From an optimization exercise on the open Yosys and OpenROAD flow, aimed at small area, a short achievable clock period and few clock cycles per item; shortcuts taken in it are not production practice.
Function was checked by simulation only, so behaviour that the tests miss may differ from the original.
The series may have gaps, and a smaller design here may also do less where the tests do not look.

==> design/flow/design.v <==
package fp_pkg;
localparam int unsigned GUARD_BITS = 3;
typedef enum logic [2:0] {
    RNE = 3'b000,
    RTZ = 3'b001,
    RDN = 3'b010,
    RUP = 3'b011,
    RMM = 3'b100,
    DYN = 3'b111
} roundmode_e;
typedef struct packed {
    logic NV;  
    logic DZ;  
    logic OF;  
    logic UF;  
    logic NX;  
} status_t;
typedef struct packed {
    logic is_minus;       
    logic is_finite;      
    logic is_normal;      
    logic is_subnormal;   
    logic is_zero;        
    logic is_inf;         
    logic is_nan;         
    logic is_signalling;  
    logic is_canonical;   
    logic is_boxed;       
    logic is_quiet;       
} fp_info_t;
typedef enum logic [9:0] {
    NEGINF     = 10'b00_0000_0001,
    NEGNORM    = 10'b00_0000_0010,
    NEGSUBNORM = 10'b00_0000_0100,
    NEGZERO    = 10'b00_0000_1000,
    POSZERO    = 10'b00_0001_0000,
    POSSUBNORM = 10'b00_0010_0000,
    POSNORM    = 10'b00_0100_0000,
    POSINF     = 10'b00_1000_0000,
    SNAN       = 10'b01_0000_0000,
    QNAN       = 10'b10_0000_0000
} classmask_e;
typedef enum logic[3:0] {
	FADD,
	FMUL,
	FDIV,
	I2F,
	F2I,
	F2F,
	FCMP,
	FCLASS,
	FMIN,
	FMAX,
	FSGNJ,
	FMADD,
	NO_FP_OP
} float_op_e;
localparam int unsigned NUM_FP_FORMATS = 4;  
localparam int unsigned FP_FORMAT_BITS = $clog2(NUM_FP_FORMATS);
typedef enum logic [FP_FORMAT_BITS-1:0] {
FP32    = 2'd0,
FP48    = 2'd1,   
FP64    = 2'd2,
FP118   = 2'd3    
} fp_format_e;
localparam int unsigned NUM_INT_FORMATS = 2;  
localparam int unsigned INT_FORMAT_BITS = $clog2(NUM_INT_FORMATS);
typedef enum logic [INT_FORMAT_BITS-1:0] {
    INT32,
    INT64
} int_format_e;
typedef struct packed {
    logic sign;
    logic [7:0] exp;
    logic [22:0] mant;
} fp32_encoding_t;
typedef struct packed {
    logic sign;
    logic [10:0] exp;
    logic [51:0] mant;
} fp64_encoding_t;
function automatic fp_info_t fp32_info(input logic [31:0] val);
    fp_info_t info;
    fp32_encoding_t decoded;
    decoded = val;
    info = '0;
    info.is_minus       = decoded.sign;
    info.is_normal      = (decoded.exp >= 8'd1) && (decoded.exp <= 8'd254);
    info.is_subnormal   = (decoded.exp == 8'd0) && (decoded.mant != '0);
    info.is_zero        = (decoded.exp == '0) && (decoded.mant == '0);
    info.is_inf         = (decoded.exp == 8'hff) && (decoded.mant == '0);
    info.is_nan         = (decoded.exp == 8'hff) && (decoded.mant != '0);
    info.is_signalling  = info.is_nan && !decoded.mant[22];
    info.is_quiet       = info.is_nan && decoded.mant[22];
    info.is_finite      = info.is_zero | info.is_subnormal | info.is_normal;
    info.is_canonical   = info.is_finite | info.is_inf | info.is_quiet;
    fp32_info = info;
endfunction
function automatic fp_info_t fp64_info(input logic [63:0] val);
    fp_info_t info;
    fp64_encoding_t decoded;
    decoded = val;
    info = '0;
    info.is_minus       = decoded.sign;
    info.is_normal      = (decoded.exp >= 11'd1) && (decoded.exp <= 11'd2046);
    info.is_subnormal   = (decoded.exp == 11'd0) && (decoded.mant != '0);
    info.is_zero        = (decoded.exp == '0) && (decoded.mant == '0);
    info.is_inf         = (decoded.exp == 11'h7ff) && (decoded.mant == '0);
    info.is_nan         = (decoded.exp == 11'h7ff) && (decoded.mant != '0);
    info.is_signalling  = info.is_nan && !decoded.mant[51];
    info.is_quiet       = info.is_nan && decoded.mant[51];
    info.is_finite      = info.is_zero | info.is_subnormal | info.is_normal;
    info.is_canonical   = info.is_finite | info.is_inf | info.is_quiet;
    fp64_info = info;
endfunction
function automatic int maximum(int a, int b);
    if (a > b) maximum = a;
    else        maximum = b;
endfunction
function automatic int unsigned int_width(int_format_e ifmt);
    case (ifmt)
        fp_pkg::INT32:   int_width = 32;
        fp_pkg::INT64:   int_width = 64;
        default: int_width = 32;
    endcase
endfunction
function automatic int unsigned fp_width(fp_format_e fmt);
    case (fmt)
        fp_pkg::FP32:    fp_width = 32;
        fp_pkg::FP48:    fp_width = 57;
        fp_pkg::FP64:    fp_width = 64;
        fp_pkg::FP118:   fp_width = 118;
        default: fp_width = 32;
    endcase
endfunction
function automatic int unsigned exp_bits(fp_format_e fmt);
    case (fmt)
        fp_pkg::FP64:    exp_bits = 11;
        fp_pkg::FP118:   exp_bits = 11;
        default: exp_bits = 8;
    endcase
endfunction
function automatic int unsigned man_bits(fp_format_e fmt);
    case (fmt)
        fp_pkg::FP32:    man_bits = 23;
        fp_pkg::FP48:    man_bits = 48;
        fp_pkg::FP64:    man_bits = 52;
        fp_pkg::FP118:   man_bits = 106;
        default: man_bits = 23;
    endcase
endfunction
function automatic int unsigned fma_format(fp_format_e fmt);
    case (fmt)
        fp_pkg::FP64:    fma_format = int'(fp_pkg::FP118);
        default: fma_format = int'(fp_pkg::FP48);
    endcase
endfunction
endpackage
module lzc
#(
    parameter WIDTH = 32
)
(
    input [WIDTH-1:0] a_i,
    output logic [$clog2(WIDTH)-1:0] cnt_o,
    output logic zero_o
);
localparam LZC_WIDTH = 2**$clog2(WIDTH);
localparam LSB_PAD = LZC_WIDTH-WIDTH;
logic zero;
logic [$clog2(WIDTH)-1:0] cnt;
gen_lzc #(.WIDTH(LZC_WIDTH)) gen_lzc_inst
(
    .a_i({a_i, {LSB_PAD{1'b1}}}),
    .cnt_o(cnt),
    .zero_o(zero)
);
assign zero_o = (a_i == {WIDTH{1'b0}});
assign cnt_o = zero_o? 0 : cnt;
endmodule
module gen_lzc
#(
    parameter WIDTH = 32
)
(
    input [WIDTH-1:0] a_i,
    output logic [$clog2(WIDTH)-1:0] cnt_o,
    output logic zero_o
);
generate
    if(WIDTH == 4)
    begin
        lzc_4 leaf(.a_i(a_i), .cnt_o(cnt_o), .zero_o(zero_o));
    end
    else
    begin
        logic [$clog2(WIDTH/2)-1:0] c[1:0];
        logic [1:0] z;
        gen_lzc #(.WIDTH(WIDTH/2)) h(.a_i(a_i[WIDTH-1:(WIDTH/2)]), .cnt_o(c[1]), .zero_o(z[1]));
        gen_lzc #(.WIDTH(WIDTH/2)) l(.a_i(a_i[(WIDTH/2) - 1:0]  ), .cnt_o(c[0]), .zero_o(z[0]));
        assign cnt_o = {z[1], z[1]? c[0]:c[1]};
        assign zero_o = &z;
    end
endgenerate
endmodule
module lzc_4
(
    input [3:0] a_i,
    output [1:0] cnt_o,
    output zero_o
);
assign zero_o = ~(|a_i);
assign cnt_o[0] = (~a_i[3] & a_i[2]) | (~a_i[3] & ~a_i[1]);
assign cnt_o[1] = (~a_i[3] & ~a_i[2]);
endmodule
module int_div
#(
  parameter WIDTH = 32
)
(
  input clk_i,
  input reset_i,
  input start_i,
  input [WIDTH-1:0] n_i,
  input [WIDTH-1:0] d_i,
  output logic [WIDTH-1:0] q_o,
  output logic [WIDTH-1:0] r_o,
  output logic valid_o
);
logic [2*WIDTH-1:0] R;
logic [2*WIDTH-1:0] D;
logic [WIDTH-1:0]   Q;
logic [$clog2(WIDTH):0] run_cnt;
typedef enum logic [1:0] {IDLE, RUN, DONE} state;
state cur_state, nxt_state;
always_comb begin
  case (cur_state)
    IDLE:    nxt_state = start_i ? RUN : IDLE;
    RUN:     nxt_state = (run_cnt == 0) ? DONE : RUN;
    DONE:    nxt_state = IDLE;
    default: nxt_state = IDLE;
  endcase
end
always_ff @(posedge clk_i or negedge reset_i) begin
  if (!reset_i)
    cur_state <= IDLE;
  else
    cur_state <= nxt_state;
end
always_ff @(posedge clk_i or negedge reset_i) begin
  if (!reset_i)
    run_cnt <= '0;
  else if (cur_state == IDLE)
    run_cnt <= WIDTH - 1;
  else if (cur_state == RUN)
    run_cnt <= run_cnt - 1'b1;
  else
    run_cnt <= '0;
end
always_ff @(posedge clk_i or negedge reset_i) begin
  if (!reset_i) begin
    R <= '0;
    Q <= '0;
    D <= '0;
  end else if (cur_state == IDLE) begin
    R <= {{WIDTH{1'b0}}, n_i};       
    D <= {d_i, {WIDTH{1'b0}}};       
  end else if (cur_state == RUN) begin
    if (~R[2*WIDTH-1]) begin
      Q[run_cnt] <= 1'b1;
      R          <= (R << 1) - D;
    end else begin
      Q[run_cnt] <= 1'b0;
      R          <= (R << 1) + D;
    end
  end
end
logic [2*WIDTH-1:0] R_fix;
assign R_fix = $signed(R) + $signed(D);
logic [WIDTH-1:0] Q_fix;
assign Q_fix = Q - (~Q);
always_ff @(posedge clk_i or negedge reset_i) begin
  if (!reset_i)
    q_o <= '0;
  else if (cur_state == DONE)
    q_o <= R[2*WIDTH-1] ? Q_fix - 1'b1 : Q_fix;
end
always_ff @(posedge clk_i or negedge reset_i) begin
  if (!reset_i)
    r_o <= '0;
  else if (cur_state == DONE)
    r_o <= R[2*WIDTH-1] ? R_fix[2*WIDTH-1 -: WIDTH] : R[2*WIDTH-1 -: WIDTH];
end
always_ff @(posedge clk_i or negedge reset_i) begin
  if (!reset_i)
    valid_o <= '0;
  else
    valid_o <= (cur_state == DONE);
end
endmodule
module int_sqrt
#(
  parameter WIDTH = 24
)
(
  input clk_i,
  input reset_i,
  input start_i,
  input [WIDTH-1:0] n_i, 
  output logic [WIDTH-1:0] q_o,
  output logic [WIDTH-1:0] r_o, 
  output logic valid_o
);
localparam int N = WIDTH / 2;
localparam int CNT_W = (N <= 1) ? 1 : $clog2(N);
localparam int REM_W = N + 2;
logic signed [REM_W-1:0] R;
logic signed [REM_W-1:0] R_int;
logic signed [REM_W-1:0] R_fix;
logic [N-1:0] Q;
logic [CNT_W-1:0] run_cnt;
typedef enum logic[1:0] {IDLE, RUN, DONE} state;
state cur_state, nxt_state;
always_comb begin
  case(cur_state)
    IDLE: nxt_state = start_i? RUN : IDLE;
    RUN:  nxt_state = (run_cnt == 0)? DONE : RUN;
    DONE: nxt_state = IDLE;
    default: nxt_state = IDLE;
  endcase
end
always_ff @( posedge clk_i or negedge reset_i ) begin
  if(!reset_i)
    cur_state <= IDLE;
  else
    cur_state <= nxt_state;
end
logic [1:0] lut [N - 1:0];
genvar i;
generate
    for(i = 0; i < N; i=i+1) begin : gen_lut
        assign lut[i] = n_i[2*i+1:2*i];
    end
endgenerate
always_comb begin
  logic signed [REM_W+1:0] r_shifted;
  logic signed [REM_W+1:0] pair_ext;
  logic signed [REM_W+1:0] q_term;
  logic signed [REM_W+1:0] r_next_wide;
  r_shifted = $signed(R) <<< 2;
  pair_ext = $signed({{REM_W{1'b0}}, lut[run_cnt]});
  if (R >= 0) begin
    q_term = $signed({2'b00, Q, 2'b01});
    r_next_wide = r_shifted + pair_ext - q_term;
  end
  else begin
    q_term = $signed({2'b00, Q, 2'b11});
    r_next_wide = r_shifted + pair_ext + q_term;
  end
  R_int = r_next_wide[REM_W-1:0];
end
always_comb begin
  R_fix = R;
  if (R < 0)
    R_fix = R + $signed({1'b0, Q, 1'b1});
end
always_ff @( posedge clk_i or negedge reset_i ) begin
  if(!reset_i)
    run_cnt <= 'h0;
  else if(cur_state == IDLE)
    run_cnt <= CNT_W'(N - 1);
  else if(cur_state == RUN && run_cnt != '0)
    run_cnt <= run_cnt - 1'b1;
  else if(cur_state == DONE)
    run_cnt <= 'h0;
end
always_ff @( posedge clk_i or negedge reset_i ) begin
  if(!reset_i) begin
    R <= 'h0;
    Q <= 'h0;
  end
  else if(cur_state == IDLE) begin
    R <= 'h0;
    Q <= 'h0;
  end
  else if(cur_state == RUN) begin
      R <= R_int;
      Q <= (R_int < 0)? (Q << 1) : ((Q << 1) | {{(N-1){1'b0}}, 1'b1});
  end
end
always_ff @( posedge clk_i or negedge reset_i ) begin
  if(!reset_i)
    q_o <= 'h0;
  else if(cur_state == DONE)
    q_o <= {{(WIDTH-N){1'b0}}, Q};
end
always_ff @( posedge clk_i or negedge reset_i ) begin
  if(!reset_i)
    r_o <= 'h0;
  else if(cur_state == DONE)
    r_o <= {{(WIDTH-REM_W){1'b0}}, R_fix};
end
always_ff @( posedge clk_i or negedge reset_i ) begin
  if(!reset_i)
    valid_o <= 'h0;
  else 
    valid_o <= (cur_state == DONE);
end
endmodule
module fp_rnd
#(
    parameter fp_pkg::fp_format_e FP_FORMAT = fp_pkg::FP32
)
(
    urnd_result_i,
    rnd_i,
    round_only,
    mul_ovf,
    rnd_result_o
);
localparam int unsigned FP_WIDTH   = fp_pkg::fp_width(FP_FORMAT);
localparam int unsigned EXP_WIDTH  = fp_pkg::exp_bits(FP_FORMAT);
localparam int unsigned MANT_WIDTH = fp_pkg::man_bits(FP_FORMAT);
function logic sign(input logic [FP_WIDTH-1:0] val);
    sign = val[FP_WIDTH-1];
endfunction
function logic [EXP_WIDTH-1:0] exp(input logic [FP_WIDTH-1:0] val);
    exp = val[FP_WIDTH-2-:EXP_WIDTH];
endfunction
function logic [MANT_WIDTH-1:0] mant(input logic [FP_WIDTH-1:0] val);
    mant = val[FP_WIDTH-2-EXP_WIDTH:0];
endfunction
function logic is_minus(input logic [FP_WIDTH-1:0] val);
    is_minus = sign(val);
endfunction
function logic is_normal(input logic [FP_WIDTH-1:0] val);
    is_normal = (exp(val) >= 1) && (exp(val) <= (2**EXP_WIDTH-2));
endfunction
function logic is_subnormal(input logic [FP_WIDTH-1:0] val);
    is_subnormal = (exp(val) == 0) && (mant(val) != 0);
endfunction
function logic is_zero(input logic [FP_WIDTH-1:0] val);
    is_zero = val[FP_WIDTH-2:0] == 0;
endfunction
function logic is_inf(input logic [FP_WIDTH-1:0] val);
    is_inf = exp(val) == (2**EXP_WIDTH-1) && mant(val) == 0;
endfunction
function logic is_nan(input logic [FP_WIDTH-1:0] val);
    is_nan = exp(val) == (2**EXP_WIDTH-1) && mant(val) != 0;
endfunction
function logic is_signalling(input logic [FP_WIDTH-1:0] val);
    is_signalling = exp(val) == (2**EXP_WIDTH-1) && mant(val) != 0 && !val[FP_WIDTH-2-EXP_WIDTH];
endfunction
function logic is_quiet(input logic [FP_WIDTH-1:0] val);
    is_quiet = exp(val) == (2**EXP_WIDTH-1) && val[FP_WIDTH-2-EXP_WIDTH];
endfunction
function logic is_canonical(input logic [FP_WIDTH-1:0] val);
    is_canonical = is_finite(val) | is_inf(val) | (exp(val) == (2**EXP_WIDTH-1) && val[FP_WIDTH-2-EXP_WIDTH]);
endfunction
function logic is_finite(input logic [FP_WIDTH-1:0] val);
    is_finite = is_zero(val) | is_subnormal(val) | is_normal(val);
endfunction
function fp_pkg::fp_info_t fp_info(input logic [FP_WIDTH-1:0] val);
    fp_pkg::fp_info_t info;
    info = '0;
    info.is_minus       = is_minus(val);
    info.is_normal      = is_normal(val);
    info.is_subnormal   = is_subnormal(val);
    info.is_zero        = is_zero(val);
    info.is_inf         = is_inf(val);
    info.is_nan         = is_nan(val);
    info.is_signalling  = is_signalling(val);
    info.is_canonical   = is_canonical(val);
    info.is_finite      = is_finite(val);
    info.is_quiet       = is_quiet(val);
    fp_info = info;
endfunction
typedef struct packed {
    logic sign;
    logic [EXP_WIDTH-1:0] exp;
    logic [MANT_WIDTH-1:0] mant;
} fp_encoding_t;
typedef struct packed {
    fp_encoding_t u_result;
    logic [1:0] rs;
    logic round_en;
    logic invalid;
    logic [1:0] exp_cout;
} uround_res_t;
typedef struct packed {
    fp_encoding_t result;
    fp_pkg::status_t flags;
} round_res_t;
typedef struct packed {
    logic sign;
    logic [EXP_WIDTH-1:0] exp;
    logic [2*MANT_WIDTH + 1:0] mant;
} fp_encoding_fma_t;
typedef struct packed {
    fp_encoding_fma_t u_result;
    logic [1:0] rs;
    logic round_en;
    logic invalid;
    logic [1:0] exp_cout;
} uround_res_fma_t;
input uround_res_t urnd_result_i;
input fp_pkg::roundmode_e rnd_i;
input round_only;
input mul_ovf;
output round_res_t rnd_result_o;
fp_encoding_t a_i;
logic [1:0] rs_i;
logic round_en_i;
logic invalid_i;
logic [1:0] exp_cout_i;
fp_encoding_t out_o;
fp_pkg::status_t flags_o;
logic round_bit;
logic sticky_bit;
logic uround_bit;
logic usticky_bit;
logic round_out;
logic round_up;
logic [MANT_WIDTH+1:0] rounded_mant;
logic uround_up;
logic [MANT_WIDTH:0] urounded_mant;
logic sign_o;
logic [EXP_WIDTH+1:0] exp_o;
logic [MANT_WIDTH-1:0] mant_o;
logic usign_o;
logic [MANT_WIDTH-1:0] umant_o;
logic ovf;
logic uf;
logic [EXP_WIDTH-1:0] denorm_shift;
logic [EXP_WIDTH:0] stickyindex;
logic [MANT_WIDTH:0] sigB;
logic [MANT_WIDTH:0] compressed_mant;
logic new_stickybit;
assign a_i        = urnd_result_i.u_result;
assign rs_i       = urnd_result_i.rs;
assign round_en_i = urnd_result_i.round_en;
assign invalid_i  = urnd_result_i.invalid;
assign exp_cout_i = urnd_result_i.exp_cout;
assign round_bit = rs_i[1];
assign sticky_bit = rs_i[0];
assign uround_bit = round_out;
assign usticky_bit = |rs_i[1:0] | new_stickybit;
assign round_up =   ((rnd_i == fp_pkg::RNE) & round_bit & (a_i.mant[0] | sticky_bit)) |
                    ((rnd_i == fp_pkg::RDN) & a_i.sign  & (round_bit   | sticky_bit)) |
                    ((rnd_i == fp_pkg::RUP) & !a_i.sign & (round_bit   | sticky_bit)) |
                    ((rnd_i == fp_pkg::RMM) & round_bit);
assign uround_up =  ((rnd_i == fp_pkg::RNE) & uround_bit & (umant_o[0] | usticky_bit)) |
                    ((rnd_i == fp_pkg::RDN) & a_i.sign  & (uround_bit   | usticky_bit)) |
                    ((rnd_i == fp_pkg::RUP) & !a_i.sign & (uround_bit   | usticky_bit)) |
                    ((rnd_i == fp_pkg::RMM) & uround_bit);
assign rounded_mant = {2'b01, a_i.mant} + round_up;
assign urounded_mant = {1'b0, umant_o} + uround_up;
assign sign_o = a_i.sign;
assign exp_o = (round_en_i & rounded_mant[MANT_WIDTH+1])? {exp_cout_i, a_i.exp} + 1'b1 : {exp_cout_i, a_i.exp};
assign mant_o = round_en_i? (rounded_mant[MANT_WIDTH+1]? rounded_mant[MANT_WIDTH:1] : rounded_mant[MANT_WIDTH-1:0]) : a_i.mant;
assign ovf  = round_en_i && ($signed(exp_o) >= $signed(2**EXP_WIDTH-1));
assign uf   = round_en_i && ($signed(exp_o) <= $signed(0)) & (uround_bit | usticky_bit);
assign flags_o.NV = invalid_i;
assign flags_o.OF = ovf;
assign flags_o.UF = uf;
assign flags_o.NX = round_en_i && ((round_bit | sticky_bit) | uf | ovf);
assign flags_o.DZ = 1'b0;
always_comb
begin
    if((round_en_i && flags_o.OF) | mul_ovf)
    begin
        out_o.sign = sign_o;
        case(rnd_i)
            fp_pkg::RNE, fp_pkg::RMM: begin
                out_o.exp  = (2**EXP_WIDTH-1);
                out_o.mant = 0;
            end
            fp_pkg::RTZ     : begin
                out_o.exp  = (2**EXP_WIDTH-2);
                out_o.mant = {MANT_WIDTH{1'b1}};
            end
            fp_pkg::RDN     : begin
                if(!sign_o)
                begin
                    out_o.exp  = (2**EXP_WIDTH-2);
                    out_o.mant = {MANT_WIDTH{1'b1}};
                end
                else
                begin
                    out_o.exp  = (2**EXP_WIDTH-1);
                    out_o.mant = 0;
                end
            end
            fp_pkg::RUP     : begin
                if(~sign_o)
                begin
                    out_o.exp  = (2**EXP_WIDTH-1);
                    out_o.mant = 0;
                end
                else
                begin
                    out_o.exp  = (2**EXP_WIDTH-2);
                    out_o.mant = {MANT_WIDTH{1'b1}};
                end
            end
            default : begin
                out_o.exp  = exp_o;
                out_o.mant = mant_o;
            end
        endcase
    end
    else if(round_en_i && $signed(exp_o) <= $signed(0) && !round_only)
    begin
        out_o.sign  = usign_o;
        out_o.exp  = urounded_mant[MANT_WIDTH]? 'd1 : 'd0;
        out_o.mant  = urounded_mant[MANT_WIDTH-1:0];
    end
    else
    begin
        out_o.sign  = sign_o;
        out_o.exp  = exp_o;
        out_o.mant  = mant_o;
    end 
end
assign denorm_shift = $signed(0)-$signed(a_i.exp);
always_comb
begin
    usign_o = a_i.sign;
    {umant_o, round_out} = {1'b1, a_i.mant[MANT_WIDTH-1:1], a_i.mant[0]} >> denorm_shift;
end
assign sigB = {1'b1, a_i.mant[MANT_WIDTH-1:0]};
genvar i;
generate
    for(i = 0; i <= MANT_WIDTH; i= i+1)
	begin : combine_sig
        assign compressed_mant[i] = |sigB[i:0];
	end
endgenerate
assign stickyindex = denorm_shift - 1;
always_comb
    if($signed(stickyindex) < $signed(0))
        new_stickybit = 1'b0;
    else if($signed(stickyindex) > $signed(MANT_WIDTH))
        new_stickybit = compressed_mant[MANT_WIDTH];
    else
        new_stickybit = compressed_mant[stickyindex];
assign rnd_result_o.result = out_o;
assign rnd_result_o.flags = flags_o;
endmodule
module fp_add
#(
    parameter fp_pkg::fp_format_e FP_FORMAT = fp_pkg::FP32
)
(
    a_i,
    b_i,
    start_i,
    sub_i,
    rnd_i,
    done_o,
    urnd_result_o
);
localparam int unsigned FP_WIDTH   = fp_pkg::fp_width(FP_FORMAT);
localparam int unsigned EXP_WIDTH  = fp_pkg::exp_bits(FP_FORMAT);
localparam int unsigned MANT_WIDTH = fp_pkg::man_bits(FP_FORMAT);
localparam int unsigned BIAS       = (2**(EXP_WIDTH-1)-1);
localparam INF   = {{EXP_WIDTH{1'b1}}, {MANT_WIDTH{1'b0}}};
localparam R_IND = {1'b1, {EXP_WIDTH{1'b1}}, 1'b1, {MANT_WIDTH-1{1'b0}}};
function logic sign(input logic [FP_WIDTH-1:0] val);
    sign = val[FP_WIDTH-1];
endfunction
function logic [EXP_WIDTH-1:0] exp(input logic [FP_WIDTH-1:0] val);
    exp = val[FP_WIDTH-2-:EXP_WIDTH];
endfunction
function logic [MANT_WIDTH-1:0] mant(input logic [FP_WIDTH-1:0] val);
    mant = val[FP_WIDTH-2-EXP_WIDTH:0];
endfunction
function logic is_minus(input logic [FP_WIDTH-1:0] val);
    is_minus = sign(val);
endfunction
function logic is_normal(input logic [FP_WIDTH-1:0] val);
    is_normal = (exp(val) >= 1) && (exp(val) <= (2**EXP_WIDTH-2));
endfunction
function logic is_subnormal(input logic [FP_WIDTH-1:0] val);
    is_subnormal = (exp(val) == 0) && (mant(val) != 0);
endfunction
function logic is_zero(input logic [FP_WIDTH-1:0] val);
    is_zero = val[FP_WIDTH-2:0] == 0;
endfunction
function logic is_inf(input logic [FP_WIDTH-1:0] val);
    is_inf = exp(val) == (2**EXP_WIDTH-1) && mant(val) == 0;
endfunction
function logic is_nan(input logic [FP_WIDTH-1:0] val);
    is_nan = exp(val) == (2**EXP_WIDTH-1) && mant(val) != 0;
endfunction
function logic is_signalling(input logic [FP_WIDTH-1:0] val);
    is_signalling = exp(val) == (2**EXP_WIDTH-1) && mant(val) != 0 && !val[FP_WIDTH-2-EXP_WIDTH];
endfunction
function logic is_quiet(input logic [FP_WIDTH-1:0] val);
    is_quiet = exp(val) == (2**EXP_WIDTH-1) && val[FP_WIDTH-2-EXP_WIDTH];
endfunction
function logic is_canonical(input logic [FP_WIDTH-1:0] val);
    is_canonical = is_finite(val) | is_inf(val) | (exp(val) == (2**EXP_WIDTH-1) && val[FP_WIDTH-2-EXP_WIDTH]);
endfunction
function logic is_finite(input logic [FP_WIDTH-1:0] val);
    is_finite = is_zero(val) | is_subnormal(val) | is_normal(val);
endfunction
function fp_pkg::fp_info_t fp_info(input logic [FP_WIDTH-1:0] val);
    fp_pkg::fp_info_t info;
    info = '0;
    info.is_minus       = is_minus(val);
    info.is_normal      = is_normal(val);
    info.is_subnormal   = is_subnormal(val);
    info.is_zero        = is_zero(val);
    info.is_inf         = is_inf(val);
    info.is_nan         = is_nan(val);
    info.is_signalling  = is_signalling(val);
    info.is_canonical   = is_canonical(val);
    info.is_finite      = is_finite(val);
    info.is_quiet       = is_quiet(val);
    fp_info = info;
endfunction
typedef struct packed {
    logic sign;
    logic [EXP_WIDTH-1:0] exp;
    logic [MANT_WIDTH-1:0] mant;
} fp_encoding_t;
typedef struct packed {
    fp_encoding_t u_result;
    logic [1:0] rs;
    logic round_en;
    logic invalid;
    logic [1:0] exp_cout;
} uround_res_t;
typedef struct packed {
    fp_encoding_t result;
    fp_pkg::status_t flags;
} round_res_t;
typedef struct packed {
    logic sign;
    logic [EXP_WIDTH-1:0] exp;
    logic [2*MANT_WIDTH + 1:0] mant;
} fp_encoding_fma_t;
typedef struct packed {
    fp_encoding_fma_t u_result;
    logic [1:0] rs;
    logic round_en;
    logic invalid;
    logic [1:0] exp_cout;
} uround_res_fma_t;
input [FP_WIDTH-1:0] a_i;
input [FP_WIDTH-1:0] b_i;
input start_i;
input sub_i;
input fp_pkg::roundmode_e rnd_i;
output done_o;
output uround_res_t urnd_result_o;
fp_encoding_t result_o;
logic [1:0] rs_o;
logic round_en_o;
logic invalid_o;
logic [1:0] exp_cout_o;
logic exp_eq, exp_lt;
logic mant_lt;
logic lt;
logic [EXP_WIDTH-1:0]exp_diff;
logic [MANT_WIDTH + fp_pkg::GUARD_BITS:0]shifted_mant;
logic [MANT_WIDTH:0]bigger_mant;
logic urpr_s;
logic [MANT_WIDTH + fp_pkg::GUARD_BITS + 2:0] urpr_mant;
logic [EXP_WIDTH-1:0] urpr_exp;
logic sign_o;
logic [EXP_WIDTH-1:0] exp_o;
logic [MANT_WIDTH-1:0] mant_o;
fp_encoding_t a_decoded;
fp_encoding_t b_decoded;
logic [EXP_WIDTH:0] stickyindex;
logic [MANT_WIDTH:0] sigB;
logic [MANT_WIDTH:0] compressed_mant;
logic stickybit;
assign a_decoded = a_i;
assign b_decoded = b_i;
fp_pkg::fp_info_t a_info;
fp_pkg::fp_info_t b_info;
assign a_info = fp_info(a_i);
assign b_info = fp_info(b_i);
always_comb
begin
    round_en_o = 1'b0;
	result_o = 0;
    if(a_info.is_nan)
    begin
        result_o.sign = a_decoded.sign;
        result_o.mant = {1'b1, a_decoded.mant[MANT_WIDTH-2:0]};
        result_o.exp = a_decoded.exp;
    end
    else if(b_info.is_nan)
    begin
        result_o.sign = b_decoded.sign;
        result_o.mant = {1'b1, b_decoded.mant[MANT_WIDTH-2:0]};
        result_o.exp = b_decoded.exp;
    end
    else if(a_info.is_inf)
        result_o = ((a_decoded.sign ^ (sub_i ^ b_decoded.sign)) & a_info.is_inf & b_info.is_inf)? R_IND : a_decoded;
    else if(a_info.is_normal || a_info.is_subnormal)
        if(b_info.is_inf)
        begin
            result_o.sign = sub_i ^ b_decoded.sign;
            result_o.mant = b_decoded.mant;
            result_o.exp = b_decoded.exp;
        end
        else if(b_info.is_zero)
            result_o = a_decoded;
        else
        begin
            if(a_decoded.exp == b_decoded.exp && a_decoded.mant == b_decoded.mant && (a_decoded.sign != (sub_i ^ b_decoded.sign)))
            begin
                result_o.sign = (rnd_i == fp_pkg::RDN);
                result_o.mant = 0;
                result_o.exp = 0;
            end
            else if(a_info.is_subnormal && b_info.is_subnormal) 
            begin
                result_o.sign = sign_o;
                result_o.mant = urpr_mant[MANT_WIDTH + fp_pkg::GUARD_BITS-:MANT_WIDTH];
                result_o.exp = urpr_mant[MANT_WIDTH + fp_pkg::GUARD_BITS + 1] ? 'd1 : 'd0;
            end
            else 
            begin
                round_en_o = 1'b1;
                result_o.sign = sign_o;
                result_o.mant = mant_o;
                result_o.exp = exp_o;
            end
        end
    else if(a_info.is_zero)
    begin
        result_o.sign = sub_i ^ b_decoded.sign;
        result_o.mant = b_decoded.mant;
        result_o.exp = b_decoded.exp;
        if(b_info.is_zero && ((sub_i ^ b_info.is_minus) ^ a_info.is_minus))
            result_o.sign = (rnd_i == fp_pkg::RDN);
    end
end
logic denormalA;
logic denormalB;
assign denormalA = (a_info.is_subnormal ^ b_info.is_subnormal) & a_info.is_subnormal;
assign denormalB = (a_info.is_subnormal ^ b_info.is_subnormal) & b_info.is_subnormal;
assign exp_eq = (a_decoded.exp == b_decoded.exp);
assign exp_lt = (a_decoded.exp < b_decoded.exp);
assign mant_lt = (a_decoded.mant < b_decoded.mant);
assign lt = exp_lt | (exp_eq & mant_lt);
assign exp_diff = lt? (b_decoded.exp - a_decoded.exp) 
                    : (a_decoded.exp - b_decoded.exp);
assign shifted_mant = lt? ({{a_info.is_normal, a_decoded.mant},{fp_pkg::GUARD_BITS{1'b0}}} >> (denormalA ? exp_diff - 1 : exp_diff)) 
                        : ({{b_info.is_normal, b_decoded.mant},{fp_pkg::GUARD_BITS{1'b0}}} >> (denormalB ? exp_diff - 1 : exp_diff));
assign bigger_mant = lt? {b_info.is_normal, b_decoded.mant} : {a_info.is_normal, a_decoded.mant};
assign urpr_s = lt? sub_i ^ b_decoded.sign : a_decoded.sign;
assign urpr_mant = (a_decoded.sign ^ (sub_i ^ b_decoded.sign))? ({1'b0, bigger_mant,{fp_pkg::GUARD_BITS{1'b0}},1'b0} - {1'b0,shifted_mant,stickybit}) 
                                                            : ({1'b0, bigger_mant,{fp_pkg::GUARD_BITS{1'b0}},1'b0} + {1'b0,shifted_mant,stickybit});
assign urpr_exp = lt? b_decoded.exp : a_decoded.exp;
logic [MANT_WIDTH + fp_pkg::GUARD_BITS + 1:0] shifted_mant_norm;
logic [$clog2(FP_WIDTH)-1:0] shamt;
lzc #(.WIDTH(MANT_WIDTH+fp_pkg::GUARD_BITS)) lzc_inst
(
    .a_i(urpr_mant[MANT_WIDTH + fp_pkg::GUARD_BITS + 1 : fp_pkg::GUARD_BITS - 1]),
    .cnt_o(shamt),
    .zero_o()
);
logic bitout;
assign {shifted_mant_norm, bitout} = urpr_mant[MANT_WIDTH + fp_pkg::GUARD_BITS + 2]?  {urpr_mant[MANT_WIDTH + fp_pkg::GUARD_BITS + 2:1],1'b0} >> 1'b1 
                                    : {urpr_mant[MANT_WIDTH + fp_pkg::GUARD_BITS + 2:1],1'b0} << shamt;
assign sign_o = urpr_s;
assign mant_o = shifted_mant_norm[MANT_WIDTH + (fp_pkg::GUARD_BITS - 1)-:MANT_WIDTH];
assign {exp_cout_o, exp_o} = urpr_mant[MANT_WIDTH + fp_pkg::GUARD_BITS + 2]? urpr_exp + 1'b1 : urpr_exp - shamt;
assign sigB = lt? {a_info.is_normal, a_decoded.mant} : {b_info.is_normal, b_decoded.mant};
genvar i;
generate
    for(i = 0; i <= MANT_WIDTH; i= i+1)
	begin : combine_sig
        assign compressed_mant[i] = |sigB[i:0];
	end
endgenerate
assign stickyindex = exp_diff - (fp_pkg::GUARD_BITS + 1);
always_comb
    if($signed(stickyindex) < $signed(0))
        stickybit = 1'b0;
    else if($signed(stickyindex) > $signed(MANT_WIDTH))
        stickybit = compressed_mant[MANT_WIDTH];
    else
        stickybit = compressed_mant[stickyindex];
assign rs_o = {shifted_mant_norm[fp_pkg::GUARD_BITS - 1], |shifted_mant_norm[fp_pkg::GUARD_BITS - 2:0] | stickybit | bitout};
assign invalid_o = a_info.is_signalling | b_info.is_signalling | ((a_decoded.sign ^ (sub_i ^ b_decoded.sign)) & a_info.is_inf & b_info.is_inf); 
assign urnd_result_o.u_result =  result_o;
assign urnd_result_o.rs =  rs_o;
assign urnd_result_o.round_en =  round_en_o;
assign urnd_result_o.invalid =  invalid_o;
assign urnd_result_o.exp_cout =  exp_cout_o;
assign done_o = start_i;
endmodule
module fp_mul
#(
    parameter fp_pkg::fp_format_e FP_FORMAT = fp_pkg::FP32
)
(
    a_i,
    b_i,
    start_i,
    done_o,
    urnd_result_o
);
localparam int unsigned FP_WIDTH   = fp_pkg::fp_width(FP_FORMAT);
localparam int unsigned EXP_WIDTH  = fp_pkg::exp_bits(FP_FORMAT);
localparam int unsigned MANT_WIDTH = fp_pkg::man_bits(FP_FORMAT);
localparam int unsigned BIAS       = (2**(EXP_WIDTH-1)-1);
localparam INF   = {{EXP_WIDTH{1'b1}}, {MANT_WIDTH{1'b0}}};
localparam R_IND = {1'b1, {EXP_WIDTH{1'b1}}, 1'b1, {MANT_WIDTH-1{1'b0}}};
function logic sign(input logic [FP_WIDTH-1:0] val);
    sign = val[FP_WIDTH-1];
endfunction
function logic [EXP_WIDTH-1:0] exp(input logic [FP_WIDTH-1:0] val);
    exp = val[FP_WIDTH-2-:EXP_WIDTH];
endfunction
function logic [MANT_WIDTH-1:0] mant(input logic [FP_WIDTH-1:0] val);
    mant = val[FP_WIDTH-2-EXP_WIDTH:0];
endfunction
function logic is_minus(input logic [FP_WIDTH-1:0] val);
    is_minus = sign(val);
endfunction
function logic is_normal(input logic [FP_WIDTH-1:0] val);
    is_normal = (exp(val) >= 1) && (exp(val) <= (2**EXP_WIDTH-2));
endfunction
function logic is_subnormal(input logic [FP_WIDTH-1:0] val);
    is_subnormal = (exp(val) == 0) && (mant(val) != 0);
endfunction
function logic is_zero(input logic [FP_WIDTH-1:0] val);
    is_zero = val[FP_WIDTH-2:0] == 0;
endfunction
function logic is_inf(input logic [FP_WIDTH-1:0] val);
    is_inf = exp(val) == (2**EXP_WIDTH-1) && mant(val) == 0;
endfunction
function logic is_nan(input logic [FP_WIDTH-1:0] val);
    is_nan = exp(val) == (2**EXP_WIDTH-1) && mant(val) != 0;
endfunction
function logic is_signalling(input logic [FP_WIDTH-1:0] val);
    is_signalling = exp(val) == (2**EXP_WIDTH-1) && mant(val) != 0 && !val[FP_WIDTH-2-EXP_WIDTH];
endfunction
function logic is_quiet(input logic [FP_WIDTH-1:0] val);
    is_quiet = exp(val) == (2**EXP_WIDTH-1) && val[FP_WIDTH-2-EXP_WIDTH];
endfunction
function logic is_canonical(input logic [FP_WIDTH-1:0] val);
    is_canonical = is_finite(val) | is_inf(val) | (exp(val) == (2**EXP_WIDTH-1) && val[FP_WIDTH-2-EXP_WIDTH]);
endfunction
function logic is_finite(input logic [FP_WIDTH-1:0] val);
    is_finite = is_zero(val) | is_subnormal(val) | is_normal(val);
endfunction
function fp_pkg::fp_info_t fp_info(input logic [FP_WIDTH-1:0] val);
    fp_pkg::fp_info_t info;
    info = '0;
    info.is_minus       = is_minus(val);
    info.is_normal      = is_normal(val);
    info.is_subnormal   = is_subnormal(val);
    info.is_zero        = is_zero(val);
    info.is_inf         = is_inf(val);
    info.is_nan         = is_nan(val);
    info.is_signalling  = is_signalling(val);
    info.is_canonical   = is_canonical(val);
    info.is_finite      = is_finite(val);
    info.is_quiet       = is_quiet(val);
    fp_info = info;
endfunction
typedef struct packed {
    logic sign;
    logic [EXP_WIDTH-1:0] exp;
    logic [MANT_WIDTH-1:0] mant;
} fp_encoding_t;
typedef struct packed {
    fp_encoding_t u_result;
    logic [1:0] rs;
    logic round_en;
    logic invalid;
    logic [1:0] exp_cout;
} uround_res_t;
typedef struct packed {
    fp_encoding_t result;
    fp_pkg::status_t flags;
} round_res_t;
typedef struct packed {
    logic sign;
    logic [EXP_WIDTH-1:0] exp;
    logic [2*MANT_WIDTH + 1:0] mant;
} fp_encoding_fma_t;
typedef struct packed {
    fp_encoding_fma_t u_result;
    logic [1:0] rs;
    logic round_en;
    logic invalid;
    logic [1:0] exp_cout;
} uround_res_fma_t;
input [FP_WIDTH-1:0] a_i;
input [FP_WIDTH-1:0] b_i;
input start_i;
output done_o;
output uround_res_t urnd_result_o;
fp_encoding_t result_o;
logic [1:0] rs_o;
logic round_en_o;
logic invalid_o;
logic [1:0] exp_cout_o;
logic urpr_s;
logic [2*MANT_WIDTH + 1:0] urpr_mant;
logic [EXP_WIDTH + 1:0] urpr_exp;
logic sign_o;
logic [EXP_WIDTH-1:0] exp_o;
logic [MANT_WIDTH-1:0] mant_o;
fp_encoding_t a_decoded;
fp_encoding_t b_decoded;
assign a_decoded = a_i;
assign b_decoded = b_i;
fp_pkg::fp_info_t a_info;
fp_pkg::fp_info_t b_info;
assign a_info = fp_info(a_i);
assign b_info = fp_info(b_i);
always_comb
begin
    round_en_o = 1'b0;
	result_o = 0;
    if(a_info.is_nan)
    begin
        result_o.sign = a_decoded.sign;
        result_o.mant = {1'b1, a_decoded.mant[MANT_WIDTH-2:0]};
        result_o.exp = a_decoded.exp;
    end
    else if(b_info.is_nan)
    begin
        result_o.sign = b_decoded.sign;
        result_o.mant = {1'b1, b_decoded.mant[MANT_WIDTH-2:0]};
        result_o.exp = b_decoded.exp;
    end
    else if(a_info.is_inf)
        if(b_info.is_zero)
            result_o = R_IND;
        else
            result_o = {sign_o, INF}; 
    else if(a_info.is_normal || a_info.is_subnormal)
        if(b_info.is_inf)
            result_o = {sign_o, INF};
        else if(b_info.is_zero)
            result_o = {sign_o, {FP_WIDTH-1{1'b0}}};
        else
        begin
            round_en_o = 1'b1;
            result_o.sign = sign_o;
            result_o.mant = mant_o;
            result_o.exp = exp_o;
        end
    else if(a_info.is_zero)
        if(b_info.is_inf)
            result_o = R_IND;
        else
            result_o = {sign_o, {FP_WIDTH-1{1'b0}}};
end
assign urpr_s = a_decoded.sign ^ b_decoded.sign;
assign urpr_exp = (a_decoded.exp + b_decoded.exp) - ((a_info.is_subnormal | b_info.is_subnormal) ? BIAS-1 : BIAS );
assign urpr_mant = {a_info.is_normal, a_decoded.mant} * {b_info.is_normal, b_decoded.mant};
logic [2*MANT_WIDTH + 1:0] shifted_mant_norm;
logic [$clog2(FP_WIDTH):0] shamt;
lzc #(.WIDTH(2*MANT_WIDTH+1)) lzc_inst
(
    .a_i(urpr_mant[2*MANT_WIDTH:0]),
    .cnt_o(shamt),
    .zero_o()
);
assign shifted_mant_norm = urpr_mant << shamt; 
assign sign_o = urpr_s;
assign {exp_cout_o, exp_o} = urpr_mant[2*MANT_WIDTH + 1] ? urpr_exp + 1'b1 : urpr_exp - shamt;
assign mant_o = urpr_mant[2*MANT_WIDTH + 1] ? urpr_mant[2*MANT_WIDTH -: MANT_WIDTH] : shifted_mant_norm[2*MANT_WIDTH - 1 -: MANT_WIDTH];
assign rs_o[1] = urpr_mant[2*MANT_WIDTH + 1] ? urpr_mant[MANT_WIDTH] : shifted_mant_norm[MANT_WIDTH - 1];
assign rs_o[0] = urpr_mant[2*MANT_WIDTH + 1] ? |urpr_mant[MANT_WIDTH-1:0] : |shifted_mant_norm[MANT_WIDTH - 2:0];
assign invalid_o = a_info.is_signalling | b_info.is_signalling | ((a_info.is_zero & b_info.is_inf) | (a_info.is_inf & b_info.is_zero));
assign urnd_result_o.u_result =  result_o;
assign urnd_result_o.rs =  rs_o;
assign urnd_result_o.round_en =  round_en_o;
assign urnd_result_o.invalid =  invalid_o;
assign urnd_result_o.exp_cout =  exp_cout_o;
assign done_o = start_i;
endmodule
module fp_fma
#(
    parameter fp_pkg::fp_format_e FP_FORMAT = fp_pkg::FP32
)
(
    clk_i,
    reset_i,
    a_i,
    b_i,
    c_i,
    start_i,
    sub_i,
    rnd_i,
    done_o,
    round_only,
    mul_ovf,
    mul_uf,
    mul_uround_out,
    urnd_result_o
);
localparam int unsigned FP_WIDTH   = fp_pkg::fp_width(FP_FORMAT);
localparam int unsigned EXP_WIDTH  = fp_pkg::exp_bits(FP_FORMAT);
localparam int unsigned MANT_WIDTH = fp_pkg::man_bits(FP_FORMAT);
localparam int unsigned BIAS       = (2**(EXP_WIDTH-1)-1);
localparam fp_pkg::fp_format_e  FMA_FMT    = fp_pkg::fp_format_e'(fp_pkg::fma_format(FP_FORMAT));
localparam INF   = {{EXP_WIDTH{1'b1}}, {MANT_WIDTH{1'b0}}};
localparam R_IND = {1'b1, {EXP_WIDTH{1'b1}}, 1'b1, {MANT_WIDTH-1{1'b0}}};
function logic sign(input logic [FP_WIDTH-1:0] val);
    sign = val[FP_WIDTH-1];
endfunction
function logic [EXP_WIDTH-1:0] exp(input logic [FP_WIDTH-1:0] val);
    exp = val[FP_WIDTH-2-:EXP_WIDTH];
endfunction
function logic [MANT_WIDTH-1:0] mant(input logic [FP_WIDTH-1:0] val);
    mant = val[FP_WIDTH-2-EXP_WIDTH:0];
endfunction
function logic is_minus(input logic [FP_WIDTH-1:0] val);
    is_minus = sign(val);
endfunction
function logic is_normal(input logic [FP_WIDTH-1:0] val);
    is_normal = (exp(val) >= 1) && (exp(val) <= (2**EXP_WIDTH-2));
endfunction
function logic is_subnormal(input logic [FP_WIDTH-1:0] val);
    is_subnormal = (exp(val) == 0) && (mant(val) != 0);
endfunction
function logic is_zero(input logic [FP_WIDTH-1:0] val);
    is_zero = val[FP_WIDTH-2:0] == 0;
endfunction
function logic is_inf(input logic [FP_WIDTH-1:0] val);
    is_inf = exp(val) == (2**EXP_WIDTH-1) && mant(val) == 0;
endfunction
function logic is_nan(input logic [FP_WIDTH-1:0] val);
    is_nan = exp(val) == (2**EXP_WIDTH-1) && mant(val) != 0;
endfunction
function logic is_signalling(input logic [FP_WIDTH-1:0] val);
    is_signalling = exp(val) == (2**EXP_WIDTH-1) && mant(val) != 0 && !val[FP_WIDTH-2-EXP_WIDTH];
endfunction
function logic is_quiet(input logic [FP_WIDTH-1:0] val);
    is_quiet = exp(val) == (2**EXP_WIDTH-1) && val[FP_WIDTH-2-EXP_WIDTH];
endfunction
function logic is_canonical(input logic [FP_WIDTH-1:0] val);
    is_canonical = is_finite(val) | is_inf(val) | (exp(val) == (2**EXP_WIDTH-1) && val[FP_WIDTH-2-EXP_WIDTH]);
endfunction
function logic is_finite(input logic [FP_WIDTH-1:0] val);
    is_finite = is_zero(val) | is_subnormal(val) | is_normal(val);
endfunction
function fp_pkg::fp_info_t fp_info(input logic [FP_WIDTH-1:0] val);
    fp_pkg::fp_info_t info;
    info = '0;
    info.is_minus       = is_minus(val);
    info.is_normal      = is_normal(val);
    info.is_subnormal   = is_subnormal(val);
    info.is_zero        = is_zero(val);
    info.is_inf         = is_inf(val);
    info.is_nan         = is_nan(val);
    info.is_signalling  = is_signalling(val);
    info.is_canonical   = is_canonical(val);
    info.is_finite      = is_finite(val);
    info.is_quiet       = is_quiet(val);
    fp_info = info;
endfunction
typedef struct packed {
    logic sign;
    logic [EXP_WIDTH-1:0] exp;
    logic [MANT_WIDTH-1:0] mant;
} fp_encoding_t;
typedef struct packed {
    fp_encoding_t u_result;
    logic [1:0] rs;
    logic round_en;
    logic invalid;
    logic [1:0] exp_cout;
} uround_res_t;
typedef struct packed {
    fp_encoding_t result;
    fp_pkg::status_t flags;
} round_res_t;
typedef struct packed {
    logic sign;
    logic [EXP_WIDTH-1:0] exp;
    logic [2*MANT_WIDTH + 1:0] mant;
} fp_encoding_fma_t;
typedef struct packed {
    fp_encoding_fma_t u_result;
    logic [1:0] rs;
    logic round_en;
    logic invalid;
    logic [1:0] exp_cout;
} uround_res_fma_t;
input clk_i;
input reset_i;
input [FP_WIDTH-1:0] a_i;
input [FP_WIDTH-1:0] b_i;
input [FP_WIDTH-1:0] c_i;
input start_i;
input sub_i;
input fp_pkg::roundmode_e rnd_i;
output done_o;
output logic round_only;
output logic mul_ovf;
output logic mul_uf;
output logic mul_uround_out;
output uround_res_t urnd_result_o;
fp_encoding_t result_o;
logic [1:0] rs_o;
logic round_en_o;
logic invalid_o;
logic [1:0] exp_cout_o;
fp_encoding_t a_decoded;
fp_encoding_t b_decoded;
fp_encoding_t c_decoded;
assign a_decoded = a_i;
assign b_decoded = b_i;
assign c_decoded = c_i;
fp_pkg::fp_info_t a_info;
fp_pkg::fp_info_t b_info;
fp_pkg::fp_info_t c_info;
assign a_info = fp_info(a_i);
assign b_info = fp_info(b_i);
assign c_info = fp_info(c_i);
localparam int unsigned MANT_WIDTH_ADDER = 2*MANT_WIDTH + 2;
localparam int unsigned FP_WIDTH_ADDER = 1 + EXP_WIDTH + MANT_WIDTH_ADDER;
localparam INF_ADDER = {{EXP_WIDTH{1'b1}}, {MANT_WIDTH_ADDER{1'b0}}};
localparam R_IND_ADDER = {1'b1, {EXP_WIDTH{1'b1}}, 1'b1, {MANT_WIDTH_ADDER-1{1'b0}}};
fp_encoding_t mul_result;
logic mul_round_en;
logic [1:0] mul_exp_cout;
logic mul_urpr_s;
logic [2*MANT_WIDTH + 1:0] mul_urpr_mant;
logic [EXP_WIDTH + 1:0] mul_urpr_exp;
logic mul_sign;
logic [EXP_WIDTH-1:0] mul_exp;
logic [2*MANT_WIDTH + 1:0] mul_norm_mant;
logic [FP_WIDTH_ADDER-1:0] joined_mul_result;
always_comb
begin
    mul_round_en = 1'b0;
	mul_result = 0;
    if(a_info.is_nan)
    begin
        mul_result.sign = a_decoded.sign;
        mul_result.exp = a_decoded.exp;
    end
    else if(b_info.is_nan)
    begin
        mul_result.sign = b_decoded.sign;
        mul_result.exp = b_decoded.exp;
    end
    else if(a_info.is_inf)
        if(b_info.is_zero)
            mul_result = R_IND;
        else
            mul_result = {mul_sign, INF};
    else if(a_info.is_normal || a_info.is_subnormal)
        if(b_info.is_inf)
            mul_result = {mul_sign, INF};
        else if(b_info.is_zero)
            mul_result = {mul_sign, {FP_WIDTH-1{1'b0}}};
        else
        begin
            mul_round_en = 1'b1;
            mul_result.sign = mul_sign;
            mul_result.exp = mul_exp;
        end
    else if(a_info.is_zero)
        if(b_info.is_inf)
            mul_result = R_IND;
        else
            mul_result = {mul_sign, {FP_WIDTH-1{1'b0}}};
end
assign mul_urpr_s = a_decoded.sign ^ b_decoded.sign;
assign mul_urpr_exp = (a_decoded.exp + b_decoded.exp) - ((a_info.is_subnormal | b_info.is_subnormal) ? BIAS-1 : BIAS );
assign mul_urpr_mant = {a_info.is_normal, a_decoded.mant} * {b_info.is_normal, b_decoded.mant};
logic [2*MANT_WIDTH + 1:0] mul_shifted_mant_norm;
logic [$clog2(FP_WIDTH):0] mul_shamt;
lzc #(.WIDTH(2*MANT_WIDTH+1)) mul_lzc_inst
(
    .a_i(mul_urpr_mant[2*MANT_WIDTH:0]),
    .cnt_o(mul_shamt),
    .zero_o()
);
assign mul_shifted_mant_norm = mul_urpr_mant << mul_shamt; 
assign mul_sign = mul_urpr_s;
assign {mul_exp_cout, mul_exp} = mul_urpr_mant[2*MANT_WIDTH + 1] ? mul_urpr_exp + 1'b1 : mul_urpr_exp - mul_shamt;
assign mul_norm_mant = mul_urpr_mant[2*MANT_WIDTH + 1] ? {mul_urpr_mant[2*MANT_WIDTH : 0],1'b0} : {mul_shifted_mant_norm[2*MANT_WIDTH - 1 : 0],2'b0};
logic [EXP_WIDTH-1:0] mul_uexp;
logic [2*MANT_WIDTH + 1:0] mul_umant;
logic mul_round_out;
logic [EXP_WIDTH-1:0] mul_denorm_shift;
assign mul_denorm_shift = $signed(0)-$signed({mul_exp_cout,mul_result.exp});
always_comb
begin
    mul_uexp = {EXP_WIDTH{1'b0}};
    {mul_umant, mul_round_out} = {1'b1, mul_norm_mant[2*MANT_WIDTH + 1:0]} >> mul_denorm_shift;
end
logic [EXP_WIDTH:0] stickyindex;
logic [2*MANT_WIDTH + 2:0] sigB;
logic [2*MANT_WIDTH + 2:0] compressed_mant;
logic new_stickybit;
assign sigB = {1'b1, mul_norm_mant[2*MANT_WIDTH + 1:0]};
genvar i;
generate
    for(i = 0; i <= (2*MANT_WIDTH+2); i= i+1)
	begin : combine_sig_mul
        assign compressed_mant[i] = |sigB[i:0];
	end
endgenerate
assign stickyindex = mul_denorm_shift - 1;
always_comb
    if($signed(stickyindex) < $signed(0))
        new_stickybit = 1'b0;
    else if($signed(stickyindex) > $signed(2*MANT_WIDTH+2))
        new_stickybit = compressed_mant[2*MANT_WIDTH+2];
    else
        new_stickybit = compressed_mant[stickyindex];
logic mult_sticky_bit;
always_comb
    if($signed({mul_exp_cout,mul_result.exp}) <= $signed(0))
        mult_sticky_bit = mul_round_out | new_stickybit;
    else
        mult_sticky_bit = 1'b0;
always_comb begin
    if ($signed({mul_exp_cout,mul_result.exp}) <= $signed(0) && !(a_info.is_zero || b_info.is_zero))
        joined_mul_result = {mul_result.sign,mul_uexp,mul_umant[2*MANT_WIDTH+1:1],mul_umant[0] | mult_sticky_bit};
    else
        joined_mul_result = {mul_result.sign,mul_result.exp,mul_norm_mant};
end
logic [FP_WIDTH_ADDER-1:0] joined_mul_result_q;
logic mul_round_en_q;
logic [1:0] mul_exp_cout_q;
logic mult_sticky_bit_q;
logic sub_q;
fp_pkg::roundmode_e rnd_q;
logic valid_q;
fp_encoding_t mul_result_q;
fp_encoding_t a_decoded_q;
fp_encoding_t b_decoded_q;
fp_encoding_t c_decoded_q;
fp_pkg::fp_info_t a_info_q;
fp_pkg::fp_info_t b_info_q;
fp_pkg::fp_info_t c_info_q;
always_ff @(posedge clk_i or negedge reset_i) begin
    if (!reset_i) begin
        joined_mul_result_q <= '0;
        mul_round_en_q <= 1'b0;
        mul_exp_cout_q <= '0;
        mult_sticky_bit_q <= 1'b0;
        sub_q <= 1'b0;
        rnd_q <= fp_pkg::RNE;
        valid_q <= 1'b0;
        mul_result_q <= '0;
        a_decoded_q <= '0;
        b_decoded_q <= '0;
        c_decoded_q <= '0;
        a_info_q <= '0;
        b_info_q <= '0;
        c_info_q <= '0;
    end else begin
        valid_q <= start_i;
        if (start_i) begin
            joined_mul_result_q <= joined_mul_result;
            mul_round_en_q <= mul_round_en;
            mul_exp_cout_q <= mul_exp_cout;
            mult_sticky_bit_q <= mult_sticky_bit;
            sub_q <= sub_i;
            rnd_q <= rnd_i;
            mul_result_q <= mul_result;
            a_decoded_q <= a_decoded;
            b_decoded_q <= b_decoded;
            c_decoded_q <= c_decoded;
            a_info_q <= a_info;
            b_info_q <= b_info;
            c_info_q <= c_info;
        end
    end
end
logic mul_ovf_sig;
uround_res_fma_t add_result;
fp_fma_add_unit  #(.FP_FORMAT(FMA_FMT)) fp_add_inst
(
    .a_i(joined_mul_result_q),
    .b_i({c_decoded_q, {MANT_WIDTH+2{1'b0}}}),
    .sub_i(sub_q),
    .exp_in(mul_exp_cout_q),
    .round_en(mul_round_en_q),
    .rnd_i(rnd_q),
    .round_only(round_only),
    .mul_ovf(mul_ovf_sig),
    .mul_uf(mul_uf),
    .urnd_result_o(add_result)
);
logic [MANT_WIDTH-1:0] mant_o;
assign mant_o = add_result.u_result.mant[2*MANT_WIDTH + 1 -: MANT_WIDTH];
assign rs_o[1] = add_result.u_result.mant[MANT_WIDTH + 1];
assign rs_o[0] = (|add_result.u_result.mant[MANT_WIDTH:0]) | (|add_result.rs) | mult_sticky_bit_q;
assign invalid_o = a_info_q.is_signalling | b_info_q.is_signalling | c_info_q.is_signalling | 
                    ((a_info_q.is_inf & b_info_q.is_zero) | (a_info_q.is_zero & b_info_q.is_inf)) |
                    (!a_info_q.is_nan && !b_info_q.is_nan && c_info_q.is_inf & ((mul_result_q.sign ^ (sub_q ^ c_decoded_q.sign)) & (a_info_q.is_inf | b_info_q.is_inf)));
always_comb
    case (rnd_q)
        fp_pkg::RNE, fp_pkg::RMM :  mul_uround_out = ~add_result.u_result.mant[MANT_WIDTH];
        default:    mul_uround_out = ~(|add_result.rs) & (rs_o == 2'b01 | rs_o == 2'b10);
    endcase
always_comb
begin
    round_en_o = 1'b0;
	result_o = 0;
    mul_ovf = 1'b0;
    if((a_info_q.is_inf & b_info_q.is_zero) | (a_info_q.is_zero & b_info_q.is_inf))
        result_o = R_IND;
    else if(a_info_q.is_nan)
    begin
        result_o.sign = a_decoded_q.sign;
        result_o.mant = {1'b1, a_decoded_q.mant[MANT_WIDTH-2:0]};
        result_o.exp = a_decoded_q.exp;
    end
    else if(b_info_q.is_nan)
    begin
        result_o.sign = b_decoded_q.sign;
        result_o.mant = {1'b1, b_decoded_q.mant[MANT_WIDTH-2:0]};
        result_o.exp = b_decoded_q.exp;
    end
    else if(c_info_q.is_nan)
    begin
        result_o.sign = c_decoded_q.sign;
        result_o.mant = {1'b1, c_decoded_q.mant[MANT_WIDTH-2:0]};
        result_o.exp = c_decoded_q.exp;
    end
    else if(c_info_q.is_inf)
        result_o = ((mul_result_q.sign ^ (sub_q ^ c_decoded_q.sign)) & (a_info_q.is_inf | b_info_q.is_inf))? R_IND : {sub_q ^ c_decoded_q.sign,c_decoded_q.exp,c_decoded_q.mant} ;
    else
    begin
        round_en_o       = add_result.round_en;
        result_o.sign    = add_result.u_result.sign;
        result_o.mant    = mant_o;
        result_o.exp     = add_result.u_result.exp;
        mul_ovf          = mul_ovf_sig & ~invalid_o;
    end
end
assign urnd_result_o.u_result   =  result_o;
assign urnd_result_o.rs         =  rs_o;
assign urnd_result_o.round_en   =  round_en_o;
assign urnd_result_o.invalid    =  invalid_o;
assign urnd_result_o.exp_cout   =  add_result.exp_cout;
assign done_o = valid_q;
endmodule
module fp_fma_add_unit
#(
    parameter fp_pkg::fp_format_e FP_FORMAT = fp_pkg::FP32
)
(
    a_i,
    b_i,
    start_i,
    sub_i,
    exp_in,
    round_en,
    rnd_i,
    done_o,
    round_only,
    mul_ovf,
    mul_uf,
    urnd_result_o
);
localparam int unsigned FP_WIDTH   = fp_pkg::fp_width(FP_FORMAT);
localparam int unsigned EXP_WIDTH  = fp_pkg::exp_bits(FP_FORMAT);
localparam int unsigned MANT_WIDTH = fp_pkg::man_bits(FP_FORMAT);
localparam int unsigned BIAS       = (2**(EXP_WIDTH-1)-1);
localparam INF   = {{EXP_WIDTH{1'b1}}, {MANT_WIDTH{1'b0}}};
localparam R_IND = {1'b1, {EXP_WIDTH{1'b1}}, 1'b1, {MANT_WIDTH-1{1'b0}}};
function logic sign(input logic [FP_WIDTH-1:0] val);
    sign = val[FP_WIDTH-1];
endfunction
function logic [EXP_WIDTH-1:0] exp(input logic [FP_WIDTH-1:0] val);
    exp = val[FP_WIDTH-2-:EXP_WIDTH];
endfunction
function logic [MANT_WIDTH-1:0] mant(input logic [FP_WIDTH-1:0] val);
    mant = val[FP_WIDTH-2-EXP_WIDTH:0];
endfunction
function logic is_minus(input logic [FP_WIDTH-1:0] val);
    is_minus = sign(val);
endfunction
function logic is_normal(input logic [FP_WIDTH-1:0] val);
    is_normal = (exp(val) >= 1) && (exp(val) <= (2**EXP_WIDTH-2));
endfunction
function logic is_subnormal(input logic [FP_WIDTH-1:0] val);
    is_subnormal = (exp(val) == 0) && (mant(val) != 0);
endfunction
function logic is_zero(input logic [FP_WIDTH-1:0] val);
    is_zero = val[FP_WIDTH-2:0] == 0;
endfunction
function logic is_inf(input logic [FP_WIDTH-1:0] val);
    is_inf = exp(val) == (2**EXP_WIDTH-1) && mant(val) == 0;
endfunction
function logic is_nan(input logic [FP_WIDTH-1:0] val);
    is_nan = exp(val) == (2**EXP_WIDTH-1) && mant(val) != 0;
endfunction
function logic is_signalling(input logic [FP_WIDTH-1:0] val);
    is_signalling = exp(val) == (2**EXP_WIDTH-1) && mant(val) != 0 && !val[FP_WIDTH-2-EXP_WIDTH];
endfunction
function logic is_quiet(input logic [FP_WIDTH-1:0] val);
    is_quiet = exp(val) == (2**EXP_WIDTH-1) && val[FP_WIDTH-2-EXP_WIDTH];
endfunction
function logic is_canonical(input logic [FP_WIDTH-1:0] val);
    is_canonical = is_finite(val) | is_inf(val) | (exp(val) == (2**EXP_WIDTH-1) && val[FP_WIDTH-2-EXP_WIDTH]);
endfunction
function logic is_finite(input logic [FP_WIDTH-1:0] val);
    is_finite = is_zero(val) | is_subnormal(val) | is_normal(val);
endfunction
function fp_pkg::fp_info_t fp_info(input logic [FP_WIDTH-1:0] val);
    fp_pkg::fp_info_t info;
    info = '0;
    info.is_minus       = is_minus(val);
    info.is_normal      = is_normal(val);
    info.is_subnormal   = is_subnormal(val);
    info.is_zero        = is_zero(val);
    info.is_inf         = is_inf(val);
    info.is_nan         = is_nan(val);
    info.is_signalling  = is_signalling(val);
    info.is_canonical   = is_canonical(val);
    info.is_finite      = is_finite(val);
    info.is_quiet       = is_quiet(val);
    fp_info = info;
endfunction
typedef struct packed {
    logic sign;
    logic [EXP_WIDTH-1:0] exp;
    logic [MANT_WIDTH-1:0] mant;
} fp_encoding_t;
typedef struct packed {
    fp_encoding_t u_result;
    logic [1:0] rs;
    logic round_en;
    logic invalid;
    logic [1:0] exp_cout;
} uround_res_t;
typedef struct packed {
    fp_encoding_t result;
    fp_pkg::status_t flags;
} round_res_t;
typedef struct packed {
    logic sign;
    logic [EXP_WIDTH-1:0] exp;
    logic [2*MANT_WIDTH + 1:0] mant;
} fp_encoding_fma_t;
typedef struct packed {
    fp_encoding_fma_t u_result;
    logic [1:0] rs;
    logic round_en;
    logic invalid;
    logic [1:0] exp_cout;
} uround_res_fma_t;
input [FP_WIDTH-1:0] a_i;
input [FP_WIDTH-1:0] b_i;
input start_i;
input sub_i;
input [1:0]exp_in;
input round_en;
input fp_pkg::roundmode_e rnd_i;
output done_o;
output logic round_only;
output logic mul_ovf;
output logic mul_uf;
output uround_res_t urnd_result_o;
fp_encoding_t result_o;
logic [1:0] rs_o;
logic round_en_o;
logic invalid_o;
logic [1:0] exp_cout_o;
logic exp_eq, exp_lt;
logic mant_lt;
logic lt;
logic [EXP_WIDTH-1:0]exp_diff;
logic [MANT_WIDTH + fp_pkg::GUARD_BITS:0]shifted_mant;
logic [MANT_WIDTH:0]bigger_mant;
logic urpr_s;
logic [MANT_WIDTH + fp_pkg::GUARD_BITS + 2:0] urpr_mant;
logic [EXP_WIDTH-1:0] urpr_exp;
logic sign_o;
logic [EXP_WIDTH-1:0] exp_o;
logic [MANT_WIDTH-1:0] mant_o;
fp_encoding_t a_decoded;
fp_encoding_t b_decoded;
logic [EXP_WIDTH:0] stickyindex;
logic [MANT_WIDTH:0] sigB;
logic [MANT_WIDTH:0] compressed_mant;
logic stickybit;
assign a_decoded = a_i;
assign b_decoded = b_i;
fp_pkg::fp_info_t a_info;
fp_pkg::fp_info_t b_info;
assign a_info = fp_info(a_i);
assign b_info = fp_info(b_i);
logic [EXP_WIDTH+1:0] comb_exp;
logic inf_cond;
assign comb_exp = {exp_in, a_decoded.exp};
always_comb
begin
    round_en_o = 1'b0;
	result_o = 0;
    round_only = 1'b0;
    mul_ovf = 1'b0;
    mul_uf = 1'b0;
    if(a_info.is_nan)
    begin
        if(~round_en)
        begin
            result_o.sign = a_decoded.sign;
            result_o.mant = {1'b1, a_decoded.mant[MANT_WIDTH-2:0]};
            result_o.exp = a_decoded.exp;
        end
        else begin
        round_en_o = 1'b1;
        result_o.sign = sign_o;
        result_o.mant = mant_o;
        result_o.exp = exp_o;
        end
    end
    if(b_info.is_nan)
    begin
        result_o.sign = b_decoded.sign;
        result_o.mant = {1'b1, b_decoded.mant[MANT_WIDTH-2:0]};
        result_o.exp = b_decoded.exp;
    end
    else if(a_info.is_inf)
    begin
        if(~round_en)
            result_o = ((a_decoded.sign ^ (sub_i ^ b_decoded.sign)) & a_info.is_inf & b_info.is_inf)? R_IND : a_decoded;
        else begin
            round_en_o = 1'b1;
            result_o.sign = sign_o;
            result_o.mant = mant_o;
            result_o.exp = exp_o;
        end
    end
    else if(inf_cond & ~b_info.is_inf)
    begin
        mul_ovf = 1'b1;
        result_o = {a_decoded.sign, INF};
    end
    else if(a_info.is_normal || a_info.is_subnormal)
        if(b_info.is_inf)
        begin
            result_o.sign = sub_i ^ b_decoded.sign;
            result_o.mant = b_decoded.mant;
            result_o.exp = b_decoded.exp;
        end
        else if(b_info.is_zero)
        begin
            round_en_o = 1'b1;
            round_only = 1'b1;
            mul_uf = 1'b1;
            result_o = a_decoded;
        end
        else
        begin
            if(a_decoded.exp == b_decoded.exp && a_decoded.mant == b_decoded.mant && (a_decoded.sign != (sub_i ^ b_decoded.sign)))
            begin
                result_o.sign = (rnd_i == fp_pkg::RDN);
                result_o.mant = 0;
                result_o.exp = 0;
            end
            else if(a_info.is_subnormal && b_info.is_subnormal) 
            begin
                round_en_o = 1'b1;
                round_only = 1'b1;
                mul_uf = 1'b1;
                result_o.sign = sign_o;
                result_o.mant = urpr_mant[MANT_WIDTH + fp_pkg::GUARD_BITS-:MANT_WIDTH];
                result_o.exp = urpr_mant[MANT_WIDTH + fp_pkg::GUARD_BITS + 1] ? 'd1 : 'd0;
            end
            else 
            begin
                round_en_o = 1'b1;
                result_o.sign = sign_o;
                result_o.mant = mant_o;
                result_o.exp = exp_o;
            end
        end
    else if(a_info.is_zero)
    begin
        result_o.sign = sub_i ^ b_decoded.sign;
        result_o.mant = b_decoded.mant;
        result_o.exp = b_decoded.exp;
        if(b_info.is_zero && ((sub_i ^ b_info.is_minus) ^ a_info.is_minus))
            result_o.sign = (rnd_i == fp_pkg::RDN);
    end
end
logic denormalA;
logic denormalB;
assign denormalA = (a_info.is_subnormal ^ b_info.is_subnormal) & a_info.is_subnormal;
assign denormalB = (a_info.is_subnormal ^ b_info.is_subnormal) & b_info.is_subnormal;
assign exp_eq = (a_decoded.exp == b_decoded.exp);
assign exp_lt = (a_decoded.exp < b_decoded.exp);
assign mant_lt = (a_decoded.mant < b_decoded.mant);
assign lt = exp_lt | (exp_eq & mant_lt);
assign exp_diff = lt? (b_decoded.exp - a_decoded.exp) 
                    : (a_decoded.exp - b_decoded.exp);
assign shifted_mant = lt? ({{a_info.is_normal | a_info.is_nan | a_info.is_inf, a_decoded.mant},{fp_pkg::GUARD_BITS{1'b0}}} >> (denormalA ? exp_diff - 1 : exp_diff)) 
                        : ({{b_info.is_normal, b_decoded.mant},{fp_pkg::GUARD_BITS{1'b0}}} >> (denormalB ? exp_diff - 1 : exp_diff));
assign bigger_mant = lt? {b_info.is_normal, b_decoded.mant} : {a_info.is_normal | a_info.is_nan | a_info.is_inf, a_decoded.mant};
assign urpr_s = lt? sub_i ^ b_decoded.sign : a_decoded.sign;
assign urpr_mant = (a_decoded.sign ^ (sub_i ^ b_decoded.sign))? ({1'b0, bigger_mant,{fp_pkg::GUARD_BITS{1'b0}},1'b0} - {1'b0,shifted_mant,stickybit}) 
                                                            : ({1'b0, bigger_mant,{fp_pkg::GUARD_BITS{1'b0}},1'b0} + {1'b0,shifted_mant,stickybit});
assign urpr_exp = lt? b_decoded.exp : a_decoded.exp;
logic [MANT_WIDTH + fp_pkg::GUARD_BITS + 1:0] shifted_mant_norm;
logic [$clog2(FP_WIDTH)-1:0] shamt;
lzc #(.WIDTH(MANT_WIDTH+fp_pkg::GUARD_BITS)) lzc_inst
(
    .a_i(urpr_mant[MANT_WIDTH + fp_pkg::GUARD_BITS + 1 : fp_pkg::GUARD_BITS - 1]),
    .cnt_o(shamt),
    .zero_o()
);
assign inf_cond  = ($signed(comb_exp) >  $signed(2**EXP_WIDTH-1) );
logic bitout;
assign {shifted_mant_norm, bitout} = urpr_mant[MANT_WIDTH + fp_pkg::GUARD_BITS + 2]?  {urpr_mant[MANT_WIDTH + fp_pkg::GUARD_BITS + 2:1],1'b0} >> 1'b1 
                                    : {urpr_mant[MANT_WIDTH + fp_pkg::GUARD_BITS + 2:1],1'b0} << shamt;
assign sign_o = urpr_s;
assign mant_o = shifted_mant_norm[MANT_WIDTH + (fp_pkg::GUARD_BITS - 1)-:MANT_WIDTH];
assign {exp_cout_o, exp_o} = urpr_mant[MANT_WIDTH + fp_pkg::GUARD_BITS + 2]? urpr_exp + 1'b1 : urpr_exp - shamt;
assign sigB = lt? {a_info.is_normal, a_decoded.mant} : {b_info.is_normal, b_decoded.mant};
genvar i;
generate
    for(i = 0; i <= MANT_WIDTH; i= i+1)
	begin : combine_sig
        assign compressed_mant[i] = |sigB[i:0];
	end
endgenerate
assign stickyindex = exp_diff - (fp_pkg::GUARD_BITS + 1);
always_comb
    if($signed(stickyindex) < $signed(0))
        stickybit = 1'b0;
    else if($signed(stickyindex) > $signed(MANT_WIDTH))
        stickybit = compressed_mant[MANT_WIDTH];
    else
        stickybit = compressed_mant[stickyindex];
assign rs_o = {shifted_mant_norm[fp_pkg::GUARD_BITS - 1], |shifted_mant_norm[fp_pkg::GUARD_BITS - 2:0] | stickybit | bitout};
assign invalid_o = a_info.is_signalling | b_info.is_signalling | ((a_decoded.sign ^ (sub_i ^ b_decoded.sign)) & a_info.is_inf & b_info.is_inf); 
assign urnd_result_o.u_result =  result_o;
assign urnd_result_o.rs =  rs_o;
assign urnd_result_o.round_en =  round_en_o;
assign urnd_result_o.invalid =  invalid_o;
assign urnd_result_o.exp_cout =  exp_cout_o;
assign done_o = start_i;
endmodule
module fp_div
#(
    parameter fp_pkg::fp_format_e FP_FORMAT = fp_pkg::FP32
)
(
    clk_i,
    reset_i,
    a_i,
    b_i,
    start_i,
    rnd_i,
    done_o,
    urnd_result_o,
    divide_by_zero
);
localparam int unsigned FP_WIDTH   = fp_pkg::fp_width(FP_FORMAT);
localparam int unsigned EXP_WIDTH  = fp_pkg::exp_bits(FP_FORMAT);
localparam int unsigned MANT_WIDTH = fp_pkg::man_bits(FP_FORMAT);
localparam int unsigned BIAS       = (2**(EXP_WIDTH-1)-1);
localparam INF   = {{EXP_WIDTH{1'b1}}, {MANT_WIDTH{1'b0}}};
localparam R_IND = {1'b1, {EXP_WIDTH{1'b1}}, 1'b1, {MANT_WIDTH-1{1'b0}}};
function logic sign(input logic [FP_WIDTH-1:0] val);
    sign = val[FP_WIDTH-1];
endfunction
function logic [EXP_WIDTH-1:0] exp(input logic [FP_WIDTH-1:0] val);
    exp = val[FP_WIDTH-2-:EXP_WIDTH];
endfunction
function logic [MANT_WIDTH-1:0] mant(input logic [FP_WIDTH-1:0] val);
    mant = val[FP_WIDTH-2-EXP_WIDTH:0];
endfunction
function logic is_minus(input logic [FP_WIDTH-1:0] val);
    is_minus = sign(val);
endfunction
function logic is_normal(input logic [FP_WIDTH-1:0] val);
    is_normal = (exp(val) >= 1) && (exp(val) <= (2**EXP_WIDTH-2));
endfunction
function logic is_subnormal(input logic [FP_WIDTH-1:0] val);
    is_subnormal = (exp(val) == 0) && (mant(val) != 0);
endfunction
function logic is_zero(input logic [FP_WIDTH-1:0] val);
    is_zero = val[FP_WIDTH-2:0] == 0;
endfunction
function logic is_inf(input logic [FP_WIDTH-1:0] val);
    is_inf = exp(val) == (2**EXP_WIDTH-1) && mant(val) == 0;
endfunction
function logic is_nan(input logic [FP_WIDTH-1:0] val);
    is_nan = exp(val) == (2**EXP_WIDTH-1) && mant(val) != 0;
endfunction
function logic is_signalling(input logic [FP_WIDTH-1:0] val);
    is_signalling = exp(val) == (2**EXP_WIDTH-1) && mant(val) != 0 && !val[FP_WIDTH-2-EXP_WIDTH];
endfunction
function logic is_quiet(input logic [FP_WIDTH-1:0] val);
    is_quiet = exp(val) == (2**EXP_WIDTH-1) && val[FP_WIDTH-2-EXP_WIDTH];
endfunction
function logic is_canonical(input logic [FP_WIDTH-1:0] val);
    is_canonical = is_finite(val) | is_inf(val) | (exp(val) == (2**EXP_WIDTH-1) && val[FP_WIDTH-2-EXP_WIDTH]);
endfunction
function logic is_finite(input logic [FP_WIDTH-1:0] val);
    is_finite = is_zero(val) | is_subnormal(val) | is_normal(val);
endfunction
function fp_pkg::fp_info_t fp_info(input logic [FP_WIDTH-1:0] val);
    fp_pkg::fp_info_t info;
    info = '0;
    info.is_minus       = is_minus(val);
    info.is_normal      = is_normal(val);
    info.is_subnormal   = is_subnormal(val);
    info.is_zero        = is_zero(val);
    info.is_inf         = is_inf(val);
    info.is_nan         = is_nan(val);
    info.is_signalling  = is_signalling(val);
    info.is_canonical   = is_canonical(val);
    info.is_finite      = is_finite(val);
    info.is_quiet       = is_quiet(val);
    fp_info = info;
endfunction
typedef struct packed {
    logic sign;
    logic [EXP_WIDTH-1:0] exp;
    logic [MANT_WIDTH-1:0] mant;
} fp_encoding_t;
typedef struct packed {
    fp_encoding_t u_result;
    logic [1:0] rs;
    logic round_en;
    logic invalid;
    logic [1:0] exp_cout;
} uround_res_t;
typedef struct packed {
    fp_encoding_t result;
    fp_pkg::status_t flags;
} round_res_t;
typedef struct packed {
    logic sign;
    logic [EXP_WIDTH-1:0] exp;
    logic [2*MANT_WIDTH + 1:0] mant;
} fp_encoding_fma_t;
typedef struct packed {
    fp_encoding_fma_t u_result;
    logic [1:0] rs;
    logic round_en;
    logic invalid;
    logic [1:0] exp_cout;
} uround_res_fma_t;
input clk_i;
input reset_i;
input [FP_WIDTH-1:0] a_i;
input [FP_WIDTH-1:0] b_i;
input start_i;
input fp_pkg::roundmode_e rnd_i;
output done_o;
output uround_res_t urnd_result_o;
output logic divide_by_zero;
fp_encoding_t result_o;
logic [1:0] rs_o;
logic round_en_o;
logic invalid_o;
logic [1:0] exp_cout_o;
logic urpr_s;
logic [MANT_WIDTH+1+fp_pkg::GUARD_BITS:0] urpr_mant;
logic [EXP_WIDTH+1:0] urpr_exp;
logic [EXP_WIDTH+1:0] shift_exp;
logic sign_o;
logic [EXP_WIDTH-1:0] exp_o;
logic [MANT_WIDTH-1:0] mant_o;
fp_encoding_t a_decoded;
fp_encoding_t b_decoded;
assign a_decoded = a_i;
assign b_decoded = b_i;
fp_pkg::fp_info_t a_info;
fp_pkg::fp_info_t b_info;
assign a_info = fp_info(a_i);
assign b_info = fp_info(b_i);
always_comb
begin
  round_en_o = 1'b0;
  result_o = 'h0;
  divide_by_zero = 1'b0;
  if(a_info.is_nan)
    begin
        result_o.sign = a_decoded.sign;
        result_o.mant = {1'b1, a_decoded.mant[MANT_WIDTH-2:0]};
        result_o.exp = a_decoded.exp;
    end
    else if(b_info.is_nan)
    begin
        result_o.sign = b_decoded.sign;
        result_o.mant = {1'b1, b_decoded.mant[MANT_WIDTH-2:0]};
        result_o.exp = b_decoded.exp;
    end
    else if(a_info.is_inf)
        if(b_info.is_inf)
          result_o = R_IND;
        else
          result_o = {sign_o, INF}; 
    else if(a_info.is_normal || a_info.is_subnormal)
        if(b_info.is_inf)
          result_o = {sign_o, {FP_WIDTH-1{1'b0}}};
        else if(b_info.is_zero)
        begin
          divide_by_zero = 1'b1;
          result_o = {sign_o, INF};
        end
        else
        begin
            round_en_o = 1'b1;
            result_o.sign = sign_o;
            result_o.mant = mant_o;
            result_o.exp = exp_o;
        end
    else if(a_info.is_zero)
        if(b_info.is_zero)
            result_o = R_IND;
        else
            result_o = {sign_o, {FP_WIDTH-1{1'b0}}};
end
assign urpr_s = a_decoded.sign ^ b_decoded.sign;
always_comb 
  case({a_info.is_subnormal, b_info.is_subnormal})
  2'b00:  urpr_exp = (a_decoded.exp - b_decoded.exp) + (BIAS - 1);
  2'b01:  urpr_exp = (a_decoded.exp - b_decoded.exp) + (BIAS - 2);
  2'b10:  urpr_exp = (a_decoded.exp - b_decoded.exp) + (BIAS);
  2'b11:  urpr_exp = (a_decoded.exp - b_decoded.exp) + (BIAS - 1);
  endcase
logic [$clog2(FP_WIDTH):0] shamt_a;
lzc #(.WIDTH(MANT_WIDTH+1+fp_pkg::GUARD_BITS)) lzc_inst_0
(
    .a_i({a_info.is_normal,a_decoded.mant,{fp_pkg::GUARD_BITS{1'b0}}}),
    .cnt_o(shamt_a),
    .zero_o()
);
logic [$clog2(FP_WIDTH):0] shamt_b;
lzc #(.WIDTH(MANT_WIDTH+1+fp_pkg::GUARD_BITS)) lzc_inst_1
(
    .a_i({b_info.is_normal,b_decoded.mant,{fp_pkg::GUARD_BITS{1'b0}}}),
    .cnt_o(shamt_b),
    .zero_o()
);
assign shift_exp = urpr_exp - shamt_a + shamt_b;
logic [MANT_WIDTH+1+fp_pkg::GUARD_BITS:0] rem_o;
int_div #(.WIDTH(2*MANT_WIDTH+2+fp_pkg::GUARD_BITS)) int_div_inst
(
  .clk_i(clk_i),
  .reset_i(reset_i),
  .start_i(start_i),
  .n_i({a_info.is_normal, a_decoded.mant,{MANT_WIDTH+1{1'b0}},{fp_pkg::GUARD_BITS{1'b0}}} << shamt_a), 
  .d_i({{MANT_WIDTH+1{1'b0}},{fp_pkg::GUARD_BITS{1'b0}},b_info.is_normal, b_decoded.mant} << shamt_b),
  .q_o(urpr_mant), 
  .r_o(rem_o), 
  .valid_o(done_o)
);
assign sign_o = urpr_s;
assign {exp_cout_o, exp_o} = (urpr_mant[MANT_WIDTH+1+fp_pkg::GUARD_BITS])? shift_exp + 1: shift_exp;
assign mant_o = (urpr_mant[MANT_WIDTH+1+fp_pkg::GUARD_BITS])? urpr_mant >> (1+fp_pkg::GUARD_BITS) : urpr_mant >> (fp_pkg::GUARD_BITS);
logic sticky_bit;
assign sticky_bit = rem_o != 'h0;
assign rs_o[1] = (urpr_mant[MANT_WIDTH+1+fp_pkg::GUARD_BITS])? urpr_mant[fp_pkg::GUARD_BITS] : urpr_mant[fp_pkg::GUARD_BITS-1];
assign rs_o[0] = (urpr_mant[MANT_WIDTH+1+fp_pkg::GUARD_BITS])? |urpr_mant[fp_pkg::GUARD_BITS-1:0] | sticky_bit: |urpr_mant[fp_pkg::GUARD_BITS-2:0] | sticky_bit;
assign invalid_o = a_info.is_signalling | b_info.is_signalling | ((a_info.is_inf & b_info.is_inf) | (a_info.is_zero & b_info.is_zero));
assign urnd_result_o.u_result =  result_o;
assign urnd_result_o.rs =  rs_o;
assign urnd_result_o.round_en =  round_en_o;
assign urnd_result_o.invalid =  invalid_o;
assign urnd_result_o.exp_cout =  exp_cout_o;
endmodule
module fp_sqrt
#(
    parameter fp_pkg::fp_format_e FP_FORMAT = fp_pkg::FP32
)
(
    clk_i,
    reset_i,
    a_i,
    start_i,
    rnd_i,
    done_o,
    urnd_result_o
);
localparam int unsigned FP_WIDTH   = fp_pkg::fp_width(FP_FORMAT);
localparam int unsigned EXP_WIDTH  = fp_pkg::exp_bits(FP_FORMAT);
localparam int unsigned MANT_WIDTH = fp_pkg::man_bits(FP_FORMAT);
localparam int unsigned BIAS       = (2**(EXP_WIDTH-1)-1);
localparam INF   = {{EXP_WIDTH{1'b1}}, {MANT_WIDTH{1'b0}}};
localparam R_IND = {1'b1, {EXP_WIDTH{1'b1}}, 1'b1, {MANT_WIDTH-1{1'b0}}};
function logic sign(input logic [FP_WIDTH-1:0] val);
    sign = val[FP_WIDTH-1];
endfunction
function logic [EXP_WIDTH-1:0] exp(input logic [FP_WIDTH-1:0] val);
    exp = val[FP_WIDTH-2-:EXP_WIDTH];
endfunction
function logic [MANT_WIDTH-1:0] mant(input logic [FP_WIDTH-1:0] val);
    mant = val[FP_WIDTH-2-EXP_WIDTH:0];
endfunction
function logic is_minus(input logic [FP_WIDTH-1:0] val);
    is_minus = sign(val);
endfunction
function logic is_normal(input logic [FP_WIDTH-1:0] val);
    is_normal = (exp(val) >= 1) && (exp(val) <= (2**EXP_WIDTH-2));
endfunction
function logic is_subnormal(input logic [FP_WIDTH-1:0] val);
    is_subnormal = (exp(val) == 0) && (mant(val) != 0);
endfunction
function logic is_zero(input logic [FP_WIDTH-1:0] val);
    is_zero = val[FP_WIDTH-2:0] == 0;
endfunction
function logic is_inf(input logic [FP_WIDTH-1:0] val);
    is_inf = exp(val) == (2**EXP_WIDTH-1) && mant(val) == 0;
endfunction
function logic is_nan(input logic [FP_WIDTH-1:0] val);
    is_nan = exp(val) == (2**EXP_WIDTH-1) && mant(val) != 0;
endfunction
function logic is_signalling(input logic [FP_WIDTH-1:0] val);
    is_signalling = exp(val) == (2**EXP_WIDTH-1) && mant(val) != 0 && !val[FP_WIDTH-2-EXP_WIDTH];
endfunction
function logic is_quiet(input logic [FP_WIDTH-1:0] val);
    is_quiet = exp(val) == (2**EXP_WIDTH-1) && val[FP_WIDTH-2-EXP_WIDTH];
endfunction
function logic is_canonical(input logic [FP_WIDTH-1:0] val);
    is_canonical = is_finite(val) | is_inf(val) | (exp(val) == (2**EXP_WIDTH-1) && val[FP_WIDTH-2-EXP_WIDTH]);
endfunction
function logic is_finite(input logic [FP_WIDTH-1:0] val);
    is_finite = is_zero(val) | is_subnormal(val) | is_normal(val);
endfunction
function fp_pkg::fp_info_t fp_info(input logic [FP_WIDTH-1:0] val);
    fp_pkg::fp_info_t info;
    info = '0;
    info.is_minus       = is_minus(val);
    info.is_normal      = is_normal(val);
    info.is_subnormal   = is_subnormal(val);
    info.is_zero        = is_zero(val);
    info.is_inf         = is_inf(val);
    info.is_nan         = is_nan(val);
    info.is_signalling  = is_signalling(val);
    info.is_canonical   = is_canonical(val);
    info.is_finite      = is_finite(val);
    info.is_quiet       = is_quiet(val);
    fp_info = info;
endfunction
typedef struct packed {
    logic sign;
    logic [EXP_WIDTH-1:0] exp;
    logic [MANT_WIDTH-1:0] mant;
} fp_encoding_t;
typedef struct packed {
    fp_encoding_t u_result;
    logic [1:0] rs;
    logic round_en;
    logic invalid;
    logic [1:0] exp_cout;
} uround_res_t;
typedef struct packed {
    fp_encoding_t result;
    fp_pkg::status_t flags;
} round_res_t;
typedef struct packed {
    logic sign;
    logic [EXP_WIDTH-1:0] exp;
    logic [2*MANT_WIDTH + 1:0] mant;
} fp_encoding_fma_t;
typedef struct packed {
    fp_encoding_fma_t u_result;
    logic [1:0] rs;
    logic round_en;
    logic invalid;
    logic [1:0] exp_cout;
} uround_res_fma_t;
input clk_i;
input reset_i;
input [FP_WIDTH-1:0] a_i;
input start_i;
input fp_pkg::roundmode_e rnd_i;
output done_o;
output uround_res_t urnd_result_o;
fp_encoding_t result_o;
logic [1:0] rs_o;
logic round_en_o;
logic invalid_o;
logic [1:0] exp_cout_o;
logic urpr_s;
logic [MANT_WIDTH + fp_pkg::GUARD_BITS:0] urpr_mant;
logic [EXP_WIDTH+1:0] urpr_exp;
logic sign_o;
logic [EXP_WIDTH-1:0] exp_o;
logic [MANT_WIDTH-1:0] mant_o;
fp_encoding_t a_decoded;
assign a_decoded = a_i;
fp_pkg::fp_info_t a_info;
assign a_info = fp_info(a_i);
always_comb
begin
    round_en_o = 1'b0;
    result_o = 'h0;
    if(a_info.is_nan)
    begin
        result_o.sign = a_decoded.sign;
        result_o.mant = {1'b1, a_decoded.mant[MANT_WIDTH-2:0]};
        result_o.exp = a_decoded.exp;
    end
    else if(a_info.is_minus && !(a_info.is_zero))
        result_o = R_IND;
    else if(a_info.is_normal || a_info.is_subnormal)
        begin
            round_en_o = 1'b1;
            result_o.sign = sign_o;
            result_o.mant = mant_o;
            result_o.exp = exp_o;
        end
    else  
        result_o = a_decoded;
end
logic [MANT_WIDTH + fp_pkg::GUARD_BITS: 0] mant_sqrt;
logic [MANT_WIDTH + fp_pkg::GUARD_BITS + 1: 0] mant_rem;
logic [$clog2(FP_WIDTH)-1:0] shamt_a;
lzc #(.WIDTH(MANT_WIDTH+1)) lzc_inst_0
(
    .a_i({a_info.is_normal, a_decoded.mant}),
    .cnt_o(shamt_a),
    .zero_o()
);
logic [$clog2(FP_WIDTH)-1:0] shamt_val;
logic [EXP_WIDTH+1:0] exp_adj;
assign exp_adj = (a_decoded.exp | a_info.is_subnormal) - (shamt_a);
assign shamt_val = shamt_a | a_decoded.exp[0] | a_info.is_subnormal;
int_sqrt #(.WIDTH(2*MANT_WIDTH+4+fp_pkg::GUARD_BITS+1)) int_sqrt_inst
(
  .clk_i(clk_i),
  .reset_i(reset_i),
  .start_i(start_i),
  .n_i({2'b0,a_info.is_normal, a_decoded.mant,{MANT_WIDTH+1+fp_pkg::GUARD_BITS+1{1'b0}}} << shamt_val), 
  .q_o(mant_sqrt),
  .r_o(mant_rem), 
  .valid_o(done_o)
);
assign urpr_s = a_decoded.sign;
assign urpr_exp = (exp_adj >>> 1) + ((BIAS - 1)/2) + (exp_adj[0]);
assign urpr_mant = mant_sqrt;
logic [MANT_WIDTH + fp_pkg::GUARD_BITS:0] shifted_mant_norm;
assign shifted_mant_norm = urpr_mant[MANT_WIDTH+fp_pkg::GUARD_BITS]? urpr_mant[MANT_WIDTH+fp_pkg::GUARD_BITS : 0] : urpr_mant << 1'b1;
assign sign_o = urpr_s;
assign exp_o = urpr_exp;
assign mant_o = shifted_mant_norm[MANT_WIDTH+fp_pkg::GUARD_BITS-1 -: MANT_WIDTH];
assign rs_o[1] = shifted_mant_norm[fp_pkg::GUARD_BITS-1];
assign rs_o[0] = |shifted_mant_norm[fp_pkg::GUARD_BITS-2:0] || mant_rem != 'h0; 
assign invalid_o = a_info.is_signalling | (a_info.is_minus & ~(a_info.is_quiet | a_info.is_zero));
assign exp_cout_o = 'h0;
assign urnd_result_o.u_result =  result_o;
assign urnd_result_o.rs =  rs_o;
assign urnd_result_o.round_en =  round_en_o;
assign urnd_result_o.invalid =  invalid_o;
assign urnd_result_o.exp_cout =  exp_cout_o;
endmodule
module fp_i2f
#(
    parameter fp_pkg::fp_format_e FP_FORMAT = fp_pkg::FP32,
    parameter fp_pkg::int_format_e INT_FORMAT = fp_pkg::INT32
)
(
    a_i,
    start_i,
    signed_i,
    done_o,
    urnd_result_o
);
localparam int unsigned FP_WIDTH    = fp_pkg::fp_width(FP_FORMAT);
localparam int unsigned EXP_WIDTH   = fp_pkg::exp_bits(FP_FORMAT);
localparam int unsigned MANT_WIDTH  = fp_pkg::man_bits(FP_FORMAT);
localparam int unsigned INT_WIDTH   = fp_pkg::int_width(INT_FORMAT);
localparam int unsigned SHIFT_WIDTH = fp_pkg::maximum(FP_WIDTH, INT_WIDTH);
localparam int unsigned BIAS        = (2**(EXP_WIDTH-1)-1);
function logic sign(input logic [FP_WIDTH-1:0] val);
    sign = val[FP_WIDTH-1];
endfunction
function logic [EXP_WIDTH-1:0] exp(input logic [FP_WIDTH-1:0] val);
    exp = val[FP_WIDTH-2-:EXP_WIDTH];
endfunction
function logic [MANT_WIDTH-1:0] mant(input logic [FP_WIDTH-1:0] val);
    mant = val[FP_WIDTH-2-EXP_WIDTH:0];
endfunction
function logic is_minus(input logic [FP_WIDTH-1:0] val);
    is_minus = sign(val);
endfunction
function logic is_normal(input logic [FP_WIDTH-1:0] val);
    is_normal = (exp(val) >= 1) && (exp(val) <= (2**EXP_WIDTH-2));
endfunction
function logic is_subnormal(input logic [FP_WIDTH-1:0] val);
    is_subnormal = (exp(val) == 0) && (mant(val) != 0);
endfunction
function logic is_zero(input logic [FP_WIDTH-1:0] val);
    is_zero = val[FP_WIDTH-2:0] == 0;
endfunction
function logic is_inf(input logic [FP_WIDTH-1:0] val);
    is_inf = exp(val) == (2**EXP_WIDTH-1) && mant(val) == 0;
endfunction
function logic is_nan(input logic [FP_WIDTH-1:0] val);
    is_nan = exp(val) == (2**EXP_WIDTH-1) && mant(val) != 0;
endfunction
function logic is_signalling(input logic [FP_WIDTH-1:0] val);
    is_signalling = exp(val) == (2**EXP_WIDTH-1) && mant(val) != 0 && !val[FP_WIDTH-2-EXP_WIDTH];
endfunction
function logic is_quiet(input logic [FP_WIDTH-1:0] val);
    is_quiet = exp(val) == (2**EXP_WIDTH-1) && val[FP_WIDTH-2-EXP_WIDTH];
endfunction
function logic is_canonical(input logic [FP_WIDTH-1:0] val);
    is_canonical = is_finite(val) | is_inf(val) | (exp(val) == (2**EXP_WIDTH-1) && val[FP_WIDTH-2-EXP_WIDTH]);
endfunction
function logic is_finite(input logic [FP_WIDTH-1:0] val);
    is_finite = is_zero(val) | is_subnormal(val) | is_normal(val);
endfunction
function fp_pkg::fp_info_t fp_info(input logic [FP_WIDTH-1:0] val);
    fp_pkg::fp_info_t info;
    info = '0;
    info.is_minus       = is_minus(val);
    info.is_normal      = is_normal(val);
    info.is_subnormal   = is_subnormal(val);
    info.is_zero        = is_zero(val);
    info.is_inf         = is_inf(val);
    info.is_nan         = is_nan(val);
    info.is_signalling  = is_signalling(val);
    info.is_canonical   = is_canonical(val);
    info.is_finite      = is_finite(val);
    info.is_quiet       = is_quiet(val);
    fp_info = info;
endfunction
typedef struct packed {
    logic sign;
    logic [EXP_WIDTH-1:0] exp;
    logic [MANT_WIDTH-1:0] mant;
} fp_encoding_t;
typedef struct packed {
    fp_encoding_t u_result;
    logic [1:0] rs;
    logic round_en;
    logic invalid;
    logic [1:0] exp_cout;
} uround_res_t;
typedef struct packed {
    fp_encoding_t result;
    fp_pkg::status_t flags;
} round_res_t;
typedef struct packed {
    logic sign;
    logic [EXP_WIDTH-1:0] exp;
    logic [2*MANT_WIDTH + 1:0] mant;
} fp_encoding_fma_t;
typedef struct packed {
    fp_encoding_fma_t u_result;
    logic [1:0] rs;
    logic round_en;
    logic invalid;
    logic [1:0] exp_cout;
} uround_res_fma_t;
input [INT_WIDTH-1:0] a_i;
input start_i;
input signed_i;
output done_o;
output uround_res_t urnd_result_o;
fp_encoding_t result_o;
logic [1:0] rs_o;
logic round_en_o;
logic invalid_o;
logic [1:0] exp_cout_o;
logic sign_o;
logic [EXP_WIDTH-1:0] exp_o;
logic [MANT_WIDTH-1:0] mant_o;
logic [INT_WIDTH-1:0] int_val;
logic [$clog2(INT_WIDTH)-1:0] shamt;
logic [SHIFT_WIDTH-1:0] shift_out;
always_comb
begin
    if(a_i == 0)
    begin
        result_o = 0;
        round_en_o = 1'b0;
    end
    else
    begin
        result_o.sign = sign_o;
        result_o.exp = exp_o;
        result_o.mant = mant_o;
        round_en_o = 1'b1;
    end
end
assign int_val = (signed_i & a_i[INT_WIDTH-1])? -a_i : a_i;
logic [$clog2(INT_WIDTH)-1:0] shamt_lzc;
lzc #(.WIDTH(INT_WIDTH)) lzc_inst
(
    .a_i(int_val),
    .cnt_o(shamt_lzc),
    .zero_o()
);
assign shamt = (INT_WIDTH-1) - shamt_lzc;
assign shift_out = {int_val, {SHIFT_WIDTH{1'b0}}} >> shamt;
assign sign_o = signed_i & a_i[INT_WIDTH-1];
assign mant_o = shift_out[SHIFT_WIDTH-1 -: MANT_WIDTH];
assign exp_o = BIAS + shamt;
assign rs_o[1] = shift_out[SHIFT_WIDTH-MANT_WIDTH-1];
assign rs_o[0] = |shift_out[SHIFT_WIDTH-MANT_WIDTH-2:0];
assign exp_cout_o = 2'b00;
assign invalid_o = 1'b0;
assign urnd_result_o.u_result =  result_o;
assign urnd_result_o.rs =  rs_o;
assign urnd_result_o.round_en =  round_en_o;
assign urnd_result_o.invalid =  invalid_o;
assign urnd_result_o.exp_cout =  exp_cout_o;
assign done_o = start_i;
endmodule
module fp_f2i
#(
    parameter fp_pkg::fp_format_e FP_FORMAT = fp_pkg::FP32,
    parameter fp_pkg::int_format_e INT_FORMAT = fp_pkg::INT32
)
(
    a_i,
    signed_i,
    start_i,
    rnd_i,
    result_o,
    flags_o,
    done_o
);
localparam int unsigned FP_WIDTH   = fp_pkg::fp_width(FP_FORMAT);
localparam int unsigned EXP_WIDTH  = fp_pkg::exp_bits(FP_FORMAT);
localparam int unsigned MANT_WIDTH = fp_pkg::man_bits(FP_FORMAT);
localparam int unsigned INT_WIDTH  = fp_pkg::int_width(INT_FORMAT);
localparam int unsigned BIAS       = (2**(EXP_WIDTH-1)-1);
function logic sign(input logic [FP_WIDTH-1:0] val);
    sign = val[FP_WIDTH-1];
endfunction
function logic [EXP_WIDTH-1:0] exp(input logic [FP_WIDTH-1:0] val);
    exp = val[FP_WIDTH-2-:EXP_WIDTH];
endfunction
function logic [MANT_WIDTH-1:0] mant(input logic [FP_WIDTH-1:0] val);
    mant = val[FP_WIDTH-2-EXP_WIDTH:0];
endfunction
function logic is_minus(input logic [FP_WIDTH-1:0] val);
    is_minus = sign(val);
endfunction
function logic is_normal(input logic [FP_WIDTH-1:0] val);
    is_normal = (exp(val) >= 1) && (exp(val) <= (2**EXP_WIDTH-2));
endfunction
function logic is_subnormal(input logic [FP_WIDTH-1:0] val);
    is_subnormal = (exp(val) == 0) && (mant(val) != 0);
endfunction
function logic is_zero(input logic [FP_WIDTH-1:0] val);
    is_zero = val[FP_WIDTH-2:0] == 0;
endfunction
function logic is_inf(input logic [FP_WIDTH-1:0] val);
    is_inf = exp(val) == (2**EXP_WIDTH-1) && mant(val) == 0;
endfunction
function logic is_nan(input logic [FP_WIDTH-1:0] val);
    is_nan = exp(val) == (2**EXP_WIDTH-1) && mant(val) != 0;
endfunction
function logic is_signalling(input logic [FP_WIDTH-1:0] val);
    is_signalling = exp(val) == (2**EXP_WIDTH-1) && mant(val) != 0 && !val[FP_WIDTH-2-EXP_WIDTH];
endfunction
function logic is_quiet(input logic [FP_WIDTH-1:0] val);
    is_quiet = exp(val) == (2**EXP_WIDTH-1) && val[FP_WIDTH-2-EXP_WIDTH];
endfunction
function logic is_canonical(input logic [FP_WIDTH-1:0] val);
    is_canonical = is_finite(val) | is_inf(val) | (exp(val) == (2**EXP_WIDTH-1) && val[FP_WIDTH-2-EXP_WIDTH]);
endfunction
function logic is_finite(input logic [FP_WIDTH-1:0] val);
    is_finite = is_zero(val) | is_subnormal(val) | is_normal(val);
endfunction
function fp_pkg::fp_info_t fp_info(input logic [FP_WIDTH-1:0] val);
    fp_pkg::fp_info_t info;
    info = '0;
    info.is_minus       = is_minus(val);
    info.is_normal      = is_normal(val);
    info.is_subnormal   = is_subnormal(val);
    info.is_zero        = is_zero(val);
    info.is_inf         = is_inf(val);
    info.is_nan         = is_nan(val);
    info.is_signalling  = is_signalling(val);
    info.is_canonical   = is_canonical(val);
    info.is_finite      = is_finite(val);
    info.is_quiet       = is_quiet(val);
    fp_info = info;
endfunction
typedef struct packed {
    logic sign;
    logic [EXP_WIDTH-1:0] exp;
    logic [MANT_WIDTH-1:0] mant;
} fp_encoding_t;
typedef struct packed {
    fp_encoding_t u_result;
    logic [1:0] rs;
    logic round_en;
    logic invalid;
    logic [1:0] exp_cout;
} uround_res_t;
typedef struct packed {
    fp_encoding_t result;
    fp_pkg::status_t flags;
} round_res_t;
typedef struct packed {
    logic sign;
    logic [EXP_WIDTH-1:0] exp;
    logic [2*MANT_WIDTH + 1:0] mant;
} fp_encoding_fma_t;
typedef struct packed {
    fp_encoding_fma_t u_result;
    logic [1:0] rs;
    logic round_en;
    logic invalid;
    logic [1:0] exp_cout;
} uround_res_fma_t;
input [FP_WIDTH-1:0] a_i;
input signed_i;
input start_i;
input fp_pkg::roundmode_e rnd_i;
output logic [INT_WIDTH-1:0] result_o;
output fp_pkg::status_t flags_o;
output done_o;
logic [MANT_WIDTH+INT_WIDTH-1:0] pre_round_mant;
logic [INT_WIDTH:0] round_int;
logic [1:0] rs;
logic [MANT_WIDTH:0] sigB;
logic stickybit;
logic round_up;
logic  [EXP_WIDTH-1:0] shamt;
fp_encoding_t a_decoded;
assign a_decoded = a_i;
fp_pkg::fp_info_t a_info;
assign a_info = fp_info(a_i);
always_comb
begin
    result_o = 0;
    flags_o  = '0;
    if(~signed_i)
    begin
        if(a_info.is_nan || (a_info.is_inf & ~a_info.is_minus))
        begin
            result_o =  2**(INT_WIDTH) - 1;
            flags_o.NV = 1'b1;
        end
        else if(a_info.is_inf & a_info.is_minus)
        begin
            result_o =  0;
            flags_o.NV = 1'b1;
        end
        else if(a_info.is_zero)
        begin
            result_o =  0;
        end
        else
            if(a_info.is_minus)
                case(rnd_i)
                    fp_pkg::RDN:        begin
                                    result_o = 0;
                                    flags_o.NV = 1'b1;
                                end
                    fp_pkg::RUP, fp_pkg::RTZ:   begin
                                    result_o = 0;
                                    flags_o.NV = (a_decoded.exp >= BIAS);
                                    flags_o.NX = ~flags_o.NV & (|rs);
                                end
                    fp_pkg::RNE, fp_pkg::RMM:   begin
                                    result_o = 0;
                                    flags_o.NV = (a_decoded.exp >= BIAS) | round_up;
                                    flags_o.NX = ~flags_o.NV & (|rs);
                                end
                    default:    begin
                                    result_o = 0;
                                end
                endcase
            else
                begin
                    result_o = ((a_decoded.exp >= BIAS && shamt >= INT_WIDTH) | round_int[INT_WIDTH])? 2**(INT_WIDTH) - 1 : round_int;
                    flags_o.NV = (a_decoded.exp >= BIAS && shamt >= INT_WIDTH) | round_int[INT_WIDTH];
                    flags_o.NX = ~flags_o.NV & (|rs);
                end
    end
    else
    begin
        if(a_info.is_nan || (a_info.is_inf & ~a_info.is_minus))
        begin
            result_o =  2**(INT_WIDTH-1) - 1;
            flags_o.NV = 1'b1;
        end
        else if(a_info.is_inf & a_info.is_minus)
        begin
            result_o =  2**(INT_WIDTH-1);
            flags_o.NV = 1'b1;
        end
        else if(a_info.is_zero)
        begin
            result_o =  0;
        end
        else
            if(a_info.is_minus)
            begin
                result_o = (a_decoded.exp >= BIAS && shamt >= (INT_WIDTH-1))? 2**(INT_WIDTH-1) : -round_int;
                flags_o.NV = (a_decoded.exp >= BIAS && shamt > (INT_WIDTH-1)) | (round_int > (2**(INT_WIDTH-1)));
                flags_o.NX = ~flags_o.NV & (|rs);
            end
            else
            begin
                result_o = (a_decoded.exp >= BIAS && shamt >= (INT_WIDTH-1))? 2**(INT_WIDTH-1) - 1 : round_int;
                flags_o.NV = (a_decoded.exp >= BIAS && shamt > (INT_WIDTH-1)) | (round_int >= (2**(INT_WIDTH-1)));
                flags_o.NX = ~flags_o.NV & (|rs);
            end
    end
end
assign shamt = (a_decoded.exp >= BIAS)? a_decoded.exp - BIAS : BIAS - a_decoded.exp;
assign pre_round_mant = (a_decoded.exp >= BIAS)?    {{INT_WIDTH-1{1'b0}}, a_info.is_normal, a_decoded.mant} << shamt 
                                                :   {{INT_WIDTH-1{1'b0}}, a_info.is_normal, a_decoded.mant} >> shamt;
always_comb
begin
    if(a_decoded.exp >= BIAS)
    begin
        rs[1] = pre_round_mant[MANT_WIDTH-1];
        rs[0] = |pre_round_mant[MANT_WIDTH-2:0];
    end
    else
    begin
        rs[1] = pre_round_mant[MANT_WIDTH-1];
        rs[0] = stickybit;
    end
end
assign round_up =   ((rnd_i == fp_pkg::RNE) & rs[1] & (pre_round_mant[MANT_WIDTH] | rs[0])) |
                    ((rnd_i == fp_pkg::RDN) & a_decoded.sign  & (rs[1]   | rs[0])) |
                    ((rnd_i == fp_pkg::RUP) & !a_decoded.sign & (rs[1]   | rs[0])) |
                    ((rnd_i == fp_pkg::RMM) & rs[1]);
assign round_int = pre_round_mant[MANT_WIDTH+INT_WIDTH-1 -: INT_WIDTH] + round_up;
assign sigB = {a_info.is_normal, a_decoded.mant};
always_comb
    if(shamt == 0)
        stickybit = |sigB[MANT_WIDTH-2:0];
    else if(shamt == 1'b1)
        stickybit = |sigB[MANT_WIDTH-1:0];
    else
        stickybit = |sigB[MANT_WIDTH:0];
assign done_o = start_i;
endmodule
module fp_cmp
#(
    parameter fp_pkg::fp_format_e FP_FORMAT = fp_pkg::FP32
)
(
    a_i,
    b_i,
    start_i,
    eq_en_i,
    lt_o,
    le_o,
    eq_o,
    done_o,
    flags_o
);
localparam int unsigned FP_WIDTH   = fp_pkg::fp_width(FP_FORMAT);
localparam int unsigned EXP_WIDTH  = fp_pkg::exp_bits(FP_FORMAT);
localparam int unsigned MANT_WIDTH = fp_pkg::man_bits(FP_FORMAT);
function logic sign(input logic [FP_WIDTH-1:0] val);
    sign = val[FP_WIDTH-1];
endfunction
function logic [EXP_WIDTH-1:0] exp(input logic [FP_WIDTH-1:0] val);
    exp = val[FP_WIDTH-2-:EXP_WIDTH];
endfunction
function logic [MANT_WIDTH-1:0] mant(input logic [FP_WIDTH-1:0] val);
    mant = val[FP_WIDTH-2-EXP_WIDTH:0];
endfunction
function logic is_minus(input logic [FP_WIDTH-1:0] val);
    is_minus = sign(val);
endfunction
function logic is_normal(input logic [FP_WIDTH-1:0] val);
    is_normal = (exp(val) >= 1) && (exp(val) <= (2**EXP_WIDTH-2));
endfunction
function logic is_subnormal(input logic [FP_WIDTH-1:0] val);
    is_subnormal = (exp(val) == 0) && (mant(val) != 0);
endfunction
function logic is_zero(input logic [FP_WIDTH-1:0] val);
    is_zero = val[FP_WIDTH-2:0] == 0;
endfunction
function logic is_inf(input logic [FP_WIDTH-1:0] val);
    is_inf = exp(val) == (2**EXP_WIDTH-1) && mant(val) == 0;
endfunction
function logic is_nan(input logic [FP_WIDTH-1:0] val);
    is_nan = exp(val) == (2**EXP_WIDTH-1) && mant(val) != 0;
endfunction
function logic is_signalling(input logic [FP_WIDTH-1:0] val);
    is_signalling = exp(val) == (2**EXP_WIDTH-1) && mant(val) != 0 && !val[FP_WIDTH-2-EXP_WIDTH];
endfunction
function logic is_quiet(input logic [FP_WIDTH-1:0] val);
    is_quiet = exp(val) == (2**EXP_WIDTH-1) && val[FP_WIDTH-2-EXP_WIDTH];
endfunction
function logic is_canonical(input logic [FP_WIDTH-1:0] val);
    is_canonical = is_finite(val) | is_inf(val) | (exp(val) == (2**EXP_WIDTH-1) && val[FP_WIDTH-2-EXP_WIDTH]);
endfunction
function logic is_finite(input logic [FP_WIDTH-1:0] val);
    is_finite = is_zero(val) | is_subnormal(val) | is_normal(val);
endfunction
function fp_pkg::fp_info_t fp_info(input logic [FP_WIDTH-1:0] val);
    fp_pkg::fp_info_t info;
    info = '0;
    info.is_minus       = is_minus(val);
    info.is_normal      = is_normal(val);
    info.is_subnormal   = is_subnormal(val);
    info.is_zero        = is_zero(val);
    info.is_inf         = is_inf(val);
    info.is_nan         = is_nan(val);
    info.is_signalling  = is_signalling(val);
    info.is_canonical   = is_canonical(val);
    info.is_finite      = is_finite(val);
    info.is_quiet       = is_quiet(val);
    fp_info = info;
endfunction
typedef struct packed {
    logic sign;
    logic [EXP_WIDTH-1:0] exp;
    logic [MANT_WIDTH-1:0] mant;
} fp_encoding_t;
typedef struct packed {
    fp_encoding_t u_result;
    logic [1:0] rs;
    logic round_en;
    logic invalid;
    logic [1:0] exp_cout;
} uround_res_t;
typedef struct packed {
    fp_encoding_t result;
    fp_pkg::status_t flags;
} round_res_t;
typedef struct packed {
    logic sign;
    logic [EXP_WIDTH-1:0] exp;
    logic [2*MANT_WIDTH + 1:0] mant;
} fp_encoding_fma_t;
typedef struct packed {
    fp_encoding_fma_t u_result;
    logic [1:0] rs;
    logic round_en;
    logic invalid;
    logic [1:0] exp_cout;
} uround_res_fma_t;
input [FP_WIDTH-1:0] a_i;
input [FP_WIDTH-1:0] b_i;
input start_i;
input eq_en_i;
output logic lt_o;
output logic le_o;
output logic eq_o;
output done_o;
output fp_pkg::status_t flags_o;
logic exp_eq, exp_lt, exp_gt;
logic mant_eq, mant_lt, mant_gt;
logic eq;
logic lt;
logic le;
logic invalid;
fp_encoding_t a_decoded;
fp_encoding_t b_decoded;
assign a_decoded = a_i;
assign b_decoded = b_i;
fp_pkg::fp_info_t a_info;
fp_pkg::fp_info_t b_info;
assign a_info = fp_info(a_i);
assign b_info = fp_info(b_i);
assign exp_eq = (a_decoded.exp == b_decoded.exp);
assign exp_lt = (a_decoded.exp < b_decoded.exp);
assign exp_gt = (a_decoded.exp > b_decoded.exp);
assign mant_eq = (a_decoded.mant == b_decoded.mant);
assign mant_lt = (a_decoded.mant < b_decoded.mant);
assign mant_gt = (a_decoded.mant > b_decoded.mant);
always_comb
begin
    if(a_info.is_zero & b_info.is_zero)
        lt = 1'b0;
    else
        case({a_decoded.sign, b_decoded.sign})
            2'b00: lt = (exp_lt | (exp_eq & mant_lt));
            2'b01: lt = 1'b0;
            2'b10: lt = 1'b1;
            2'b11: lt = (exp_gt | (exp_eq & mant_gt));
        endcase
end
assign eq = (a_info.is_zero & b_info.is_zero) | ((a_decoded.sign ~^ b_decoded.sign) & exp_eq & mant_eq);
assign le = lt | eq;
assign invalid = eq_en_i? (a_info.is_signalling | b_info.is_signalling) : (a_info.is_nan | b_info.is_nan);
assign flags_o.NV = invalid;
assign flags_o.OF = 1'b0;
assign flags_o.UF = 1'b0;
assign flags_o.NX = 1'b0;
assign flags_o.DZ = 1'b0;
assign lt_o = ~(a_info.is_nan | b_info.is_nan) & lt;
assign le_o = ~(a_info.is_nan | b_info.is_nan) & le;
assign eq_o = ~(a_info.is_nan | b_info.is_nan) & eq;
assign done_o = start_i;
endmodule
module fp_classify
#(
    parameter fp_pkg::fp_format_e FP_FORMAT = fp_pkg::FP32
)
(
    a_i,
    start_i,
    class_o,
    done_o
);
localparam int unsigned FP_WIDTH   = fp_pkg::fp_width(FP_FORMAT);
localparam int unsigned EXP_WIDTH  = fp_pkg::exp_bits(FP_FORMAT);
localparam int unsigned MANT_WIDTH = fp_pkg::man_bits(FP_FORMAT);
function logic sign(input logic [FP_WIDTH-1:0] val);
    sign = val[FP_WIDTH-1];
endfunction
function logic [EXP_WIDTH-1:0] exp(input logic [FP_WIDTH-1:0] val);
    exp = val[FP_WIDTH-2-:EXP_WIDTH];
endfunction
function logic [MANT_WIDTH-1:0] mant(input logic [FP_WIDTH-1:0] val);
    mant = val[FP_WIDTH-2-EXP_WIDTH:0];
endfunction
function logic is_minus(input logic [FP_WIDTH-1:0] val);
    is_minus = sign(val);
endfunction
function logic is_normal(input logic [FP_WIDTH-1:0] val);
    is_normal = (exp(val) >= 1) && (exp(val) <= (2**EXP_WIDTH-2));
endfunction
function logic is_subnormal(input logic [FP_WIDTH-1:0] val);
    is_subnormal = (exp(val) == 0) && (mant(val) != 0);
endfunction
function logic is_zero(input logic [FP_WIDTH-1:0] val);
    is_zero = val[FP_WIDTH-2:0] == 0;
endfunction
function logic is_inf(input logic [FP_WIDTH-1:0] val);
    is_inf = exp(val) == (2**EXP_WIDTH-1) && mant(val) == 0;
endfunction
function logic is_nan(input logic [FP_WIDTH-1:0] val);
    is_nan = exp(val) == (2**EXP_WIDTH-1) && mant(val) != 0;
endfunction
function logic is_signalling(input logic [FP_WIDTH-1:0] val);
    is_signalling = exp(val) == (2**EXP_WIDTH-1) && mant(val) != 0 && !val[FP_WIDTH-2-EXP_WIDTH];
endfunction
function logic is_quiet(input logic [FP_WIDTH-1:0] val);
    is_quiet = exp(val) == (2**EXP_WIDTH-1) && val[FP_WIDTH-2-EXP_WIDTH];
endfunction
function logic is_canonical(input logic [FP_WIDTH-1:0] val);
    is_canonical = is_finite(val) | is_inf(val) | (exp(val) == (2**EXP_WIDTH-1) && val[FP_WIDTH-2-EXP_WIDTH]);
endfunction
function logic is_finite(input logic [FP_WIDTH-1:0] val);
    is_finite = is_zero(val) | is_subnormal(val) | is_normal(val);
endfunction
function fp_pkg::fp_info_t fp_info(input logic [FP_WIDTH-1:0] val);
    fp_pkg::fp_info_t info;
    info = '0;
    info.is_minus       = is_minus(val);
    info.is_normal      = is_normal(val);
    info.is_subnormal   = is_subnormal(val);
    info.is_zero        = is_zero(val);
    info.is_inf         = is_inf(val);
    info.is_nan         = is_nan(val);
    info.is_signalling  = is_signalling(val);
    info.is_canonical   = is_canonical(val);
    info.is_finite      = is_finite(val);
    info.is_quiet       = is_quiet(val);
    fp_info = info;
endfunction
typedef struct packed {
    logic sign;
    logic [EXP_WIDTH-1:0] exp;
    logic [MANT_WIDTH-1:0] mant;
} fp_encoding_t;
typedef struct packed {
    fp_encoding_t u_result;
    logic [1:0] rs;
    logic round_en;
    logic invalid;
    logic [1:0] exp_cout;
} uround_res_t;
typedef struct packed {
    fp_encoding_t result;
    fp_pkg::status_t flags;
} round_res_t;
typedef struct packed {
    logic sign;
    logic [EXP_WIDTH-1:0] exp;
    logic [2*MANT_WIDTH + 1:0] mant;
} fp_encoding_fma_t;
typedef struct packed {
    fp_encoding_fma_t u_result;
    logic [1:0] rs;
    logic round_en;
    logic invalid;
    logic [1:0] exp_cout;
} uround_res_fma_t;
input [FP_WIDTH-1:0] a_i;
input start_i;
output fp_pkg::classmask_e class_o;
output done_o;
fp_pkg::fp_info_t a_info;
assign a_info = fp_info(a_i);
assign class_o[0] = a_info.is_inf       & a_info.is_minus;
assign class_o[1] = a_info.is_normal    & a_info.is_minus; 
assign class_o[2] = a_info.is_subnormal & a_info.is_minus;
assign class_o[3] = a_info.is_zero      & a_info.is_minus;
assign class_o[4] = a_info.is_zero      & !a_info.is_minus;
assign class_o[5] = a_info.is_subnormal & !a_info.is_minus;
assign class_o[6] = a_info.is_normal    & !a_info.is_minus; 
assign class_o[7] = a_info.is_inf       & !a_info.is_minus;
assign class_o[8] = a_info.is_signalling;
assign class_o[9] = a_info.is_quiet;
assign done_o = start_i;
endmodule
module f2d
(
    a_i,
    rnd_result_o
);
localparam fp_pkg::fp_format_e FP_FORMAT = fp_pkg::FP64;
localparam int unsigned FP_WIDTH = fp_pkg::fp_width(FP_FORMAT);
localparam int unsigned EXP_WIDTH = fp_pkg::exp_bits(FP_FORMAT);
localparam int unsigned MANT_WIDTH = fp_pkg::man_bits(FP_FORMAT);
function logic sign(input logic [FP_WIDTH-1:0] val);
    sign = val[FP_WIDTH-1];
endfunction
function logic [EXP_WIDTH-1:0] exp(input logic [FP_WIDTH-1:0] val);
    exp = val[FP_WIDTH-2-:EXP_WIDTH];
endfunction
function logic [MANT_WIDTH-1:0] mant(input logic [FP_WIDTH-1:0] val);
    mant = val[FP_WIDTH-2-EXP_WIDTH:0];
endfunction
function logic is_minus(input logic [FP_WIDTH-1:0] val);
    is_minus = sign(val);
endfunction
function logic is_normal(input logic [FP_WIDTH-1:0] val);
    is_normal = (exp(val) >= 1) && (exp(val) <= (2**EXP_WIDTH-2));
endfunction
function logic is_subnormal(input logic [FP_WIDTH-1:0] val);
    is_subnormal = (exp(val) == 0) && (mant(val) != 0);
endfunction
function logic is_zero(input logic [FP_WIDTH-1:0] val);
    is_zero = val[FP_WIDTH-2:0] == 0;
endfunction
function logic is_inf(input logic [FP_WIDTH-1:0] val);
    is_inf = exp(val) == (2**EXP_WIDTH-1) && mant(val) == 0;
endfunction
function logic is_nan(input logic [FP_WIDTH-1:0] val);
    is_nan = exp(val) == (2**EXP_WIDTH-1) && mant(val) != 0;
endfunction
function logic is_signalling(input logic [FP_WIDTH-1:0] val);
    is_signalling = exp(val) == (2**EXP_WIDTH-1) && mant(val) != 0 && !val[FP_WIDTH-2-EXP_WIDTH];
endfunction
function logic is_quiet(input logic [FP_WIDTH-1:0] val);
    is_quiet = exp(val) == (2**EXP_WIDTH-1) && val[FP_WIDTH-2-EXP_WIDTH];
endfunction
function logic is_canonical(input logic [FP_WIDTH-1:0] val);
    is_canonical = is_finite(val) | is_inf(val) | (exp(val) == (2**EXP_WIDTH-1) && val[FP_WIDTH-2-EXP_WIDTH]);
endfunction
function logic is_finite(input logic [FP_WIDTH-1:0] val);
    is_finite = is_zero(val) | is_subnormal(val) | is_normal(val);
endfunction
function fp_pkg::fp_info_t fp_info(input logic [FP_WIDTH-1:0] val);
    fp_pkg::fp_info_t info;
    info = '0;
    info.is_minus       = is_minus(val);
    info.is_normal      = is_normal(val);
    info.is_subnormal   = is_subnormal(val);
    info.is_zero        = is_zero(val);
    info.is_inf         = is_inf(val);
    info.is_nan         = is_nan(val);
    info.is_signalling  = is_signalling(val);
    info.is_canonical   = is_canonical(val);
    info.is_finite      = is_finite(val);
    info.is_quiet       = is_quiet(val);
    fp_info = info;
endfunction
typedef struct packed {
    logic sign;
    logic [EXP_WIDTH-1:0] exp;
    logic [MANT_WIDTH-1:0] mant;
} fp_encoding_t;
typedef struct packed {
    fp_encoding_t u_result;
    logic [1:0] rs;
    logic round_en;
    logic invalid;
    logic [1:0] exp_cout;
} uround_res_t;
typedef struct packed {
    fp_encoding_t result;
    fp_pkg::status_t flags;
} round_res_t;
typedef struct packed {
    logic sign;
    logic [EXP_WIDTH-1:0] exp;
    logic [2*MANT_WIDTH + 1:0] mant;
} fp_encoding_fma_t;
typedef struct packed {
    fp_encoding_fma_t u_result;
    logic [1:0] rs;
    logic round_en;
    logic invalid;
    logic [1:0] exp_cout;
} uround_res_fma_t;
input [31:0] a_i;
output round_res_t rnd_result_o;
fp_encoding_t result_o;
fp_pkg::status_t flags_o;
logic [10:0] exp_o;
logic [23:0] shifted_mant;
logic [10:0] a_exp_ext;
logic [10:0] shamt_ext;
fp_pkg::fp32_encoding_t a_decoded;
assign a_decoded = a_i;
fp_pkg::fp_info_t a_info;
assign a_info = fp_pkg::fp32_info(a_i);
always_comb
begin
    flags_o = '0;
    if(a_info.is_signalling)
    begin
        result_o.sign = a_decoded.sign;
        result_o.mant = {1'b1, a_decoded.mant[21:0], 29'd0};
        result_o.exp = 11'd2047;
        flags_o.NV = 1'b1;
    end
    else if(a_info.is_inf | a_info.is_nan)
    begin
        result_o.sign = a_decoded.sign;
        result_o.mant = {a_decoded.mant,29'd0};
        result_o.exp = 11'd2047;
    end
    else if(a_info.is_zero)
    begin
        result_o.sign = a_decoded.sign;
        result_o.mant = 'd0;
        result_o.exp = 'd0;
    end
    else
    begin
        result_o.sign = a_decoded.sign;
        result_o.mant = {shifted_mant[22:0],29'd0};
        result_o.exp = exp_o;
    end
end
logic [4:0] shamt;
lzc #(.WIDTH(24)) lzc_inst
(
    .a_i({a_info.is_normal, a_decoded.mant}),
    .cnt_o(shamt),
    .zero_o()
);
assign shifted_mant = {a_info.is_normal, a_decoded.mant} << shamt;
assign a_exp_ext = {3'b0, a_decoded.exp};
assign shamt_ext = {6'b0, shamt};
assign exp_o = a_info.is_normal ? (a_exp_ext - 11'd127 + 11'd1023) : (a_exp_ext - 11'd126 + 11'd1023 - shamt_ext);
assign rnd_result_o.result = result_o;
assign rnd_result_o.flags = flags_o; 
endmodule
module d2f
(
    a_i,
    urnd_result_o
);
localparam fp_pkg::fp_format_e FP_FORMAT = fp_pkg::FP32;
localparam int unsigned FP_WIDTH = fp_pkg::fp_width(FP_FORMAT);
localparam int unsigned EXP_WIDTH = fp_pkg::exp_bits(FP_FORMAT);
localparam int unsigned MANT_WIDTH = fp_pkg::man_bits(FP_FORMAT);
function logic sign(input logic [FP_WIDTH-1:0] val);
    sign = val[FP_WIDTH-1];
endfunction
function logic [EXP_WIDTH-1:0] exp(input logic [FP_WIDTH-1:0] val);
    exp = val[FP_WIDTH-2-:EXP_WIDTH];
endfunction
function logic [MANT_WIDTH-1:0] mant(input logic [FP_WIDTH-1:0] val);
    mant = val[FP_WIDTH-2-EXP_WIDTH:0];
endfunction
function logic is_minus(input logic [FP_WIDTH-1:0] val);
    is_minus = sign(val);
endfunction
function logic is_normal(input logic [FP_WIDTH-1:0] val);
    is_normal = (exp(val) >= 1) && (exp(val) <= (2**EXP_WIDTH-2));
endfunction
function logic is_subnormal(input logic [FP_WIDTH-1:0] val);
    is_subnormal = (exp(val) == 0) && (mant(val) != 0);
endfunction
function logic is_zero(input logic [FP_WIDTH-1:0] val);
    is_zero = val[FP_WIDTH-2:0] == 0;
endfunction
function logic is_inf(input logic [FP_WIDTH-1:0] val);
    is_inf = exp(val) == (2**EXP_WIDTH-1) && mant(val) == 0;
endfunction
function logic is_nan(input logic [FP_WIDTH-1:0] val);
    is_nan = exp(val) == (2**EXP_WIDTH-1) && mant(val) != 0;
endfunction
function logic is_signalling(input logic [FP_WIDTH-1:0] val);
    is_signalling = exp(val) == (2**EXP_WIDTH-1) && mant(val) != 0 && !val[FP_WIDTH-2-EXP_WIDTH];
endfunction
function logic is_quiet(input logic [FP_WIDTH-1:0] val);
    is_quiet = exp(val) == (2**EXP_WIDTH-1) && val[FP_WIDTH-2-EXP_WIDTH];
endfunction
function logic is_canonical(input logic [FP_WIDTH-1:0] val);
    is_canonical = is_finite(val) | is_inf(val) | (exp(val) == (2**EXP_WIDTH-1) && val[FP_WIDTH-2-EXP_WIDTH]);
endfunction
function logic is_finite(input logic [FP_WIDTH-1:0] val);
    is_finite = is_zero(val) | is_subnormal(val) | is_normal(val);
endfunction
function fp_pkg::fp_info_t fp_info(input logic [FP_WIDTH-1:0] val);
    fp_pkg::fp_info_t info;
    info = '0;
    info.is_minus       = is_minus(val);
    info.is_normal      = is_normal(val);
    info.is_subnormal   = is_subnormal(val);
    info.is_zero        = is_zero(val);
    info.is_inf         = is_inf(val);
    info.is_nan         = is_nan(val);
    info.is_signalling  = is_signalling(val);
    info.is_canonical   = is_canonical(val);
    info.is_finite      = is_finite(val);
    info.is_quiet       = is_quiet(val);
    fp_info = info;
endfunction
typedef struct packed {
    logic sign;
    logic [EXP_WIDTH-1:0] exp;
    logic [MANT_WIDTH-1:0] mant;
} fp_encoding_t;
typedef struct packed {
    fp_encoding_t u_result;
    logic [1:0] rs;
    logic round_en;
    logic invalid;
    logic [1:0] exp_cout;
} uround_res_t;
typedef struct packed {
    fp_encoding_t result;
    fp_pkg::status_t flags;
} round_res_t;
typedef struct packed {
    logic sign;
    logic [EXP_WIDTH-1:0] exp;
    logic [2*MANT_WIDTH + 1:0] mant;
} fp_encoding_fma_t;
typedef struct packed {
    fp_encoding_fma_t u_result;
    logic [1:0] rs;
    logic round_en;
    logic invalid;
    logic [1:0] exp_cout;
} uround_res_fma_t;
input [63:0] a_i;
output uround_res_t urnd_result_o;
fp_encoding_t result_o;
logic [1:0] rs_o;
logic round_en_o;
logic invalid_o;
logic [1:0] exp_cout_o;
logic urpr_s;
logic [23 + 2:0] urpr_mant;
logic [11:0] urpr_exp;
logic sign_o;
logic [7:0] exp_o;
logic [22:0] mant_o;
fp_pkg::fp64_encoding_t a_decoded;
assign a_decoded = a_i;
fp_pkg::fp_info_t a_info;
assign a_info = fp_pkg::fp64_info(a_i);
always_comb
begin
    round_en_o = 1'b0;
    invalid_o = 1'b0;
    if(a_info.is_signalling)
    begin
        result_o.sign = a_decoded.sign;
        result_o.mant = {1'b1, a_decoded.mant[50-:22]};
        result_o.exp = 8'd255;
        invalid_o = 1'b1;
    end
    else if(a_info.is_inf | a_info.is_nan)
    begin
        result_o.sign = a_decoded.sign;
        result_o.mant = a_decoded.mant[51-:23];
        result_o.exp = 8'd255;
    end
    else if(a_info.is_zero)
    begin
        result_o.sign = a_decoded.sign;
        result_o.mant = 'd0;
        result_o.exp = 'd0;
    end
    else
    begin
        result_o.sign = sign_o;
        result_o.mant = mant_o;
        result_o.exp = exp_o;
        round_en_o = 1'b1;
    end
end
assign urpr_s = a_decoded.sign;
assign urpr_mant = {a_info.is_normal, a_decoded.mant[51-:23], a_decoded.mant[28], |a_decoded.mant[27:0]};
assign urpr_exp = {1'b0, a_decoded.exp} + 12'd127 - 12'd1023;
assign exp_cout_o = {urpr_exp[11] , |urpr_exp[10:8]};
assign sign_o = urpr_s;
assign mant_o = urpr_mant[24-:23];
assign exp_o = ($signed(urpr_exp) < -12'sd127) ? 8'd1 : urpr_exp[7:0];
assign rs_o = urpr_mant[1:0];
assign urnd_result_o.u_result =  result_o;
assign urnd_result_o.rs =  rs_o;
assign urnd_result_o.round_en =  round_en_o;
assign urnd_result_o.invalid =  invalid_o;
assign urnd_result_o.exp_cout =  exp_cout_o;
endmodule
module fp_top
#(
    parameter fp_pkg::fp_format_e  FP_FORMAT   = fp_pkg::FP32,
    parameter fp_pkg::int_format_e INT_FORMAT  = fp_pkg::INT32,
    parameter logic        RISCV_MODE  = 1'b0
)
(
    input clk_i,
    input rst_i,
    input start_i,
    output logic ready_o,
    input [63:0] a_i,
    input [63:0] b_i,
    input [63:0] c_i,
    input fp_pkg::roundmode_e rnd_i,
    input fp_pkg::float_op_e op_i,
    input [1:0] op_modify_i,
    output logic [63:0] result_o,
    output logic valid_o,
    output fp_pkg::status_t flags_o
);
localparam int unsigned FP_WIDTH   = fp_pkg::fp_width(FP_FORMAT);
localparam int unsigned EXP_WIDTH  = fp_pkg::exp_bits(FP_FORMAT);
localparam int unsigned MANT_WIDTH = fp_pkg::man_bits(FP_FORMAT);
localparam int unsigned INT_WIDTH  = fp_pkg::int_width(INT_FORMAT);
function logic sign(input logic [FP_WIDTH-1:0] val);
    sign = val[FP_WIDTH-1];
endfunction
function logic [EXP_WIDTH-1:0] exp(input logic [FP_WIDTH-1:0] val);
    exp = val[FP_WIDTH-2-:EXP_WIDTH];
endfunction
function logic [MANT_WIDTH-1:0] mant(input logic [FP_WIDTH-1:0] val);
    mant = val[FP_WIDTH-2-EXP_WIDTH:0];
endfunction
function logic is_minus(input logic [FP_WIDTH-1:0] val);
    is_minus = sign(val);
endfunction
function logic is_normal(input logic [FP_WIDTH-1:0] val);
    is_normal = (exp(val) >= 1) && (exp(val) <= (2**EXP_WIDTH-2));
endfunction
function logic is_subnormal(input logic [FP_WIDTH-1:0] val);
    is_subnormal = (exp(val) == 0) && (mant(val) != 0);
endfunction
function logic is_zero(input logic [FP_WIDTH-1:0] val);
    is_zero = val[FP_WIDTH-2:0] == 0;
endfunction
function logic is_inf(input logic [FP_WIDTH-1:0] val);
    is_inf = exp(val) == (2**EXP_WIDTH-1) && mant(val) == 0;
endfunction
function logic is_nan(input logic [FP_WIDTH-1:0] val);
    is_nan = exp(val) == (2**EXP_WIDTH-1) && mant(val) != 0;
endfunction
function logic is_signalling(input logic [FP_WIDTH-1:0] val);
    is_signalling = exp(val) == (2**EXP_WIDTH-1) && mant(val) != 0 && !val[FP_WIDTH-2-EXP_WIDTH];
endfunction
function logic is_quiet(input logic [FP_WIDTH-1:0] val);
    is_quiet = exp(val) == (2**EXP_WIDTH-1) && val[FP_WIDTH-2-EXP_WIDTH];
endfunction
function logic is_canonical(input logic [FP_WIDTH-1:0] val);
    is_canonical = is_finite(val) | is_inf(val) | (exp(val) == (2**EXP_WIDTH-1) && val[FP_WIDTH-2-EXP_WIDTH]);
endfunction
function logic is_finite(input logic [FP_WIDTH-1:0] val);
    is_finite = is_zero(val) | is_subnormal(val) | is_normal(val);
endfunction
function fp_pkg::fp_info_t fp_info(input logic [FP_WIDTH-1:0] val);
    fp_pkg::fp_info_t info;
    info = '0;
    info.is_minus       = is_minus(val);
    info.is_normal      = is_normal(val);
    info.is_subnormal   = is_subnormal(val);
    info.is_zero        = is_zero(val);
    info.is_inf         = is_inf(val);
    info.is_nan         = is_nan(val);
    info.is_signalling  = is_signalling(val);
    info.is_canonical   = is_canonical(val);
    info.is_finite      = is_finite(val);
    info.is_quiet       = is_quiet(val);
    fp_info = info;
endfunction
typedef struct packed {
    logic sign;
    logic [EXP_WIDTH-1:0] exp;
    logic [MANT_WIDTH-1:0] mant;
} fp_encoding_t;
typedef struct packed {
    fp_encoding_t u_result;
    logic [1:0] rs;
    logic round_en;
    logic invalid;
    logic [1:0] exp_cout;
} uround_res_t;
typedef struct packed {
    fp_encoding_t result;
    fp_pkg::status_t flags;
} round_res_t;
typedef struct packed {
    logic sign;
    logic [EXP_WIDTH-1:0] exp;
    logic [2*MANT_WIDTH + 1:0] mant;
} fp_encoding_fma_t;
typedef struct packed {
    fp_encoding_fma_t u_result;
    logic [1:0] rs;
    logic round_en;
    logic invalid;
    logic [1:0] exp_cout;
} uround_res_fma_t;
localparam logic [FP_WIDTH-1:0] QNAN_FP = {1'b0, {EXP_WIDTH{1'b1}}, 1'b1, {MANT_WIDTH-1{1'b0}}};
fp_encoding_t a_decoded;
fp_encoding_t b_decoded;
logic [FP_WIDTH-1:0] a_fp;
logic [FP_WIDTH-1:0] b_fp;
logic [FP_WIDTH-1:0] c_fp;
generate
    if (RISCV_MODE && FP_FORMAT == fp_pkg::FP32) begin : gen_nanbox
        assign a_fp = (a_i[63:32] == 32'hFFFF_FFFF) ? a_i[31:0] : QNAN_FP;
        assign b_fp = (b_i[63:32] == 32'hFFFF_FFFF) ? b_i[31:0] : QNAN_FP;
        assign c_fp = (c_i[63:32] == 32'hFFFF_FFFF) ? c_i[31:0] : QNAN_FP;
    end else begin : gen_no_nanbox
        assign a_fp = a_i[FP_WIDTH-1:0];
        assign b_fp = b_i[FP_WIDTH-1:0];
        assign c_fp = c_i[FP_WIDTH-1:0];
    end
endgenerate
assign a_decoded = a_fp;
assign b_decoded = b_fp;
fp_pkg::fp_info_t a_info;
fp_pkg::fp_info_t b_info;
assign a_info = fp_info(a_fp);
assign b_info = fp_info(b_fp);
logic [INT_WIDTH-1:0] a_int;
logic [31:0] a_fp32;
logic [63:0] a_fp64;
assign a_int = a_i[INT_WIDTH-1:0];
assign a_fp32 = a_i[31:0];
assign a_fp64 = a_i;
logic longop_busy_q;
logic longop_sqrt_q;
fp_pkg::roundmode_e longop_rnd_q;
logic fma_busy_q;
fp_pkg::roundmode_e fma_rnd_q;
logic accept_start;
logic fdv_start;
logic add_start;
logic mul_start;
logic div_start;
logic sqrt_start;
logic i2f_start;
logic f2i_start;
logic cmp_start;
logic class_start;
logic minmax_start;
logic sgnj_start;
logic fma_start;
logic f2f_start;
assign ready_o = ~longop_busy_q & ~fma_busy_q;
assign accept_start = start_i & ready_o;
assign add_start = accept_start & (op_i == fp_pkg::FADD);
assign mul_start = accept_start & (op_i == fp_pkg::FMUL);
assign fdv_start = accept_start & (op_i == fp_pkg::FDIV);
assign div_start = fdv_start & ~op_modify_i[0];
assign sqrt_start = fdv_start & op_modify_i[0];
assign i2f_start = accept_start & (op_i == fp_pkg::I2F);
assign f2i_start = accept_start & (op_i == fp_pkg::F2I);
assign cmp_start = accept_start & (op_i == fp_pkg::FCMP);
assign class_start = accept_start & (op_i == fp_pkg::FCLASS);
assign minmax_start = accept_start & ((op_i == fp_pkg::FMIN) || (op_i == fp_pkg::FMAX));
assign sgnj_start = accept_start & (op_i == fp_pkg::FSGNJ);
assign fma_start = accept_start & (op_i == fp_pkg::FMADD);
assign f2f_start = accept_start & (op_i == fp_pkg::F2F);
logic div_done;
logic sqrt_done;
always_ff @(posedge clk_i or negedge rst_i) begin
    if (!rst_i) begin
        longop_busy_q <= 1'b0;
        longop_sqrt_q <= 1'b0;
        longop_rnd_q <= fp_pkg::RNE;
    end else begin
        if (fdv_start) begin
            longop_busy_q <= 1'b1;
            longop_sqrt_q <= op_modify_i[0];
            longop_rnd_q <= rnd_i;
        end else if ((longop_sqrt_q && sqrt_done) || (~longop_sqrt_q && div_done)) begin
            longop_busy_q <= 1'b0;
        end
    end
end
always_ff @(posedge clk_i or negedge rst_i) begin
    if (!rst_i) begin
        fma_busy_q <= 1'b0;
        fma_rnd_q  <= fp_pkg::RNE;
    end else begin
        if (fma_start) begin
            fma_busy_q <= 1'b1;
            fma_rnd_q  <= rnd_i;
        end else if (fma_done) begin
            fma_busy_q <= 1'b0;
        end
    end
end
uround_res_t add_urnd_result;
logic add_done;
fp_add #(.FP_FORMAT(FP_FORMAT)) fp_add_inst
(
    .a_i(a_fp),
    .b_i(b_fp),
    .start_i(add_start),
    .sub_i(op_modify_i == 2'b01),
    .rnd_i(rnd_i),
    .done_o(add_done),
    .urnd_result_o(add_urnd_result)
);
uround_res_t mul_urnd_result;
logic mul_done;
fp_mul #(.FP_FORMAT(FP_FORMAT)) fp_mul_inst
(
    .a_i(a_fp),
    .b_i(b_fp),
    .start_i(mul_start),
    .done_o(mul_done),
    .urnd_result_o(mul_urnd_result)
);
uround_res_t div_urnd_result;
logic div_by_zero;
fp_div #(.FP_FORMAT(FP_FORMAT)) fp_div_inst
(
    .clk_i(clk_i),
    .reset_i(rst_i),
    .a_i(a_fp),
    .b_i(b_fp),
    .start_i(div_start),
    .rnd_i(rnd_i),
    .done_o(div_done),
    .urnd_result_o(div_urnd_result),
    .divide_by_zero(div_by_zero)
);
uround_res_t sqrt_urnd_result;
fp_sqrt #(.FP_FORMAT(FP_FORMAT)) fp_sqrt_inst
(
    .clk_i(clk_i),
    .reset_i(rst_i),
    .a_i(a_fp),
    .start_i(sqrt_start),
    .rnd_i(rnd_i),
    .done_o(sqrt_done),
    .urnd_result_o(sqrt_urnd_result)
);
uround_res_t i2f_urnd_result;
logic i2f_done;
fp_i2f #(.FP_FORMAT(FP_FORMAT), .INT_FORMAT(INT_FORMAT)) fp_i2f_inst
(
    .a_i(a_int),
    .start_i(i2f_start),
    .signed_i(op_modify_i == 2'b01),
    .done_o(i2f_done),
    .urnd_result_o(i2f_urnd_result)
);
logic [INT_WIDTH-1:0] f2i_result;
fp_pkg::status_t f2i_flags;
logic f2i_done;
fp_f2i #(.FP_FORMAT(FP_FORMAT), .INT_FORMAT(INT_FORMAT)) fp_f2i_inst
(
    .a_i(a_fp),
    .signed_i(op_modify_i == 2'b01),
    .start_i(f2i_start),
    .rnd_i(rnd_i),
    .result_o(f2i_result),
    .flags_o(f2i_flags),
    .done_o(f2i_done)
);
logic cmp_lt;
logic cmp_le;
logic cmp_eq;
fp_pkg::status_t cmp_flags;
logic cmp_done;
fp_cmp #(.FP_FORMAT(FP_FORMAT)) fp_cmp_inst
(
    .a_i(a_fp),
    .b_i(b_fp),
    .start_i(cmp_start),
    .eq_en_i(op_modify_i == 2'b01),
    .lt_o(cmp_lt),
    .le_o(cmp_le),
    .eq_o(cmp_eq),
    .done_o(cmp_done),
    .flags_o(cmp_flags)
);
fp_pkg::classmask_e class_mask;
logic class_done;
fp_classify #(.FP_FORMAT(FP_FORMAT)) fp_classify_inst
(
    .a_i(a_fp),
    .start_i(class_start),
    .class_o(class_mask),
    .done_o(class_done)
);
logic [FP_WIDTH-1:0] fma_a_i;
assign fma_a_i = {a_fp[FP_WIDTH-1] ^ op_modify_i[1], a_fp[FP_WIDTH-2:0]};
uround_res_t fma_urnd_result;
logic fma_done;
logic fma_round_only;
logic fma_mul_ovf;
logic fma_mul_uf;
logic fma_mul_uround_out;
fp_fma #(.FP_FORMAT(FP_FORMAT)) fp_fma_inst
(
    .clk_i(clk_i),
    .reset_i(rst_i),
    .a_i(fma_a_i),
    .b_i(b_fp),
    .c_i(c_fp),
    .start_i(fma_start),
    .sub_i(op_modify_i[0]),
    .rnd_i(rnd_i),
    .done_o(fma_done),
    .round_only(fma_round_only),
    .mul_ovf(fma_mul_ovf),
    .mul_uf(fma_mul_uf),
    .mul_uround_out(fma_mul_uround_out),
    .urnd_result_o(fma_urnd_result)
);
uround_res_t f2f_urnd_result;
logic [FP_WIDTH-1:0] f2f_direct_result;
fp_pkg::status_t f2f_direct_flags;
logic f2f_done;
logic f2f_need_rnd;
round_res_t f2d_rnd_result;
uround_res_t d2f_urnd_result;
generate
    if (FP_FORMAT == fp_pkg::FP64) begin : gen_f2d
        f2d f2d_inst
        (
            .a_i(a_fp32),
            .rnd_result_o(f2d_rnd_result)
        );
        assign f2f_done = f2f_start;
        assign f2f_need_rnd = 1'b0;
        assign f2f_direct_result = f2d_rnd_result.result;
        assign f2f_direct_flags = f2d_rnd_result.flags;
        assign f2f_urnd_result = '0;
    end else if (FP_FORMAT == fp_pkg::FP32) begin : gen_d2f
        d2f d2f_inst
        (
            .a_i(a_fp64),
            .urnd_result_o(d2f_urnd_result)
        );
        assign f2f_done = f2f_start;
        assign f2f_need_rnd = 1'b1;
        assign f2f_urnd_result = d2f_urnd_result;
        assign f2f_direct_result = '0;
        assign f2f_direct_flags = '0;
    end else begin : gen_no_f2f
        assign f2f_done = 1'b0;
        assign f2f_need_rnd = 1'b0;
        assign f2f_urnd_result = '0;
        assign f2f_direct_result = '0;
        assign f2f_direct_flags = '0;
    end
endgenerate
logic [FP_WIDTH-1:0] minmax_result;
fp_pkg::status_t minmax_flags;
logic minmax_done;
assign minmax_done = minmax_start;
always_comb begin
    minmax_flags = '0;
    minmax_flags.NV = a_info.is_signalling | b_info.is_signalling;
    if (a_info.is_nan || b_info.is_nan) begin
        if (RISCV_MODE && a_info.is_nan && !b_info.is_nan)
            minmax_result = b_fp;
        else if (RISCV_MODE && b_info.is_nan && !a_info.is_nan)
            minmax_result = a_fp;
        else
            minmax_result = QNAN_FP;
    end else if (a_info.is_zero && b_info.is_zero) begin
        minmax_result = '0;
        if (op_i == fp_pkg::FMIN) begin
            minmax_result[FP_WIDTH-1] = a_decoded.sign | b_decoded.sign;
        end else begin
            minmax_result[FP_WIDTH-1] = a_decoded.sign & b_decoded.sign;
        end
    end else if (op_i == fp_pkg::FMIN) begin
        minmax_result = cmp_lt ? a_fp : b_fp;
    end else begin
        minmax_result = cmp_lt ? b_fp : a_fp;
    end
end
logic [FP_WIDTH-1:0] sgnj_result;
fp_pkg::status_t sgnj_flags;
logic sgnj_done;
assign sgnj_done = sgnj_start;
always_comb begin
    sgnj_flags = '0;
    sgnj_result = a_fp;
    case (op_modify_i)
        2'b00: sgnj_result[FP_WIDTH-1] = b_decoded.sign;
        2'b01: sgnj_result[FP_WIDTH-1] = ~b_decoded.sign;
        2'b10: sgnj_result[FP_WIDTH-1] = a_decoded.sign ^ b_decoded.sign;
        default: sgnj_result[FP_WIDTH-1] = b_decoded.sign;
    endcase
end
logic [63:0] f2i_result_fp;
logic signed [63:0] f2i_result_signed_ext;
logic [63:0] f2i_result_unsigned_ext;
assign f2i_result_signed_ext = $signed(f2i_result);
assign f2i_result_unsigned_ext = f2i_result;
assign f2i_result_fp = op_modify_i[0] ? f2i_result_signed_ext : f2i_result_unsigned_ext;
logic cmp_bit;
always_comb begin
    case (op_modify_i)
        2'b00: cmp_bit = cmp_le;
        2'b01: cmp_bit = cmp_eq;
        default: cmp_bit = cmp_lt;
    endcase
end
logic [63:0] cmp_result_fp;
assign cmp_result_fp = {{63{1'b0}}, cmp_bit};
logic [63:0] class_result_fp;
assign class_result_fp = {{54{1'b0}}, class_mask};
fp_pkg::float_op_e op_sel;
logic fdv_sqrt_sel;
fp_pkg::roundmode_e rnd_sel;
assign op_sel = longop_busy_q ? fp_pkg::FDIV : (fma_busy_q ? fp_pkg::FMADD : op_i);
assign fdv_sqrt_sel = longop_busy_q ? longop_sqrt_q : op_modify_i[0];
uround_res_t urnd_sel;
logic [63:0] direct_result_sel;
fp_pkg::status_t direct_flags_sel;
logic done_sel;
logic need_rnd_sel;
logic round_only_sel;
logic mul_ovf_sel;
logic mul_uf_sel;
logic mul_uround_out_sel;
logic dz_sel;
always_comb begin
    urnd_sel = '0;
    direct_result_sel = '0;
    direct_flags_sel = '0;
    done_sel = 1'b0;
    need_rnd_sel = 1'b0;
    round_only_sel = 1'b0;
    mul_ovf_sel = 1'b0;
    mul_uf_sel = 1'b0;
    mul_uround_out_sel = 1'b0;
    dz_sel = 1'b0;
    rnd_sel = rnd_i;
    case (op_sel)
        fp_pkg::FADD: begin
            urnd_sel = add_urnd_result;
            done_sel = add_done;
            need_rnd_sel = 1'b1;
        end
        fp_pkg::FMUL: begin
            urnd_sel = mul_urnd_result;
            done_sel = mul_done;
            need_rnd_sel = 1'b1;
        end
        fp_pkg::FDIV: begin
            urnd_sel = fdv_sqrt_sel ? sqrt_urnd_result : div_urnd_result;
            done_sel = fdv_sqrt_sel ? sqrt_done : div_done;
            need_rnd_sel = 1'b1;
            dz_sel = (~fdv_sqrt_sel) & div_by_zero;
            rnd_sel = longop_busy_q ? longop_rnd_q : rnd_i;
        end
        fp_pkg::I2F: begin
            urnd_sel = i2f_urnd_result;
            done_sel = i2f_done;
            need_rnd_sel = 1'b1;
        end
        fp_pkg::FMADD: begin
            urnd_sel = fma_urnd_result;
            done_sel = fma_done;
            need_rnd_sel = 1'b1;
            round_only_sel = fma_round_only;
            mul_ovf_sel = fma_mul_ovf;
            mul_uf_sel = fma_mul_uf;
            mul_uround_out_sel = fma_mul_uround_out;
            rnd_sel = fma_busy_q ? fma_rnd_q : rnd_i;
        end
        fp_pkg::F2F: begin
            done_sel = f2f_done;
            need_rnd_sel = f2f_need_rnd;
            if (f2f_need_rnd) begin
                urnd_sel = f2f_urnd_result;
            end else begin
                direct_result_sel = {{(64-FP_WIDTH){1'b0}}, f2f_direct_result};
                direct_flags_sel = f2f_direct_flags;
            end
        end
        fp_pkg::F2I: begin
            done_sel = f2i_done;
            direct_result_sel = f2i_result_fp;
            direct_flags_sel = f2i_flags;
        end
        fp_pkg::FCMP: begin
            done_sel = cmp_done;
            direct_result_sel = cmp_result_fp;
            direct_flags_sel = cmp_flags;
        end
        fp_pkg::FCLASS: begin
            done_sel = class_done;
            direct_result_sel = class_result_fp;
            direct_flags_sel = '0;
        end
        fp_pkg::FMIN, fp_pkg::FMAX: begin
            done_sel = minmax_done;
            direct_result_sel = {{(64-FP_WIDTH){1'b0}}, minmax_result};
            direct_flags_sel = minmax_flags;
        end
        fp_pkg::FSGNJ: begin
            done_sel = sgnj_done;
            direct_result_sel = {{(64-FP_WIDTH){1'b0}}, sgnj_result};
            direct_flags_sel = sgnj_flags;
        end
        default: begin
            done_sel = 1'b0;
        end
    endcase
end
uround_res_t urnd_q;
logic [63:0] direct_result_q;
fp_pkg::status_t direct_flags_q;
logic done_q;
fp_pkg::float_op_e op_q;
logic need_rnd_q;
logic round_only_q;
logic mul_ovf_q;
logic mul_uf_q;
logic mul_uround_out_q;
logic dz_q;
fp_pkg::roundmode_e rnd_q;
always_ff @(posedge clk_i or negedge rst_i) begin
    if (!rst_i) begin
        urnd_q <= '0;
        direct_result_q <= '0;
        direct_flags_q <= '0;
        done_q <= 1'b0;
        op_q <= fp_pkg::NO_FP_OP;
        need_rnd_q <= 1'b0;
        round_only_q <= 1'b0;
        mul_ovf_q <= 1'b0;
        mul_uf_q <= 1'b0;
        mul_uround_out_q <= 1'b0;
        dz_q <= 1'b0;
        rnd_q <= fp_pkg::RNE;
    end else begin
        done_q <= done_sel;
        if (done_sel) begin
            urnd_q <= urnd_sel;
            direct_result_q <= direct_result_sel;
            direct_flags_q <= direct_flags_sel;
            op_q <= op_sel;
            need_rnd_q <= need_rnd_sel;
            round_only_q <= round_only_sel;
            mul_ovf_q <= mul_ovf_sel;
            mul_uf_q <= mul_uf_sel;
            mul_uround_out_q <= mul_uround_out_sel;
            dz_q <= dz_sel;
            rnd_q <= rnd_sel;
        end
    end
end
round_res_t rnd_result;
fp_rnd #(.FP_FORMAT(FP_FORMAT)) fp_rnd_inst
(
    .urnd_result_i(urnd_q),
    .rnd_i(rnd_q),
    .round_only(round_only_q),
    .mul_ovf(mul_ovf_q),
    .rnd_result_o(rnd_result)
);
logic fma_uf_fix;
logic fma_uf_fix1;
assign fma_uf_fix = (rnd_result.result.exp == '0) & (|urnd_q.rs);
assign fma_uf_fix1 = (urnd_q.u_result.exp == '0) &
                     (rnd_result.result.exp == {{EXP_WIDTH-1{1'b0}}, 1'b1}) &
                     mul_uround_out_q;
logic result_is_fp;
fp_pkg::fp_info_t raw_fp_info;
assign result_is_fp = need_rnd_q
                    | (op_q == fp_pkg::FMIN) | (op_q == fp_pkg::FMAX)
                    | (op_q == fp_pkg::FSGNJ)
                    | (op_q == fp_pkg::F2F);
logic [FP_WIDTH-1:0] raw_fp_result;
assign raw_fp_result = need_rnd_q ? rnd_result.result
                                  : direct_result_q[FP_WIDTH-1:0];
always_comb begin
    result_o = '0;
    flags_o = '0;
    valid_o = done_q;
    if (need_rnd_q) begin
        result_o = {{(64-FP_WIDTH){1'b0}}, rnd_result.result};
        flags_o = rnd_result.flags;
    end else begin
        result_o = direct_result_q;
        flags_o = direct_flags_q;
    end
    if (need_rnd_q && (op_q == fp_pkg::FMADD)) begin
        flags_o.NV = rnd_result.flags.NV;
        flags_o.DZ = rnd_result.flags.DZ;
        flags_o.OF = rnd_result.flags.OF | mul_ovf_q;
        flags_o.UF = mul_uf_q ? (fma_uf_fix | fma_uf_fix1) : rnd_result.flags.UF;
        flags_o.NX = mul_uf_q ? (|urnd_q.rs) : (rnd_result.flags.NX | mul_ovf_q);
    end
    flags_o.DZ = flags_o.DZ | dz_q;
    raw_fp_info = fp_info(raw_fp_result);
    if (RISCV_MODE && result_is_fp && raw_fp_info.is_nan)
        result_o = {{(64-FP_WIDTH){1'b0}}, QNAN_FP};
end
endmodule
==> design/flow/run.sh <==
#!/bin/bash
# synth_recipe.tcl (not shown) runs the flow's synth.tcl, then flattens the netlist and writes it again
# the make line also repeats each setting of config.mk as NAME=value (left out here)
make -C /OpenROAD-flow-scripts/flow DESIGN_CONFIG=/design/flow/config.mk WORK_HOME=/design/flow/orfs CLKGATE_MAP_FILE= SYNTH_SCRIPT=/design/flow/synth_recipe.tcl finish
==> design/flow/config.mk <==
export PLATFORM = sky130hd
export DESIGN_NAME = fp_top
export DESIGN_NICKNAME = fp_top
export VERILOG_FILES = /design/flow/design.v
export SDC_FILE = /design/flow/constraint.sdc
export NUM_CORES = 8
export LEC_CHECK = 0
export CAP_MARGIN = 20
export CORE_MARGIN = 2
export CORE_UTILIZATION = 40
export SETUP_SLACK_MARGIN = 1.0
export SLEW_MARGIN = 20
==> design/flow/constraint.sdc <==
create_clock -name core_clock -period 20.0 [get_ports {clk_i}]
set_input_delay 4.0000 -clock core_clock [delete_from_list [all_inputs] [get_ports {clk_i}]]
set_output_delay 4.0000 -clock core_clock [all_outputs]
set_load 0.01 [all_outputs]
==> impl.org, run 1 <==
** Status
- Run status :: timing/DRC/antenna clean

** Critical path
- Worst Setup SP :: a_i[25]
- The worst register-to-register path ends at urnd_q[36].
- Type of element capturing the critical path :: flip-flop
- Data on the critical path is required at its endpoint by just over 20 ns.
- The worst setup path is launched from an input port.
- The critical path runs through a total of 55 cells.
- Largest driver fanout on the critical path :: 9
- The largest single stage delay on the critical path is between 0.7 and 0.8 ns.
- The critical path contains buffers and inverters numbering 8 combined.

** Clocking
- TritonCTS built the clock tree.
- The tree is rooted in a sky130_fd_sc_hd__clkbuf_16.
- Post-CTS setup buffer count :: 0
- Number of clock sinks :: 601
- After clock tree synthesis, the clock-pin slew on the worst setup and hold paths is 0.06 ns.

** Final layout
- After routing the design area is about 0.12 mm2.
- Fillers :: 29.8k
- Leaving out fill and tap cells, the most frequent cell in the layout is sky130_fd_sc_hd__nand2_1.
- Number of multi-input combinational cells :: ~13k
- Clock buffers in the final layout number between 90 and 100.
- Of all the cell area in the finished design, the clock network holds 0.0213.
- Once layout is complete, the utilization of the core stands at 0.436.
- Number of flip-flops under the largest register name :: 75
- Share of cell area taken by multi-input logic gates :: 0.736
- Share of layout cells above drive strength 1 :: 0.0772

** Yosys
- After synthesis, the share of cell area in mux cells is 0.0809.
- Synthesis produced roughly 16k cells.
- Basic-gate share of the synthesized area counting and, or, nand and nor cells :: 0.230
- In this run, synthesis inferred 0 flip-flops with an integrated enable.
- The fraction of the mapped netlist area in compound gates came to 0.277.
- In the synthesized netlist the dominant register cell turns out to be sky130_fd_sc_hd__dfrtp_1.
- The cell area that synthesis handed to floorplanning was about 0.12 mm2.
- Of the total synthesized cell area, the portion taken by full adders, half adders and majority gates is 0.161.
- Yosys printed 30 warnings.
- Counting flops and latches in the post-synthesis netlist gives roughly 600.
- The share of the Yosys chip area taken by registers is 0.131.
- The average instance in the mapped netlist occupies roughly 7.1 um2.
- Fraction of registers with async set or reset after synthesis :: 1.00
- After synthesis, the cell types taking the most area are sky130_fd_sc_hd__dfrtp_1, sky130_fd_sc_hd__fa_1, sky130_fd_sc_hd__ha_1.

** Timing
- Setup violations remaining at the end of the flow were counted as 0.
- The final-report hold violation count was 0.
- Final worst-path setup slack :: ~1.7 ns
- Worst slew margin :: 0.0634

** Global route
- Number of antenna violations at the first check in global routing :: 57
- Busiest layer in global routing :: met2
- Routing usage on met2 :: 0.569
- Pin count of the biggest net entering global routing :: 147

** Min path
- Hold Path End :: fp_div_inst.int_div_inst.q_o[2]

** Floorplan
- For this configuration, the core starts out at a cell density of 0.403.
- The floorplan has 196 rows.
- The die covers 0.292 mm2.

** Drt
- Drt total wl :: roughly 590 mm
- Metal2 WL :: 245 mm

** Job
- The tool flagged a number of max-cap violations equal to 0.

** Place
- Post-Place Cell Area :: between 0.1 and 0.15 mm2
Testbench counts for the RTL of run 1, summed over its fixed seeds: cycles 93,473, ops 24,000.
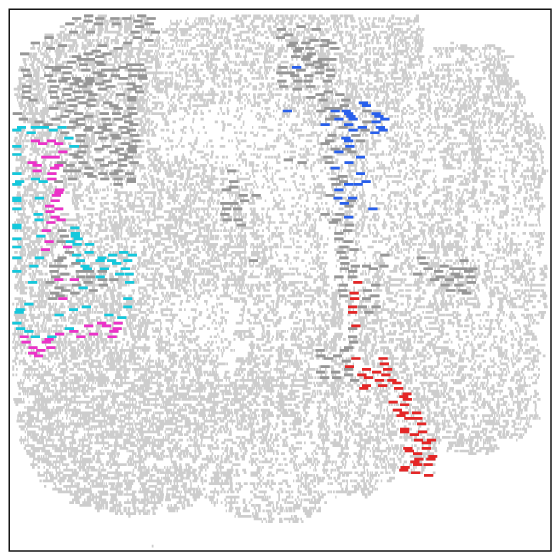
(run_1/registers.png)
Drawn at 1 px/um. Other sequential cells in the stronger gray, the rest of the logic in the fainter gray.
- cyan: `fp_div_inst.int_div_inst.R` (placed flops 75; where left middle)
- red: `fp_fma_inst.joined_mul_result_q` (placed flops 56; where bottom right)
- magenta: `fp_div_inst.int_div_inst.D` (placed flops 51)
- blue: `urnd_q` (placed flops 38)
- not colored: 381
sequential cell area share: 0.121
register area: 0.0151 mm2

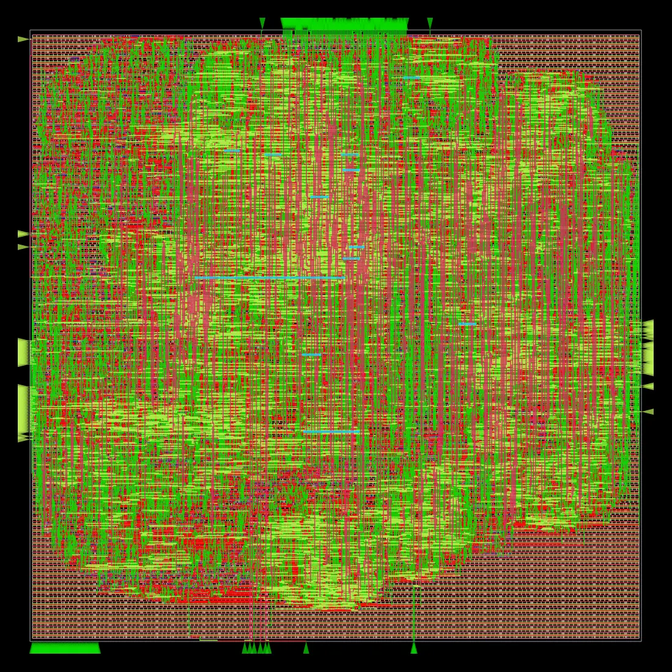
(run_1/final_routing.png)
highest metal layer with signal wires: met5
length of routed wiring on met1: 227 mm
met3 wire len: 66.4 mm
overall via count from detail_route: 131k
detailed-route wire length per cell: 30.1 um

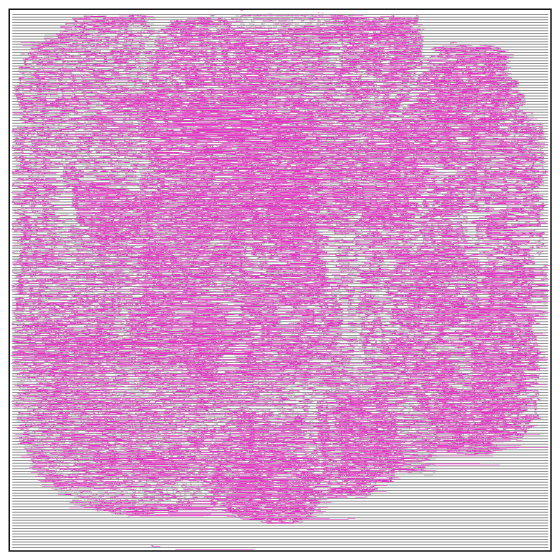
(run_1/met1.png)
Drawn at 1 px/um. Supply wires on this layer in gray.
- nets with wire on the layer: 16113
- longest straight run: 115 um

==> run 1 -> run 2 <==
--- a/design/flow/design.v
+++ b/design/flow/design.v
@@ -215,197 +215,201 @@
 endmodule
 module int_div
 #(
-  parameter WIDTH = 32
+  parameter int S = 6
 )
 (
   input clk_i,
   input reset_i,
   input start_i,
-  input [WIDTH-1:0] n_i,
-  input [WIDTH-1:0] d_i,
-  output logic [WIDTH-1:0] q_o,
-  output logic [WIDTH-1:0] r_o,
-  output logic valid_o
+  input [23:0] x_i,
+  input [23:0] y_i,
+  output logic [27:0] q_o,
+  output logic sticky_o,
+  output logic done_o
 );
-logic [2*WIDTH-1:0] R;
-logic [2*WIDTH-1:0] D;
-logic [WIDTH-1:0]   Q;
-logic [$clog2(WIDTH):0] run_cnt;
-typedef enum logic [1:0] {IDLE, RUN, DONE} state;
-state cur_state, nxt_state;
-always_comb begin
-  case (cur_state)
-    IDLE:    nxt_state = start_i ? RUN : IDLE;
-    RUN:     nxt_state = (run_cnt == 0) ? DONE : RUN;
-    DONE:    nxt_state = IDLE;
-    default: nxt_state = IDLE;
-  endcase
-end
-always_ff @(posedge clk_i or negedge reset_i) begin
-  if (!reset_i)
-    cur_state <= IDLE;
-  else
-    cur_state <= nxt_state;
-end
-always_ff @(posedge clk_i or negedge reset_i) begin
-  if (!reset_i)
-    run_cnt <= '0;
-  else if (cur_state == IDLE)
-    run_cnt <= WIDTH - 1;
-  else if (cur_state == RUN)
-    run_cnt <= run_cnt - 1'b1;
-  else
-    run_cnt <= '0;
-end
+localparam int K  = (27 + S - 1) / S;    
+localparam int E  = K * S - 27;          
+localparam int QW = 1 + K * S;           
+localparam int CW = (K <= 1) ? 1 : $clog2(K);
+logic busy_q;
+logic [CW-1:0] cnt_q;
+logic [23:0] r_q;
+logic [23:0] y_q;
+logic [QW-S-1:0] q_q;    
+logic [24:0] d0;
+logic q0;
+assign d0 = {1'b0, x_i} - {1'b0, y_i};
+assign q0 = ~d0[24];
+logic [23:0] r [0:S];
+logic [S-1:0] qs;
+assign r[0] = r_q;
+genvar i;
+generate
+  for (i = 0; i < S; i++) begin : g_step
+    logic [24:0] r2;
+    logic [24:0] d;
+    logic co;
+    assign r2 = {r[i], 1'b0};
+    ks_sub #(.W(25)) u_sub (.a_i(r2), .b_i({1'b0, y_q}), .d_o(d), .co_o(co));
+    assign qs[S-1-i] = co;
+    assign r[i+1] = co ? d[23:0] : r2[23:0];
+  end
+endgenerate
+logic [QW-S-1:0] q_next;
+generate
+  if (K >= 2) begin : g_qn
+    assign q_next = {q_q[QW-2*S-1:0], qs};
+  end else begin : g_qn1
+    assign q_next = q_q;
+  end
+endgenerate
+logic last;
+assign last = busy_q & (cnt_q == CW'(K-1));
+assign done_o = last;
 always_ff @(posedge clk_i or negedge reset_i) begin
   if (!reset_i) begin
-    R <= '0;
-    Q <= '0;
-    D <= '0;
-  end else if (cur_state == IDLE) begin
-    R <= {{WIDTH{1'b0}}, n_i};       
-    D <= {d_i, {WIDTH{1'b0}}};       
-  end else if (cur_state == RUN) begin
-    if (~R[2*WIDTH-1]) begin
-      Q[run_cnt] <= 1'b1;
-      R          <= (R << 1) - D;
-    end else begin
-      Q[run_cnt] <= 1'b0;
-      R          <= (R << 1) + D;
-    end
+    busy_q <= 1'b0;
+    cnt_q  <= '0;
+  end else if (start_i) begin
+    busy_q <= 1'b1;
+    cnt_q  <= '0;
+  end else if (busy_q) begin
+    busy_q <= ~last;
+    cnt_q  <= cnt_q + 1'b1;
   end
 end
-logic [2*WIDTH-1:0] R_fix;
-assign R_fix = $signed(R) + $signed(D);
-logic [WIDTH-1:0] Q_fix;
-assign Q_fix = Q - (~Q);
-always_ff @(posedge clk_i or negedge reset_i) begin
-  if (!reset_i)
-    q_o <= '0;
-  else if (cur_state == DONE)
-    q_o <= R[2*WIDTH-1] ? Q_fix - 1'b1 : Q_fix;
-end
-always_ff @(posedge clk_i or negedge reset_i) begin
-  if (!reset_i)
-    r_o <= '0;
-  else if (cur_state == DONE)
-    r_o <= R[2*WIDTH-1] ? R_fix[2*WIDTH-1 -: WIDTH] : R[2*WIDTH-1 -: WIDTH];
-end
-always_ff @(posedge clk_i or negedge reset_i) begin
-  if (!reset_i)
-    valid_o <= '0;
-  else
-    valid_o <= (cur_state == DONE);
+always_ff @(posedge clk_i) begin
+  if (start_i) begin
+    r_q <= q0 ? d0[23:0] : x_i;
+    y_q <= y_i;
+    q_q <= {{(QW-S-1){1'b0}}, q0};
+  end else if (busy_q) begin
+    r_q <= r[S];
+    q_q <= q_next;
+  end
 end
+logic [QW-1:0] q_full;
+assign q_full = {q_q, qs};
+assign q_o = q_full[QW-1:E];
+generate
+  if (E > 0) begin : g_e
+    assign sticky_o = (r[S] != '0) | (q_full[E-1:0] != '0);
+  end else begin : g_ne
+    assign sticky_o = (r[S] != '0);
+  end
+endgenerate
+endmodule
+module ks_sub
+#(
+  parameter int W = 26
+)
+(
+  input  [W-1:0] a_i,
+  input  [W-1:0] b_i,
+  output [W-1:0] d_o,
+  output         co_o
+);
+localparam int L = $clog2(W);
+logic [W-1:0] p0;
+logic [W-1:0] g0;
+assign p0 = a_i ^ ~b_i;
+assign g0 = a_i & ~b_i;
+logic [W-1:0] p [0:L];
+logic [W-1:0] g [0:L];
+assign p[0] = p0;
+assign g[0] = {g0[W-1:1], g0[0] | p0[0]};    
+genvar l, j;
+generate
+  for (l = 0; l < L; l++) begin : g_lvl
+    for (j = 0; j < W; j++) begin : g_bit
+      if (j >= (1 << l)) begin : g_op
+        assign g[l+1][j] = g[l][j] | (p[l][j] & g[l][j - (1 << l)]);
+        assign p[l+1][j] = p[l][j] & p[l][j - (1 << l)];
+      end else begin : g_pass
+        assign g[l+1][j] = g[l][j];
+        assign p[l+1][j] = p[l][j];
+      end
+    end
+  end
+endgenerate
+assign d_o  = p0 ^ {g[L][W-2:0], 1'b1};
+assign co_o = g[L][W-1];
 endmodule
 module int_sqrt
 #(
-  parameter WIDTH = 24
+  parameter int S = 5
 )
 (
   input clk_i,
   input reset_i,
   input start_i,
-  input [WIDTH-1:0] n_i, 
-  output logic [WIDTH-1:0] q_o,
-  output logic [WIDTH-1:0] r_o, 
-  output logic valid_o
+  input [25:0] v_i,
+  output logic [26:0] q_o,
+  output logic sticky_o,
+  output logic done_o
 );
-localparam int N = WIDTH / 2;
-localparam int CNT_W = (N <= 1) ? 1 : $clog2(N);
-localparam int REM_W = N + 2;
-logic signed [REM_W-1:0] R;
-logic signed [REM_W-1:0] R_int;
-logic signed [REM_W-1:0] R_fix;
-logic [N-1:0] Q;
-logic [CNT_W-1:0] run_cnt;
-typedef enum logic[1:0] {IDLE, RUN, DONE} state;
-state cur_state, nxt_state;
-always_comb begin
-  case(cur_state)
-    IDLE: nxt_state = start_i? RUN : IDLE;
-    RUN:  nxt_state = (run_cnt == 0)? DONE : RUN;
-    DONE: nxt_state = IDLE;
-    default: nxt_state = IDLE;
-  endcase
-end
-always_ff @( posedge clk_i or negedge reset_i ) begin
-  if(!reset_i)
-    cur_state <= IDLE;
-  else
-    cur_state <= nxt_state;
-end
-logic [1:0] lut [N - 1:0];
+localparam int K  = (27 + S - 1) / S;    
+localparam int E  = K * S - 27;          
+localparam int QW = K * S;               
+localparam int RW = QW + 3;              
+localparam int CW = (K <= 1) ? 1 : $clog2(K);
+logic busy_q;
+logic [CW-1:0] cnt_q;
+logic [RW-1:0] r_q;
+logic [QW-1:0] q_q;
+logic [25:0] v_q;
+logic [RW-1:0] r [0:S];
+logic [QW-1:0] q [0:S];
+assign r[0] = r_q;
+assign q[0] = q_q;
 genvar i;
 generate
-    for(i = 0; i < N; i=i+1) begin : gen_lut
-        assign lut[i] = n_i[2*i+1:2*i];
-    end
-endgenerate
-always_comb begin
-  logic signed [REM_W+1:0] r_shifted;
-  logic signed [REM_W+1:0] pair_ext;
-  logic signed [REM_W+1:0] q_term;
-  logic signed [REM_W+1:0] r_next_wide;
-  r_shifted = $signed(R) <<< 2;
-  pair_ext = $signed({{REM_W{1'b0}}, lut[run_cnt]});
-  if (R >= 0) begin
-    q_term = $signed({2'b00, Q, 2'b01});
-    r_next_wide = r_shifted + pair_ext - q_term;
+  for (i = 0; i < S; i++) begin : g_step
+    logic [RW-1:0] rp;
+    logic [RW-1:0] t;
+    logic [RW-1:0] d;
+    logic bit_q;
+    assign rp = {r[i][RW-3:0], v_q[25-2*i -: 2]};
+    assign t = {1'b0, q[i], 2'b01};
+    ks_sub #(.W(RW)) u_sub (.a_i(rp), .b_i(t), .d_o(d), .co_o(bit_q));
+    assign r[i+1] = bit_q ? d : rp;
+    assign q[i+1] = {q[i][QW-2:0], bit_q};
   end
-  else begin
-    q_term = $signed({2'b00, Q, 2'b11});
-    r_next_wide = r_shifted + pair_ext + q_term;
+endgenerate
+logic last;
+assign last = busy_q & (cnt_q == CW'(K-1));
+assign done_o = last;
+always_ff @(posedge clk_i or negedge reset_i) begin
+  if (!reset_i) begin
+    busy_q <= 1'b0;
+    cnt_q  <= '0;
+  end else if (start_i) begin
+    busy_q <= 1'b1;
+    cnt_q  <= '0;
+  end else if (busy_q) begin
+    busy_q <= ~last;
+    cnt_q  <= cnt_q + 1'b1;
   end
-  R_int = r_next_wide[REM_W-1:0];
-end
-always_comb begin
-  R_fix = R;
-  if (R < 0)
-    R_fix = R + $signed({1'b0, Q, 1'b1});
-end
-always_ff @( posedge clk_i or negedge reset_i ) begin
-  if(!reset_i)
-    run_cnt <= 'h0;
-  else if(cur_state == IDLE)
-    run_cnt <= CNT_W'(N - 1);
-  else if(cur_state == RUN && run_cnt != '0)
-    run_cnt <= run_cnt - 1'b1;
-  else if(cur_state == DONE)
-    run_cnt <= 'h0;
 end
-always_ff @( posedge clk_i or negedge reset_i ) begin
-  if(!reset_i) begin
-    R <= 'h0;
-    Q <= 'h0;
+always_ff @(posedge clk_i) begin
+  if (start_i) begin
+    r_q <= '0;
+    q_q <= '0;
+    v_q <= v_i;
+  end else if (busy_q) begin
+    r_q <= r[S];
+    q_q <= q[S];
+    v_q <= {v_q[25-2*S:0], {(2*S){1'b0}}};
   end
-  else if(cur_state == IDLE) begin
-    R <= 'h0;
-    Q <= 'h0;
-  end
-  else if(cur_state == RUN) begin
-      R <= R_int;
-      Q <= (R_int < 0)? (Q << 1) : ((Q << 1) | {{(N-1){1'b0}}, 1'b1});
-  end
-end
-always_ff @( posedge clk_i or negedge reset_i ) begin
-  if(!reset_i)
-    q_o <= 'h0;
-  else if(cur_state == DONE)
-    q_o <= {{(WIDTH-N){1'b0}}, Q};
-end
-always_ff @( posedge clk_i or negedge reset_i ) begin
-  if(!reset_i)
-    r_o <= 'h0;
-  else if(cur_state == DONE)
-    r_o <= {{(WIDTH-REM_W){1'b0}}, R_fix};
-end
-always_ff @( posedge clk_i or negedge reset_i ) begin
-  if(!reset_i)
-    valid_o <= 'h0;
-  else 
-    valid_o <= (cur_state == DONE);
 end
+assign q_o = q[S][QW-1:E];
+generate
+  if (E > 0) begin : g_e
+    assign sticky_o = (r[S] != '0) | (q[S][E-1:0] != '0);
+  end else begin : g_ne
+    assign sticky_o = (r[S] != '0);
+  end
+endgenerate
 endmodule
 module fp_rnd
 #(
@@ -1752,7 +1756,8 @@
 endmodule
 module fp_div
 #(
-    parameter fp_pkg::fp_format_e FP_FORMAT = fp_pkg::FP32
+    parameter fp_pkg::fp_format_e FP_FORMAT = fp_pkg::FP32,
+    parameter int DIV_S = 5
 )
 (
     clk_i,
@@ -1948,23 +1953,27 @@
     .zero_o()
 );
 assign shift_exp = urpr_exp - shamt_a + shamt_b;
-logic [MANT_WIDTH+1+fp_pkg::GUARD_BITS:0] rem_o;
-int_div #(.WIDTH(2*MANT_WIDTH+2+fp_pkg::GUARD_BITS)) int_div_inst
+logic [23:0] div_x;
+logic [23:0] div_y;
+logic div_sticky;
+assign div_x = {a_info.is_normal, a_decoded.mant} << shamt_a;
+assign div_y = {b_info.is_normal, b_decoded.mant} << shamt_b;
+int_div #(.S(DIV_S)) int_div_inst
 (
   .clk_i(clk_i),
   .reset_i(reset_i),
   .start_i(start_i),
-  .n_i({a_info.is_normal, a_decoded.mant,{MANT_WIDTH+1{1'b0}},{fp_pkg::GUARD_BITS{1'b0}}} << shamt_a), 
-  .d_i({{MANT_WIDTH+1{1'b0}},{fp_pkg::GUARD_BITS{1'b0}},b_info.is_normal, b_decoded.mant} << shamt_b),
-  .q_o(urpr_mant), 
-  .r_o(rem_o), 
-  .valid_o(done_o)
+  .x_i(div_x),
+  .y_i(div_y),
+  .q_o(urpr_mant),
+  .sticky_o(div_sticky),
+  .done_o(done_o)
 );
 assign sign_o = urpr_s;
 assign {exp_cout_o, exp_o} = (urpr_mant[MANT_WIDTH+1+fp_pkg::GUARD_BITS])? shift_exp + 1: shift_exp;
 assign mant_o = (urpr_mant[MANT_WIDTH+1+fp_pkg::GUARD_BITS])? urpr_mant >> (1+fp_pkg::GUARD_BITS) : urpr_mant >> (fp_pkg::GUARD_BITS);
 logic sticky_bit;
-assign sticky_bit = rem_o != 'h0;
+assign sticky_bit = div_sticky;
 assign rs_o[1] = (urpr_mant[MANT_WIDTH+1+fp_pkg::GUARD_BITS])? urpr_mant[fp_pkg::GUARD_BITS] : urpr_mant[fp_pkg::GUARD_BITS-1];
 assign rs_o[0] = (urpr_mant[MANT_WIDTH+1+fp_pkg::GUARD_BITS])? |urpr_mant[fp_pkg::GUARD_BITS-1:0] | sticky_bit: |urpr_mant[fp_pkg::GUARD_BITS-2:0] | sticky_bit;
 assign invalid_o = a_info.is_signalling | b_info.is_signalling | ((a_info.is_inf & b_info.is_inf) | (a_info.is_zero & b_info.is_zero));
@@ -1976,7 +1985,8 @@
 endmodule
 module fp_sqrt
 #(
-    parameter fp_pkg::fp_format_e FP_FORMAT = fp_pkg::FP32
+    parameter fp_pkg::fp_format_e FP_FORMAT = fp_pkg::FP32,
+    parameter int SQRT_S = 4
 )
 (
     clk_i,
@@ -2120,7 +2130,6 @@
         result_o = a_decoded;
 end
 logic [MANT_WIDTH + fp_pkg::GUARD_BITS: 0] mant_sqrt;
-logic [MANT_WIDTH + fp_pkg::GUARD_BITS + 1: 0] mant_rem;
 logic [$clog2(FP_WIDTH)-1:0] shamt_a;
 lzc #(.WIDTH(MANT_WIDTH+1)) lzc_inst_0
 (
@@ -2132,15 +2141,18 @@
 logic [EXP_WIDTH+1:0] exp_adj;
 assign exp_adj = (a_decoded.exp | a_info.is_subnormal) - (shamt_a);
 assign shamt_val = shamt_a | a_decoded.exp[0] | a_info.is_subnormal;
-int_sqrt #(.WIDTH(2*MANT_WIDTH+4+fp_pkg::GUARD_BITS+1)) int_sqrt_inst
+logic [25:0] sqrt_v;
+logic sqrt_sticky;
+assign sqrt_v = {2'b0, a_info.is_normal, a_decoded.mant} << shamt_val;
+int_sqrt #(.S(SQRT_S)) int_sqrt_inst
 (
   .clk_i(clk_i),
   .reset_i(reset_i),
   .start_i(start_i),
-  .n_i({2'b0,a_info.is_normal, a_decoded.mant,{MANT_WIDTH+1+fp_pkg::GUARD_BITS+1{1'b0}}} << shamt_val), 
+  .v_i(sqrt_v),
   .q_o(mant_sqrt),
-  .r_o(mant_rem), 
-  .valid_o(done_o)
+  .sticky_o(sqrt_sticky),
+  .done_o(done_o)
 );
 assign urpr_s = a_decoded.sign;
 assign urpr_exp = (exp_adj >>> 1) + ((BIAS - 1)/2) + (exp_adj[0]);
@@ -2151,7 +2163,7 @@
 assign exp_o = urpr_exp;
 assign mant_o = shifted_mant_norm[MANT_WIDTH+fp_pkg::GUARD_BITS-1 -: MANT_WIDTH];
 assign rs_o[1] = shifted_mant_norm[fp_pkg::GUARD_BITS-1];
-assign rs_o[0] = |shifted_mant_norm[fp_pkg::GUARD_BITS-2:0] || mant_rem != 'h0; 
+assign rs_o[0] = |shifted_mant_norm[fp_pkg::GUARD_BITS-2:0] || sqrt_sticky; 
 assign invalid_o = a_info.is_signalling | (a_info.is_minus & ~(a_info.is_quiet | a_info.is_zero));
 assign exp_cout_o = 'h0;
 assign urnd_result_o.u_result =  result_o;
==> impl.org, run 2 <==
** Status
- The run finished, with violations left.
- In this run the layout check failures are setup timing.

** Yosys
- Sequential cell area fraction in the yosys report :: 0.0926
- Number of synthesized register bits :: 428
- Counting flops with an async set or reset pin after synthesis yields a share of 0.633.
- Average instance area after synthesis :: approximately 7 um2
- Multiplexer share of the synthesized area :: 0.0865
- Yosys warns :: 34
- Count of flip-flops with a built-in enable after synthesis :: 75
- Total standard cell area after synthesis :: 0.115 mm2
- Cell count after synthesis :: roughly 17k

** Final layout
- Share of layout cells above drive strength 1 :: 0.120
- Share of cell area taken by multi-input logic gates :: 0.746
- At the end of the flow the core is filled with cells to 0.453.
- Clock buffer instance count of the final layout :: 66
- Of all the cell area in the finished design, the clock network holds 0.0143.
- The filler cells instantiated in the layout total between 20k and 30k.
- Summing all non-filler instances in the final layout gives an area of 0.130 mm2.

** Drt
- Met3 wire len :: ~88 mm
- After detailed routing, the wire length on met1 is around 260 mm.
- Highest metal layer with signal wires :: met5

** Critical path
- The worst register-to-register path ends at fp_div_inst.int_div_inst.r_q[5].
- Data required time at the worst endpoint :: roughly 21 ns
- Worst Setup SP :: fp_div_inst.int_div_inst.r_q[0]
- Largest driver fanout on the critical path :: 5
- Crit path depth :: between 150 and 200
- On the worst path, the slowest cell contributes a delay of 0.43 ns.

** Global route
- Number of antenna violations at the first check in global routing :: a little over 80
- Busiest layer in global routing :: met2
- For met2 alone, demand over resource in global routing was 0.582.
- Entering global routing, the biggest net connects 140 pins.

** Floorplan
- Row cnt :: 197

** Job
- Across the run, the number of max-cap violations was 0.

** Timing
- Setup violations remaining at the end of the flow were counted as 26.
- In this run the tightest slew margin relative to its limit is 0.0810.
- Final worst-path setup slack :: -1.05 ns

** Place
- In this run the cell area measured after placement is ~0.12 mm2.

** Min path
- Hold Path End :: op_q[2]

** Clocking
- Post-CTS setup buffer count :: approximately 300
- Clock tree from TritonCTS :: built
- The tree is rooted in a sky130_fd_sc_hd__clkbuf_16.
Testbench counts for the RTL of run 2, summed over its fixed seeds: cycles 37,408, ops 24,000.
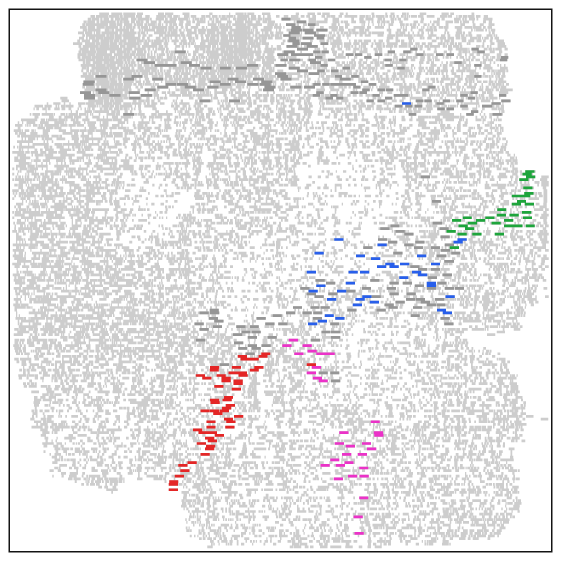
(run_2/registers.png)
Drawn at 1 px/um. Other sequential cells in the stronger gray, the rest of the logic in the fainter gray.
- green: `direct_result_q` (placed flops 33; where right middle)
- red: `fp_fma_inst.joined_mul_result_q` (placed flops 56; where bottom middle)
- magenta: `fp_fma_inst.c_decoded_q` (placed flops 32; where bottom middle)
- blue: `urnd_q` (placed flops 38)
register area: 0.0107 mm2

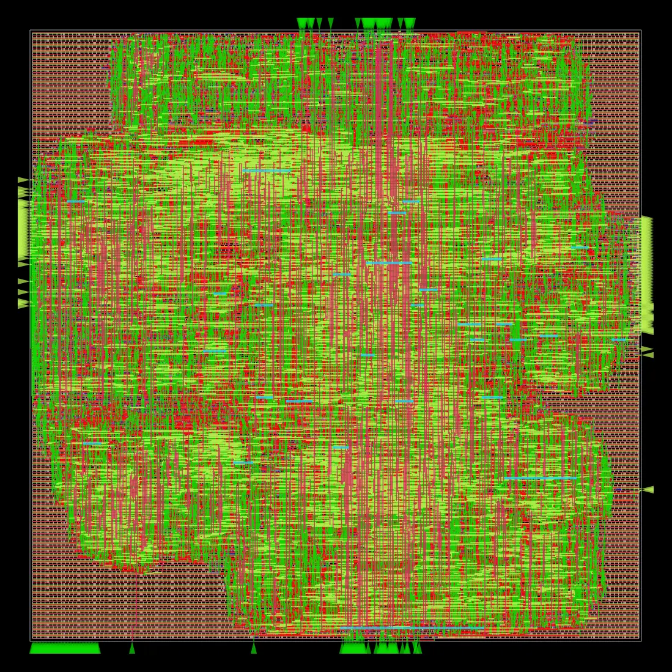
(run_2/final_routing.png)
detailed-route wire length per cell: 30.9 um
metal2 WL: 252 mm
GRT Overall Usage: 0.419
overall via count from detail_route: 140k
drt total wl: 644 mm

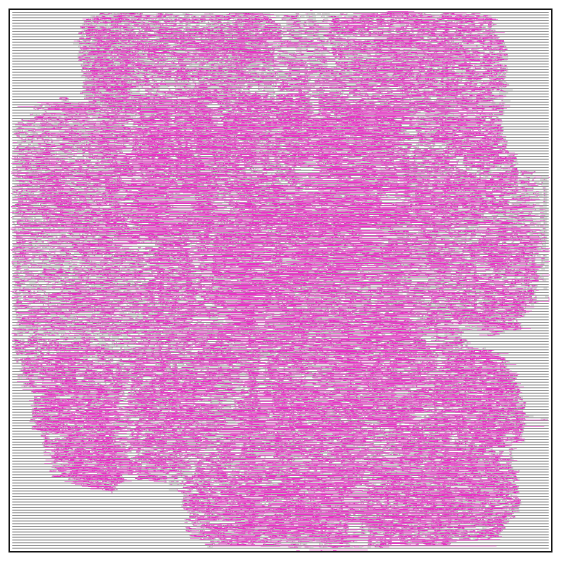
(run_2/met1.png)
Drawn at 1 px/um. Supply wires on this layer in gray.
- nets with wire on the layer: 17310
- share of all routed wire: 40%
- main direction: horizontal
met1 usage in global routing: 0.565

==> run 3: too many edits to list; what changed since run 2 <==
design/flow/design.v: 3733 -> 4247 lines; modules unchanged: 12
  int_div: edited, 86 -> 97 lines
  fp_add_head: new, 223 lines
  fp_add_tail: new, 141 lines
  fp_mul_head: new, 120 lines
  fp_mul_tail: new, 179 lines
  fp_fma_s2: new, 296 lines
  fp_fma_tail: new, 186 lines
  fp_fma_add_head: new, 297 lines
  fp_div: edited, 229 -> 229 lines
  fp_sqrt: edited, 189 -> 189 lines
  fp_top: edited, 609 -> 773 lines
  removed: fp_add, fp_mul, fp_fma, fp_fma_add_unit
==> module fp_fma_add_head as of run 3 <==
module fp_fma_add_head
#(
    parameter fp_pkg::fp_format_e FP_FORMAT = fp_pkg::FP48
)
(
    a_i,
    b_i,
    sub_i,
    exp_in,
    round_en,
    rnd_i,
    spec_o,
    sel_o,
    round_en_o,
    round_only,
    mul_ovf,
    mul_uf,
    sign_o,
    urpr_mant_o,
    urpr_exp_o,
    shamt_o,
    sticky_o,
    invalid_o
);
localparam int unsigned FP_WIDTH   = fp_pkg::fp_width(FP_FORMAT);
localparam int unsigned EXP_WIDTH  = fp_pkg::exp_bits(FP_FORMAT);
localparam int unsigned MANT_WIDTH = fp_pkg::man_bits(FP_FORMAT);
localparam INF   = {{EXP_WIDTH{1'b1}}, {MANT_WIDTH{1'b0}}};
localparam R_IND = {1'b1, {EXP_WIDTH{1'b1}}, 1'b1, {MANT_WIDTH-1{1'b0}}};
function logic sign(input logic [FP_WIDTH-1:0] val);
    sign = val[FP_WIDTH-1];
endfunction
function logic [EXP_WIDTH-1:0] exp(input logic [FP_WIDTH-1:0] val);
    exp = val[FP_WIDTH-2-:EXP_WIDTH];
endfunction
function logic [MANT_WIDTH-1:0] mant(input logic [FP_WIDTH-1:0] val);
    mant = val[FP_WIDTH-2-EXP_WIDTH:0];
endfunction
function logic is_minus(input logic [FP_WIDTH-1:0] val);
    is_minus = sign(val);
endfunction
function logic is_normal(input logic [FP_WIDTH-1:0] val);
    is_normal = (exp(val) >= 1) && (exp(val) <= (2**EXP_WIDTH-2));
endfunction
function logic is_subnormal(input logic [FP_WIDTH-1:0] val);
    is_subnormal = (exp(val) == 0) && (mant(val) != 0);
endfunction
function logic is_zero(input logic [FP_WIDTH-1:0] val);
    is_zero = val[FP_WIDTH-2:0] == 0;
endfunction
function logic is_inf(input logic [FP_WIDTH-1:0] val);
    is_inf = exp(val) == (2**EXP_WIDTH-1) && mant(val) == 0;
endfunction
function logic is_nan(input logic [FP_WIDTH-1:0] val);
    is_nan = exp(val) == (2**EXP_WIDTH-1) && mant(val) != 0;
endfunction
function logic is_signalling(input logic [FP_WIDTH-1:0] val);
    is_signalling = exp(val) == (2**EXP_WIDTH-1) && mant(val) != 0 && !val[FP_WIDTH-2-EXP_WIDTH];
endfunction
function logic is_quiet(input logic [FP_WIDTH-1:0] val);
    is_quiet = exp(val) == (2**EXP_WIDTH-1) && val[FP_WIDTH-2-EXP_WIDTH];
endfunction
function logic is_canonical(input logic [FP_WIDTH-1:0] val);
    is_canonical = is_finite(val) | is_inf(val) | (exp(val) == (2**EXP_WIDTH-1) && val[FP_WIDTH-2-EXP_WIDTH]);
endfunction
function logic is_finite(input logic [FP_WIDTH-1:0] val);
    is_finite = is_zero(val) | is_subnormal(val) | is_normal(val);
endfunction
function fp_pkg::fp_info_t fp_info(input logic [FP_WIDTH-1:0] val);
    fp_pkg::fp_info_t info;
    info = '0;
    info.is_minus       = is_minus(val);
    info.is_normal      = is_normal(val);
    info.is_subnormal   = is_subnormal(val);
    info.is_zero        = is_zero(val);
    info.is_inf         = is_inf(val);
    info.is_nan         = is_nan(val);
    info.is_signalling  = is_signalling(val);
    info.is_canonical   = is_canonical(val);
    info.is_finite      = is_finite(val);
    info.is_quiet       = is_quiet(val);
    fp_info = info;
endfunction
typedef struct packed {
    logic sign;
    logic [EXP_WIDTH-1:0] exp;
    logic [MANT_WIDTH-1:0] mant;
} fp_encoding_t;
typedef struct packed {
    fp_encoding_t u_result;
    logic [1:0] rs;
    logic round_en;
    logic invalid;
    logic [1:0] exp_cout;
} uround_res_t;
typedef struct packed {
    fp_encoding_t result;
    fp_pkg::status_t flags;
} round_res_t;
typedef struct packed {
    logic sign;
    logic [EXP_WIDTH-1:0] exp;
    logic [2*MANT_WIDTH + 1:0] mant;
} fp_encoding_fma_t;
typedef struct packed {
    fp_encoding_fma_t u_result;
    logic [1:0] rs;
    logic round_en;
    logic invalid;
    logic [1:0] exp_cout;
} uround_res_fma_t;
input [FP_WIDTH-1:0] a_i;
input [FP_WIDTH-1:0] b_i;
input sub_i;
input [1:0]exp_in;
input round_en;
input fp_pkg::roundmode_e rnd_i;
output logic [FP_WIDTH-1:0] spec_o;
output logic [1:0] sel_o;
output logic round_en_o;
output logic round_only;
output logic mul_ovf;
output logic mul_uf;
output logic sign_o;
output logic [MANT_WIDTH + fp_pkg::GUARD_BITS + 2:0] urpr_mant_o;
output logic [EXP_WIDTH-1:0] urpr_exp_o;
output logic [$clog2(FP_WIDTH)-1:0] shamt_o;
output logic sticky_o;
output logic invalid_o;
fp_encoding_t result_o;
logic exp_eq, exp_lt;
logic mant_lt;
logic lt;
logic [EXP_WIDTH-1:0]exp_diff;
logic [MANT_WIDTH + fp_pkg::GUARD_BITS:0]shifted_mant;
logic [MANT_WIDTH:0]bigger_mant;
logic urpr_s;
logic [MANT_WIDTH + fp_pkg::GUARD_BITS + 2:0] urpr_mant;
logic [EXP_WIDTH-1:0] urpr_exp;
fp_encoding_t a_decoded;
fp_encoding_t b_decoded;
logic [EXP_WIDTH:0] stickyindex;
logic [MANT_WIDTH:0] sigB;
logic [MANT_WIDTH:0] compressed_mant;
logic stickybit;
assign a_decoded = a_i;
assign b_decoded = b_i;
fp_pkg::fp_info_t a_info;
fp_pkg::fp_info_t b_info;
assign a_info = fp_info(a_i);
assign b_info = fp_info(b_i);
logic [EXP_WIDTH+1:0] comb_exp;
logic inf_cond;
assign comb_exp = {exp_in, a_decoded.exp};
always_comb
begin
    round_en_o = 1'b0;
	result_o = 0;
    sel_o = 2'd0;
    round_only = 1'b0;
    mul_ovf = 1'b0;
    mul_uf = 1'b0;
    if(a_info.is_nan)
    begin
        if(~round_en)
        begin
            result_o.sign = a_decoded.sign;
            result_o.mant = {1'b1, a_decoded.mant[MANT_WIDTH-2:0]};
            result_o.exp = a_decoded.exp;
            sel_o = 2'd0;
        end
        else begin
        round_en_o = 1'b1;
        sel_o = 2'd2;
        end
    end
    if(b_info.is_nan)
    begin
        result_o.sign = b_decoded.sign;
        result_o.mant = {1'b1, b_decoded.mant[MANT_WIDTH-2:0]};
        result_o.exp = b_decoded.exp;
        sel_o = 2'd0;
    end
    else if(a_info.is_inf)
    begin
        if(~round_en) begin
            result_o = ((a_decoded.sign ^ (sub_i ^ b_decoded.sign)) & a_info.is_inf & b_info.is_inf)? R_IND : a_decoded;
            sel_o = 2'd0;
        end
        else begin
            round_en_o = 1'b1;
            sel_o = 2'd2;
        end
    end
    else if(inf_cond & ~b_info.is_inf)
    begin
        mul_ovf = 1'b1;
        result_o = {a_decoded.sign, INF};
        sel_o = 2'd0;
    end
    else if(a_info.is_normal || a_info.is_subnormal)
        if(b_info.is_inf)
        begin
            result_o.sign = sub_i ^ b_decoded.sign;
            result_o.mant = b_decoded.mant;
            result_o.exp = b_decoded.exp;
            sel_o = 2'd0;
        end
        else if(b_info.is_zero)
        begin
            round_en_o = 1'b1;
            round_only = 1'b1;
            mul_uf = 1'b1;
            result_o = a_decoded;
            sel_o = 2'd0;
        end
        else
        begin
            if(a_decoded.exp == b_decoded.exp && a_decoded.mant == b_decoded.mant && (a_decoded.sign != (sub_i ^ b_decoded.sign)))
            begin
                result_o.sign = (rnd_i == fp_pkg::RDN);
                result_o.mant = 0;
                result_o.exp = 0;
                sel_o = 2'd0;
            end
            else if(a_info.is_subnormal && b_info.is_subnormal) 
            begin
                round_en_o = 1'b1;
                round_only = 1'b1;
                mul_uf = 1'b1;
                sel_o = 2'd1;
            end
            else 
            begin
                round_en_o = 1'b1;
                sel_o = 2'd2;
            end
        end
    else if(a_info.is_zero)
    begin
        result_o.sign = sub_i ^ b_decoded.sign;
        result_o.mant = b_decoded.mant;
        result_o.exp = b_decoded.exp;
        if(b_info.is_zero && ((sub_i ^ b_info.is_minus) ^ a_info.is_minus))
            result_o.sign = (rnd_i == fp_pkg::RDN);
        sel_o = 2'd0;
    end
end
assign spec_o = result_o;
logic denormalA;
logic denormalB;
assign denormalA = (a_info.is_subnormal ^ b_info.is_subnormal) & a_info.is_subnormal;
assign denormalB = (a_info.is_subnormal ^ b_info.is_subnormal) & b_info.is_subnormal;
assign exp_eq = (a_decoded.exp == b_decoded.exp);
assign exp_lt = (a_decoded.exp < b_decoded.exp);
assign mant_lt = (a_decoded.mant < b_decoded.mant);
assign lt = exp_lt | (exp_eq & mant_lt);
assign exp_diff = lt? (b_decoded.exp - a_decoded.exp)
                    : (a_decoded.exp - b_decoded.exp);
assign shifted_mant = lt? ({{a_info.is_normal | a_info.is_nan | a_info.is_inf, a_decoded.mant},{fp_pkg::GUARD_BITS{1'b0}}} >> (denormalA ? exp_diff - 1 : exp_diff))
                        : ({{b_info.is_normal, b_decoded.mant},{fp_pkg::GUARD_BITS{1'b0}}} >> (denormalB ? exp_diff - 1 : exp_diff));
assign bigger_mant = lt? {b_info.is_normal, b_decoded.mant} : {a_info.is_normal | a_info.is_nan | a_info.is_inf, a_decoded.mant};
assign urpr_s = lt? sub_i ^ b_decoded.sign : a_decoded.sign;
assign urpr_mant = (a_decoded.sign ^ (sub_i ^ b_decoded.sign))? ({1'b0, bigger_mant,{fp_pkg::GUARD_BITS{1'b0}},1'b0} - {1'b0,shifted_mant,stickybit})
                                                            : ({1'b0, bigger_mant,{fp_pkg::GUARD_BITS{1'b0}},1'b0} + {1'b0,shifted_mant,stickybit});
assign urpr_exp = lt? b_decoded.exp : a_decoded.exp;
logic [$clog2(FP_WIDTH)-1:0] shamt;
lzc #(.WIDTH(MANT_WIDTH+fp_pkg::GUARD_BITS)) lzc_inst
(
    .a_i(urpr_mant[MANT_WIDTH + fp_pkg::GUARD_BITS + 1 : fp_pkg::GUARD_BITS - 1]),
    .cnt_o(shamt),
    .zero_o()
);
assign inf_cond  = ($signed(comb_exp) >  $signed(2**EXP_WIDTH-1) );
assign sigB = lt? {a_info.is_normal, a_decoded.mant} : {b_info.is_normal, b_decoded.mant};
genvar i;
generate
    for(i = 0; i <= MANT_WIDTH; i= i+1)
	begin : combine_sig
        assign compressed_mant[i] = |sigB[i:0];
	end
endgenerate
assign stickyindex = exp_diff - (fp_pkg::GUARD_BITS + 1);
always_comb
    if($signed(stickyindex) < $signed(0))
        stickybit = 1'b0;
    else if($signed(stickyindex) > $signed(MANT_WIDTH))
        stickybit = compressed_mant[MANT_WIDTH];
    else
        stickybit = compressed_mant[stickyindex];
assign invalid_o = a_info.is_signalling | b_info.is_signalling | ((a_decoded.sign ^ (sub_i ^ b_decoded.sign)) & a_info.is_inf & b_info.is_inf);
assign sign_o = urpr_s;
assign urpr_mant_o = urpr_mant;
assign urpr_exp_o = urpr_exp;
assign shamt_o = shamt;
assign sticky_o = stickybit;
endmodule
==> module fp_mul_head as of run 3 <==
module fp_mul_head
#(
    parameter fp_pkg::fp_format_e FP_FORMAT = fp_pkg::FP32
)
(
    input  [31:0] a_i,
    input  [31:0] b_i,
    output logic [47:0] prod_o,
    output logic [5:0]  shamt_o,
    output logic [9:0]  uexp_o
);
localparam int unsigned FP_WIDTH   = fp_pkg::fp_width(FP_FORMAT);
localparam int unsigned EXP_WIDTH  = fp_pkg::exp_bits(FP_FORMAT);
localparam int unsigned MANT_WIDTH = fp_pkg::man_bits(FP_FORMAT);
localparam int unsigned BIAS       = (2**(EXP_WIDTH-1)-1);
function logic sign(input logic [FP_WIDTH-1:0] val);
    sign = val[FP_WIDTH-1];
endfunction
function logic [EXP_WIDTH-1:0] exp(input logic [FP_WIDTH-1:0] val);
    exp = val[FP_WIDTH-2-:EXP_WIDTH];
endfunction
function logic [MANT_WIDTH-1:0] mant(input logic [FP_WIDTH-1:0] val);
    mant = val[FP_WIDTH-2-EXP_WIDTH:0];
endfunction
function logic is_minus(input logic [FP_WIDTH-1:0] val);
    is_minus = sign(val);
endfunction
function logic is_normal(input logic [FP_WIDTH-1:0] val);
    is_normal = (exp(val) >= 1) && (exp(val) <= (2**EXP_WIDTH-2));
endfunction
function logic is_subnormal(input logic [FP_WIDTH-1:0] val);
    is_subnormal = (exp(val) == 0) && (mant(val) != 0);
endfunction
function logic is_zero(input logic [FP_WIDTH-1:0] val);
    is_zero = val[FP_WIDTH-2:0] == 0;
endfunction
function logic is_inf(input logic [FP_WIDTH-1:0] val);
    is_inf = exp(val) == (2**EXP_WIDTH-1) && mant(val) == 0;
endfunction
function logic is_nan(input logic [FP_WIDTH-1:0] val);
    is_nan = exp(val) == (2**EXP_WIDTH-1) && mant(val) != 0;
endfunction
function logic is_signalling(input logic [FP_WIDTH-1:0] val);
    is_signalling = exp(val) == (2**EXP_WIDTH-1) && mant(val) != 0 && !val[FP_WIDTH-2-EXP_WIDTH];
endfunction
function logic is_quiet(input logic [FP_WIDTH-1:0] val);
    is_quiet = exp(val) == (2**EXP_WIDTH-1) && val[FP_WIDTH-2-EXP_WIDTH];
endfunction
function logic is_canonical(input logic [FP_WIDTH-1:0] val);
    is_canonical = is_finite(val) | is_inf(val) | (exp(val) == (2**EXP_WIDTH-1) && val[FP_WIDTH-2-EXP_WIDTH]);
endfunction
function logic is_finite(input logic [FP_WIDTH-1:0] val);
    is_finite = is_zero(val) | is_subnormal(val) | is_normal(val);
endfunction
function fp_pkg::fp_info_t fp_info(input logic [FP_WIDTH-1:0] val);
    fp_pkg::fp_info_t info;
    info = '0;
    info.is_minus       = is_minus(val);
    info.is_normal      = is_normal(val);
    info.is_subnormal   = is_subnormal(val);
    info.is_zero        = is_zero(val);
    info.is_inf         = is_inf(val);
    info.is_nan         = is_nan(val);
    info.is_signalling  = is_signalling(val);
    info.is_canonical   = is_canonical(val);
    info.is_finite      = is_finite(val);
    info.is_quiet       = is_quiet(val);
    fp_info = info;
endfunction
typedef struct packed {
    logic sign;
    logic [EXP_WIDTH-1:0] exp;
    logic [MANT_WIDTH-1:0] mant;
} fp_encoding_t;
typedef struct packed {
    fp_encoding_t u_result;
    logic [1:0] rs;
    logic round_en;
    logic invalid;
    logic [1:0] exp_cout;
} uround_res_t;
typedef struct packed {
    fp_encoding_t result;
    fp_pkg::status_t flags;
} round_res_t;
typedef struct packed {
    logic sign;
    logic [EXP_WIDTH-1:0] exp;
    logic [2*MANT_WIDTH + 1:0] mant;
} fp_encoding_fma_t;
typedef struct packed {
    fp_encoding_fma_t u_result;
    logic [1:0] rs;
    logic round_en;
    logic invalid;
    logic [1:0] exp_cout;
} uround_res_fma_t;
fp_encoding_t a_decoded;
fp_encoding_t b_decoded;
assign a_decoded = a_i;
assign b_decoded = b_i;
fp_pkg::fp_info_t a_info;
fp_pkg::fp_info_t b_info;
assign a_info = fp_info(a_i);
assign b_info = fp_info(b_i);
logic [2*MANT_WIDTH + 1:0] urpr_mant;
logic [EXP_WIDTH + 1:0] urpr_exp;
assign urpr_exp = (a_decoded.exp + b_decoded.exp) - ((a_info.is_subnormal | b_info.is_subnormal) ? BIAS-1 : BIAS );
assign urpr_mant = {a_info.is_normal, a_decoded.mant} * {b_info.is_normal, b_decoded.mant};
logic [$clog2(FP_WIDTH):0] shamt;
lzc #(.WIDTH(2*MANT_WIDTH+1)) lzc_inst
(
    .a_i(urpr_mant[2*MANT_WIDTH:0]),
    .cnt_o(shamt),
    .zero_o()
);
assign prod_o = urpr_mant;
assign shamt_o = shamt;
assign uexp_o = urpr_exp;
endmodule
==> impl.org, run 3 <==
** Final layout
- Most common library cell in the layout ignoring fill and taps :: sky130_fd_sc_hd__nand2_1
- In the finished layout, the clock tree contains a buffer count of between 100 and 150.
- Share of layout cells above drive strength 1 :: 0.0948
- Once layout is complete, the utilization of the core stands at 0.442.
- Across the whole layout, storage elements account for 0.0156 mm2.
- In the layout the tool counted multi-input logic cells amounting to ~12k.
- Fillers :: approximately 29k
- After routing the design area is 0.126 mm2.
- Number of flip-flops under the largest register name :: 54
- Share of cell area taken by multi-input logic gates :: 0.718
- Sequential cell area share :: 0.124

** Global route
- Routing usage on met2 :: 0.601
- Met1 usage in global routing :: 0.480
- Busiest layer in global routing :: met2
- GRT Overall Usage :: 0.391

** Critical path
- The worst setup path is launched from a flip-flop.
- Of all nets on the critical path, the largest fanout is 16.
- Worst Setup SP :: m_b_q[6]
- R2R Path End :: f_ashamt_q[0]
- Crit path depth :: 76
- The worst setup path is captured at a flip-flop.

** Yosys
- Share of the synthesized area in compound gates (AO/OA/AOI/OAI) :: 0.248
- Basic-gate share of the synthesized area counting and, or, nand and nor cells :: 0.207
- Yosys attributes the largest share of cell area to sky130_fd_sc_hd__fa_1, sky130_fd_sc_hd__dfxtp_1, sky130_fd_sc_hd__ha_1.
- Of all flip-flops after synthesis, the portion carrying an async set or reset was 0.0284.
- Total standard cell area after synthesis :: 0.114 mm2
- Average instance area after synthesis :: about 7.4 um2
- Of the synthesized area, sequential elements account for 0.136.
- The cell count after synthesis came out at around 15k.
- For this run, the leading register cell type out of synthesis is sky130_fd_sc_hd__dfxtp_1.
- Number of synthesized register bits :: between 700 and 800
- After synthesis, the share of cell area in mux cells is 0.0968.

** Floorplan
- Die area :: 0.290 mm2
- Initial core utilization :: 0.402

** Clocking
- Buffers added to address setup during post-CTS repair amount to 0.
- Clock tree from TritonCTS :: built
- Clock tree synthesis selected as its root buffer the cell sky130_fd_sc_hd__clkbuf_16.
- The clock net in this run drives a total of about 710 sinks.

** Timing
- Across all setup checks in the final design, the least slack found is 1.65 ns.
- Setup violations remaining at the end of the flow were counted as 0.
- Headroom to the max-slew limit came out at 0.103.
- The final-report hold violation count is 0.

** Drt
- The highest layer touched by signal routing is met5.
- Number of detailed-routing iterations run before antenna repair :: 9
- Metal2 WL :: roughly 250 mm

** Place
- Summing all placed instances gives a cell area of ~0.12 mm2.

** Job
- Across the run, the number of max-cap violations was 0.

** Status
- The run finished with no timing, DRC or antenna violations.
Testbench counts for the RTL of run 3, summed over its fixed seeds: cycles 38,356, ops 24,000.
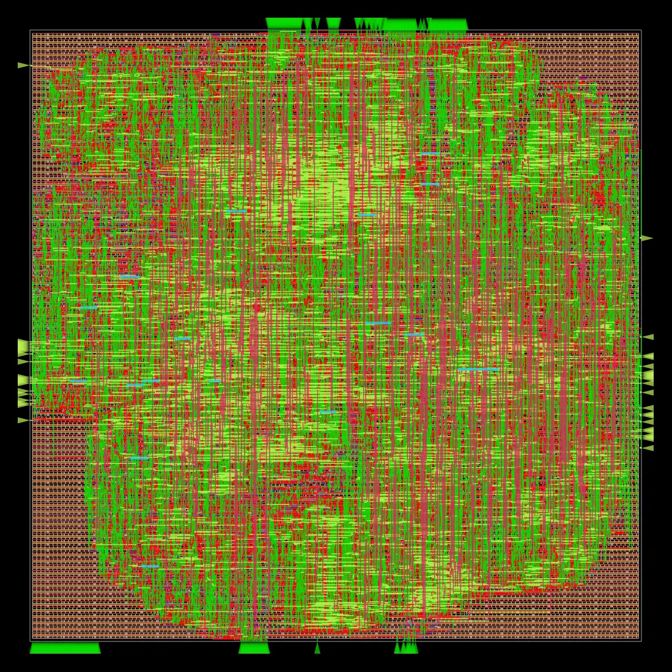
(run_3/final_routing.png)
detailed-route wire length per cell: 30.6 um
length of routed wiring on met1: 224 mm
met3 wire len: 55.6 mm
drt total wl: 588 mm
overall via count from detail_route: 124k

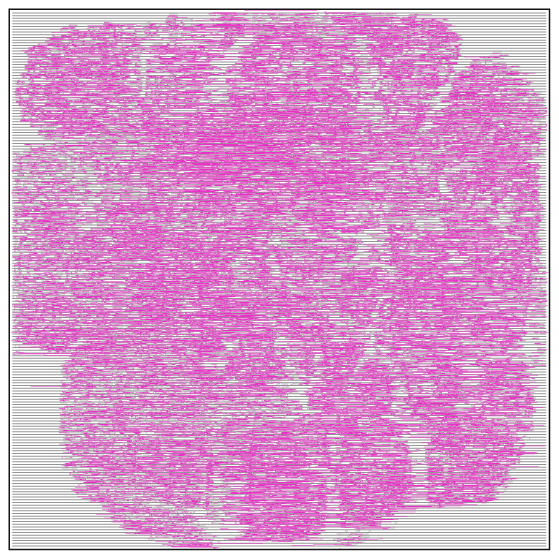
(run_3/met1.png)
Drawn at 1 px/um. Supply wires on this layer in gray.
- share of all routed wire: 38%
- nets with wire on the layer: 15929
- wire length on this layer: 224 mm
- longest straight run: 160 um

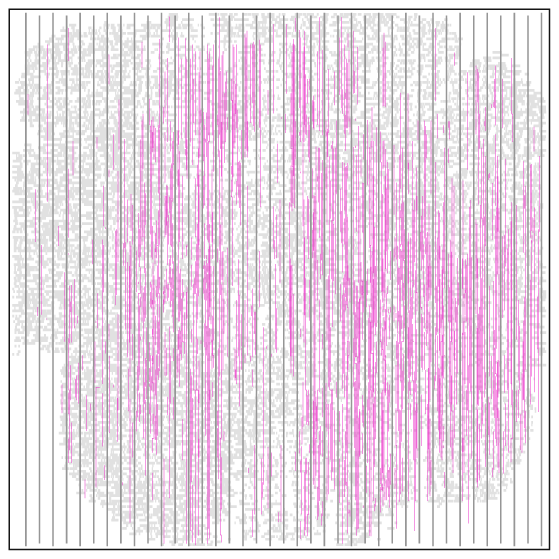
(run_3/met4.png)
Drawn at 1 px/um. Supply wires on this layer in gray.
- main direction: vertical
- longest straight run: 292 um

==> run 3 -> run 4 <==
--- a/design/flow/config.mk
+++ b/design/flow/config.mk
@@ -8,5 +8,5 @@
 export CAP_MARGIN = 20
 export CORE_MARGIN = 2
 export CORE_UTILIZATION = 40
-export SETUP_SLACK_MARGIN = 1.0
+export SETUP_SLACK_MARGIN = 5
 export SLEW_MARGIN = 20
==> impl.org, run 4 <==
** Timing
- Final worst-path setup slack :: a little under 4 ns

** Critical path
- The critical path contains buffers and inverters numbering 10 combined.
- The worst register-to-register path ends at f_ashamt_q[0].
- Crit path depth :: 75
- STA classifies the critical path startpoint as a flip-flop.
- Crit-path max cell delay :: between 0.6 and 0.7 ns

** Yosys
- The fraction of the mapped netlist area in compound gates came to 0.248.
- Cell count after synthesis :: 15.5k
- Of the total synthesized cell area, the portion taken by AND, OR, NAND and NOR gates is 0.207.
- Average instance area after synthesis :: around 7.4 um2
- Top flip-flop cell by instance count after synthesis :: sky130_fd_sc_hd__dfxtp_1
- Count of flip-flops with a built-in enable after synthesis :: around 130

** Clocking
- Clock input transition at the sequential cells of the worst setup and hold paths :: ~0.070 ns
- Post-CTS setup buffer count :: about 110

** Drt
- Highest metal layer with signal wires :: met5
- Metal2 WL :: approximately 250 mm
- The pre-antenna-repair detailed-routing pass consisted of 10 iterations.

** Global route
- The number of antenna violations at the first check in global routing was between 50 and 60.
- For met2 alone, demand over resource in global routing was 0.588.
- Pin count of the biggest net entering global routing :: 77

** Job
- Max-cap violations in this run came to 0.

** Place
- Post-Place Cell Area :: roughly 0.12 mm2

** Final layout
- Register area :: 0.0156 mm2
- Measured on the final layout, the clock distribution area share stands at 0.0233.
- Most common library cell in the layout ignoring fill and taps :: sky130_fd_sc_hd__nand2_1
- For this run, the share of the core covered by cells in the final layout is 0.462.
- Number of flip-flops under the largest register name :: 54

** Status
- Run status :: timing/DRC/antenna clean

** Min path
- Hold Path End :: fp_div_inst.int_div_inst.p_q[23]

** Floorplan
- Die area :: ~0.29 mm2
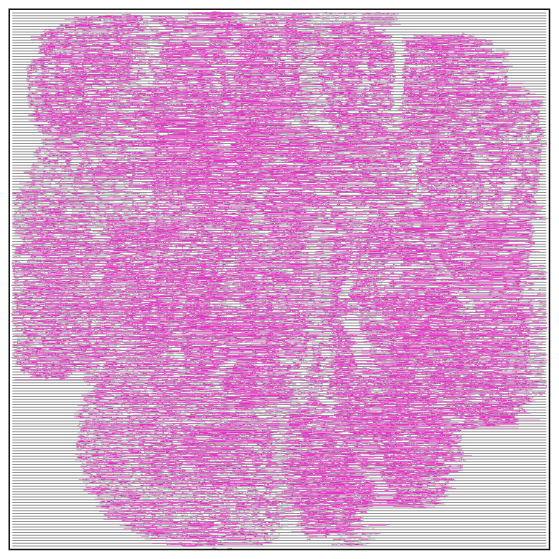
(run_4/met1.png)
Drawn at 1 px/um. Supply wires on this layer in gray.
- share of all routed wire: 37%
- nets with wire on the layer: 16140
- longest straight run: 106 um
- wire length on this layer: 215 mm
- main direction: horizontal
drt total wl: 579 mm
overall via count from detail_route: 125k
met1 usage in global routing: 0.459

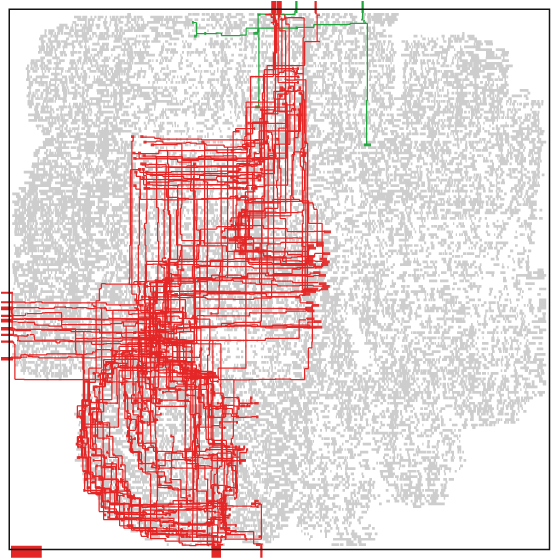
(run_4/port_nets.png)
Drawn at 1 px/um.
- red: `b_i` (bits 64; direction input; edge 42 bottom, 13 left, 9 top; end cells 748; buffers 70; wire 33.5 mm)
- green: `op_modify_i` (bits 2; direction input; edge top; end cells 8; buffers 3; wire 486 um)
count of pins on the block boundary: 275
count of port buffers added during placement: 210

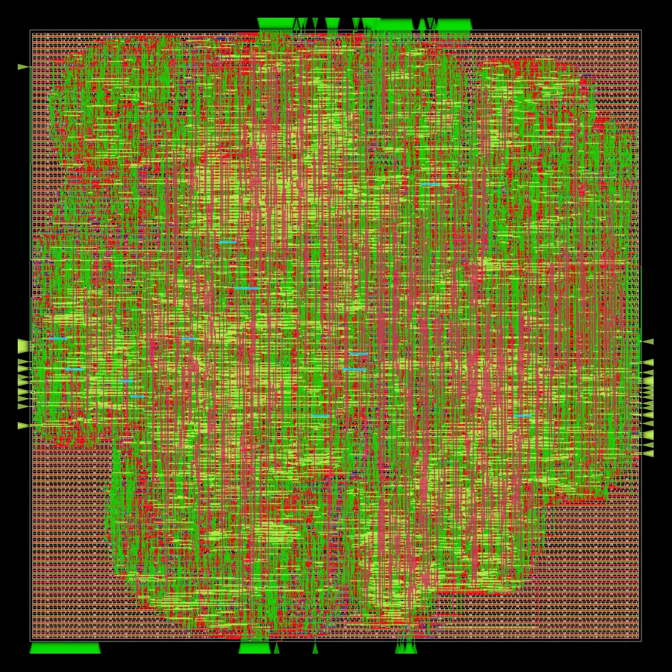
(run_4/final_routing.png)
detailed-route wire length per cell: 29.6 um
GRT Overall Usage: 0.382
met3 wire len: 57.3 mm
length of routed wiring on met1: 215 mm

==> run 4 -> run 5 <==
--- a/design/flow/design.v
+++ b/design/flow/design.v
@@ -663,9 +663,6 @@
 assign rnd_result_o.flags = flags_o;
 endmodule
 module fp_add_head
-#(
-    parameter fp_pkg::fp_format_e FP_FORMAT = fp_pkg::FP32
-)
 (
     input  [31:0] a_i,
     input  [31:0] b_i,
@@ -680,6 +677,7 @@
     output logic        sticky_o,
     output logic        invalid_o
 );
+localparam fp_pkg::fp_format_e FP_FORMAT = fp_pkg::FP32;
 localparam int unsigned FP_WIDTH   = fp_pkg::fp_width(FP_FORMAT);
 localparam int unsigned EXP_WIDTH  = fp_pkg::exp_bits(FP_FORMAT);
 localparam int unsigned MANT_WIDTH = fp_pkg::man_bits(FP_FORMAT);
@@ -1027,16 +1025,14 @@
 assign urnd_result_o = urnd;
 endmodule
 module fp_mul_head
-#(
-    parameter fp_pkg::fp_format_e FP_FORMAT = fp_pkg::FP32
-)
 (
     input  [31:0] a_i,
     input  [31:0] b_i,
-    output logic [47:0] prod_o,
-    output logic [5:0]  shamt_o,
-    output logic [9:0]  uexp_o
+    output logic [47:0] prod_o,      
+    output logic [9:0]  expa_o,      
+    output logic [9:0]  expb_o       
 );
+localparam fp_pkg::fp_format_e FP_FORMAT = fp_pkg::FP32;
 localparam int unsigned FP_WIDTH   = fp_pkg::fp_width(FP_FORMAT);
 localparam int unsigned EXP_WIDTH  = fp_pkg::exp_bits(FP_FORMAT);
 localparam int unsigned MANT_WIDTH = fp_pkg::man_bits(FP_FORMAT);
@@ -1131,20 +1127,27 @@
 fp_pkg::fp_info_t b_info;
 assign a_info = fp_info(a_i);
 assign b_info = fp_info(b_i);
-logic [2*MANT_WIDTH + 1:0] urpr_mant;
+logic [MANT_WIDTH:0] ma;
+logic [MANT_WIDTH:0] mb;
+assign ma = {a_info.is_normal, a_decoded.mant};
+assign mb = {b_info.is_normal, b_decoded.mant};
+logic [4:0] la;
+logic [4:0] lb;
+logic za;
+logic zb;
+lzc #(.WIDTH(MANT_WIDTH+1)) lzc_a (.a_i(ma), .cnt_o(la), .zero_o(za));
+lzc #(.WIDTH(MANT_WIDTH+1)) lzc_b (.a_i(mb), .cnt_o(lb), .zero_o(zb));
+logic [MANT_WIDTH:0] ma_n;
+logic [MANT_WIDTH:0] mb_n;
+assign ma_n = ma << la;
+assign mb_n = mb << lb;
+assign prod_o = ma_n * mb_n;
 logic [EXP_WIDTH + 1:0] urpr_exp;
+logic [EXP_WIDTH + 1:0] uexp_n;
 assign urpr_exp = (a_decoded.exp + b_decoded.exp) - ((a_info.is_subnormal | b_info.is_subnormal) ? BIAS-1 : BIAS );
-assign urpr_mant = {a_info.is_normal, a_decoded.mant} * {b_info.is_normal, b_decoded.mant};
-logic [$clog2(FP_WIDTH):0] shamt;
-lzc #(.WIDTH(2*MANT_WIDTH+1)) lzc_inst
-(
-    .a_i(urpr_mant[2*MANT_WIDTH:0]),
-    .cnt_o(shamt),
-    .zero_o()
-);
-assign prod_o = urpr_mant;
-assign shamt_o = shamt;
-assign uexp_o = urpr_exp;
+assign uexp_n = urpr_exp - (la + lb);
+assign expa_o = (za | zb) ? urpr_exp : uexp_n;
+assign expb_o = (za | zb) ? urpr_exp : uexp_n + 1'b1;
 endmodule
 module fp_mul_tail
 #(
@@ -1154,8 +1157,8 @@
     input  [31:0] a_i,
     input  [31:0] b_i,
     input  [47:0] prod_i,
-    input  [5:0]  shamt_i,
-    input  [9:0]  uexp_i,
+    input  [9:0]  expa_i,
+    input  [9:0]  expb_i,
     output logic [38:0] urnd_result_o
 );
 localparam int unsigned FP_WIDTH   = fp_pkg::fp_width(FP_FORMAT);
@@ -1253,9 +1256,7 @@
 logic invalid_o;
 logic [1:0] exp_cout_o;
 logic urpr_s;
-logic [2*MANT_WIDTH + 1:0] urpr_mant;
-logic [EXP_WIDTH + 1:0] urpr_exp;
-logic [$clog2(FP_WIDTH):0] shamt;
+logic [2*MANT_WIDTH + 1:0] prod_n;
 logic sign_o;
 logic [EXP_WIDTH-1:0] exp_o;
 logic [MANT_WIDTH-1:0] mant_o;
@@ -1267,9 +1268,7 @@
 fp_pkg::fp_info_t b_info;
 assign a_info = fp_info(a_i);
 assign b_info = fp_info(b_i);
-assign urpr_mant = prod_i;
-assign urpr_exp = uexp_i;
-assign shamt = shamt_i;
+assign prod_n = prod_i;
 always_comb
 begin
     round_en_o = 1'b0;
@@ -1310,13 +1309,11 @@
             result_o = {sign_o, {FP_WIDTH-1{1'b0}}};
 end
 assign urpr_s = a_decoded.sign ^ b_decoded.sign;
-logic [2*MANT_WIDTH + 1:0] shifted_mant_norm;
-assign shifted_mant_norm = urpr_mant << shamt;
 assign sign_o = urpr_s;
-assign {exp_cout_o, exp_o} = urpr_mant[2*MANT_WIDTH + 1] ? urpr_exp + 1'b1 : urpr_exp - shamt;
-assign mant_o = urpr_mant[2*MANT_WIDTH + 1] ? urpr_mant[2*MANT_WIDTH -: MANT_WIDTH] : shifted_mant_norm[2*MANT_WIDTH - 1 -: MANT_WIDTH];
-assign rs_o[1] = urpr_mant[2*MANT_WIDTH + 1] ? urpr_mant[MANT_WIDTH] : shifted_mant_norm[MANT_WIDTH - 1];
-assign rs_o[0] = urpr_mant[2*MANT_WIDTH + 1] ? |urpr_mant[MANT_WIDTH-1:0] : |shifted_mant_norm[MANT_WIDTH - 2:0];
+assign {exp_cout_o, exp_o} = prod_n[2*MANT_WIDTH + 1] ? expb_i : expa_i;
+assign mant_o = prod_n[2*MANT_WIDTH + 1] ? prod_n[2*MANT_WIDTH -: MANT_WIDTH] : prod_n[2*MANT_WIDTH - 1 -: MANT_WIDTH];
+assign rs_o[1] = prod_n[2*MANT_WIDTH + 1] ? prod_n[MANT_WIDTH] : prod_n[MANT_WIDTH - 1];
+assign rs_o[0] = prod_n[2*MANT_WIDTH + 1] ? |prod_n[MANT_WIDTH-1:0] : |prod_n[MANT_WIDTH - 2:0];
 assign invalid_o = a_info.is_signalling | b_info.is_signalling | ((a_info.is_zero & b_info.is_inf) | (a_info.is_inf & b_info.is_zero));
 assign urnd.u_result =  result_o;
 assign urnd.rs =  rs_o;
@@ -1331,8 +1328,8 @@
 )
 (
     input  [47:0] prod_i,
-    input  [5:0]  shamt_i,
-    input  [9:0]  uexp_i,
+    input  [9:0]  expa_i,
+    input  [9:0]  expb_i,
     input  [31:0] a_i,           
     input  [31:0] b_i,
     input  [31:0] c_i,
@@ -1464,8 +1461,7 @@
 logic mul_round_en;
 logic [1:0] mul_exp_cout;
 logic mul_urpr_s;
-logic [2*MANT_WIDTH + 1:0] mul_urpr_mant;
-logic [EXP_WIDTH + 1:0] mul_urpr_exp;
+logic [2*MANT_WIDTH + 1:0] prod_n;
 logic mul_sign;
 logic [EXP_WIDTH-1:0] mul_exp;
 logic [2*MANT_WIDTH + 1:0] mul_norm_mant;
@@ -1507,15 +1503,10 @@
             mul_result = {mul_sign, {FP_WIDTH-1{1'b0}}};
 end
 assign mul_urpr_s = a_decoded.sign ^ b_decoded.sign;
-assign mul_urpr_exp = uexp_i;
-assign mul_urpr_mant = prod_i;
-logic [2*MANT_WIDTH + 1:0] mul_shifted_mant_norm;
-logic [$clog2(FP_WIDTH):0] mul_shamt;
-assign mul_shamt = shamt_i;
-assign mul_shifted_mant_norm = mul_urpr_mant << mul_shamt;
+assign prod_n = prod_i;
 assign mul_sign = mul_urpr_s;
-assign {mul_exp_cout, mul_exp} = mul_urpr_mant[2*MANT_WIDTH + 1] ? mul_urpr_exp + 1'b1 : mul_urpr_exp - mul_shamt;
-assign mul_norm_mant = mul_urpr_mant[2*MANT_WIDTH + 1] ? {mul_urpr_mant[2*MANT_WIDTH : 0],1'b0} : {mul_shifted_mant_norm[2*MANT_WIDTH - 1 : 0],2'b0};
+assign {mul_exp_cout, mul_exp} = prod_n[2*MANT_WIDTH + 1] ? expb_i : expa_i;
+assign mul_norm_mant = prod_n[2*MANT_WIDTH + 1] ? {prod_n[2*MANT_WIDTH : 0],1'b0} : {prod_n[2*MANT_WIDTH - 1 : 0],2'b0};
 logic [EXP_WIDTH-1:0] mul_uexp;
 logic [2*MANT_WIDTH + 1:0] mul_umant;
 logic mul_round_out;
@@ -2070,8 +2061,13 @@
                         : ({{b_info.is_normal, b_decoded.mant},{fp_pkg::GUARD_BITS{1'b0}}} >> (denormalB ? exp_diff - 1 : exp_diff));
 assign bigger_mant = lt? {b_info.is_normal, b_decoded.mant} : {a_info.is_normal | a_info.is_nan | a_info.is_inf, a_decoded.mant};
 assign urpr_s = lt? sub_i ^ b_decoded.sign : a_decoded.sign;
-assign urpr_mant = (a_decoded.sign ^ (sub_i ^ b_decoded.sign))? ({1'b0, bigger_mant,{fp_pkg::GUARD_BITS{1'b0}},1'b0} - {1'b0,shifted_mant,stickybit})
-                                                            : ({1'b0, bigger_mant,{fp_pkg::GUARD_BITS{1'b0}},1'b0} + {1'b0,shifted_mant,stickybit});
+fma_addsub fma_addsub_inst
+(
+    .x_i({1'b0, bigger_mant,{fp_pkg::GUARD_BITS{1'b0}},1'b0}),
+    .y_i({1'b0,shifted_mant,stickybit}),
+    .sub_i(a_decoded.sign ^ (sub_i ^ b_decoded.sign)),
+    .s_o(urpr_mant)
+);
 assign urpr_exp = lt? b_decoded.exp : a_decoded.exp;
 logic [$clog2(FP_WIDTH)-1:0] shamt;
 lzc #(.WIDTH(MANT_WIDTH+fp_pkg::GUARD_BITS)) lzc_inst
@@ -2104,6 +2100,41 @@
 assign shamt_o = shamt;
 assign sticky_o = stickybit;
 endmodule
+module fma_addsub
+(
+    input  [53:0] x_i,
+    input  [53:0] y_i,
+    input         sub_i,
+    output [53:0] s_o
+);
+localparam int W = 54;
+localparam int L = $clog2(W);
+logic [W-1:0] yy;
+logic [W-1:0] p0;
+logic [W-1:0] g0;
+assign yy = y_i ^ {W{sub_i}};
+assign p0 = x_i ^ yy;
+assign g0 = x_i & yy;
+logic [W-1:0] p [0:L];
+logic [W-1:0] g [0:L];
+assign p[0] = p0;
+assign g[0] = {g0[W-1:1], g0[0] | (p0[0] & sub_i)};
+genvar l, j;
+generate
+    for (l = 0; l < L; l++) begin : g_lvl
+        for (j = 0; j < W; j++) begin : g_bit
+            if (j >= (1 << l)) begin : g_op
+                assign g[l+1][j] = g[l][j] | (p[l][j] & g[l][j - (1 << l)]);
+                assign p[l+1][j] = p[l][j] & p[l][j - (1 << l)];
+            end else begin : g_pass
+                assign g[l+1][j] = g[l][j];
+                assign p[l+1][j] = p[l][j];
+            end
+        end
+    end
+endgenerate
+assign s_o = p0 ^ {g[L][W-2:0], sub_i};
+endmodule
 module fp_div
 #(
     parameter fp_pkg::fp_format_e FP_FORMAT = fp_pkg::FP32,
@@ -3682,7 +3713,7 @@
 logic [4:0]  add_shamt;
 logic        add_sticky;
 logic        add_invalid;
-fp_add_head #(.FP_FORMAT(FP_FORMAT)) fp_add_head_inst
+fp_add_head fp_add_head_inst
 (
     .a_i(a_fp),
     .b_i(b_fp),
@@ -3733,27 +3764,27 @@
 logic [FP_WIDTH-1:0] m_a_fp;
 assign m_a_fp = {a_fp[FP_WIDTH-1] ^ ((op_i == fp_pkg::FMADD) & op_modify_i[1]), a_fp[FP_WIDTH-2:0]};
 logic [47:0] m_prod;
-logic [5:0]  m_shamt;
-logic [9:0]  m_uexp;
-fp_mul_head #(.FP_FORMAT(FP_FORMAT)) fp_mul_head_inst
+logic [9:0]  m_expa;
+logic [9:0]  m_expb;
+fp_mul_head fp_mul_head_inst
 (
     .a_i(m_a_fp),
     .b_i(b_fp),
     .prod_o(m_prod),
-    .shamt_o(m_shamt),
-    .uexp_o(m_uexp)
+    .expa_o(m_expa),
+    .expb_o(m_expb)
 );
 logic [47:0] m_prod_q;
-logic [5:0]  m_shamt_q;
-logic [9:0]  m_uexp_q;
+logic [9:0]  m_expa_q;
+logic [9:0]  m_expb_q;
 logic [31:0] m_a_q;
 logic [31:0] m_b_q;
 logic [31:0] m_c_q;
 logic        m_sub_q;
 always_ff @(posedge clk_i) begin
     m_prod_q  <= m_prod;
-    m_shamt_q <= m_shamt;
-    m_uexp_q  <= m_uexp;
+    m_expa_q  <= m_expa;
+    m_expb_q  <= m_expb;
     m_a_q     <= m_a_fp;
     m_b_q     <= b_fp;
     m_c_q     <= c_fp;
@@ -3765,8 +3796,8 @@
     .a_i(m_a_q),
     .b_i(m_b_q),
     .prod_i(m_prod_q),
-    .shamt_i(m_shamt_q),
-    .uexp_i(m_uexp_q),
+    .expa_i(m_expa_q),
+    .expb_i(m_expb_q),
     .urnd_result_o(mul_urnd_result)
 );
 logic        f_fsel;
@@ -3790,8 +3821,8 @@
 fp_fma_s2 #(.FP_FORMAT(FP_FORMAT)) fp_fma_s2_inst
 (
     .prod_i(m_prod_q),
-    .shamt_i(m_shamt_q),
-    .uexp_i(m_uexp_q),
+    .expa_i(m_expa_q),
+    .expb_i(m_expb_q),
     .a_i(m_a_q),
     .b_i(m_b_q),
     .c_i(m_c_q),
==> design/flow/flow/run.sh (new file) <==
#!/bin/bash
set -euo pipefail
bash standard.sh SETUP_SLACK_MARGIN=8 finish > flow_make.log 2>&1
==> design/flow/standard.sh (new file) <==
#!/bin/bash
# synth_recipe.tcl (not shown) runs the flow's synth.tcl, then flattens the netlist and writes it again
# the make line also repeats each setting of config.mk as NAME=value (left out here)
make -C /OpenROAD-flow-scripts/flow DESIGN_CONFIG=/design/flow/config.mk WORK_HOME=/design/flow/orfs CLKGATE_MAP_FILE= SYNTH_SCRIPT=/design/flow/synth_recipe.tcl "${@:-finish}"
--- a/design/flow/config.mk
+++ b/design/flow/config.mk
@@ -10,3 +10,5 @@
 export CORE_UTILIZATION = 40
 export SETUP_SLACK_MARGIN = 5
 export SLEW_MARGIN = 20
+export SYNTH_HIERARCHICAL = 1
+export SYNTH_MINIMUM_KEEP_SIZE = 200
removed: design/flow/run.sh
==> impl.org, run 5 <==
** Status
- The run finished with no timing, DRC or antenna violations.

** Place
- Summing all placed instances gives a cell area of 0.123 mm2.

** Timing
- Hold violation count in the final report :: 0
- Measured against its own limit, the worst slew margin works out to 0.107.
- Setup violations remaining at the end of the flow were counted as 0.
- Final worst-path setup slack :: between 6 and 7 ns

** Final layout
- Summed area of non-filler cells in the final layout :: around 0.14 mm2
- Of the total standard cell area in the layout, the sequential portion is 0.109.
- In the final layout, the share of cells above drive strength 1 is 0.208.
- Clock buffers in the final layout number between 100 and 150.
- Register area :: 0.0157 mm2
- Of the total standard cell area in the layout, the multi-input combinational portion is 0.696.
- Summing all multi-input logic gate instances after layout gives ~0.1 mm2.
- The library cell used most frequently in the layout, excluding fill and tap cells, is sky130_fd_sc_hd__nand2_1.
- The register with the most flip-flops in the layout has 53 of them.
- The number of multi-input combinational cells in the layout is between 10k and 15k.
- Fillers :: about 28k

** Min path
- The worst hold path terminates at fp_div_inst.int_div_inst.p_q[6].

** Critical path
- Largest driver fanout on the critical path :: 7
- Data required time at the worst endpoint :: around 16 ns
- Worst Setup SP :: m_b_q[6]
- In this run the critical register-to-register path is captured at f_ashamt_q[0].
- Critical path startpoint category :: flip-flop
- Buffer and inverter count on the worst path :: 15
- Type of element capturing the critical path :: output pin
- Crit path depth :: between 40 and 50

** Global route
- For this run, global-route usage on met2 was measured as 0.517.
- Number of antenna violations at the first check in global routing :: between 50 and 60
- met2 is the most crowded layer.
- Pin count of the biggest net entering global routing :: 90

** Clocking
- Once the clock tree was built, the setup fixing pass inserted between 500 and 600 buffers.
- Number of clock sinks :: about 700
- Master cell of the clock root buffer :: sky130_fd_sc_hd__clkbuf_16
- Clock-pin slew was measured on the worst setup and hold paths at ~0.060 ns.

** Yosys
- Summing every instance area after synthesis gives about 0.12 mm2.
- Counting every instance in the synthesized netlist gives 15.6k.

** Drt
- For this run, the detailed router's first-pass iteration total came to 12.

** Floorplan
- Row cnt :: a little under 200
- Initial core utilization :: 0.402
Testbench counts for the RTL of run 5, summed over its fixed seeds: cycles 38,356, ops 24,000.
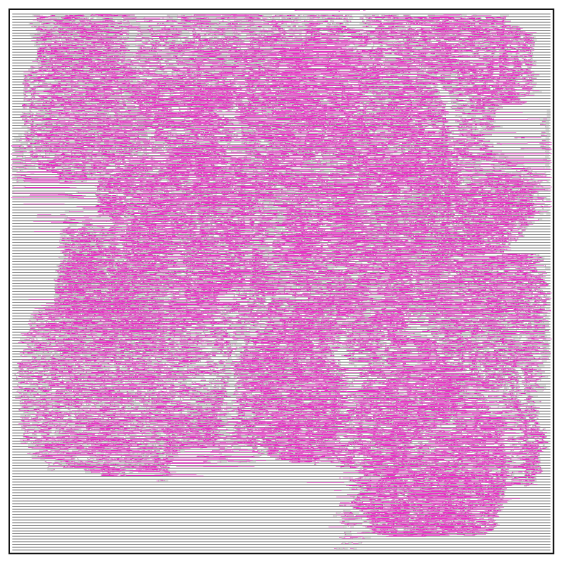
(run_5/met1.png)
Drawn at 1 px/um. Supply wires on this layer in gray.
- longest straight run: 106 um
- wire length on this layer: 227 mm
overall via count from detail_route: 131k
drt total wl: 581 mm
met1 usage in global routing: 0.494

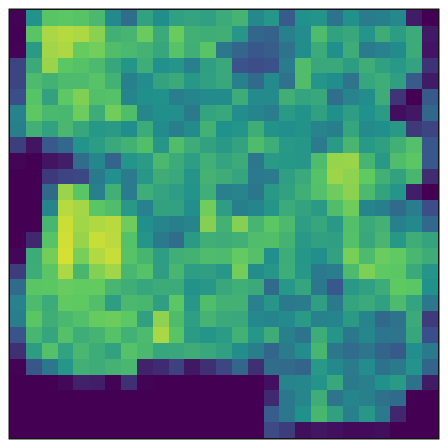
(run_5/density.png)
27 x 27 tiles, from dark purple (low) to yellow (high), 0 to 100% covered.
- tiles over 75% full: 8.2%
- nearly empty tiles: 12%
- mean over tiles: 47%
- fullest tile: 94%

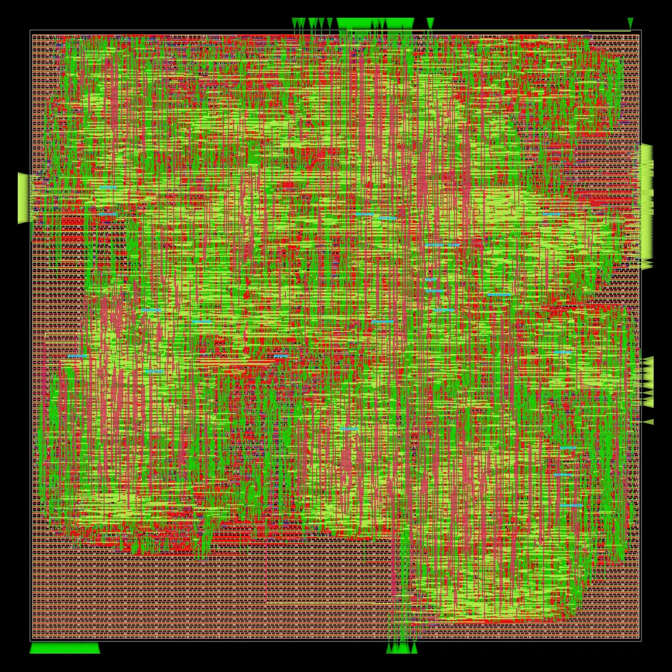
(run_5/final_routing.png)
length of routed wiring on met1: 227 mm
met3 wire len: 78.7 mm
metal2 WL: 231 mm
detailed-route wire length per cell: 28.8 um
GRT Overall Usage: 0.369

==> run 5 -> run 6 <==
==> design/flow/run.sh (new file) <==
#!/bin/bash
# synth_recipe.tcl (not shown) runs the flow's synth.tcl, then flattens the netlist and writes it again
# the make line also repeats each setting of config.mk as NAME=value (left out here)
make -C /OpenROAD-flow-scripts/flow DESIGN_CONFIG=/design/flow/config.mk WORK_HOME=/design/flow/orfs CLKGATE_MAP_FILE= SYNTH_SCRIPT=/design/flow/synth_recipe.tcl finish
removed: design/flow/flow/run.sh
removed: design/flow/standard.sh
==> impl.org, run 6 <==
** Final layout
- Summed area of non-filler cells in the final layout :: 0.128 mm2
- Of the total standard cell area in the layout, the multi-input combinational portion is 0.728.
- Multi-input combinational cell area :: between 0.09 and 0.1 mm2
- Final core area utilization :: 0.443
- The register with the most flip-flops in the layout has 53 of them.
- In the final layout, the share of cells above drive strength 1 is 0.0952.
- Clock-cell share :: 0.0231
- Most common library cell in the layout ignoring fill and taps :: sky130_fd_sc_hd__nand2_1
- Fill cells in the final layout number 29.6k.
- Counting the clock-network buffers in the layout gives about 120.
- Of the total standard cell area in the layout, the sequential portion is 0.123.
- In the layout the tool counted multi-input logic cells amounting to roughly 13k.

** Global route
- Routing usage on met2 :: 0.491
- Met1 usage in global routing :: 0.486
- Number of antenna violations at the first check in global routing :: 47
- met2 is the most crowded layer.
- Entering global routing, the biggest net connects 84 pins.

** Clocking
- Post-CTS setup buffer count :: 35
- Clock tree synthesis selected as its root buffer the cell sky130_fd_sc_hd__clkbuf_16.
- Clock tree from TritonCTS :: built
- After clock tree synthesis, the clock-pin slew on the worst setup and hold paths is roughly 0.060 ns.
- The clock drives approximately 700 sinks.

** Critical path
- The endpoint identified for the worst register-to-register timing path is f_ashamt_q[0].
- Crit-path max cell delay :: 0.72 ns
- The worst setup path is launched from an input port.
- Largest driver fanout on the critical path :: 24
- Data on the critical path is required at its endpoint by between 20 and 25 ns.
- In this run the number of cells on the critical path is 31.

** Yosys
- Synthesis produced a netlist whose cell count is between 15k and 20k.
- For this run, the number of Yosys warnings is 46.
- Average instance area after synthesis :: roughly 7.4 um2
- Total standard cell area after synthesis :: between 0.1 and 0.15 mm2

** Timing
- Count of final setup violators :: 0
- Hold violation count in the final report :: 0
- Final worst-path setup slack :: 5.28 ns
- The worst pin sits at a relative slew slack of 0.136.

** Status
- The run finished with no timing, DRC or antenna violations.

** Drt
- Met3 wire len :: 65.5 mm
- Metal2 WL :: roughly 210 mm
- Drt total wl :: roughly 540 mm
- The first detailed-routing pass took 10 iterations.

** Place
- Once placement finished, the instance area stood at around 0.12 mm2.

** Job
- Max-cap violations in this run came to 0.

** Floorplan
- Die area :: between 0.2 and 0.3 mm2
- Row generation in the floorplan step produced a little under 200 rows.
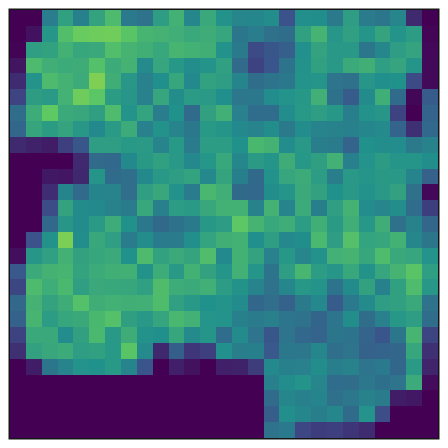
(run_6/density.png)
27 x 27 tiles, from dark purple (low) to yellow (high), 0 to 100% covered.
- emptiest ninth of the die: bottom middle
- nearly empty tiles: 13%
- mean over tiles: 42%
- tiles over 75% full: 1.0%
- fullest tile: 80%

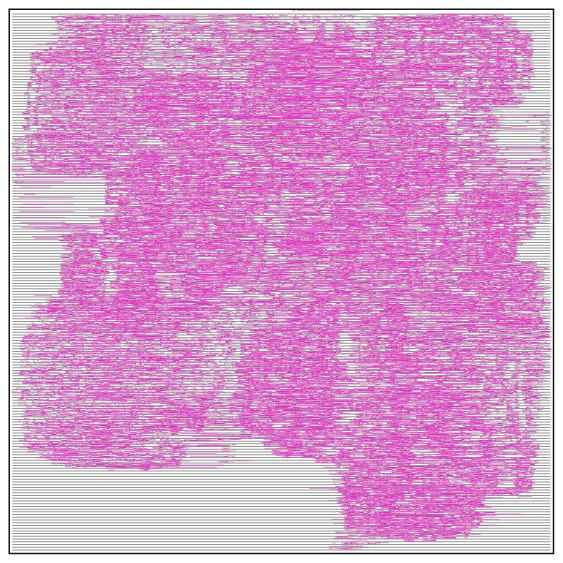
(run_6/met1.png)
Drawn at 1 px/um. Supply wires on this layer in gray.
- main direction: horizontal
- share of all routed wire: 42%
- wire length on this layer: 223 mm
- nets with wire on the layer: 15925

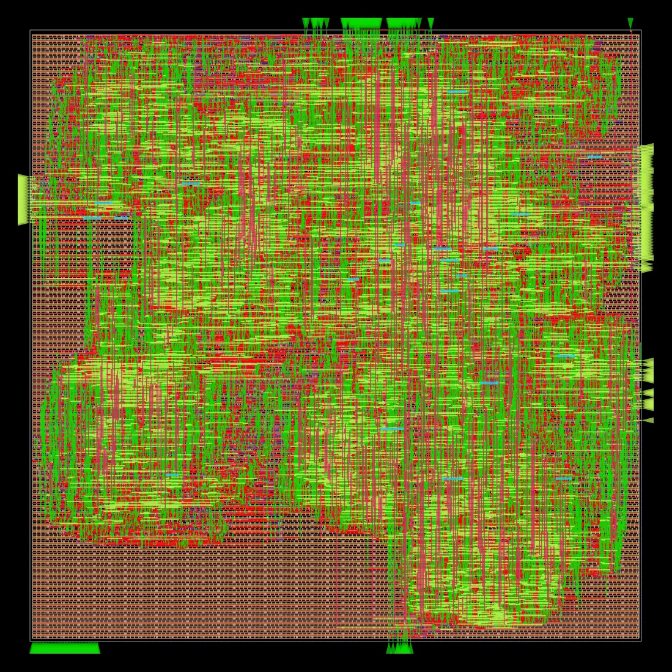
(run_6/final_routing.png)
GRT Overall Usage: 0.350
length of routed wiring on met1: 223 mm
detailed-route wire length per cell: 27.9 um
overall via count from detail_route: 124k

==> run 7: too many edits to list; what changed since run 6 <==
design/flow/design.v: 4278 -> 6272 lines; modules unchanged: 23
  fp_mul_head: edited, 125 -> 130 lines
  mul24: new, 1955 lines
  ks_add: new, 34 lines
==> module fp_mul_head as of run 7 <==
module fp_mul_head
(
    input  [31:0] a_i,
    input  [31:0] b_i,
    output logic [47:0] prod_o,      
    output logic [9:0]  expa_o,      
    output logic [9:0]  expb_o       
);
localparam fp_pkg::fp_format_e FP_FORMAT = fp_pkg::FP32;
localparam int unsigned FP_WIDTH   = fp_pkg::fp_width(FP_FORMAT);
localparam int unsigned EXP_WIDTH  = fp_pkg::exp_bits(FP_FORMAT);
localparam int unsigned MANT_WIDTH = fp_pkg::man_bits(FP_FORMAT);
localparam int unsigned BIAS       = (2**(EXP_WIDTH-1)-1);
function logic sign(input logic [FP_WIDTH-1:0] val);
    sign = val[FP_WIDTH-1];
endfunction
function logic [EXP_WIDTH-1:0] exp(input logic [FP_WIDTH-1:0] val);
    exp = val[FP_WIDTH-2-:EXP_WIDTH];
endfunction
function logic [MANT_WIDTH-1:0] mant(input logic [FP_WIDTH-1:0] val);
    mant = val[FP_WIDTH-2-EXP_WIDTH:0];
endfunction
function logic is_minus(input logic [FP_WIDTH-1:0] val);
    is_minus = sign(val);
endfunction
function logic is_normal(input logic [FP_WIDTH-1:0] val);
    is_normal = (exp(val) >= 1) && (exp(val) <= (2**EXP_WIDTH-2));
endfunction
function logic is_subnormal(input logic [FP_WIDTH-1:0] val);
    is_subnormal = (exp(val) == 0) && (mant(val) != 0);
endfunction
function logic is_zero(input logic [FP_WIDTH-1:0] val);
    is_zero = val[FP_WIDTH-2:0] == 0;
endfunction
function logic is_inf(input logic [FP_WIDTH-1:0] val);
    is_inf = exp(val) == (2**EXP_WIDTH-1) && mant(val) == 0;
endfunction
function logic is_nan(input logic [FP_WIDTH-1:0] val);
    is_nan = exp(val) == (2**EXP_WIDTH-1) && mant(val) != 0;
endfunction
function logic is_signalling(input logic [FP_WIDTH-1:0] val);
    is_signalling = exp(val) == (2**EXP_WIDTH-1) && mant(val) != 0 && !val[FP_WIDTH-2-EXP_WIDTH];
endfunction
function logic is_quiet(input logic [FP_WIDTH-1:0] val);
    is_quiet = exp(val) == (2**EXP_WIDTH-1) && val[FP_WIDTH-2-EXP_WIDTH];
endfunction
function logic is_canonical(input logic [FP_WIDTH-1:0] val);
    is_canonical = is_finite(val) | is_inf(val) | (exp(val) == (2**EXP_WIDTH-1) && val[FP_WIDTH-2-EXP_WIDTH]);
endfunction
function logic is_finite(input logic [FP_WIDTH-1:0] val);
    is_finite = is_zero(val) | is_subnormal(val) | is_normal(val);
endfunction
function fp_pkg::fp_info_t fp_info(input logic [FP_WIDTH-1:0] val);
    fp_pkg::fp_info_t info;
    info = '0;
    info.is_minus       = is_minus(val);
    info.is_normal      = is_normal(val);
    info.is_subnormal   = is_subnormal(val);
    info.is_zero        = is_zero(val);
    info.is_inf         = is_inf(val);
    info.is_nan         = is_nan(val);
    info.is_signalling  = is_signalling(val);
    info.is_canonical   = is_canonical(val);
    info.is_finite      = is_finite(val);
    info.is_quiet       = is_quiet(val);
    fp_info = info;
endfunction
typedef struct packed {
    logic sign;
    logic [EXP_WIDTH-1:0] exp;
    logic [MANT_WIDTH-1:0] mant;
} fp_encoding_t;
typedef struct packed {
    fp_encoding_t u_result;
    logic [1:0] rs;
    logic round_en;
    logic invalid;
    logic [1:0] exp_cout;
} uround_res_t;
typedef struct packed {
    fp_encoding_t result;
    fp_pkg::status_t flags;
} round_res_t;
typedef struct packed {
    logic sign;
    logic [EXP_WIDTH-1:0] exp;
    logic [2*MANT_WIDTH + 1:0] mant;
} fp_encoding_fma_t;
typedef struct packed {
    fp_encoding_fma_t u_result;
    logic [1:0] rs;
    logic round_en;
    logic invalid;
    logic [1:0] exp_cout;
} uround_res_fma_t;
fp_encoding_t a_decoded;
fp_encoding_t b_decoded;
assign a_decoded = a_i;
assign b_decoded = b_i;
fp_pkg::fp_info_t a_info;
fp_pkg::fp_info_t b_info;
assign a_info = fp_info(a_i);
assign b_info = fp_info(b_i);
logic [MANT_WIDTH:0] ma;
logic [MANT_WIDTH:0] mb;
assign ma = {a_info.is_normal, a_decoded.mant};
assign mb = {b_info.is_normal, b_decoded.mant};
logic [4:0] la;
logic [4:0] lb;
logic za;
logic zb;
lzc #(.WIDTH(MANT_WIDTH+1)) lzc_a (.a_i(ma), .cnt_o(la), .zero_o(za));
lzc #(.WIDTH(MANT_WIDTH+1)) lzc_b (.a_i(mb), .cnt_o(lb), .zero_o(zb));
logic [MANT_WIDTH:0] ma_n;
logic [MANT_WIDTH:0] mb_n;
assign ma_n = ma << la;
assign mb_n = mb << lb;
mul24 mul24_inst
(
    .x_i(ma_n),
    .y_i(mb_n),
    .p_o(prod_o)
);
logic [EXP_WIDTH + 1:0] urpr_exp;
logic [EXP_WIDTH + 1:0] uexp_n;
assign urpr_exp = (a_decoded.exp + b_decoded.exp) - ((a_info.is_subnormal | b_info.is_subnormal) ? BIAS-1 : BIAS );
assign uexp_n = urpr_exp - (la + lb);
assign expa_o = (za | zb) ? urpr_exp : uexp_n;
assign expb_o = (za | zb) ? urpr_exp : uexp_n + 1'b1;
endmodule
==> module ks_add as of run 7 <==
module ks_add
#(
  parameter int W = 48
)
(
  input  [W-1:0] a_i,
  input  [W-1:0] b_i,
  output [W-1:0] s_o
);
localparam int L = $clog2(W);
logic [W-1:0] p0;
logic [W-1:0] g0;
assign p0 = a_i ^ b_i;
assign g0 = a_i & b_i;
logic [W-1:0] p [0:L];
logic [W-1:0] g [0:L];
assign p[0] = p0;
assign g[0] = g0;
genvar l, j;
generate
  for (l = 0; l < L; l++) begin : g_lvl
    for (j = 0; j < W; j++) begin : g_bit
      if (j >= (1 << l)) begin : g_op
        assign g[l+1][j] = g[l][j] | (p[l][j] & g[l][j - (1 << l)]);
        assign p[l+1][j] = p[l][j] & p[l][j - (1 << l)];
      end else begin : g_pass
        assign g[l+1][j] = g[l][j];
        assign p[l+1][j] = p[l][j];
      end
    end
  end
endgenerate
assign s_o = p0 ^ {g[L][W-2:0], 1'b0};
endmodule
==> impl.org, run 7 <==
** Floorplan
- Die area :: between 0.2 and 0.3 mm2
- Row cnt :: ~190
- Initial core utilization :: 0.401

** Drt
- The first detailed-routing pass took 12 iterations.
- Length of routed wiring on met1 :: roughly 200 mm
- Highest metal layer with signal wires :: met5
- Dividing the detail-routed wire length by the instance count gives ~29 um.

** Final layout
- Register area :: ~0.016 mm2
- Leaving out fill and tap cells, the most frequent cell in the layout is sky130_fd_sc_hd__nand2_1.
- The largest registers in the layout are f_aurpr_mant_q: 53 flops, m_prod_q: 48 flops, urnd_q: 38 flops.
- The register with the most flip-flops in the layout has 53 of them.
- Share of layout cells above drive strength 1 :: 0.107
- Once layout is complete, the utilization of the core stands at 0.448.
- For this run, combinational gates with multiple inputs come to between 10k and 15k.
- Summing all multi-input logic gate instances after layout gives around 0.089 mm2.
- In the layout the commonest cells are sky130_fd_sc_hd__nand2_1, sky130_fd_sc_hd__nor2_1, sky130_fd_sc_hd__a21oi_1.
- Summed area of non-filler cells in the final layout :: around 0.12 mm2
- Fillers :: ~28k
- Of the total standard cell area in the layout, the sequential portion is 0.127.
- Measured on the final layout, the clock distribution area share stands at 0.0237.
- The layout has approximately 100 clock buffers.

** Place
- Count of port buffers added during placement :: 210
- Post-Place Cell Area :: approximately 0.12 mm2

** Clocking
- Number of clock sinks :: a little over 700
- Master cell of the clock root buffer :: sky130_fd_sc_hd__clkbuf_16
- TritonCTS built the clock tree.
- Post-CTS setup buffer count :: 47

** Global route
- For this run, global-route usage on met2 was measured as 0.546.
- Met1 usage in global routing :: 0.443
- Pin count of the biggest net entering global routing :: 70
- The number of antenna violations at the first check in global routing is between 40 and 50.
- After global routing, the most crowded layer is met2.

** Yosys
- Synth Net Count :: roughly 16k
- After synthesis the cells add up to approximately 0.11 mm2.
- Average instance area after synthesis :: 7.41 um2
- Cell count after synthesis :: ~15k

** Job
- Max-cap violations :: 0

** Timing
- The worst path meets setup with 5.22 ns of slack.
- The final-report hold violation count came to 0.
- Worst slew margin :: 0.134
- Count of final setup violators :: 0

** Critical path
- Worst Setup SP :: m_b_q[5]
- The worst setup path is launched from a flip-flop.
- The endpoint identified for the worst register-to-register timing path is f_ashamt_q[0].
- On the worst path, the slowest cell contributes a delay of 0.58 ns.
- STA classifies the critical path endpoint as an output pin.
- Buffer and inverter count on the worst path :: 6
- STA puts the critical path data required time at 16.00 ns.

** Status
- The run finished with no timing, DRC or antenna violations.

** Min path
- Hold Path End :: fp_div_inst.int_div_inst.p_q[21]
Testbench counts for the RTL of run 7, summed over its fixed seeds: cycles 38,356, ops 24,000.
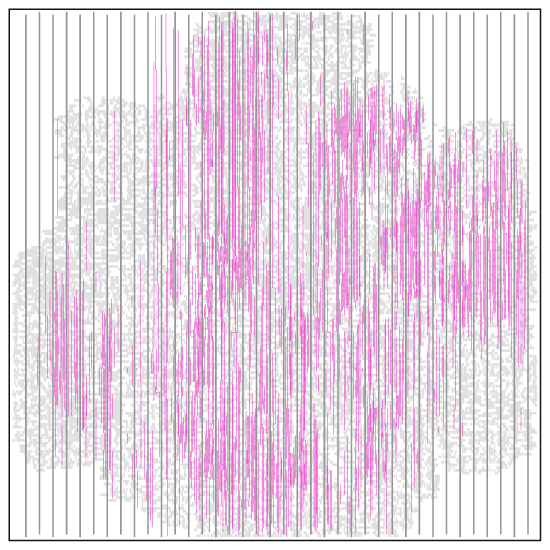
(run_7/met4.png)
Drawn at 1 px/um. Supply wires on this layer in gray.
- share of all routed wire: 9.7%
- wire length on this layer: 52.0 mm
overall via count from detail_route: 121k
drt total wl: 537 mm

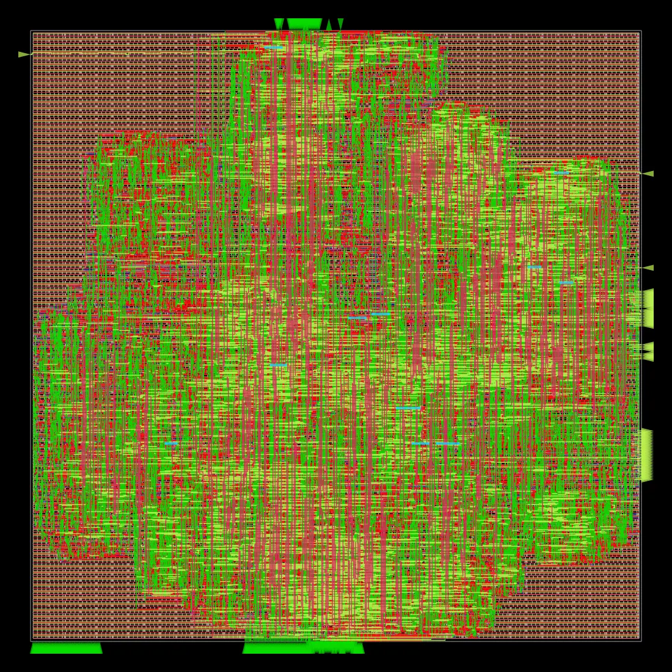
(run_7/final_routing.png)
GRT Overall Usage: 0.364
metal2 WL: 225 mm

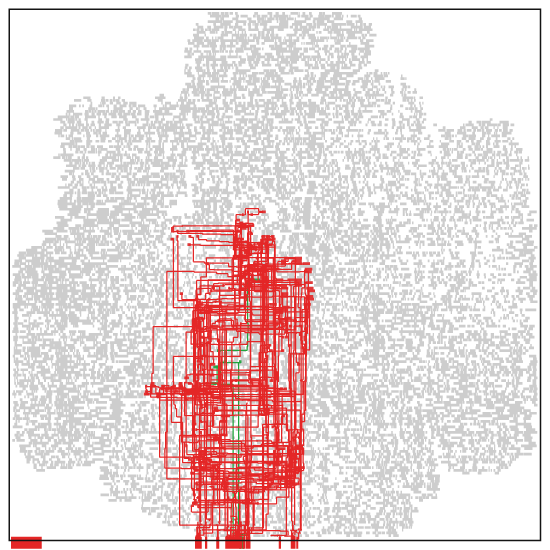
(run_7/port_nets.png)
Drawn at 1 px/um.
- green: `op_modify_i` (bits 2; direction input; edge bottom; end cells 7; buffers 2; wire 570 um)
- red: `b_i` (bits 64; direction input; edge bottom; end cells 372; buffers 66; wire 25.1 mm)

==> run 7 -> run 8 <==
--- a/design/flow/config.mk
+++ b/design/flow/config.mk
@@ -7,7 +7,7 @@
 export LEC_CHECK = 0
 export CAP_MARGIN = 20
 export CORE_MARGIN = 2
-export CORE_UTILIZATION = 40
+export CORE_UTILIZATION = 55
 export SETUP_SLACK_MARGIN = 5
 export SLEW_MARGIN = 20
 export SYNTH_HIERARCHICAL = 1
==> impl.org, run 8 <==
** Yosys
- Synthesis handed over a netlist of between 10k and 15k instances.
- Synth Net Count :: ~16k
- Each instance of the synthesized netlist takes up on average 7.41 um2.
- In this run the cell area of the synthesized design comes to roughly 0.11 mm2.
- During synthesis, Yosys emitted a total of just under 50 warnings.

** Clocking
- The H-tree was split into 3 levels.
- The clock passes through at most 3 buffers.
- The number of setup buffers added after CTS is slightly below 50.
- CTS saw between 700 and 800 sinks.
- In this run, post-CTS hold repair placed 0 buffers.
- Gates resized during post-CTS repair numbered 179.
- Buffers inserted during clock tree synthesis total 85.
- The tree is rooted in a sky130_fd_sc_hd__clkbuf_16.

** Status
- The flow stopped in global routing.
- First error in the log :: [ERROR GRT-0232] Routing congestion too high. Check the congestion heatmap in the GUI.
- The run stopped with a tool error.

** Place
- The HPWL after detailed placement is roughly 420 mm.
- Setup slack at placement :: 1.88 ns
- RD Place Congestion :: 1.11
- Post-Place Cell Area :: 0.119 mm2
- Port buffering added 210 buffers.
- Total instance count after detailed placement :: 17.5k

** Floorplan
- The die is ~450 um wide.
- Die Ht :: 452 um
- Count of pins on the block boundary :: 275
- Row cnt :: 164
- Initial core utilization :: 0.553

** Global route
- Pin count of the biggest net entering global routing :: 85

** Timing
- Type of pin the worst path ends at :: sequential cell input
- GRT repair_timing worst endpoint :: f_ashamt_q[0]$_SDFF_PN0_/D
==> run 8 -> run 9 <==
--- a/design/flow/config.mk
+++ b/design/flow/config.mk
@@ -7,8 +7,6 @@
 export LEC_CHECK = 0
 export CAP_MARGIN = 20
 export CORE_MARGIN = 2
-export CORE_UTILIZATION = 55
+export CORE_UTILIZATION = 40
 export SETUP_SLACK_MARGIN = 5
 export SLEW_MARGIN = 20
-export SYNTH_HIERARCHICAL = 1
-export SYNTH_MINIMUM_KEEP_SIZE = 200
==> impl.org, run 9 <==
** Status
- Run status :: complete, but fails checks
- Layout Check Fails :: capacitance limit, slew limit

** Clocking
- The tree is rooted in a sky130_fd_sc_hd__clkbuf_16.
- Quantity of hold-fixing buffers added after cts :: 0
- The number of clock buffers added by TritonCTS is 85.
- The clock net in this run drives a total of around 710 sinks.
- CTS max path bufs :: 3
- H-tree depth :: 3
- After clock tree synthesis, the clock-pin slew on the worst setup and hold paths is around 0.060 ns.
- In this run, post-CTS repair resized a total of 136 instances.
- Clock tree from TritonCTS :: built

** Final layout
- Leaving out fill and tap cells, the most frequent cell in the layout is sky130_fd_sc_hd__nand2_1.
- After layout, the clock buffer instance count stands at 110.
- Fill cells in the final layout number around 27k.
- Number of flip-flops under the largest register name :: 53
- Sequential cell area share :: 0.133
- Largest registers in the final layout :: f_aurpr_mant_q: 53 flops, m_prod_q: 48 flops, urnd_q: 38 flops
- Number of multi-input combinational cells :: 11.4k
- Of all the cell area in the finished design, the clock network holds 0.0258.
- Final core area utilization :: 0.449
- Of the cells placed in the final design, the portion with a size suffix greater than 1 is 0.107.
- Leaving out fill and tap cells, the most frequent cells in the layout are sky130_fd_sc_hd__nand2_1, sky130_fd_sc_hd__nor2_1, sky130_fd_sc_hd__a21oi_1.

** Critical path
- Buffer and inverter count on the worst path :: 3
- On the worst path, the slowest cell contributes a delay of between 0.9 and 1 ns.
- The critical path crosses 36 cells after its start point.
- STA classifies the critical path endpoint as an output pin.
- Critical path startpoint category :: flip-flop

** Drt
- Highest metal layer with signal wires :: met5
- For this run, the detailed router's first-pass iteration total came to 9.

** Yosys
- Sequential cell area fraction in the yosys report :: 0.148
- In the synthesized netlist, the number of instances is ~14k.
- Top flip-flop cell by instance count after synthesis :: sky130_fd_sc_hd__dfxtp_1
- Total standard cell area after synthesis :: between 0.1 and 0.15 mm2
- Basic-gate share of the synthesized area counting and, or, nand and nor cells :: 0.184
- During synthesis, Yosys emitted a total of 43 warnings.
- The number of nets handed over by synthesis was approximately 15k.
- Synthesis inferred 709 register bits.

** Timing
- Max Slew Vio Count :: 2
- After layout, the worst setup slack is around 5.3 ns.
- Count of final setup violators :: 0
- The worst pin sits at a relative slew slack of -0.0301.
- Hold violation count in the final report :: 0

** Global route
- The number of antenna violations at the first check in global routing came to between 50 and 60.
- The layer flagged by global routing as most heavily used is met2.

** Min path
- Hold Path End :: fp_div_inst.int_div_inst.p_q[16]

** Place
- Total instance count after detailed placement :: about 17k
- Count of port buffers added during placement :: 210
- Post-Place Cell Area :: approximately 0.11 mm2
- RD Place Congestion :: about 1.1
- Once detailed placement completed, the half-perimeter wirelength came to 372 mm.

** Floorplan
- The die is between 500 and 600 um tall.
- The floorplan has 188 rows.
- Die area :: between 0.2 and 0.3 mm2

** Job
- Max-cap violations :: 1
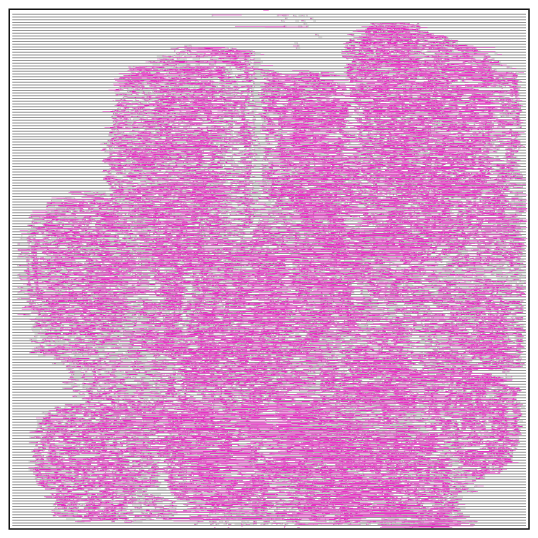
(run_9/met1.png)
Drawn at 1 px/um. Supply wires on this layer in gray.
- wire length on this layer: 197 mm
- share of all routed wire: 39%
- nets with wire on the layer: 14301
- longest straight run: 126 um
- main direction: horizontal
overall via count from detail_route: 113k
drt total wl: 503 mm
met1 usage in global routing: 0.453

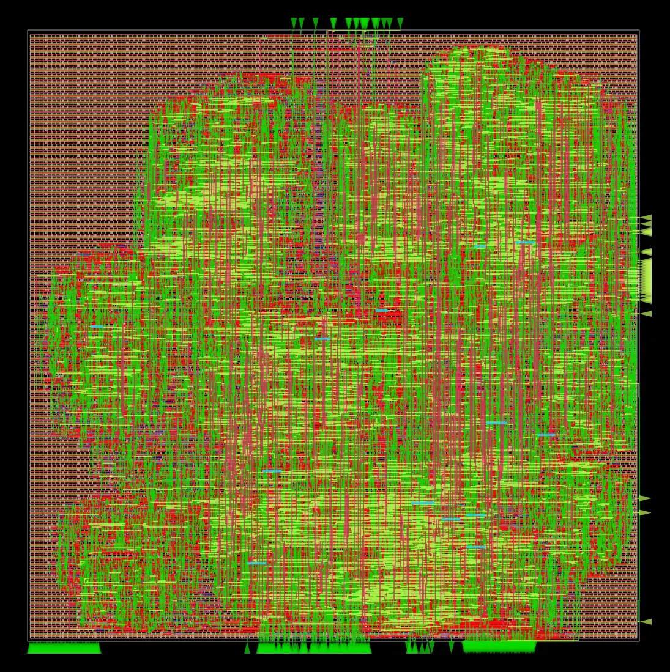
(run_9/final_routing.png)
detailed-route wire length per cell: 28.5 um
met3 wire len: 52.4 mm
length of routed wiring on met1: 197 mm
metal2 WL: 216 mm
GRT Overall Usage: 0.354

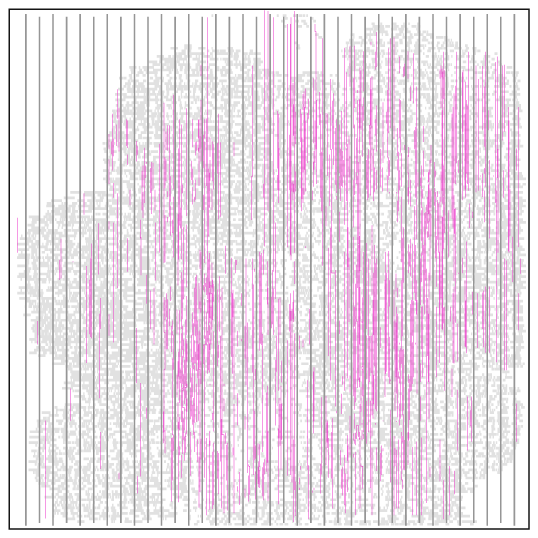
(run_9/met4.png)
Drawn at 1 px/um. Supply wires on this layer in gray.
- nets with wire on the layer: 495
- share of all routed wire: 7.3%
- longest straight run: 282 um

==> run 9 -> run 10 <==
--- a/design/flow/design.v
+++ b/design/flow/design.v
@@ -348,7 +348,8 @@
 endmodule
 module int_sqrt
 #(
-  parameter int S = 5
+  parameter int S = 5,
+  parameter int L0 = 6
 )
 (
   input clk_i,
@@ -359,9 +360,10 @@
   output logic sticky_o,
   output logic done_o
 );
-localparam int K  = (27 + S - 1) / S;    
-localparam int E  = K * S - 27;          
-localparam int QW = K * S;               
+localparam int K  = (27 - L0 + S - 1) / S;   
+localparam int QW = L0 + K * S;          
+localparam int E  = QW - 27;             
+localparam int RW0 = L0 + 3;             
 localparam int RW = QW + 3;              
 localparam int CW = (K <= 1) ? 1 : $clog2(K);
 logic busy_q;
@@ -387,6 +389,24 @@
     assign q[i+1] = {q[i][QW-2:0], bit_q};
   end
 endgenerate
+logic [RW0-1:0] r0 [0:L0];
+logic [L0-1:0]  q0 [0:L0];
+assign r0[0] = '0;
+assign q0[0] = '0;
+generate
+  for (i = 0; i < L0; i++) begin : g_step0
+    logic [RW0-1:0] rp;
+    logic [RW0-1:0] t;
+    logic [RW0:0] d;
+    logic bit_q;
+    assign rp = {r0[i][RW0-3:0], v_i[25-2*i -: 2]};
+    assign t = {1'b0, q0[i], 2'b01};
+    assign d = {1'b0, rp} - {1'b0, t};
+    assign bit_q = ~d[RW0];
+    assign r0[i+1] = bit_q ? d[RW0-1:0] : rp;
+    assign q0[i+1] = {q0[i][L0-2:0], bit_q};
+  end
+endgenerate
 logic last;
 assign last = busy_q & (cnt_q == CW'(K-1));
 assign done_o = last;
@@ -404,9 +424,9 @@
 end
 always_ff @(posedge clk_i) begin
   if (start_i) begin
-    r_q <= '0;
-    q_q <= '0;
-    v_q <= v_i;
+    r_q <= {{(RW-RW0){1'b0}}, r0[L0]};
+    q_q <= {{(QW-L0){1'b0}}, q0[L0]};
+    v_q <= {v_i[25-2*L0:0], {(2*L0){1'b0}}};
   end else if (busy_q) begin
     r_q <= r[S];
     q_q <= q[S];
--- a/design/flow/config.mk
+++ b/design/flow/config.mk
@@ -10,3 +10,5 @@
 export CORE_UTILIZATION = 40
 export SETUP_SLACK_MARGIN = 5
 export SLEW_MARGIN = 20
+export SYNTH_HIERARCHICAL = 1
+export SYNTH_MINIMUM_KEEP_SIZE = 200
==> impl.org, run 10 <==
** Final layout
- Counting the fill cells in the layout gives slightly below 30k.
- Clock-cell share :: 0.0246
- In the final layout, the registers with the most flip-flops are f_aurpr_mant_q: 53 flops, m_prod_q: 48 flops, urnd_q: 38 flops.
- Register area :: between 0.015 and 0.02 mm2
- For this run, the share of the core covered by cells in the final layout is 0.444.
- Sequential cell area share :: 0.123
- Clock buffer instance count of the final layout :: around 110
- Summed area of non-filler cells in the final layout :: approximately 0.13 mm2
- Number of multi-input combinational cells :: around 13k
- Multi-input combinational cell area :: between 0.09 and 0.1 mm2

** Global route
- Busiest layer in global routing :: met2
- In the global route stage, met2 resource usage came out at 0.521.
- In the global route stage, met1 resource usage came out at 0.486.
- Number of antenna violations at the first check in global routing :: slightly below 60

** Place
- Sum of net half-perimeters after detailed placement :: just over 400 mm
- Post-Place Cell Area :: between 0.1 and 0.15 mm2
- Port buffering added between 200 and 250 buffers.

** Clocking
- Quantity of hold-fixing buffers added after cts :: 0
- After clock tree synthesis, the repair step resized between 100 and 150 gates.
- Master cell of the clock root buffer :: sky130_fd_sc_hd__clkbuf_16
- CTS max path bufs :: 3
- TritonCTS buffer count :: 85
- The H-tree was split into 3 levels.

** Timing
- After layout, the worst setup slack is between 5 and 6 ns.
- Hold violation count in the final report :: 0
- The number of pins with negative max-slew slack in the final report is 0.
- In this run the tightest slew margin relative to its limit is 0.0844.

** Critical path
- The number of buffers and inverters on the critical path is 9.
- Of all nets on the critical path, the largest fanout is 31.
- In this run the worst setup path begins at b_i[0].
- STA classifies the critical path startpoint as an input port.
- In this run the critical register-to-register path is captured at f_ashamt_q[0].
- Crit-path max cell delay :: 0.89 ns
- Crit path depth :: 32

** Drt
- Highest metal layer with signal wires :: met5
- For this run, the detailed router's first-pass iteration total came to 19.

** Status
- The run finished with no timing, DRC or antenna violations.

** Floorplan
- Die Width :: about 540 um
- Row cnt :: just under 200
- Die area :: roughly 0.29 mm2
- During I/O placement, the number of pins put on the boundary was around 280.

** Yosys
- Counting every instance in the synthesized netlist gives around 15k.
- A synthesized cell averages 7.37 um2.

** Job
- Max-cap violations :: 0

** Min path
- The worst hold path terminates at fp_div_inst.int_div_inst.p_q[21].
Testbench counts for the RTL of run 10, summed over its fixed seeds: cycles 37,408, ops 24,000.
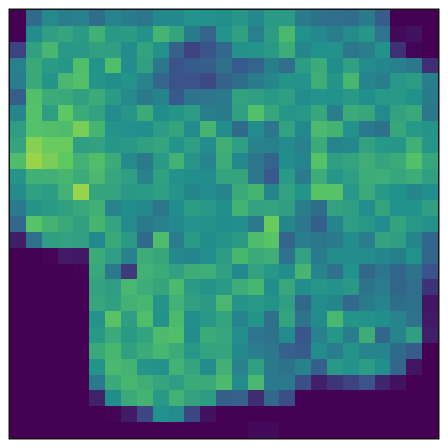
(run_10/density.png)
27 x 27 tiles, from dark purple (low) to yellow (high), 0 to 100% covered.
- fullest tile: 84%
- nearly empty tiles: 16%
- tiles over 75% full: 1.2%
- mean over tiles: 42%
- emptiest ninth of the die: bottom left

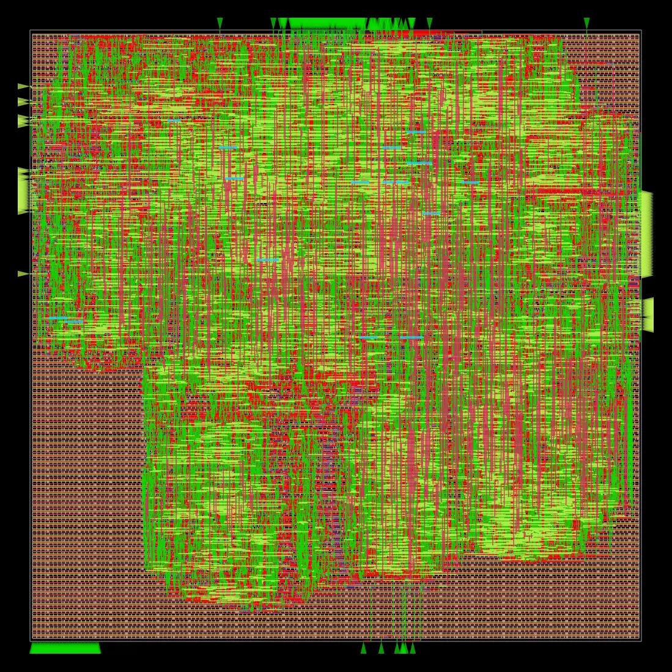
(run_10/final_routing.png)
length of routed wiring on met1: 216 mm
GRT Overall Usage: 0.365

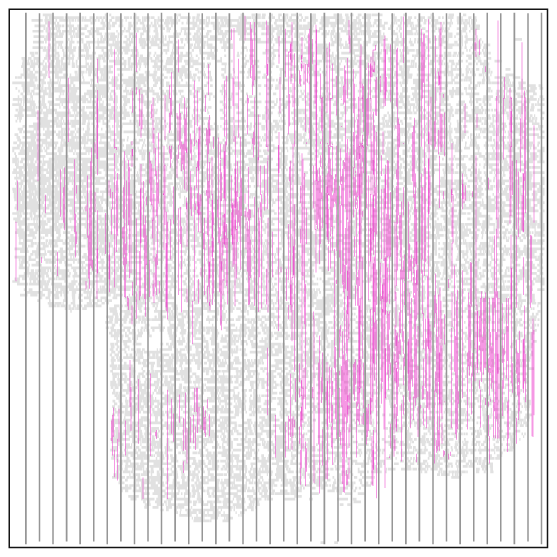
(run_10/met4.png)
Drawn at 1 px/um. Supply wires on this layer in gray.
- main direction: vertical
- nets with wire on the layer: 599
drt total wl: 551 mm
overall via count from detail_route: 125k

==> run 11: too many edits to list; what changed since run 10 <==
design/flow/design.v: 6292 -> 6466 lines; modules unchanged: 23
  int_div: edited, 97 -> 107 lines
  fp_div: edited, 229 -> 225 lines
  fp_div_tail: new, 124 lines
  fp_top: edited, 773 -> 817 lines
==> impl.org, run 11 <==
** Status
- The run finished with no timing, DRC or antenna violations.

** Clocking
- Quantity of hold-fixing buffers added after cts :: 0
- CTS saw about 740 sinks.
- The number of setup buffers added after CTS is 40.
- Post-CTS repair changed the size of ~110 cells.
- Clock tree from TritonCTS :: built
- H-tree depth :: 3

** Timing
- Worst slew margin :: 0.0913
- Max Slew Vio Count :: 0
- Count of final setup violators :: 0
- Final worst-path setup slack :: between 5 and 6 ns

** Final layout
- Share of layout cells above drive strength 1 :: 0.103
- Sequential cell area share :: 0.126
- The largest registers in the layout are f_aurpr_mant_q: 53 flops, m_prod_q: 48 flops, urnd_q: 38 flops.
- Of the total standard cell area in the layout, the multi-input combinational portion is 0.729.
- Register area :: 0.0163 mm2
- Summed area of non-filler cells in the final layout :: 0.129 mm2
- In the final layout, the multi-input gates occupy 0.0942 mm2.
- Leaving out fill and tap cells, the most frequent cell in the layout is sky130_fd_sc_hd__nand2_1.
- Of all the cell area in the finished design, the clock network holds 0.0237.
- In the layout the commonest cells are sky130_fd_sc_hd__nand2_1, sky130_fd_sc_hd__nor2_1, sky130_fd_sc_hd__a21oi_1.
- Counting the clock-network buffers in the layout gives around 120.

** Yosys
- Average instance area after synthesis :: ~7.4 um2
- After synthesis the cells add up to 0.118 mm2.
- Cell count after synthesis :: 15.9k

** Drt
- After detailed routing, no signal wire sits above met5.
- The first detailed-routing pass took 9 iterations.

** Floorplan
- The die is approximately 550 um tall.
- For this design the top-level I/O count stands at 275.
- Die Width :: 547 um
- Row cnt :: 199
- Die area :: 0.299 mm2

** Place
- Sum of net half-perimeters after detailed placement :: roughly 420 mm
- The count of buffers added on input and output ports is 210.
- Post-Place Cell Area :: 0.124 mm2
- Including well taps, the total number of placed cells is about 19k.

** Critical path
- The critical path crosses 47 cells after its start point.
- Worst Setup SP :: int_div_inst.s_q[2]
- Critical path startpoint category :: flip-flop
- Data required time at the worst endpoint :: ~16 ns
- Crit-path max cell delay :: about 0.54 ns
- R2R Path End :: f_ashamt_q[0]

** Job
- Max-cap violations :: 0

** Min path
- Hold Path End :: int_div_inst.n_q[21]

** Global route
- Entering global routing, the biggest net connects roughly 120 pins.
- Busiest layer in global routing :: met2
Testbench counts for the RTL of run 11, summed over its fixed seeds: cycles 36,437, ops 24,000.
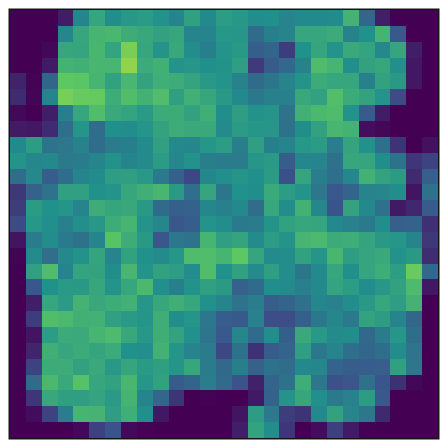
(run_11/density.png)
27 x 27 tiles, from dark purple (low) to yellow (high), 0 to 100% covered.
- mean over tiles: 42%
- fullest tile: 83%
- nearly empty tiles: 11%
- tiles over 75% full: 0.80%
initial core utilization: 0.401
area of the core: 0.293 mm2
final core area utilization: 0.441

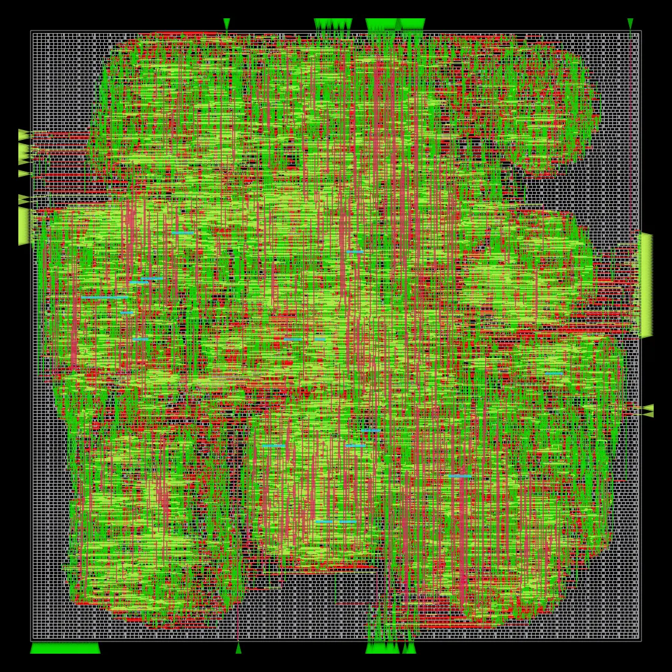
(run_11/final_routing.png)
GRT Overall Usage: 0.357
detailed-route wire length per cell: 28.8 um
metal2 WL: 230 mm

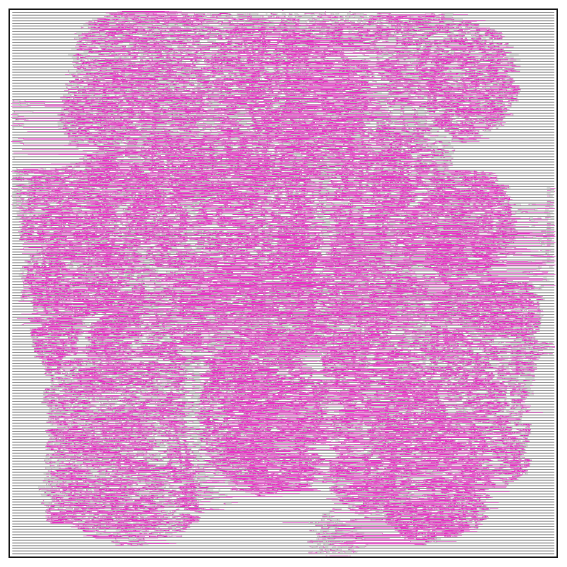
(run_11/met1.png)
Drawn at 1 px/um. Supply wires on this layer in gray.
- nets with wire on the layer: 15837
- main direction: horizontal
- share of all routed wire: 41%
- longest straight run: 154 um
- wire length on this layer: 232 mm

==> run 11 -> run 12 <==
--- a/design/flow/design.v
+++ b/design/flow/design.v
@@ -282,16 +282,12 @@
   end
 end
 always_ff @(posedge clk_i) begin
-  if (start_i) begin
-    s_q <= {{(W-24){1'b0}}, x_i};
-    c_q <= '0;
+  if (start_i)
     d_q <= {{(W-25){1'b0}}, y_i, 1'b0};
-  end else if (busy_q) begin
-    s_q <= ss[S];
-    c_q <= cs[S];
-    p_q <= {p_q[QW-S-1:0], dp};
-    n_q <= {n_q[QW-S-1:0], dn};
-  end
+  s_q <= start_i ? {{(W-24){1'b0}}, x_i} : ss[S];
+  c_q <= start_i ? '0 : cs[S];
+  p_q <= {p_q[QW-S-1:0], dp};
+  n_q <= {n_q[QW-S-1:0], dn};
 end
 logic [W-1:0] rem;
 logic rem_neg;
@@ -467,15 +463,9 @@
   end
 end
 always_ff @(posedge clk_i) begin
-  if (start_i) begin
-    r_q <= {{(RW-RW0){1'b0}}, r0[L0]};
-    q_q <= {{(QW-L0){1'b0}}, q0[L0]};
-    v_q <= {v_i[25-2*L0:0], {(2*L0){1'b0}}};
-  end else if (busy_q) begin
-    r_q <= r[S];
-    q_q <= q[S];
-    v_q <= {v_q[25-2*S:0], {(2*S){1'b0}}};
-  end
+  r_q <= start_i ? {{(RW-RW0){1'b0}}, r0[L0]} : r[S];
+  q_q <= start_i ? {{(QW-L0){1'b0}}, q0[L0]} : q[S];
+  v_q <= start_i ? {v_i[25-2*L0:0], {(2*L0){1'b0}}} : {v_q[25-2*S:0], {(2*S){1'b0}}};
 end
 assign q_o = q[S][QW-1:E];
 generate
==> impl.org, run 12 <==
** Min path
- Hold Path End :: int_div_inst.n_q[12]

** Place
- Prior to clock tree synthesis, the placed netlist has a worst setup slack of 1.94 ns.
- Post-Place Cell Area :: about 0.12 mm2
- The wire-length estimate of the detail-placed layout is around 400 mm.

** Yosys
- Synth Net Count :: approximately 17k
- Average instance area after synthesis :: 7.36 um2
- After technology mapping, the gate count stands at ~15k.

** Clocking
- No sink is reached through more buffers than the 3 on the longest clock path.
- The H-tree generated during clock tree synthesis spans 3 levels.
- Clock tree synthesis selected as its root buffer the cell sky130_fd_sc_hd__clkbuf_16.
- Buffers inserted during clock tree synthesis total 85.
- Post-CTS repair changed the size of between 200 and 250 cells.
- Number of clock sinks :: 741

** Final layout
- The filler cells instantiated in the layout total about 29k.
- The library cell used most frequently in the layout, excluding fill and tap cells, is sky130_fd_sc_hd__nand2_1.
- about 13k cells are multi-input combinational gates.
- Of the cells placed in the final design, the portion with a size suffix greater than 1 is 0.111.
- Sequential cell area share :: 0.120
- The library cells used most frequently in the layout, excluding fill and tap cells, are sky130_fd_sc_hd__nand2_1, sky130_fd_sc_hd__nor2_1, sky130_fd_sc_hd__a21oi_1.
- Final core area utilization :: 0.449

** Floorplan
- Die area :: around 0.29 mm2
- The floorplan has between 150 and 200 rows.
- The floorplan step defined a core boundary enclosing 0.283 mm2.
- Die Width :: 537 um
- Die Ht :: approximately 540 um
- The initial utilization of the core area, before any placement, comes to 0.403.

** Global route
- The layer flagged by global routing as most heavily used is met2.
- GRT Overall Usage :: 0.357

** Status
- The run finished with no timing, DRC or antenna violations.

** Critical path
- The worst setup path is captured at a flip-flop.
- Largest driver fanout on the critical path :: 19
- Critical path startpoint category :: flip-flop
- Crit path depth :: 64

** Timing
- Max Slew Vio Count :: 0
- Worst slew margin :: 0.147
Testbench counts for the RTL of run 12, summed over its fixed seeds: cycles 36,437, ops 24,000.
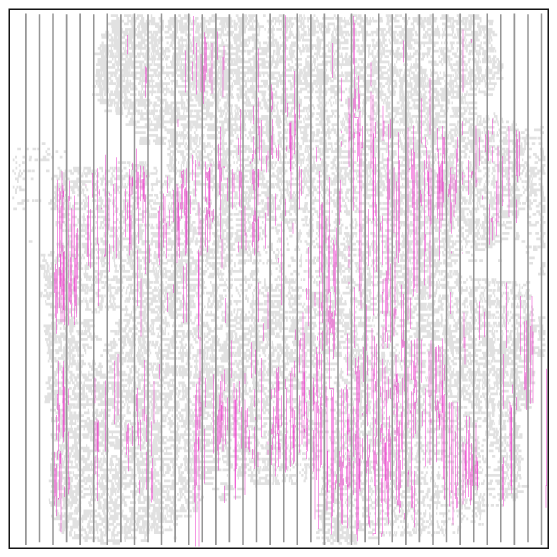
(run_12/met4.png)
Drawn at 1 px/um. Supply wires on this layer in gray.
- share of all routed wire: 5.2%
- longest straight run: 192 um

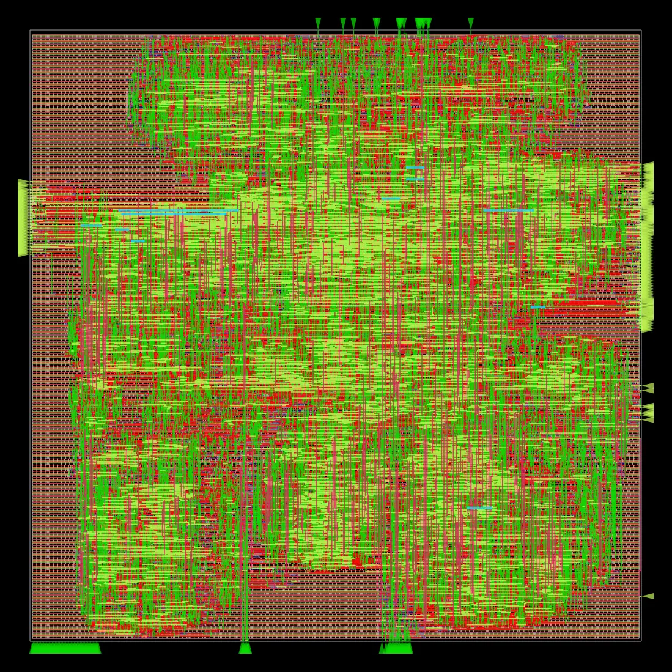
(run_12/final_routing.png)
detailed-route wire length per cell: 28.5 um
drt total wl: 545 mm
metal2 WL: 217 mm
length of routed wiring on met1: 223 mm

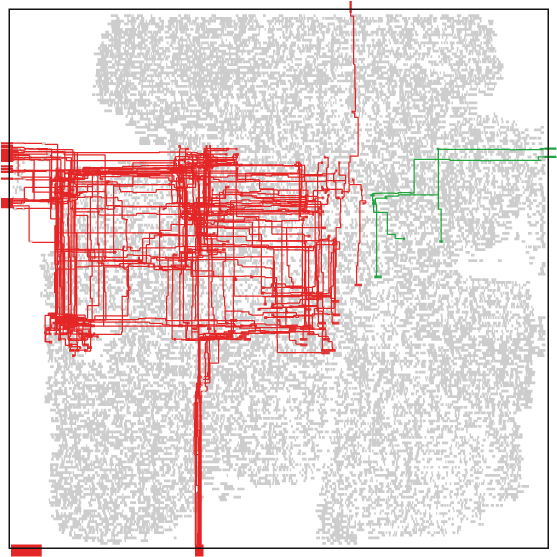
(run_12/port_nets.png)
Drawn at 1 px/um.
- green: `op_modify_i` (bits 2; direction input; edge right; end cells 8; buffers 2; wire 654 um)
- red: `b_i` (bits 64; direction input; edge 40 bottom, 23 left, 1 top; end cells 360; buffers 61; wire 26.3 mm)

[separate check: timing with driven ports]
The results above use ideal ports. As a check the final layouts listed here were re-extracted and re-timed, cells and wires unchanged. Step 1 assumes that a clkbuf_16 drives the clock port and a buf_2 every other input. Step 2 moves the port delays by t, midway between the first and last clock arrival at a register: inputs arrive t later, outputs are due t later. That takes back most of the time a late clock gives input paths. Slacks: ideal ports / drivers / drivers and shift; pairs: ideal ports / drivers.
| run | t, ns | setup WS [ns] | worst setup path at the end |
|---|---|---|---|
| run 1 | 0.814 | 1.654 / 1.683 / 0.869 | input to register |
| run 2 | 0.850 | -1.051 / -1.051 / -1.051 | register to register |
| run 3 | 0.955 | 1.655 / 1.655 / 1.655 | register to register |
| run 4 | 0.944 | 3.916 / 3.916 / 3.916 | register to register |
| run 5 | 0.915 | 6.468 / 6.365 / 6.373 | input to register |
| run 6 | 0.843 | 5.285 / 5.365 / 4.522 | input to register |
| run 7 | 0.848 | 5.219 / 5.110 / 4.573 | input to register |
| run 9 | 0.829 | 5.267 / 5.181 / 4.611 | input to register |
| run 10 | 0.834 | 5.332 / 5.260 / 4.580 | input to register |
| run 11 | 0.831 | 5.076 / 4.976 / 4.532 | input to register |
| run 12 | 0.832 | 5.247 / 5.156 / 4.519 | input to register |
For run 1, which loses most, drivers alone change the setup slack by +0.029 ns; drivers and shift together by -0.785 ns.
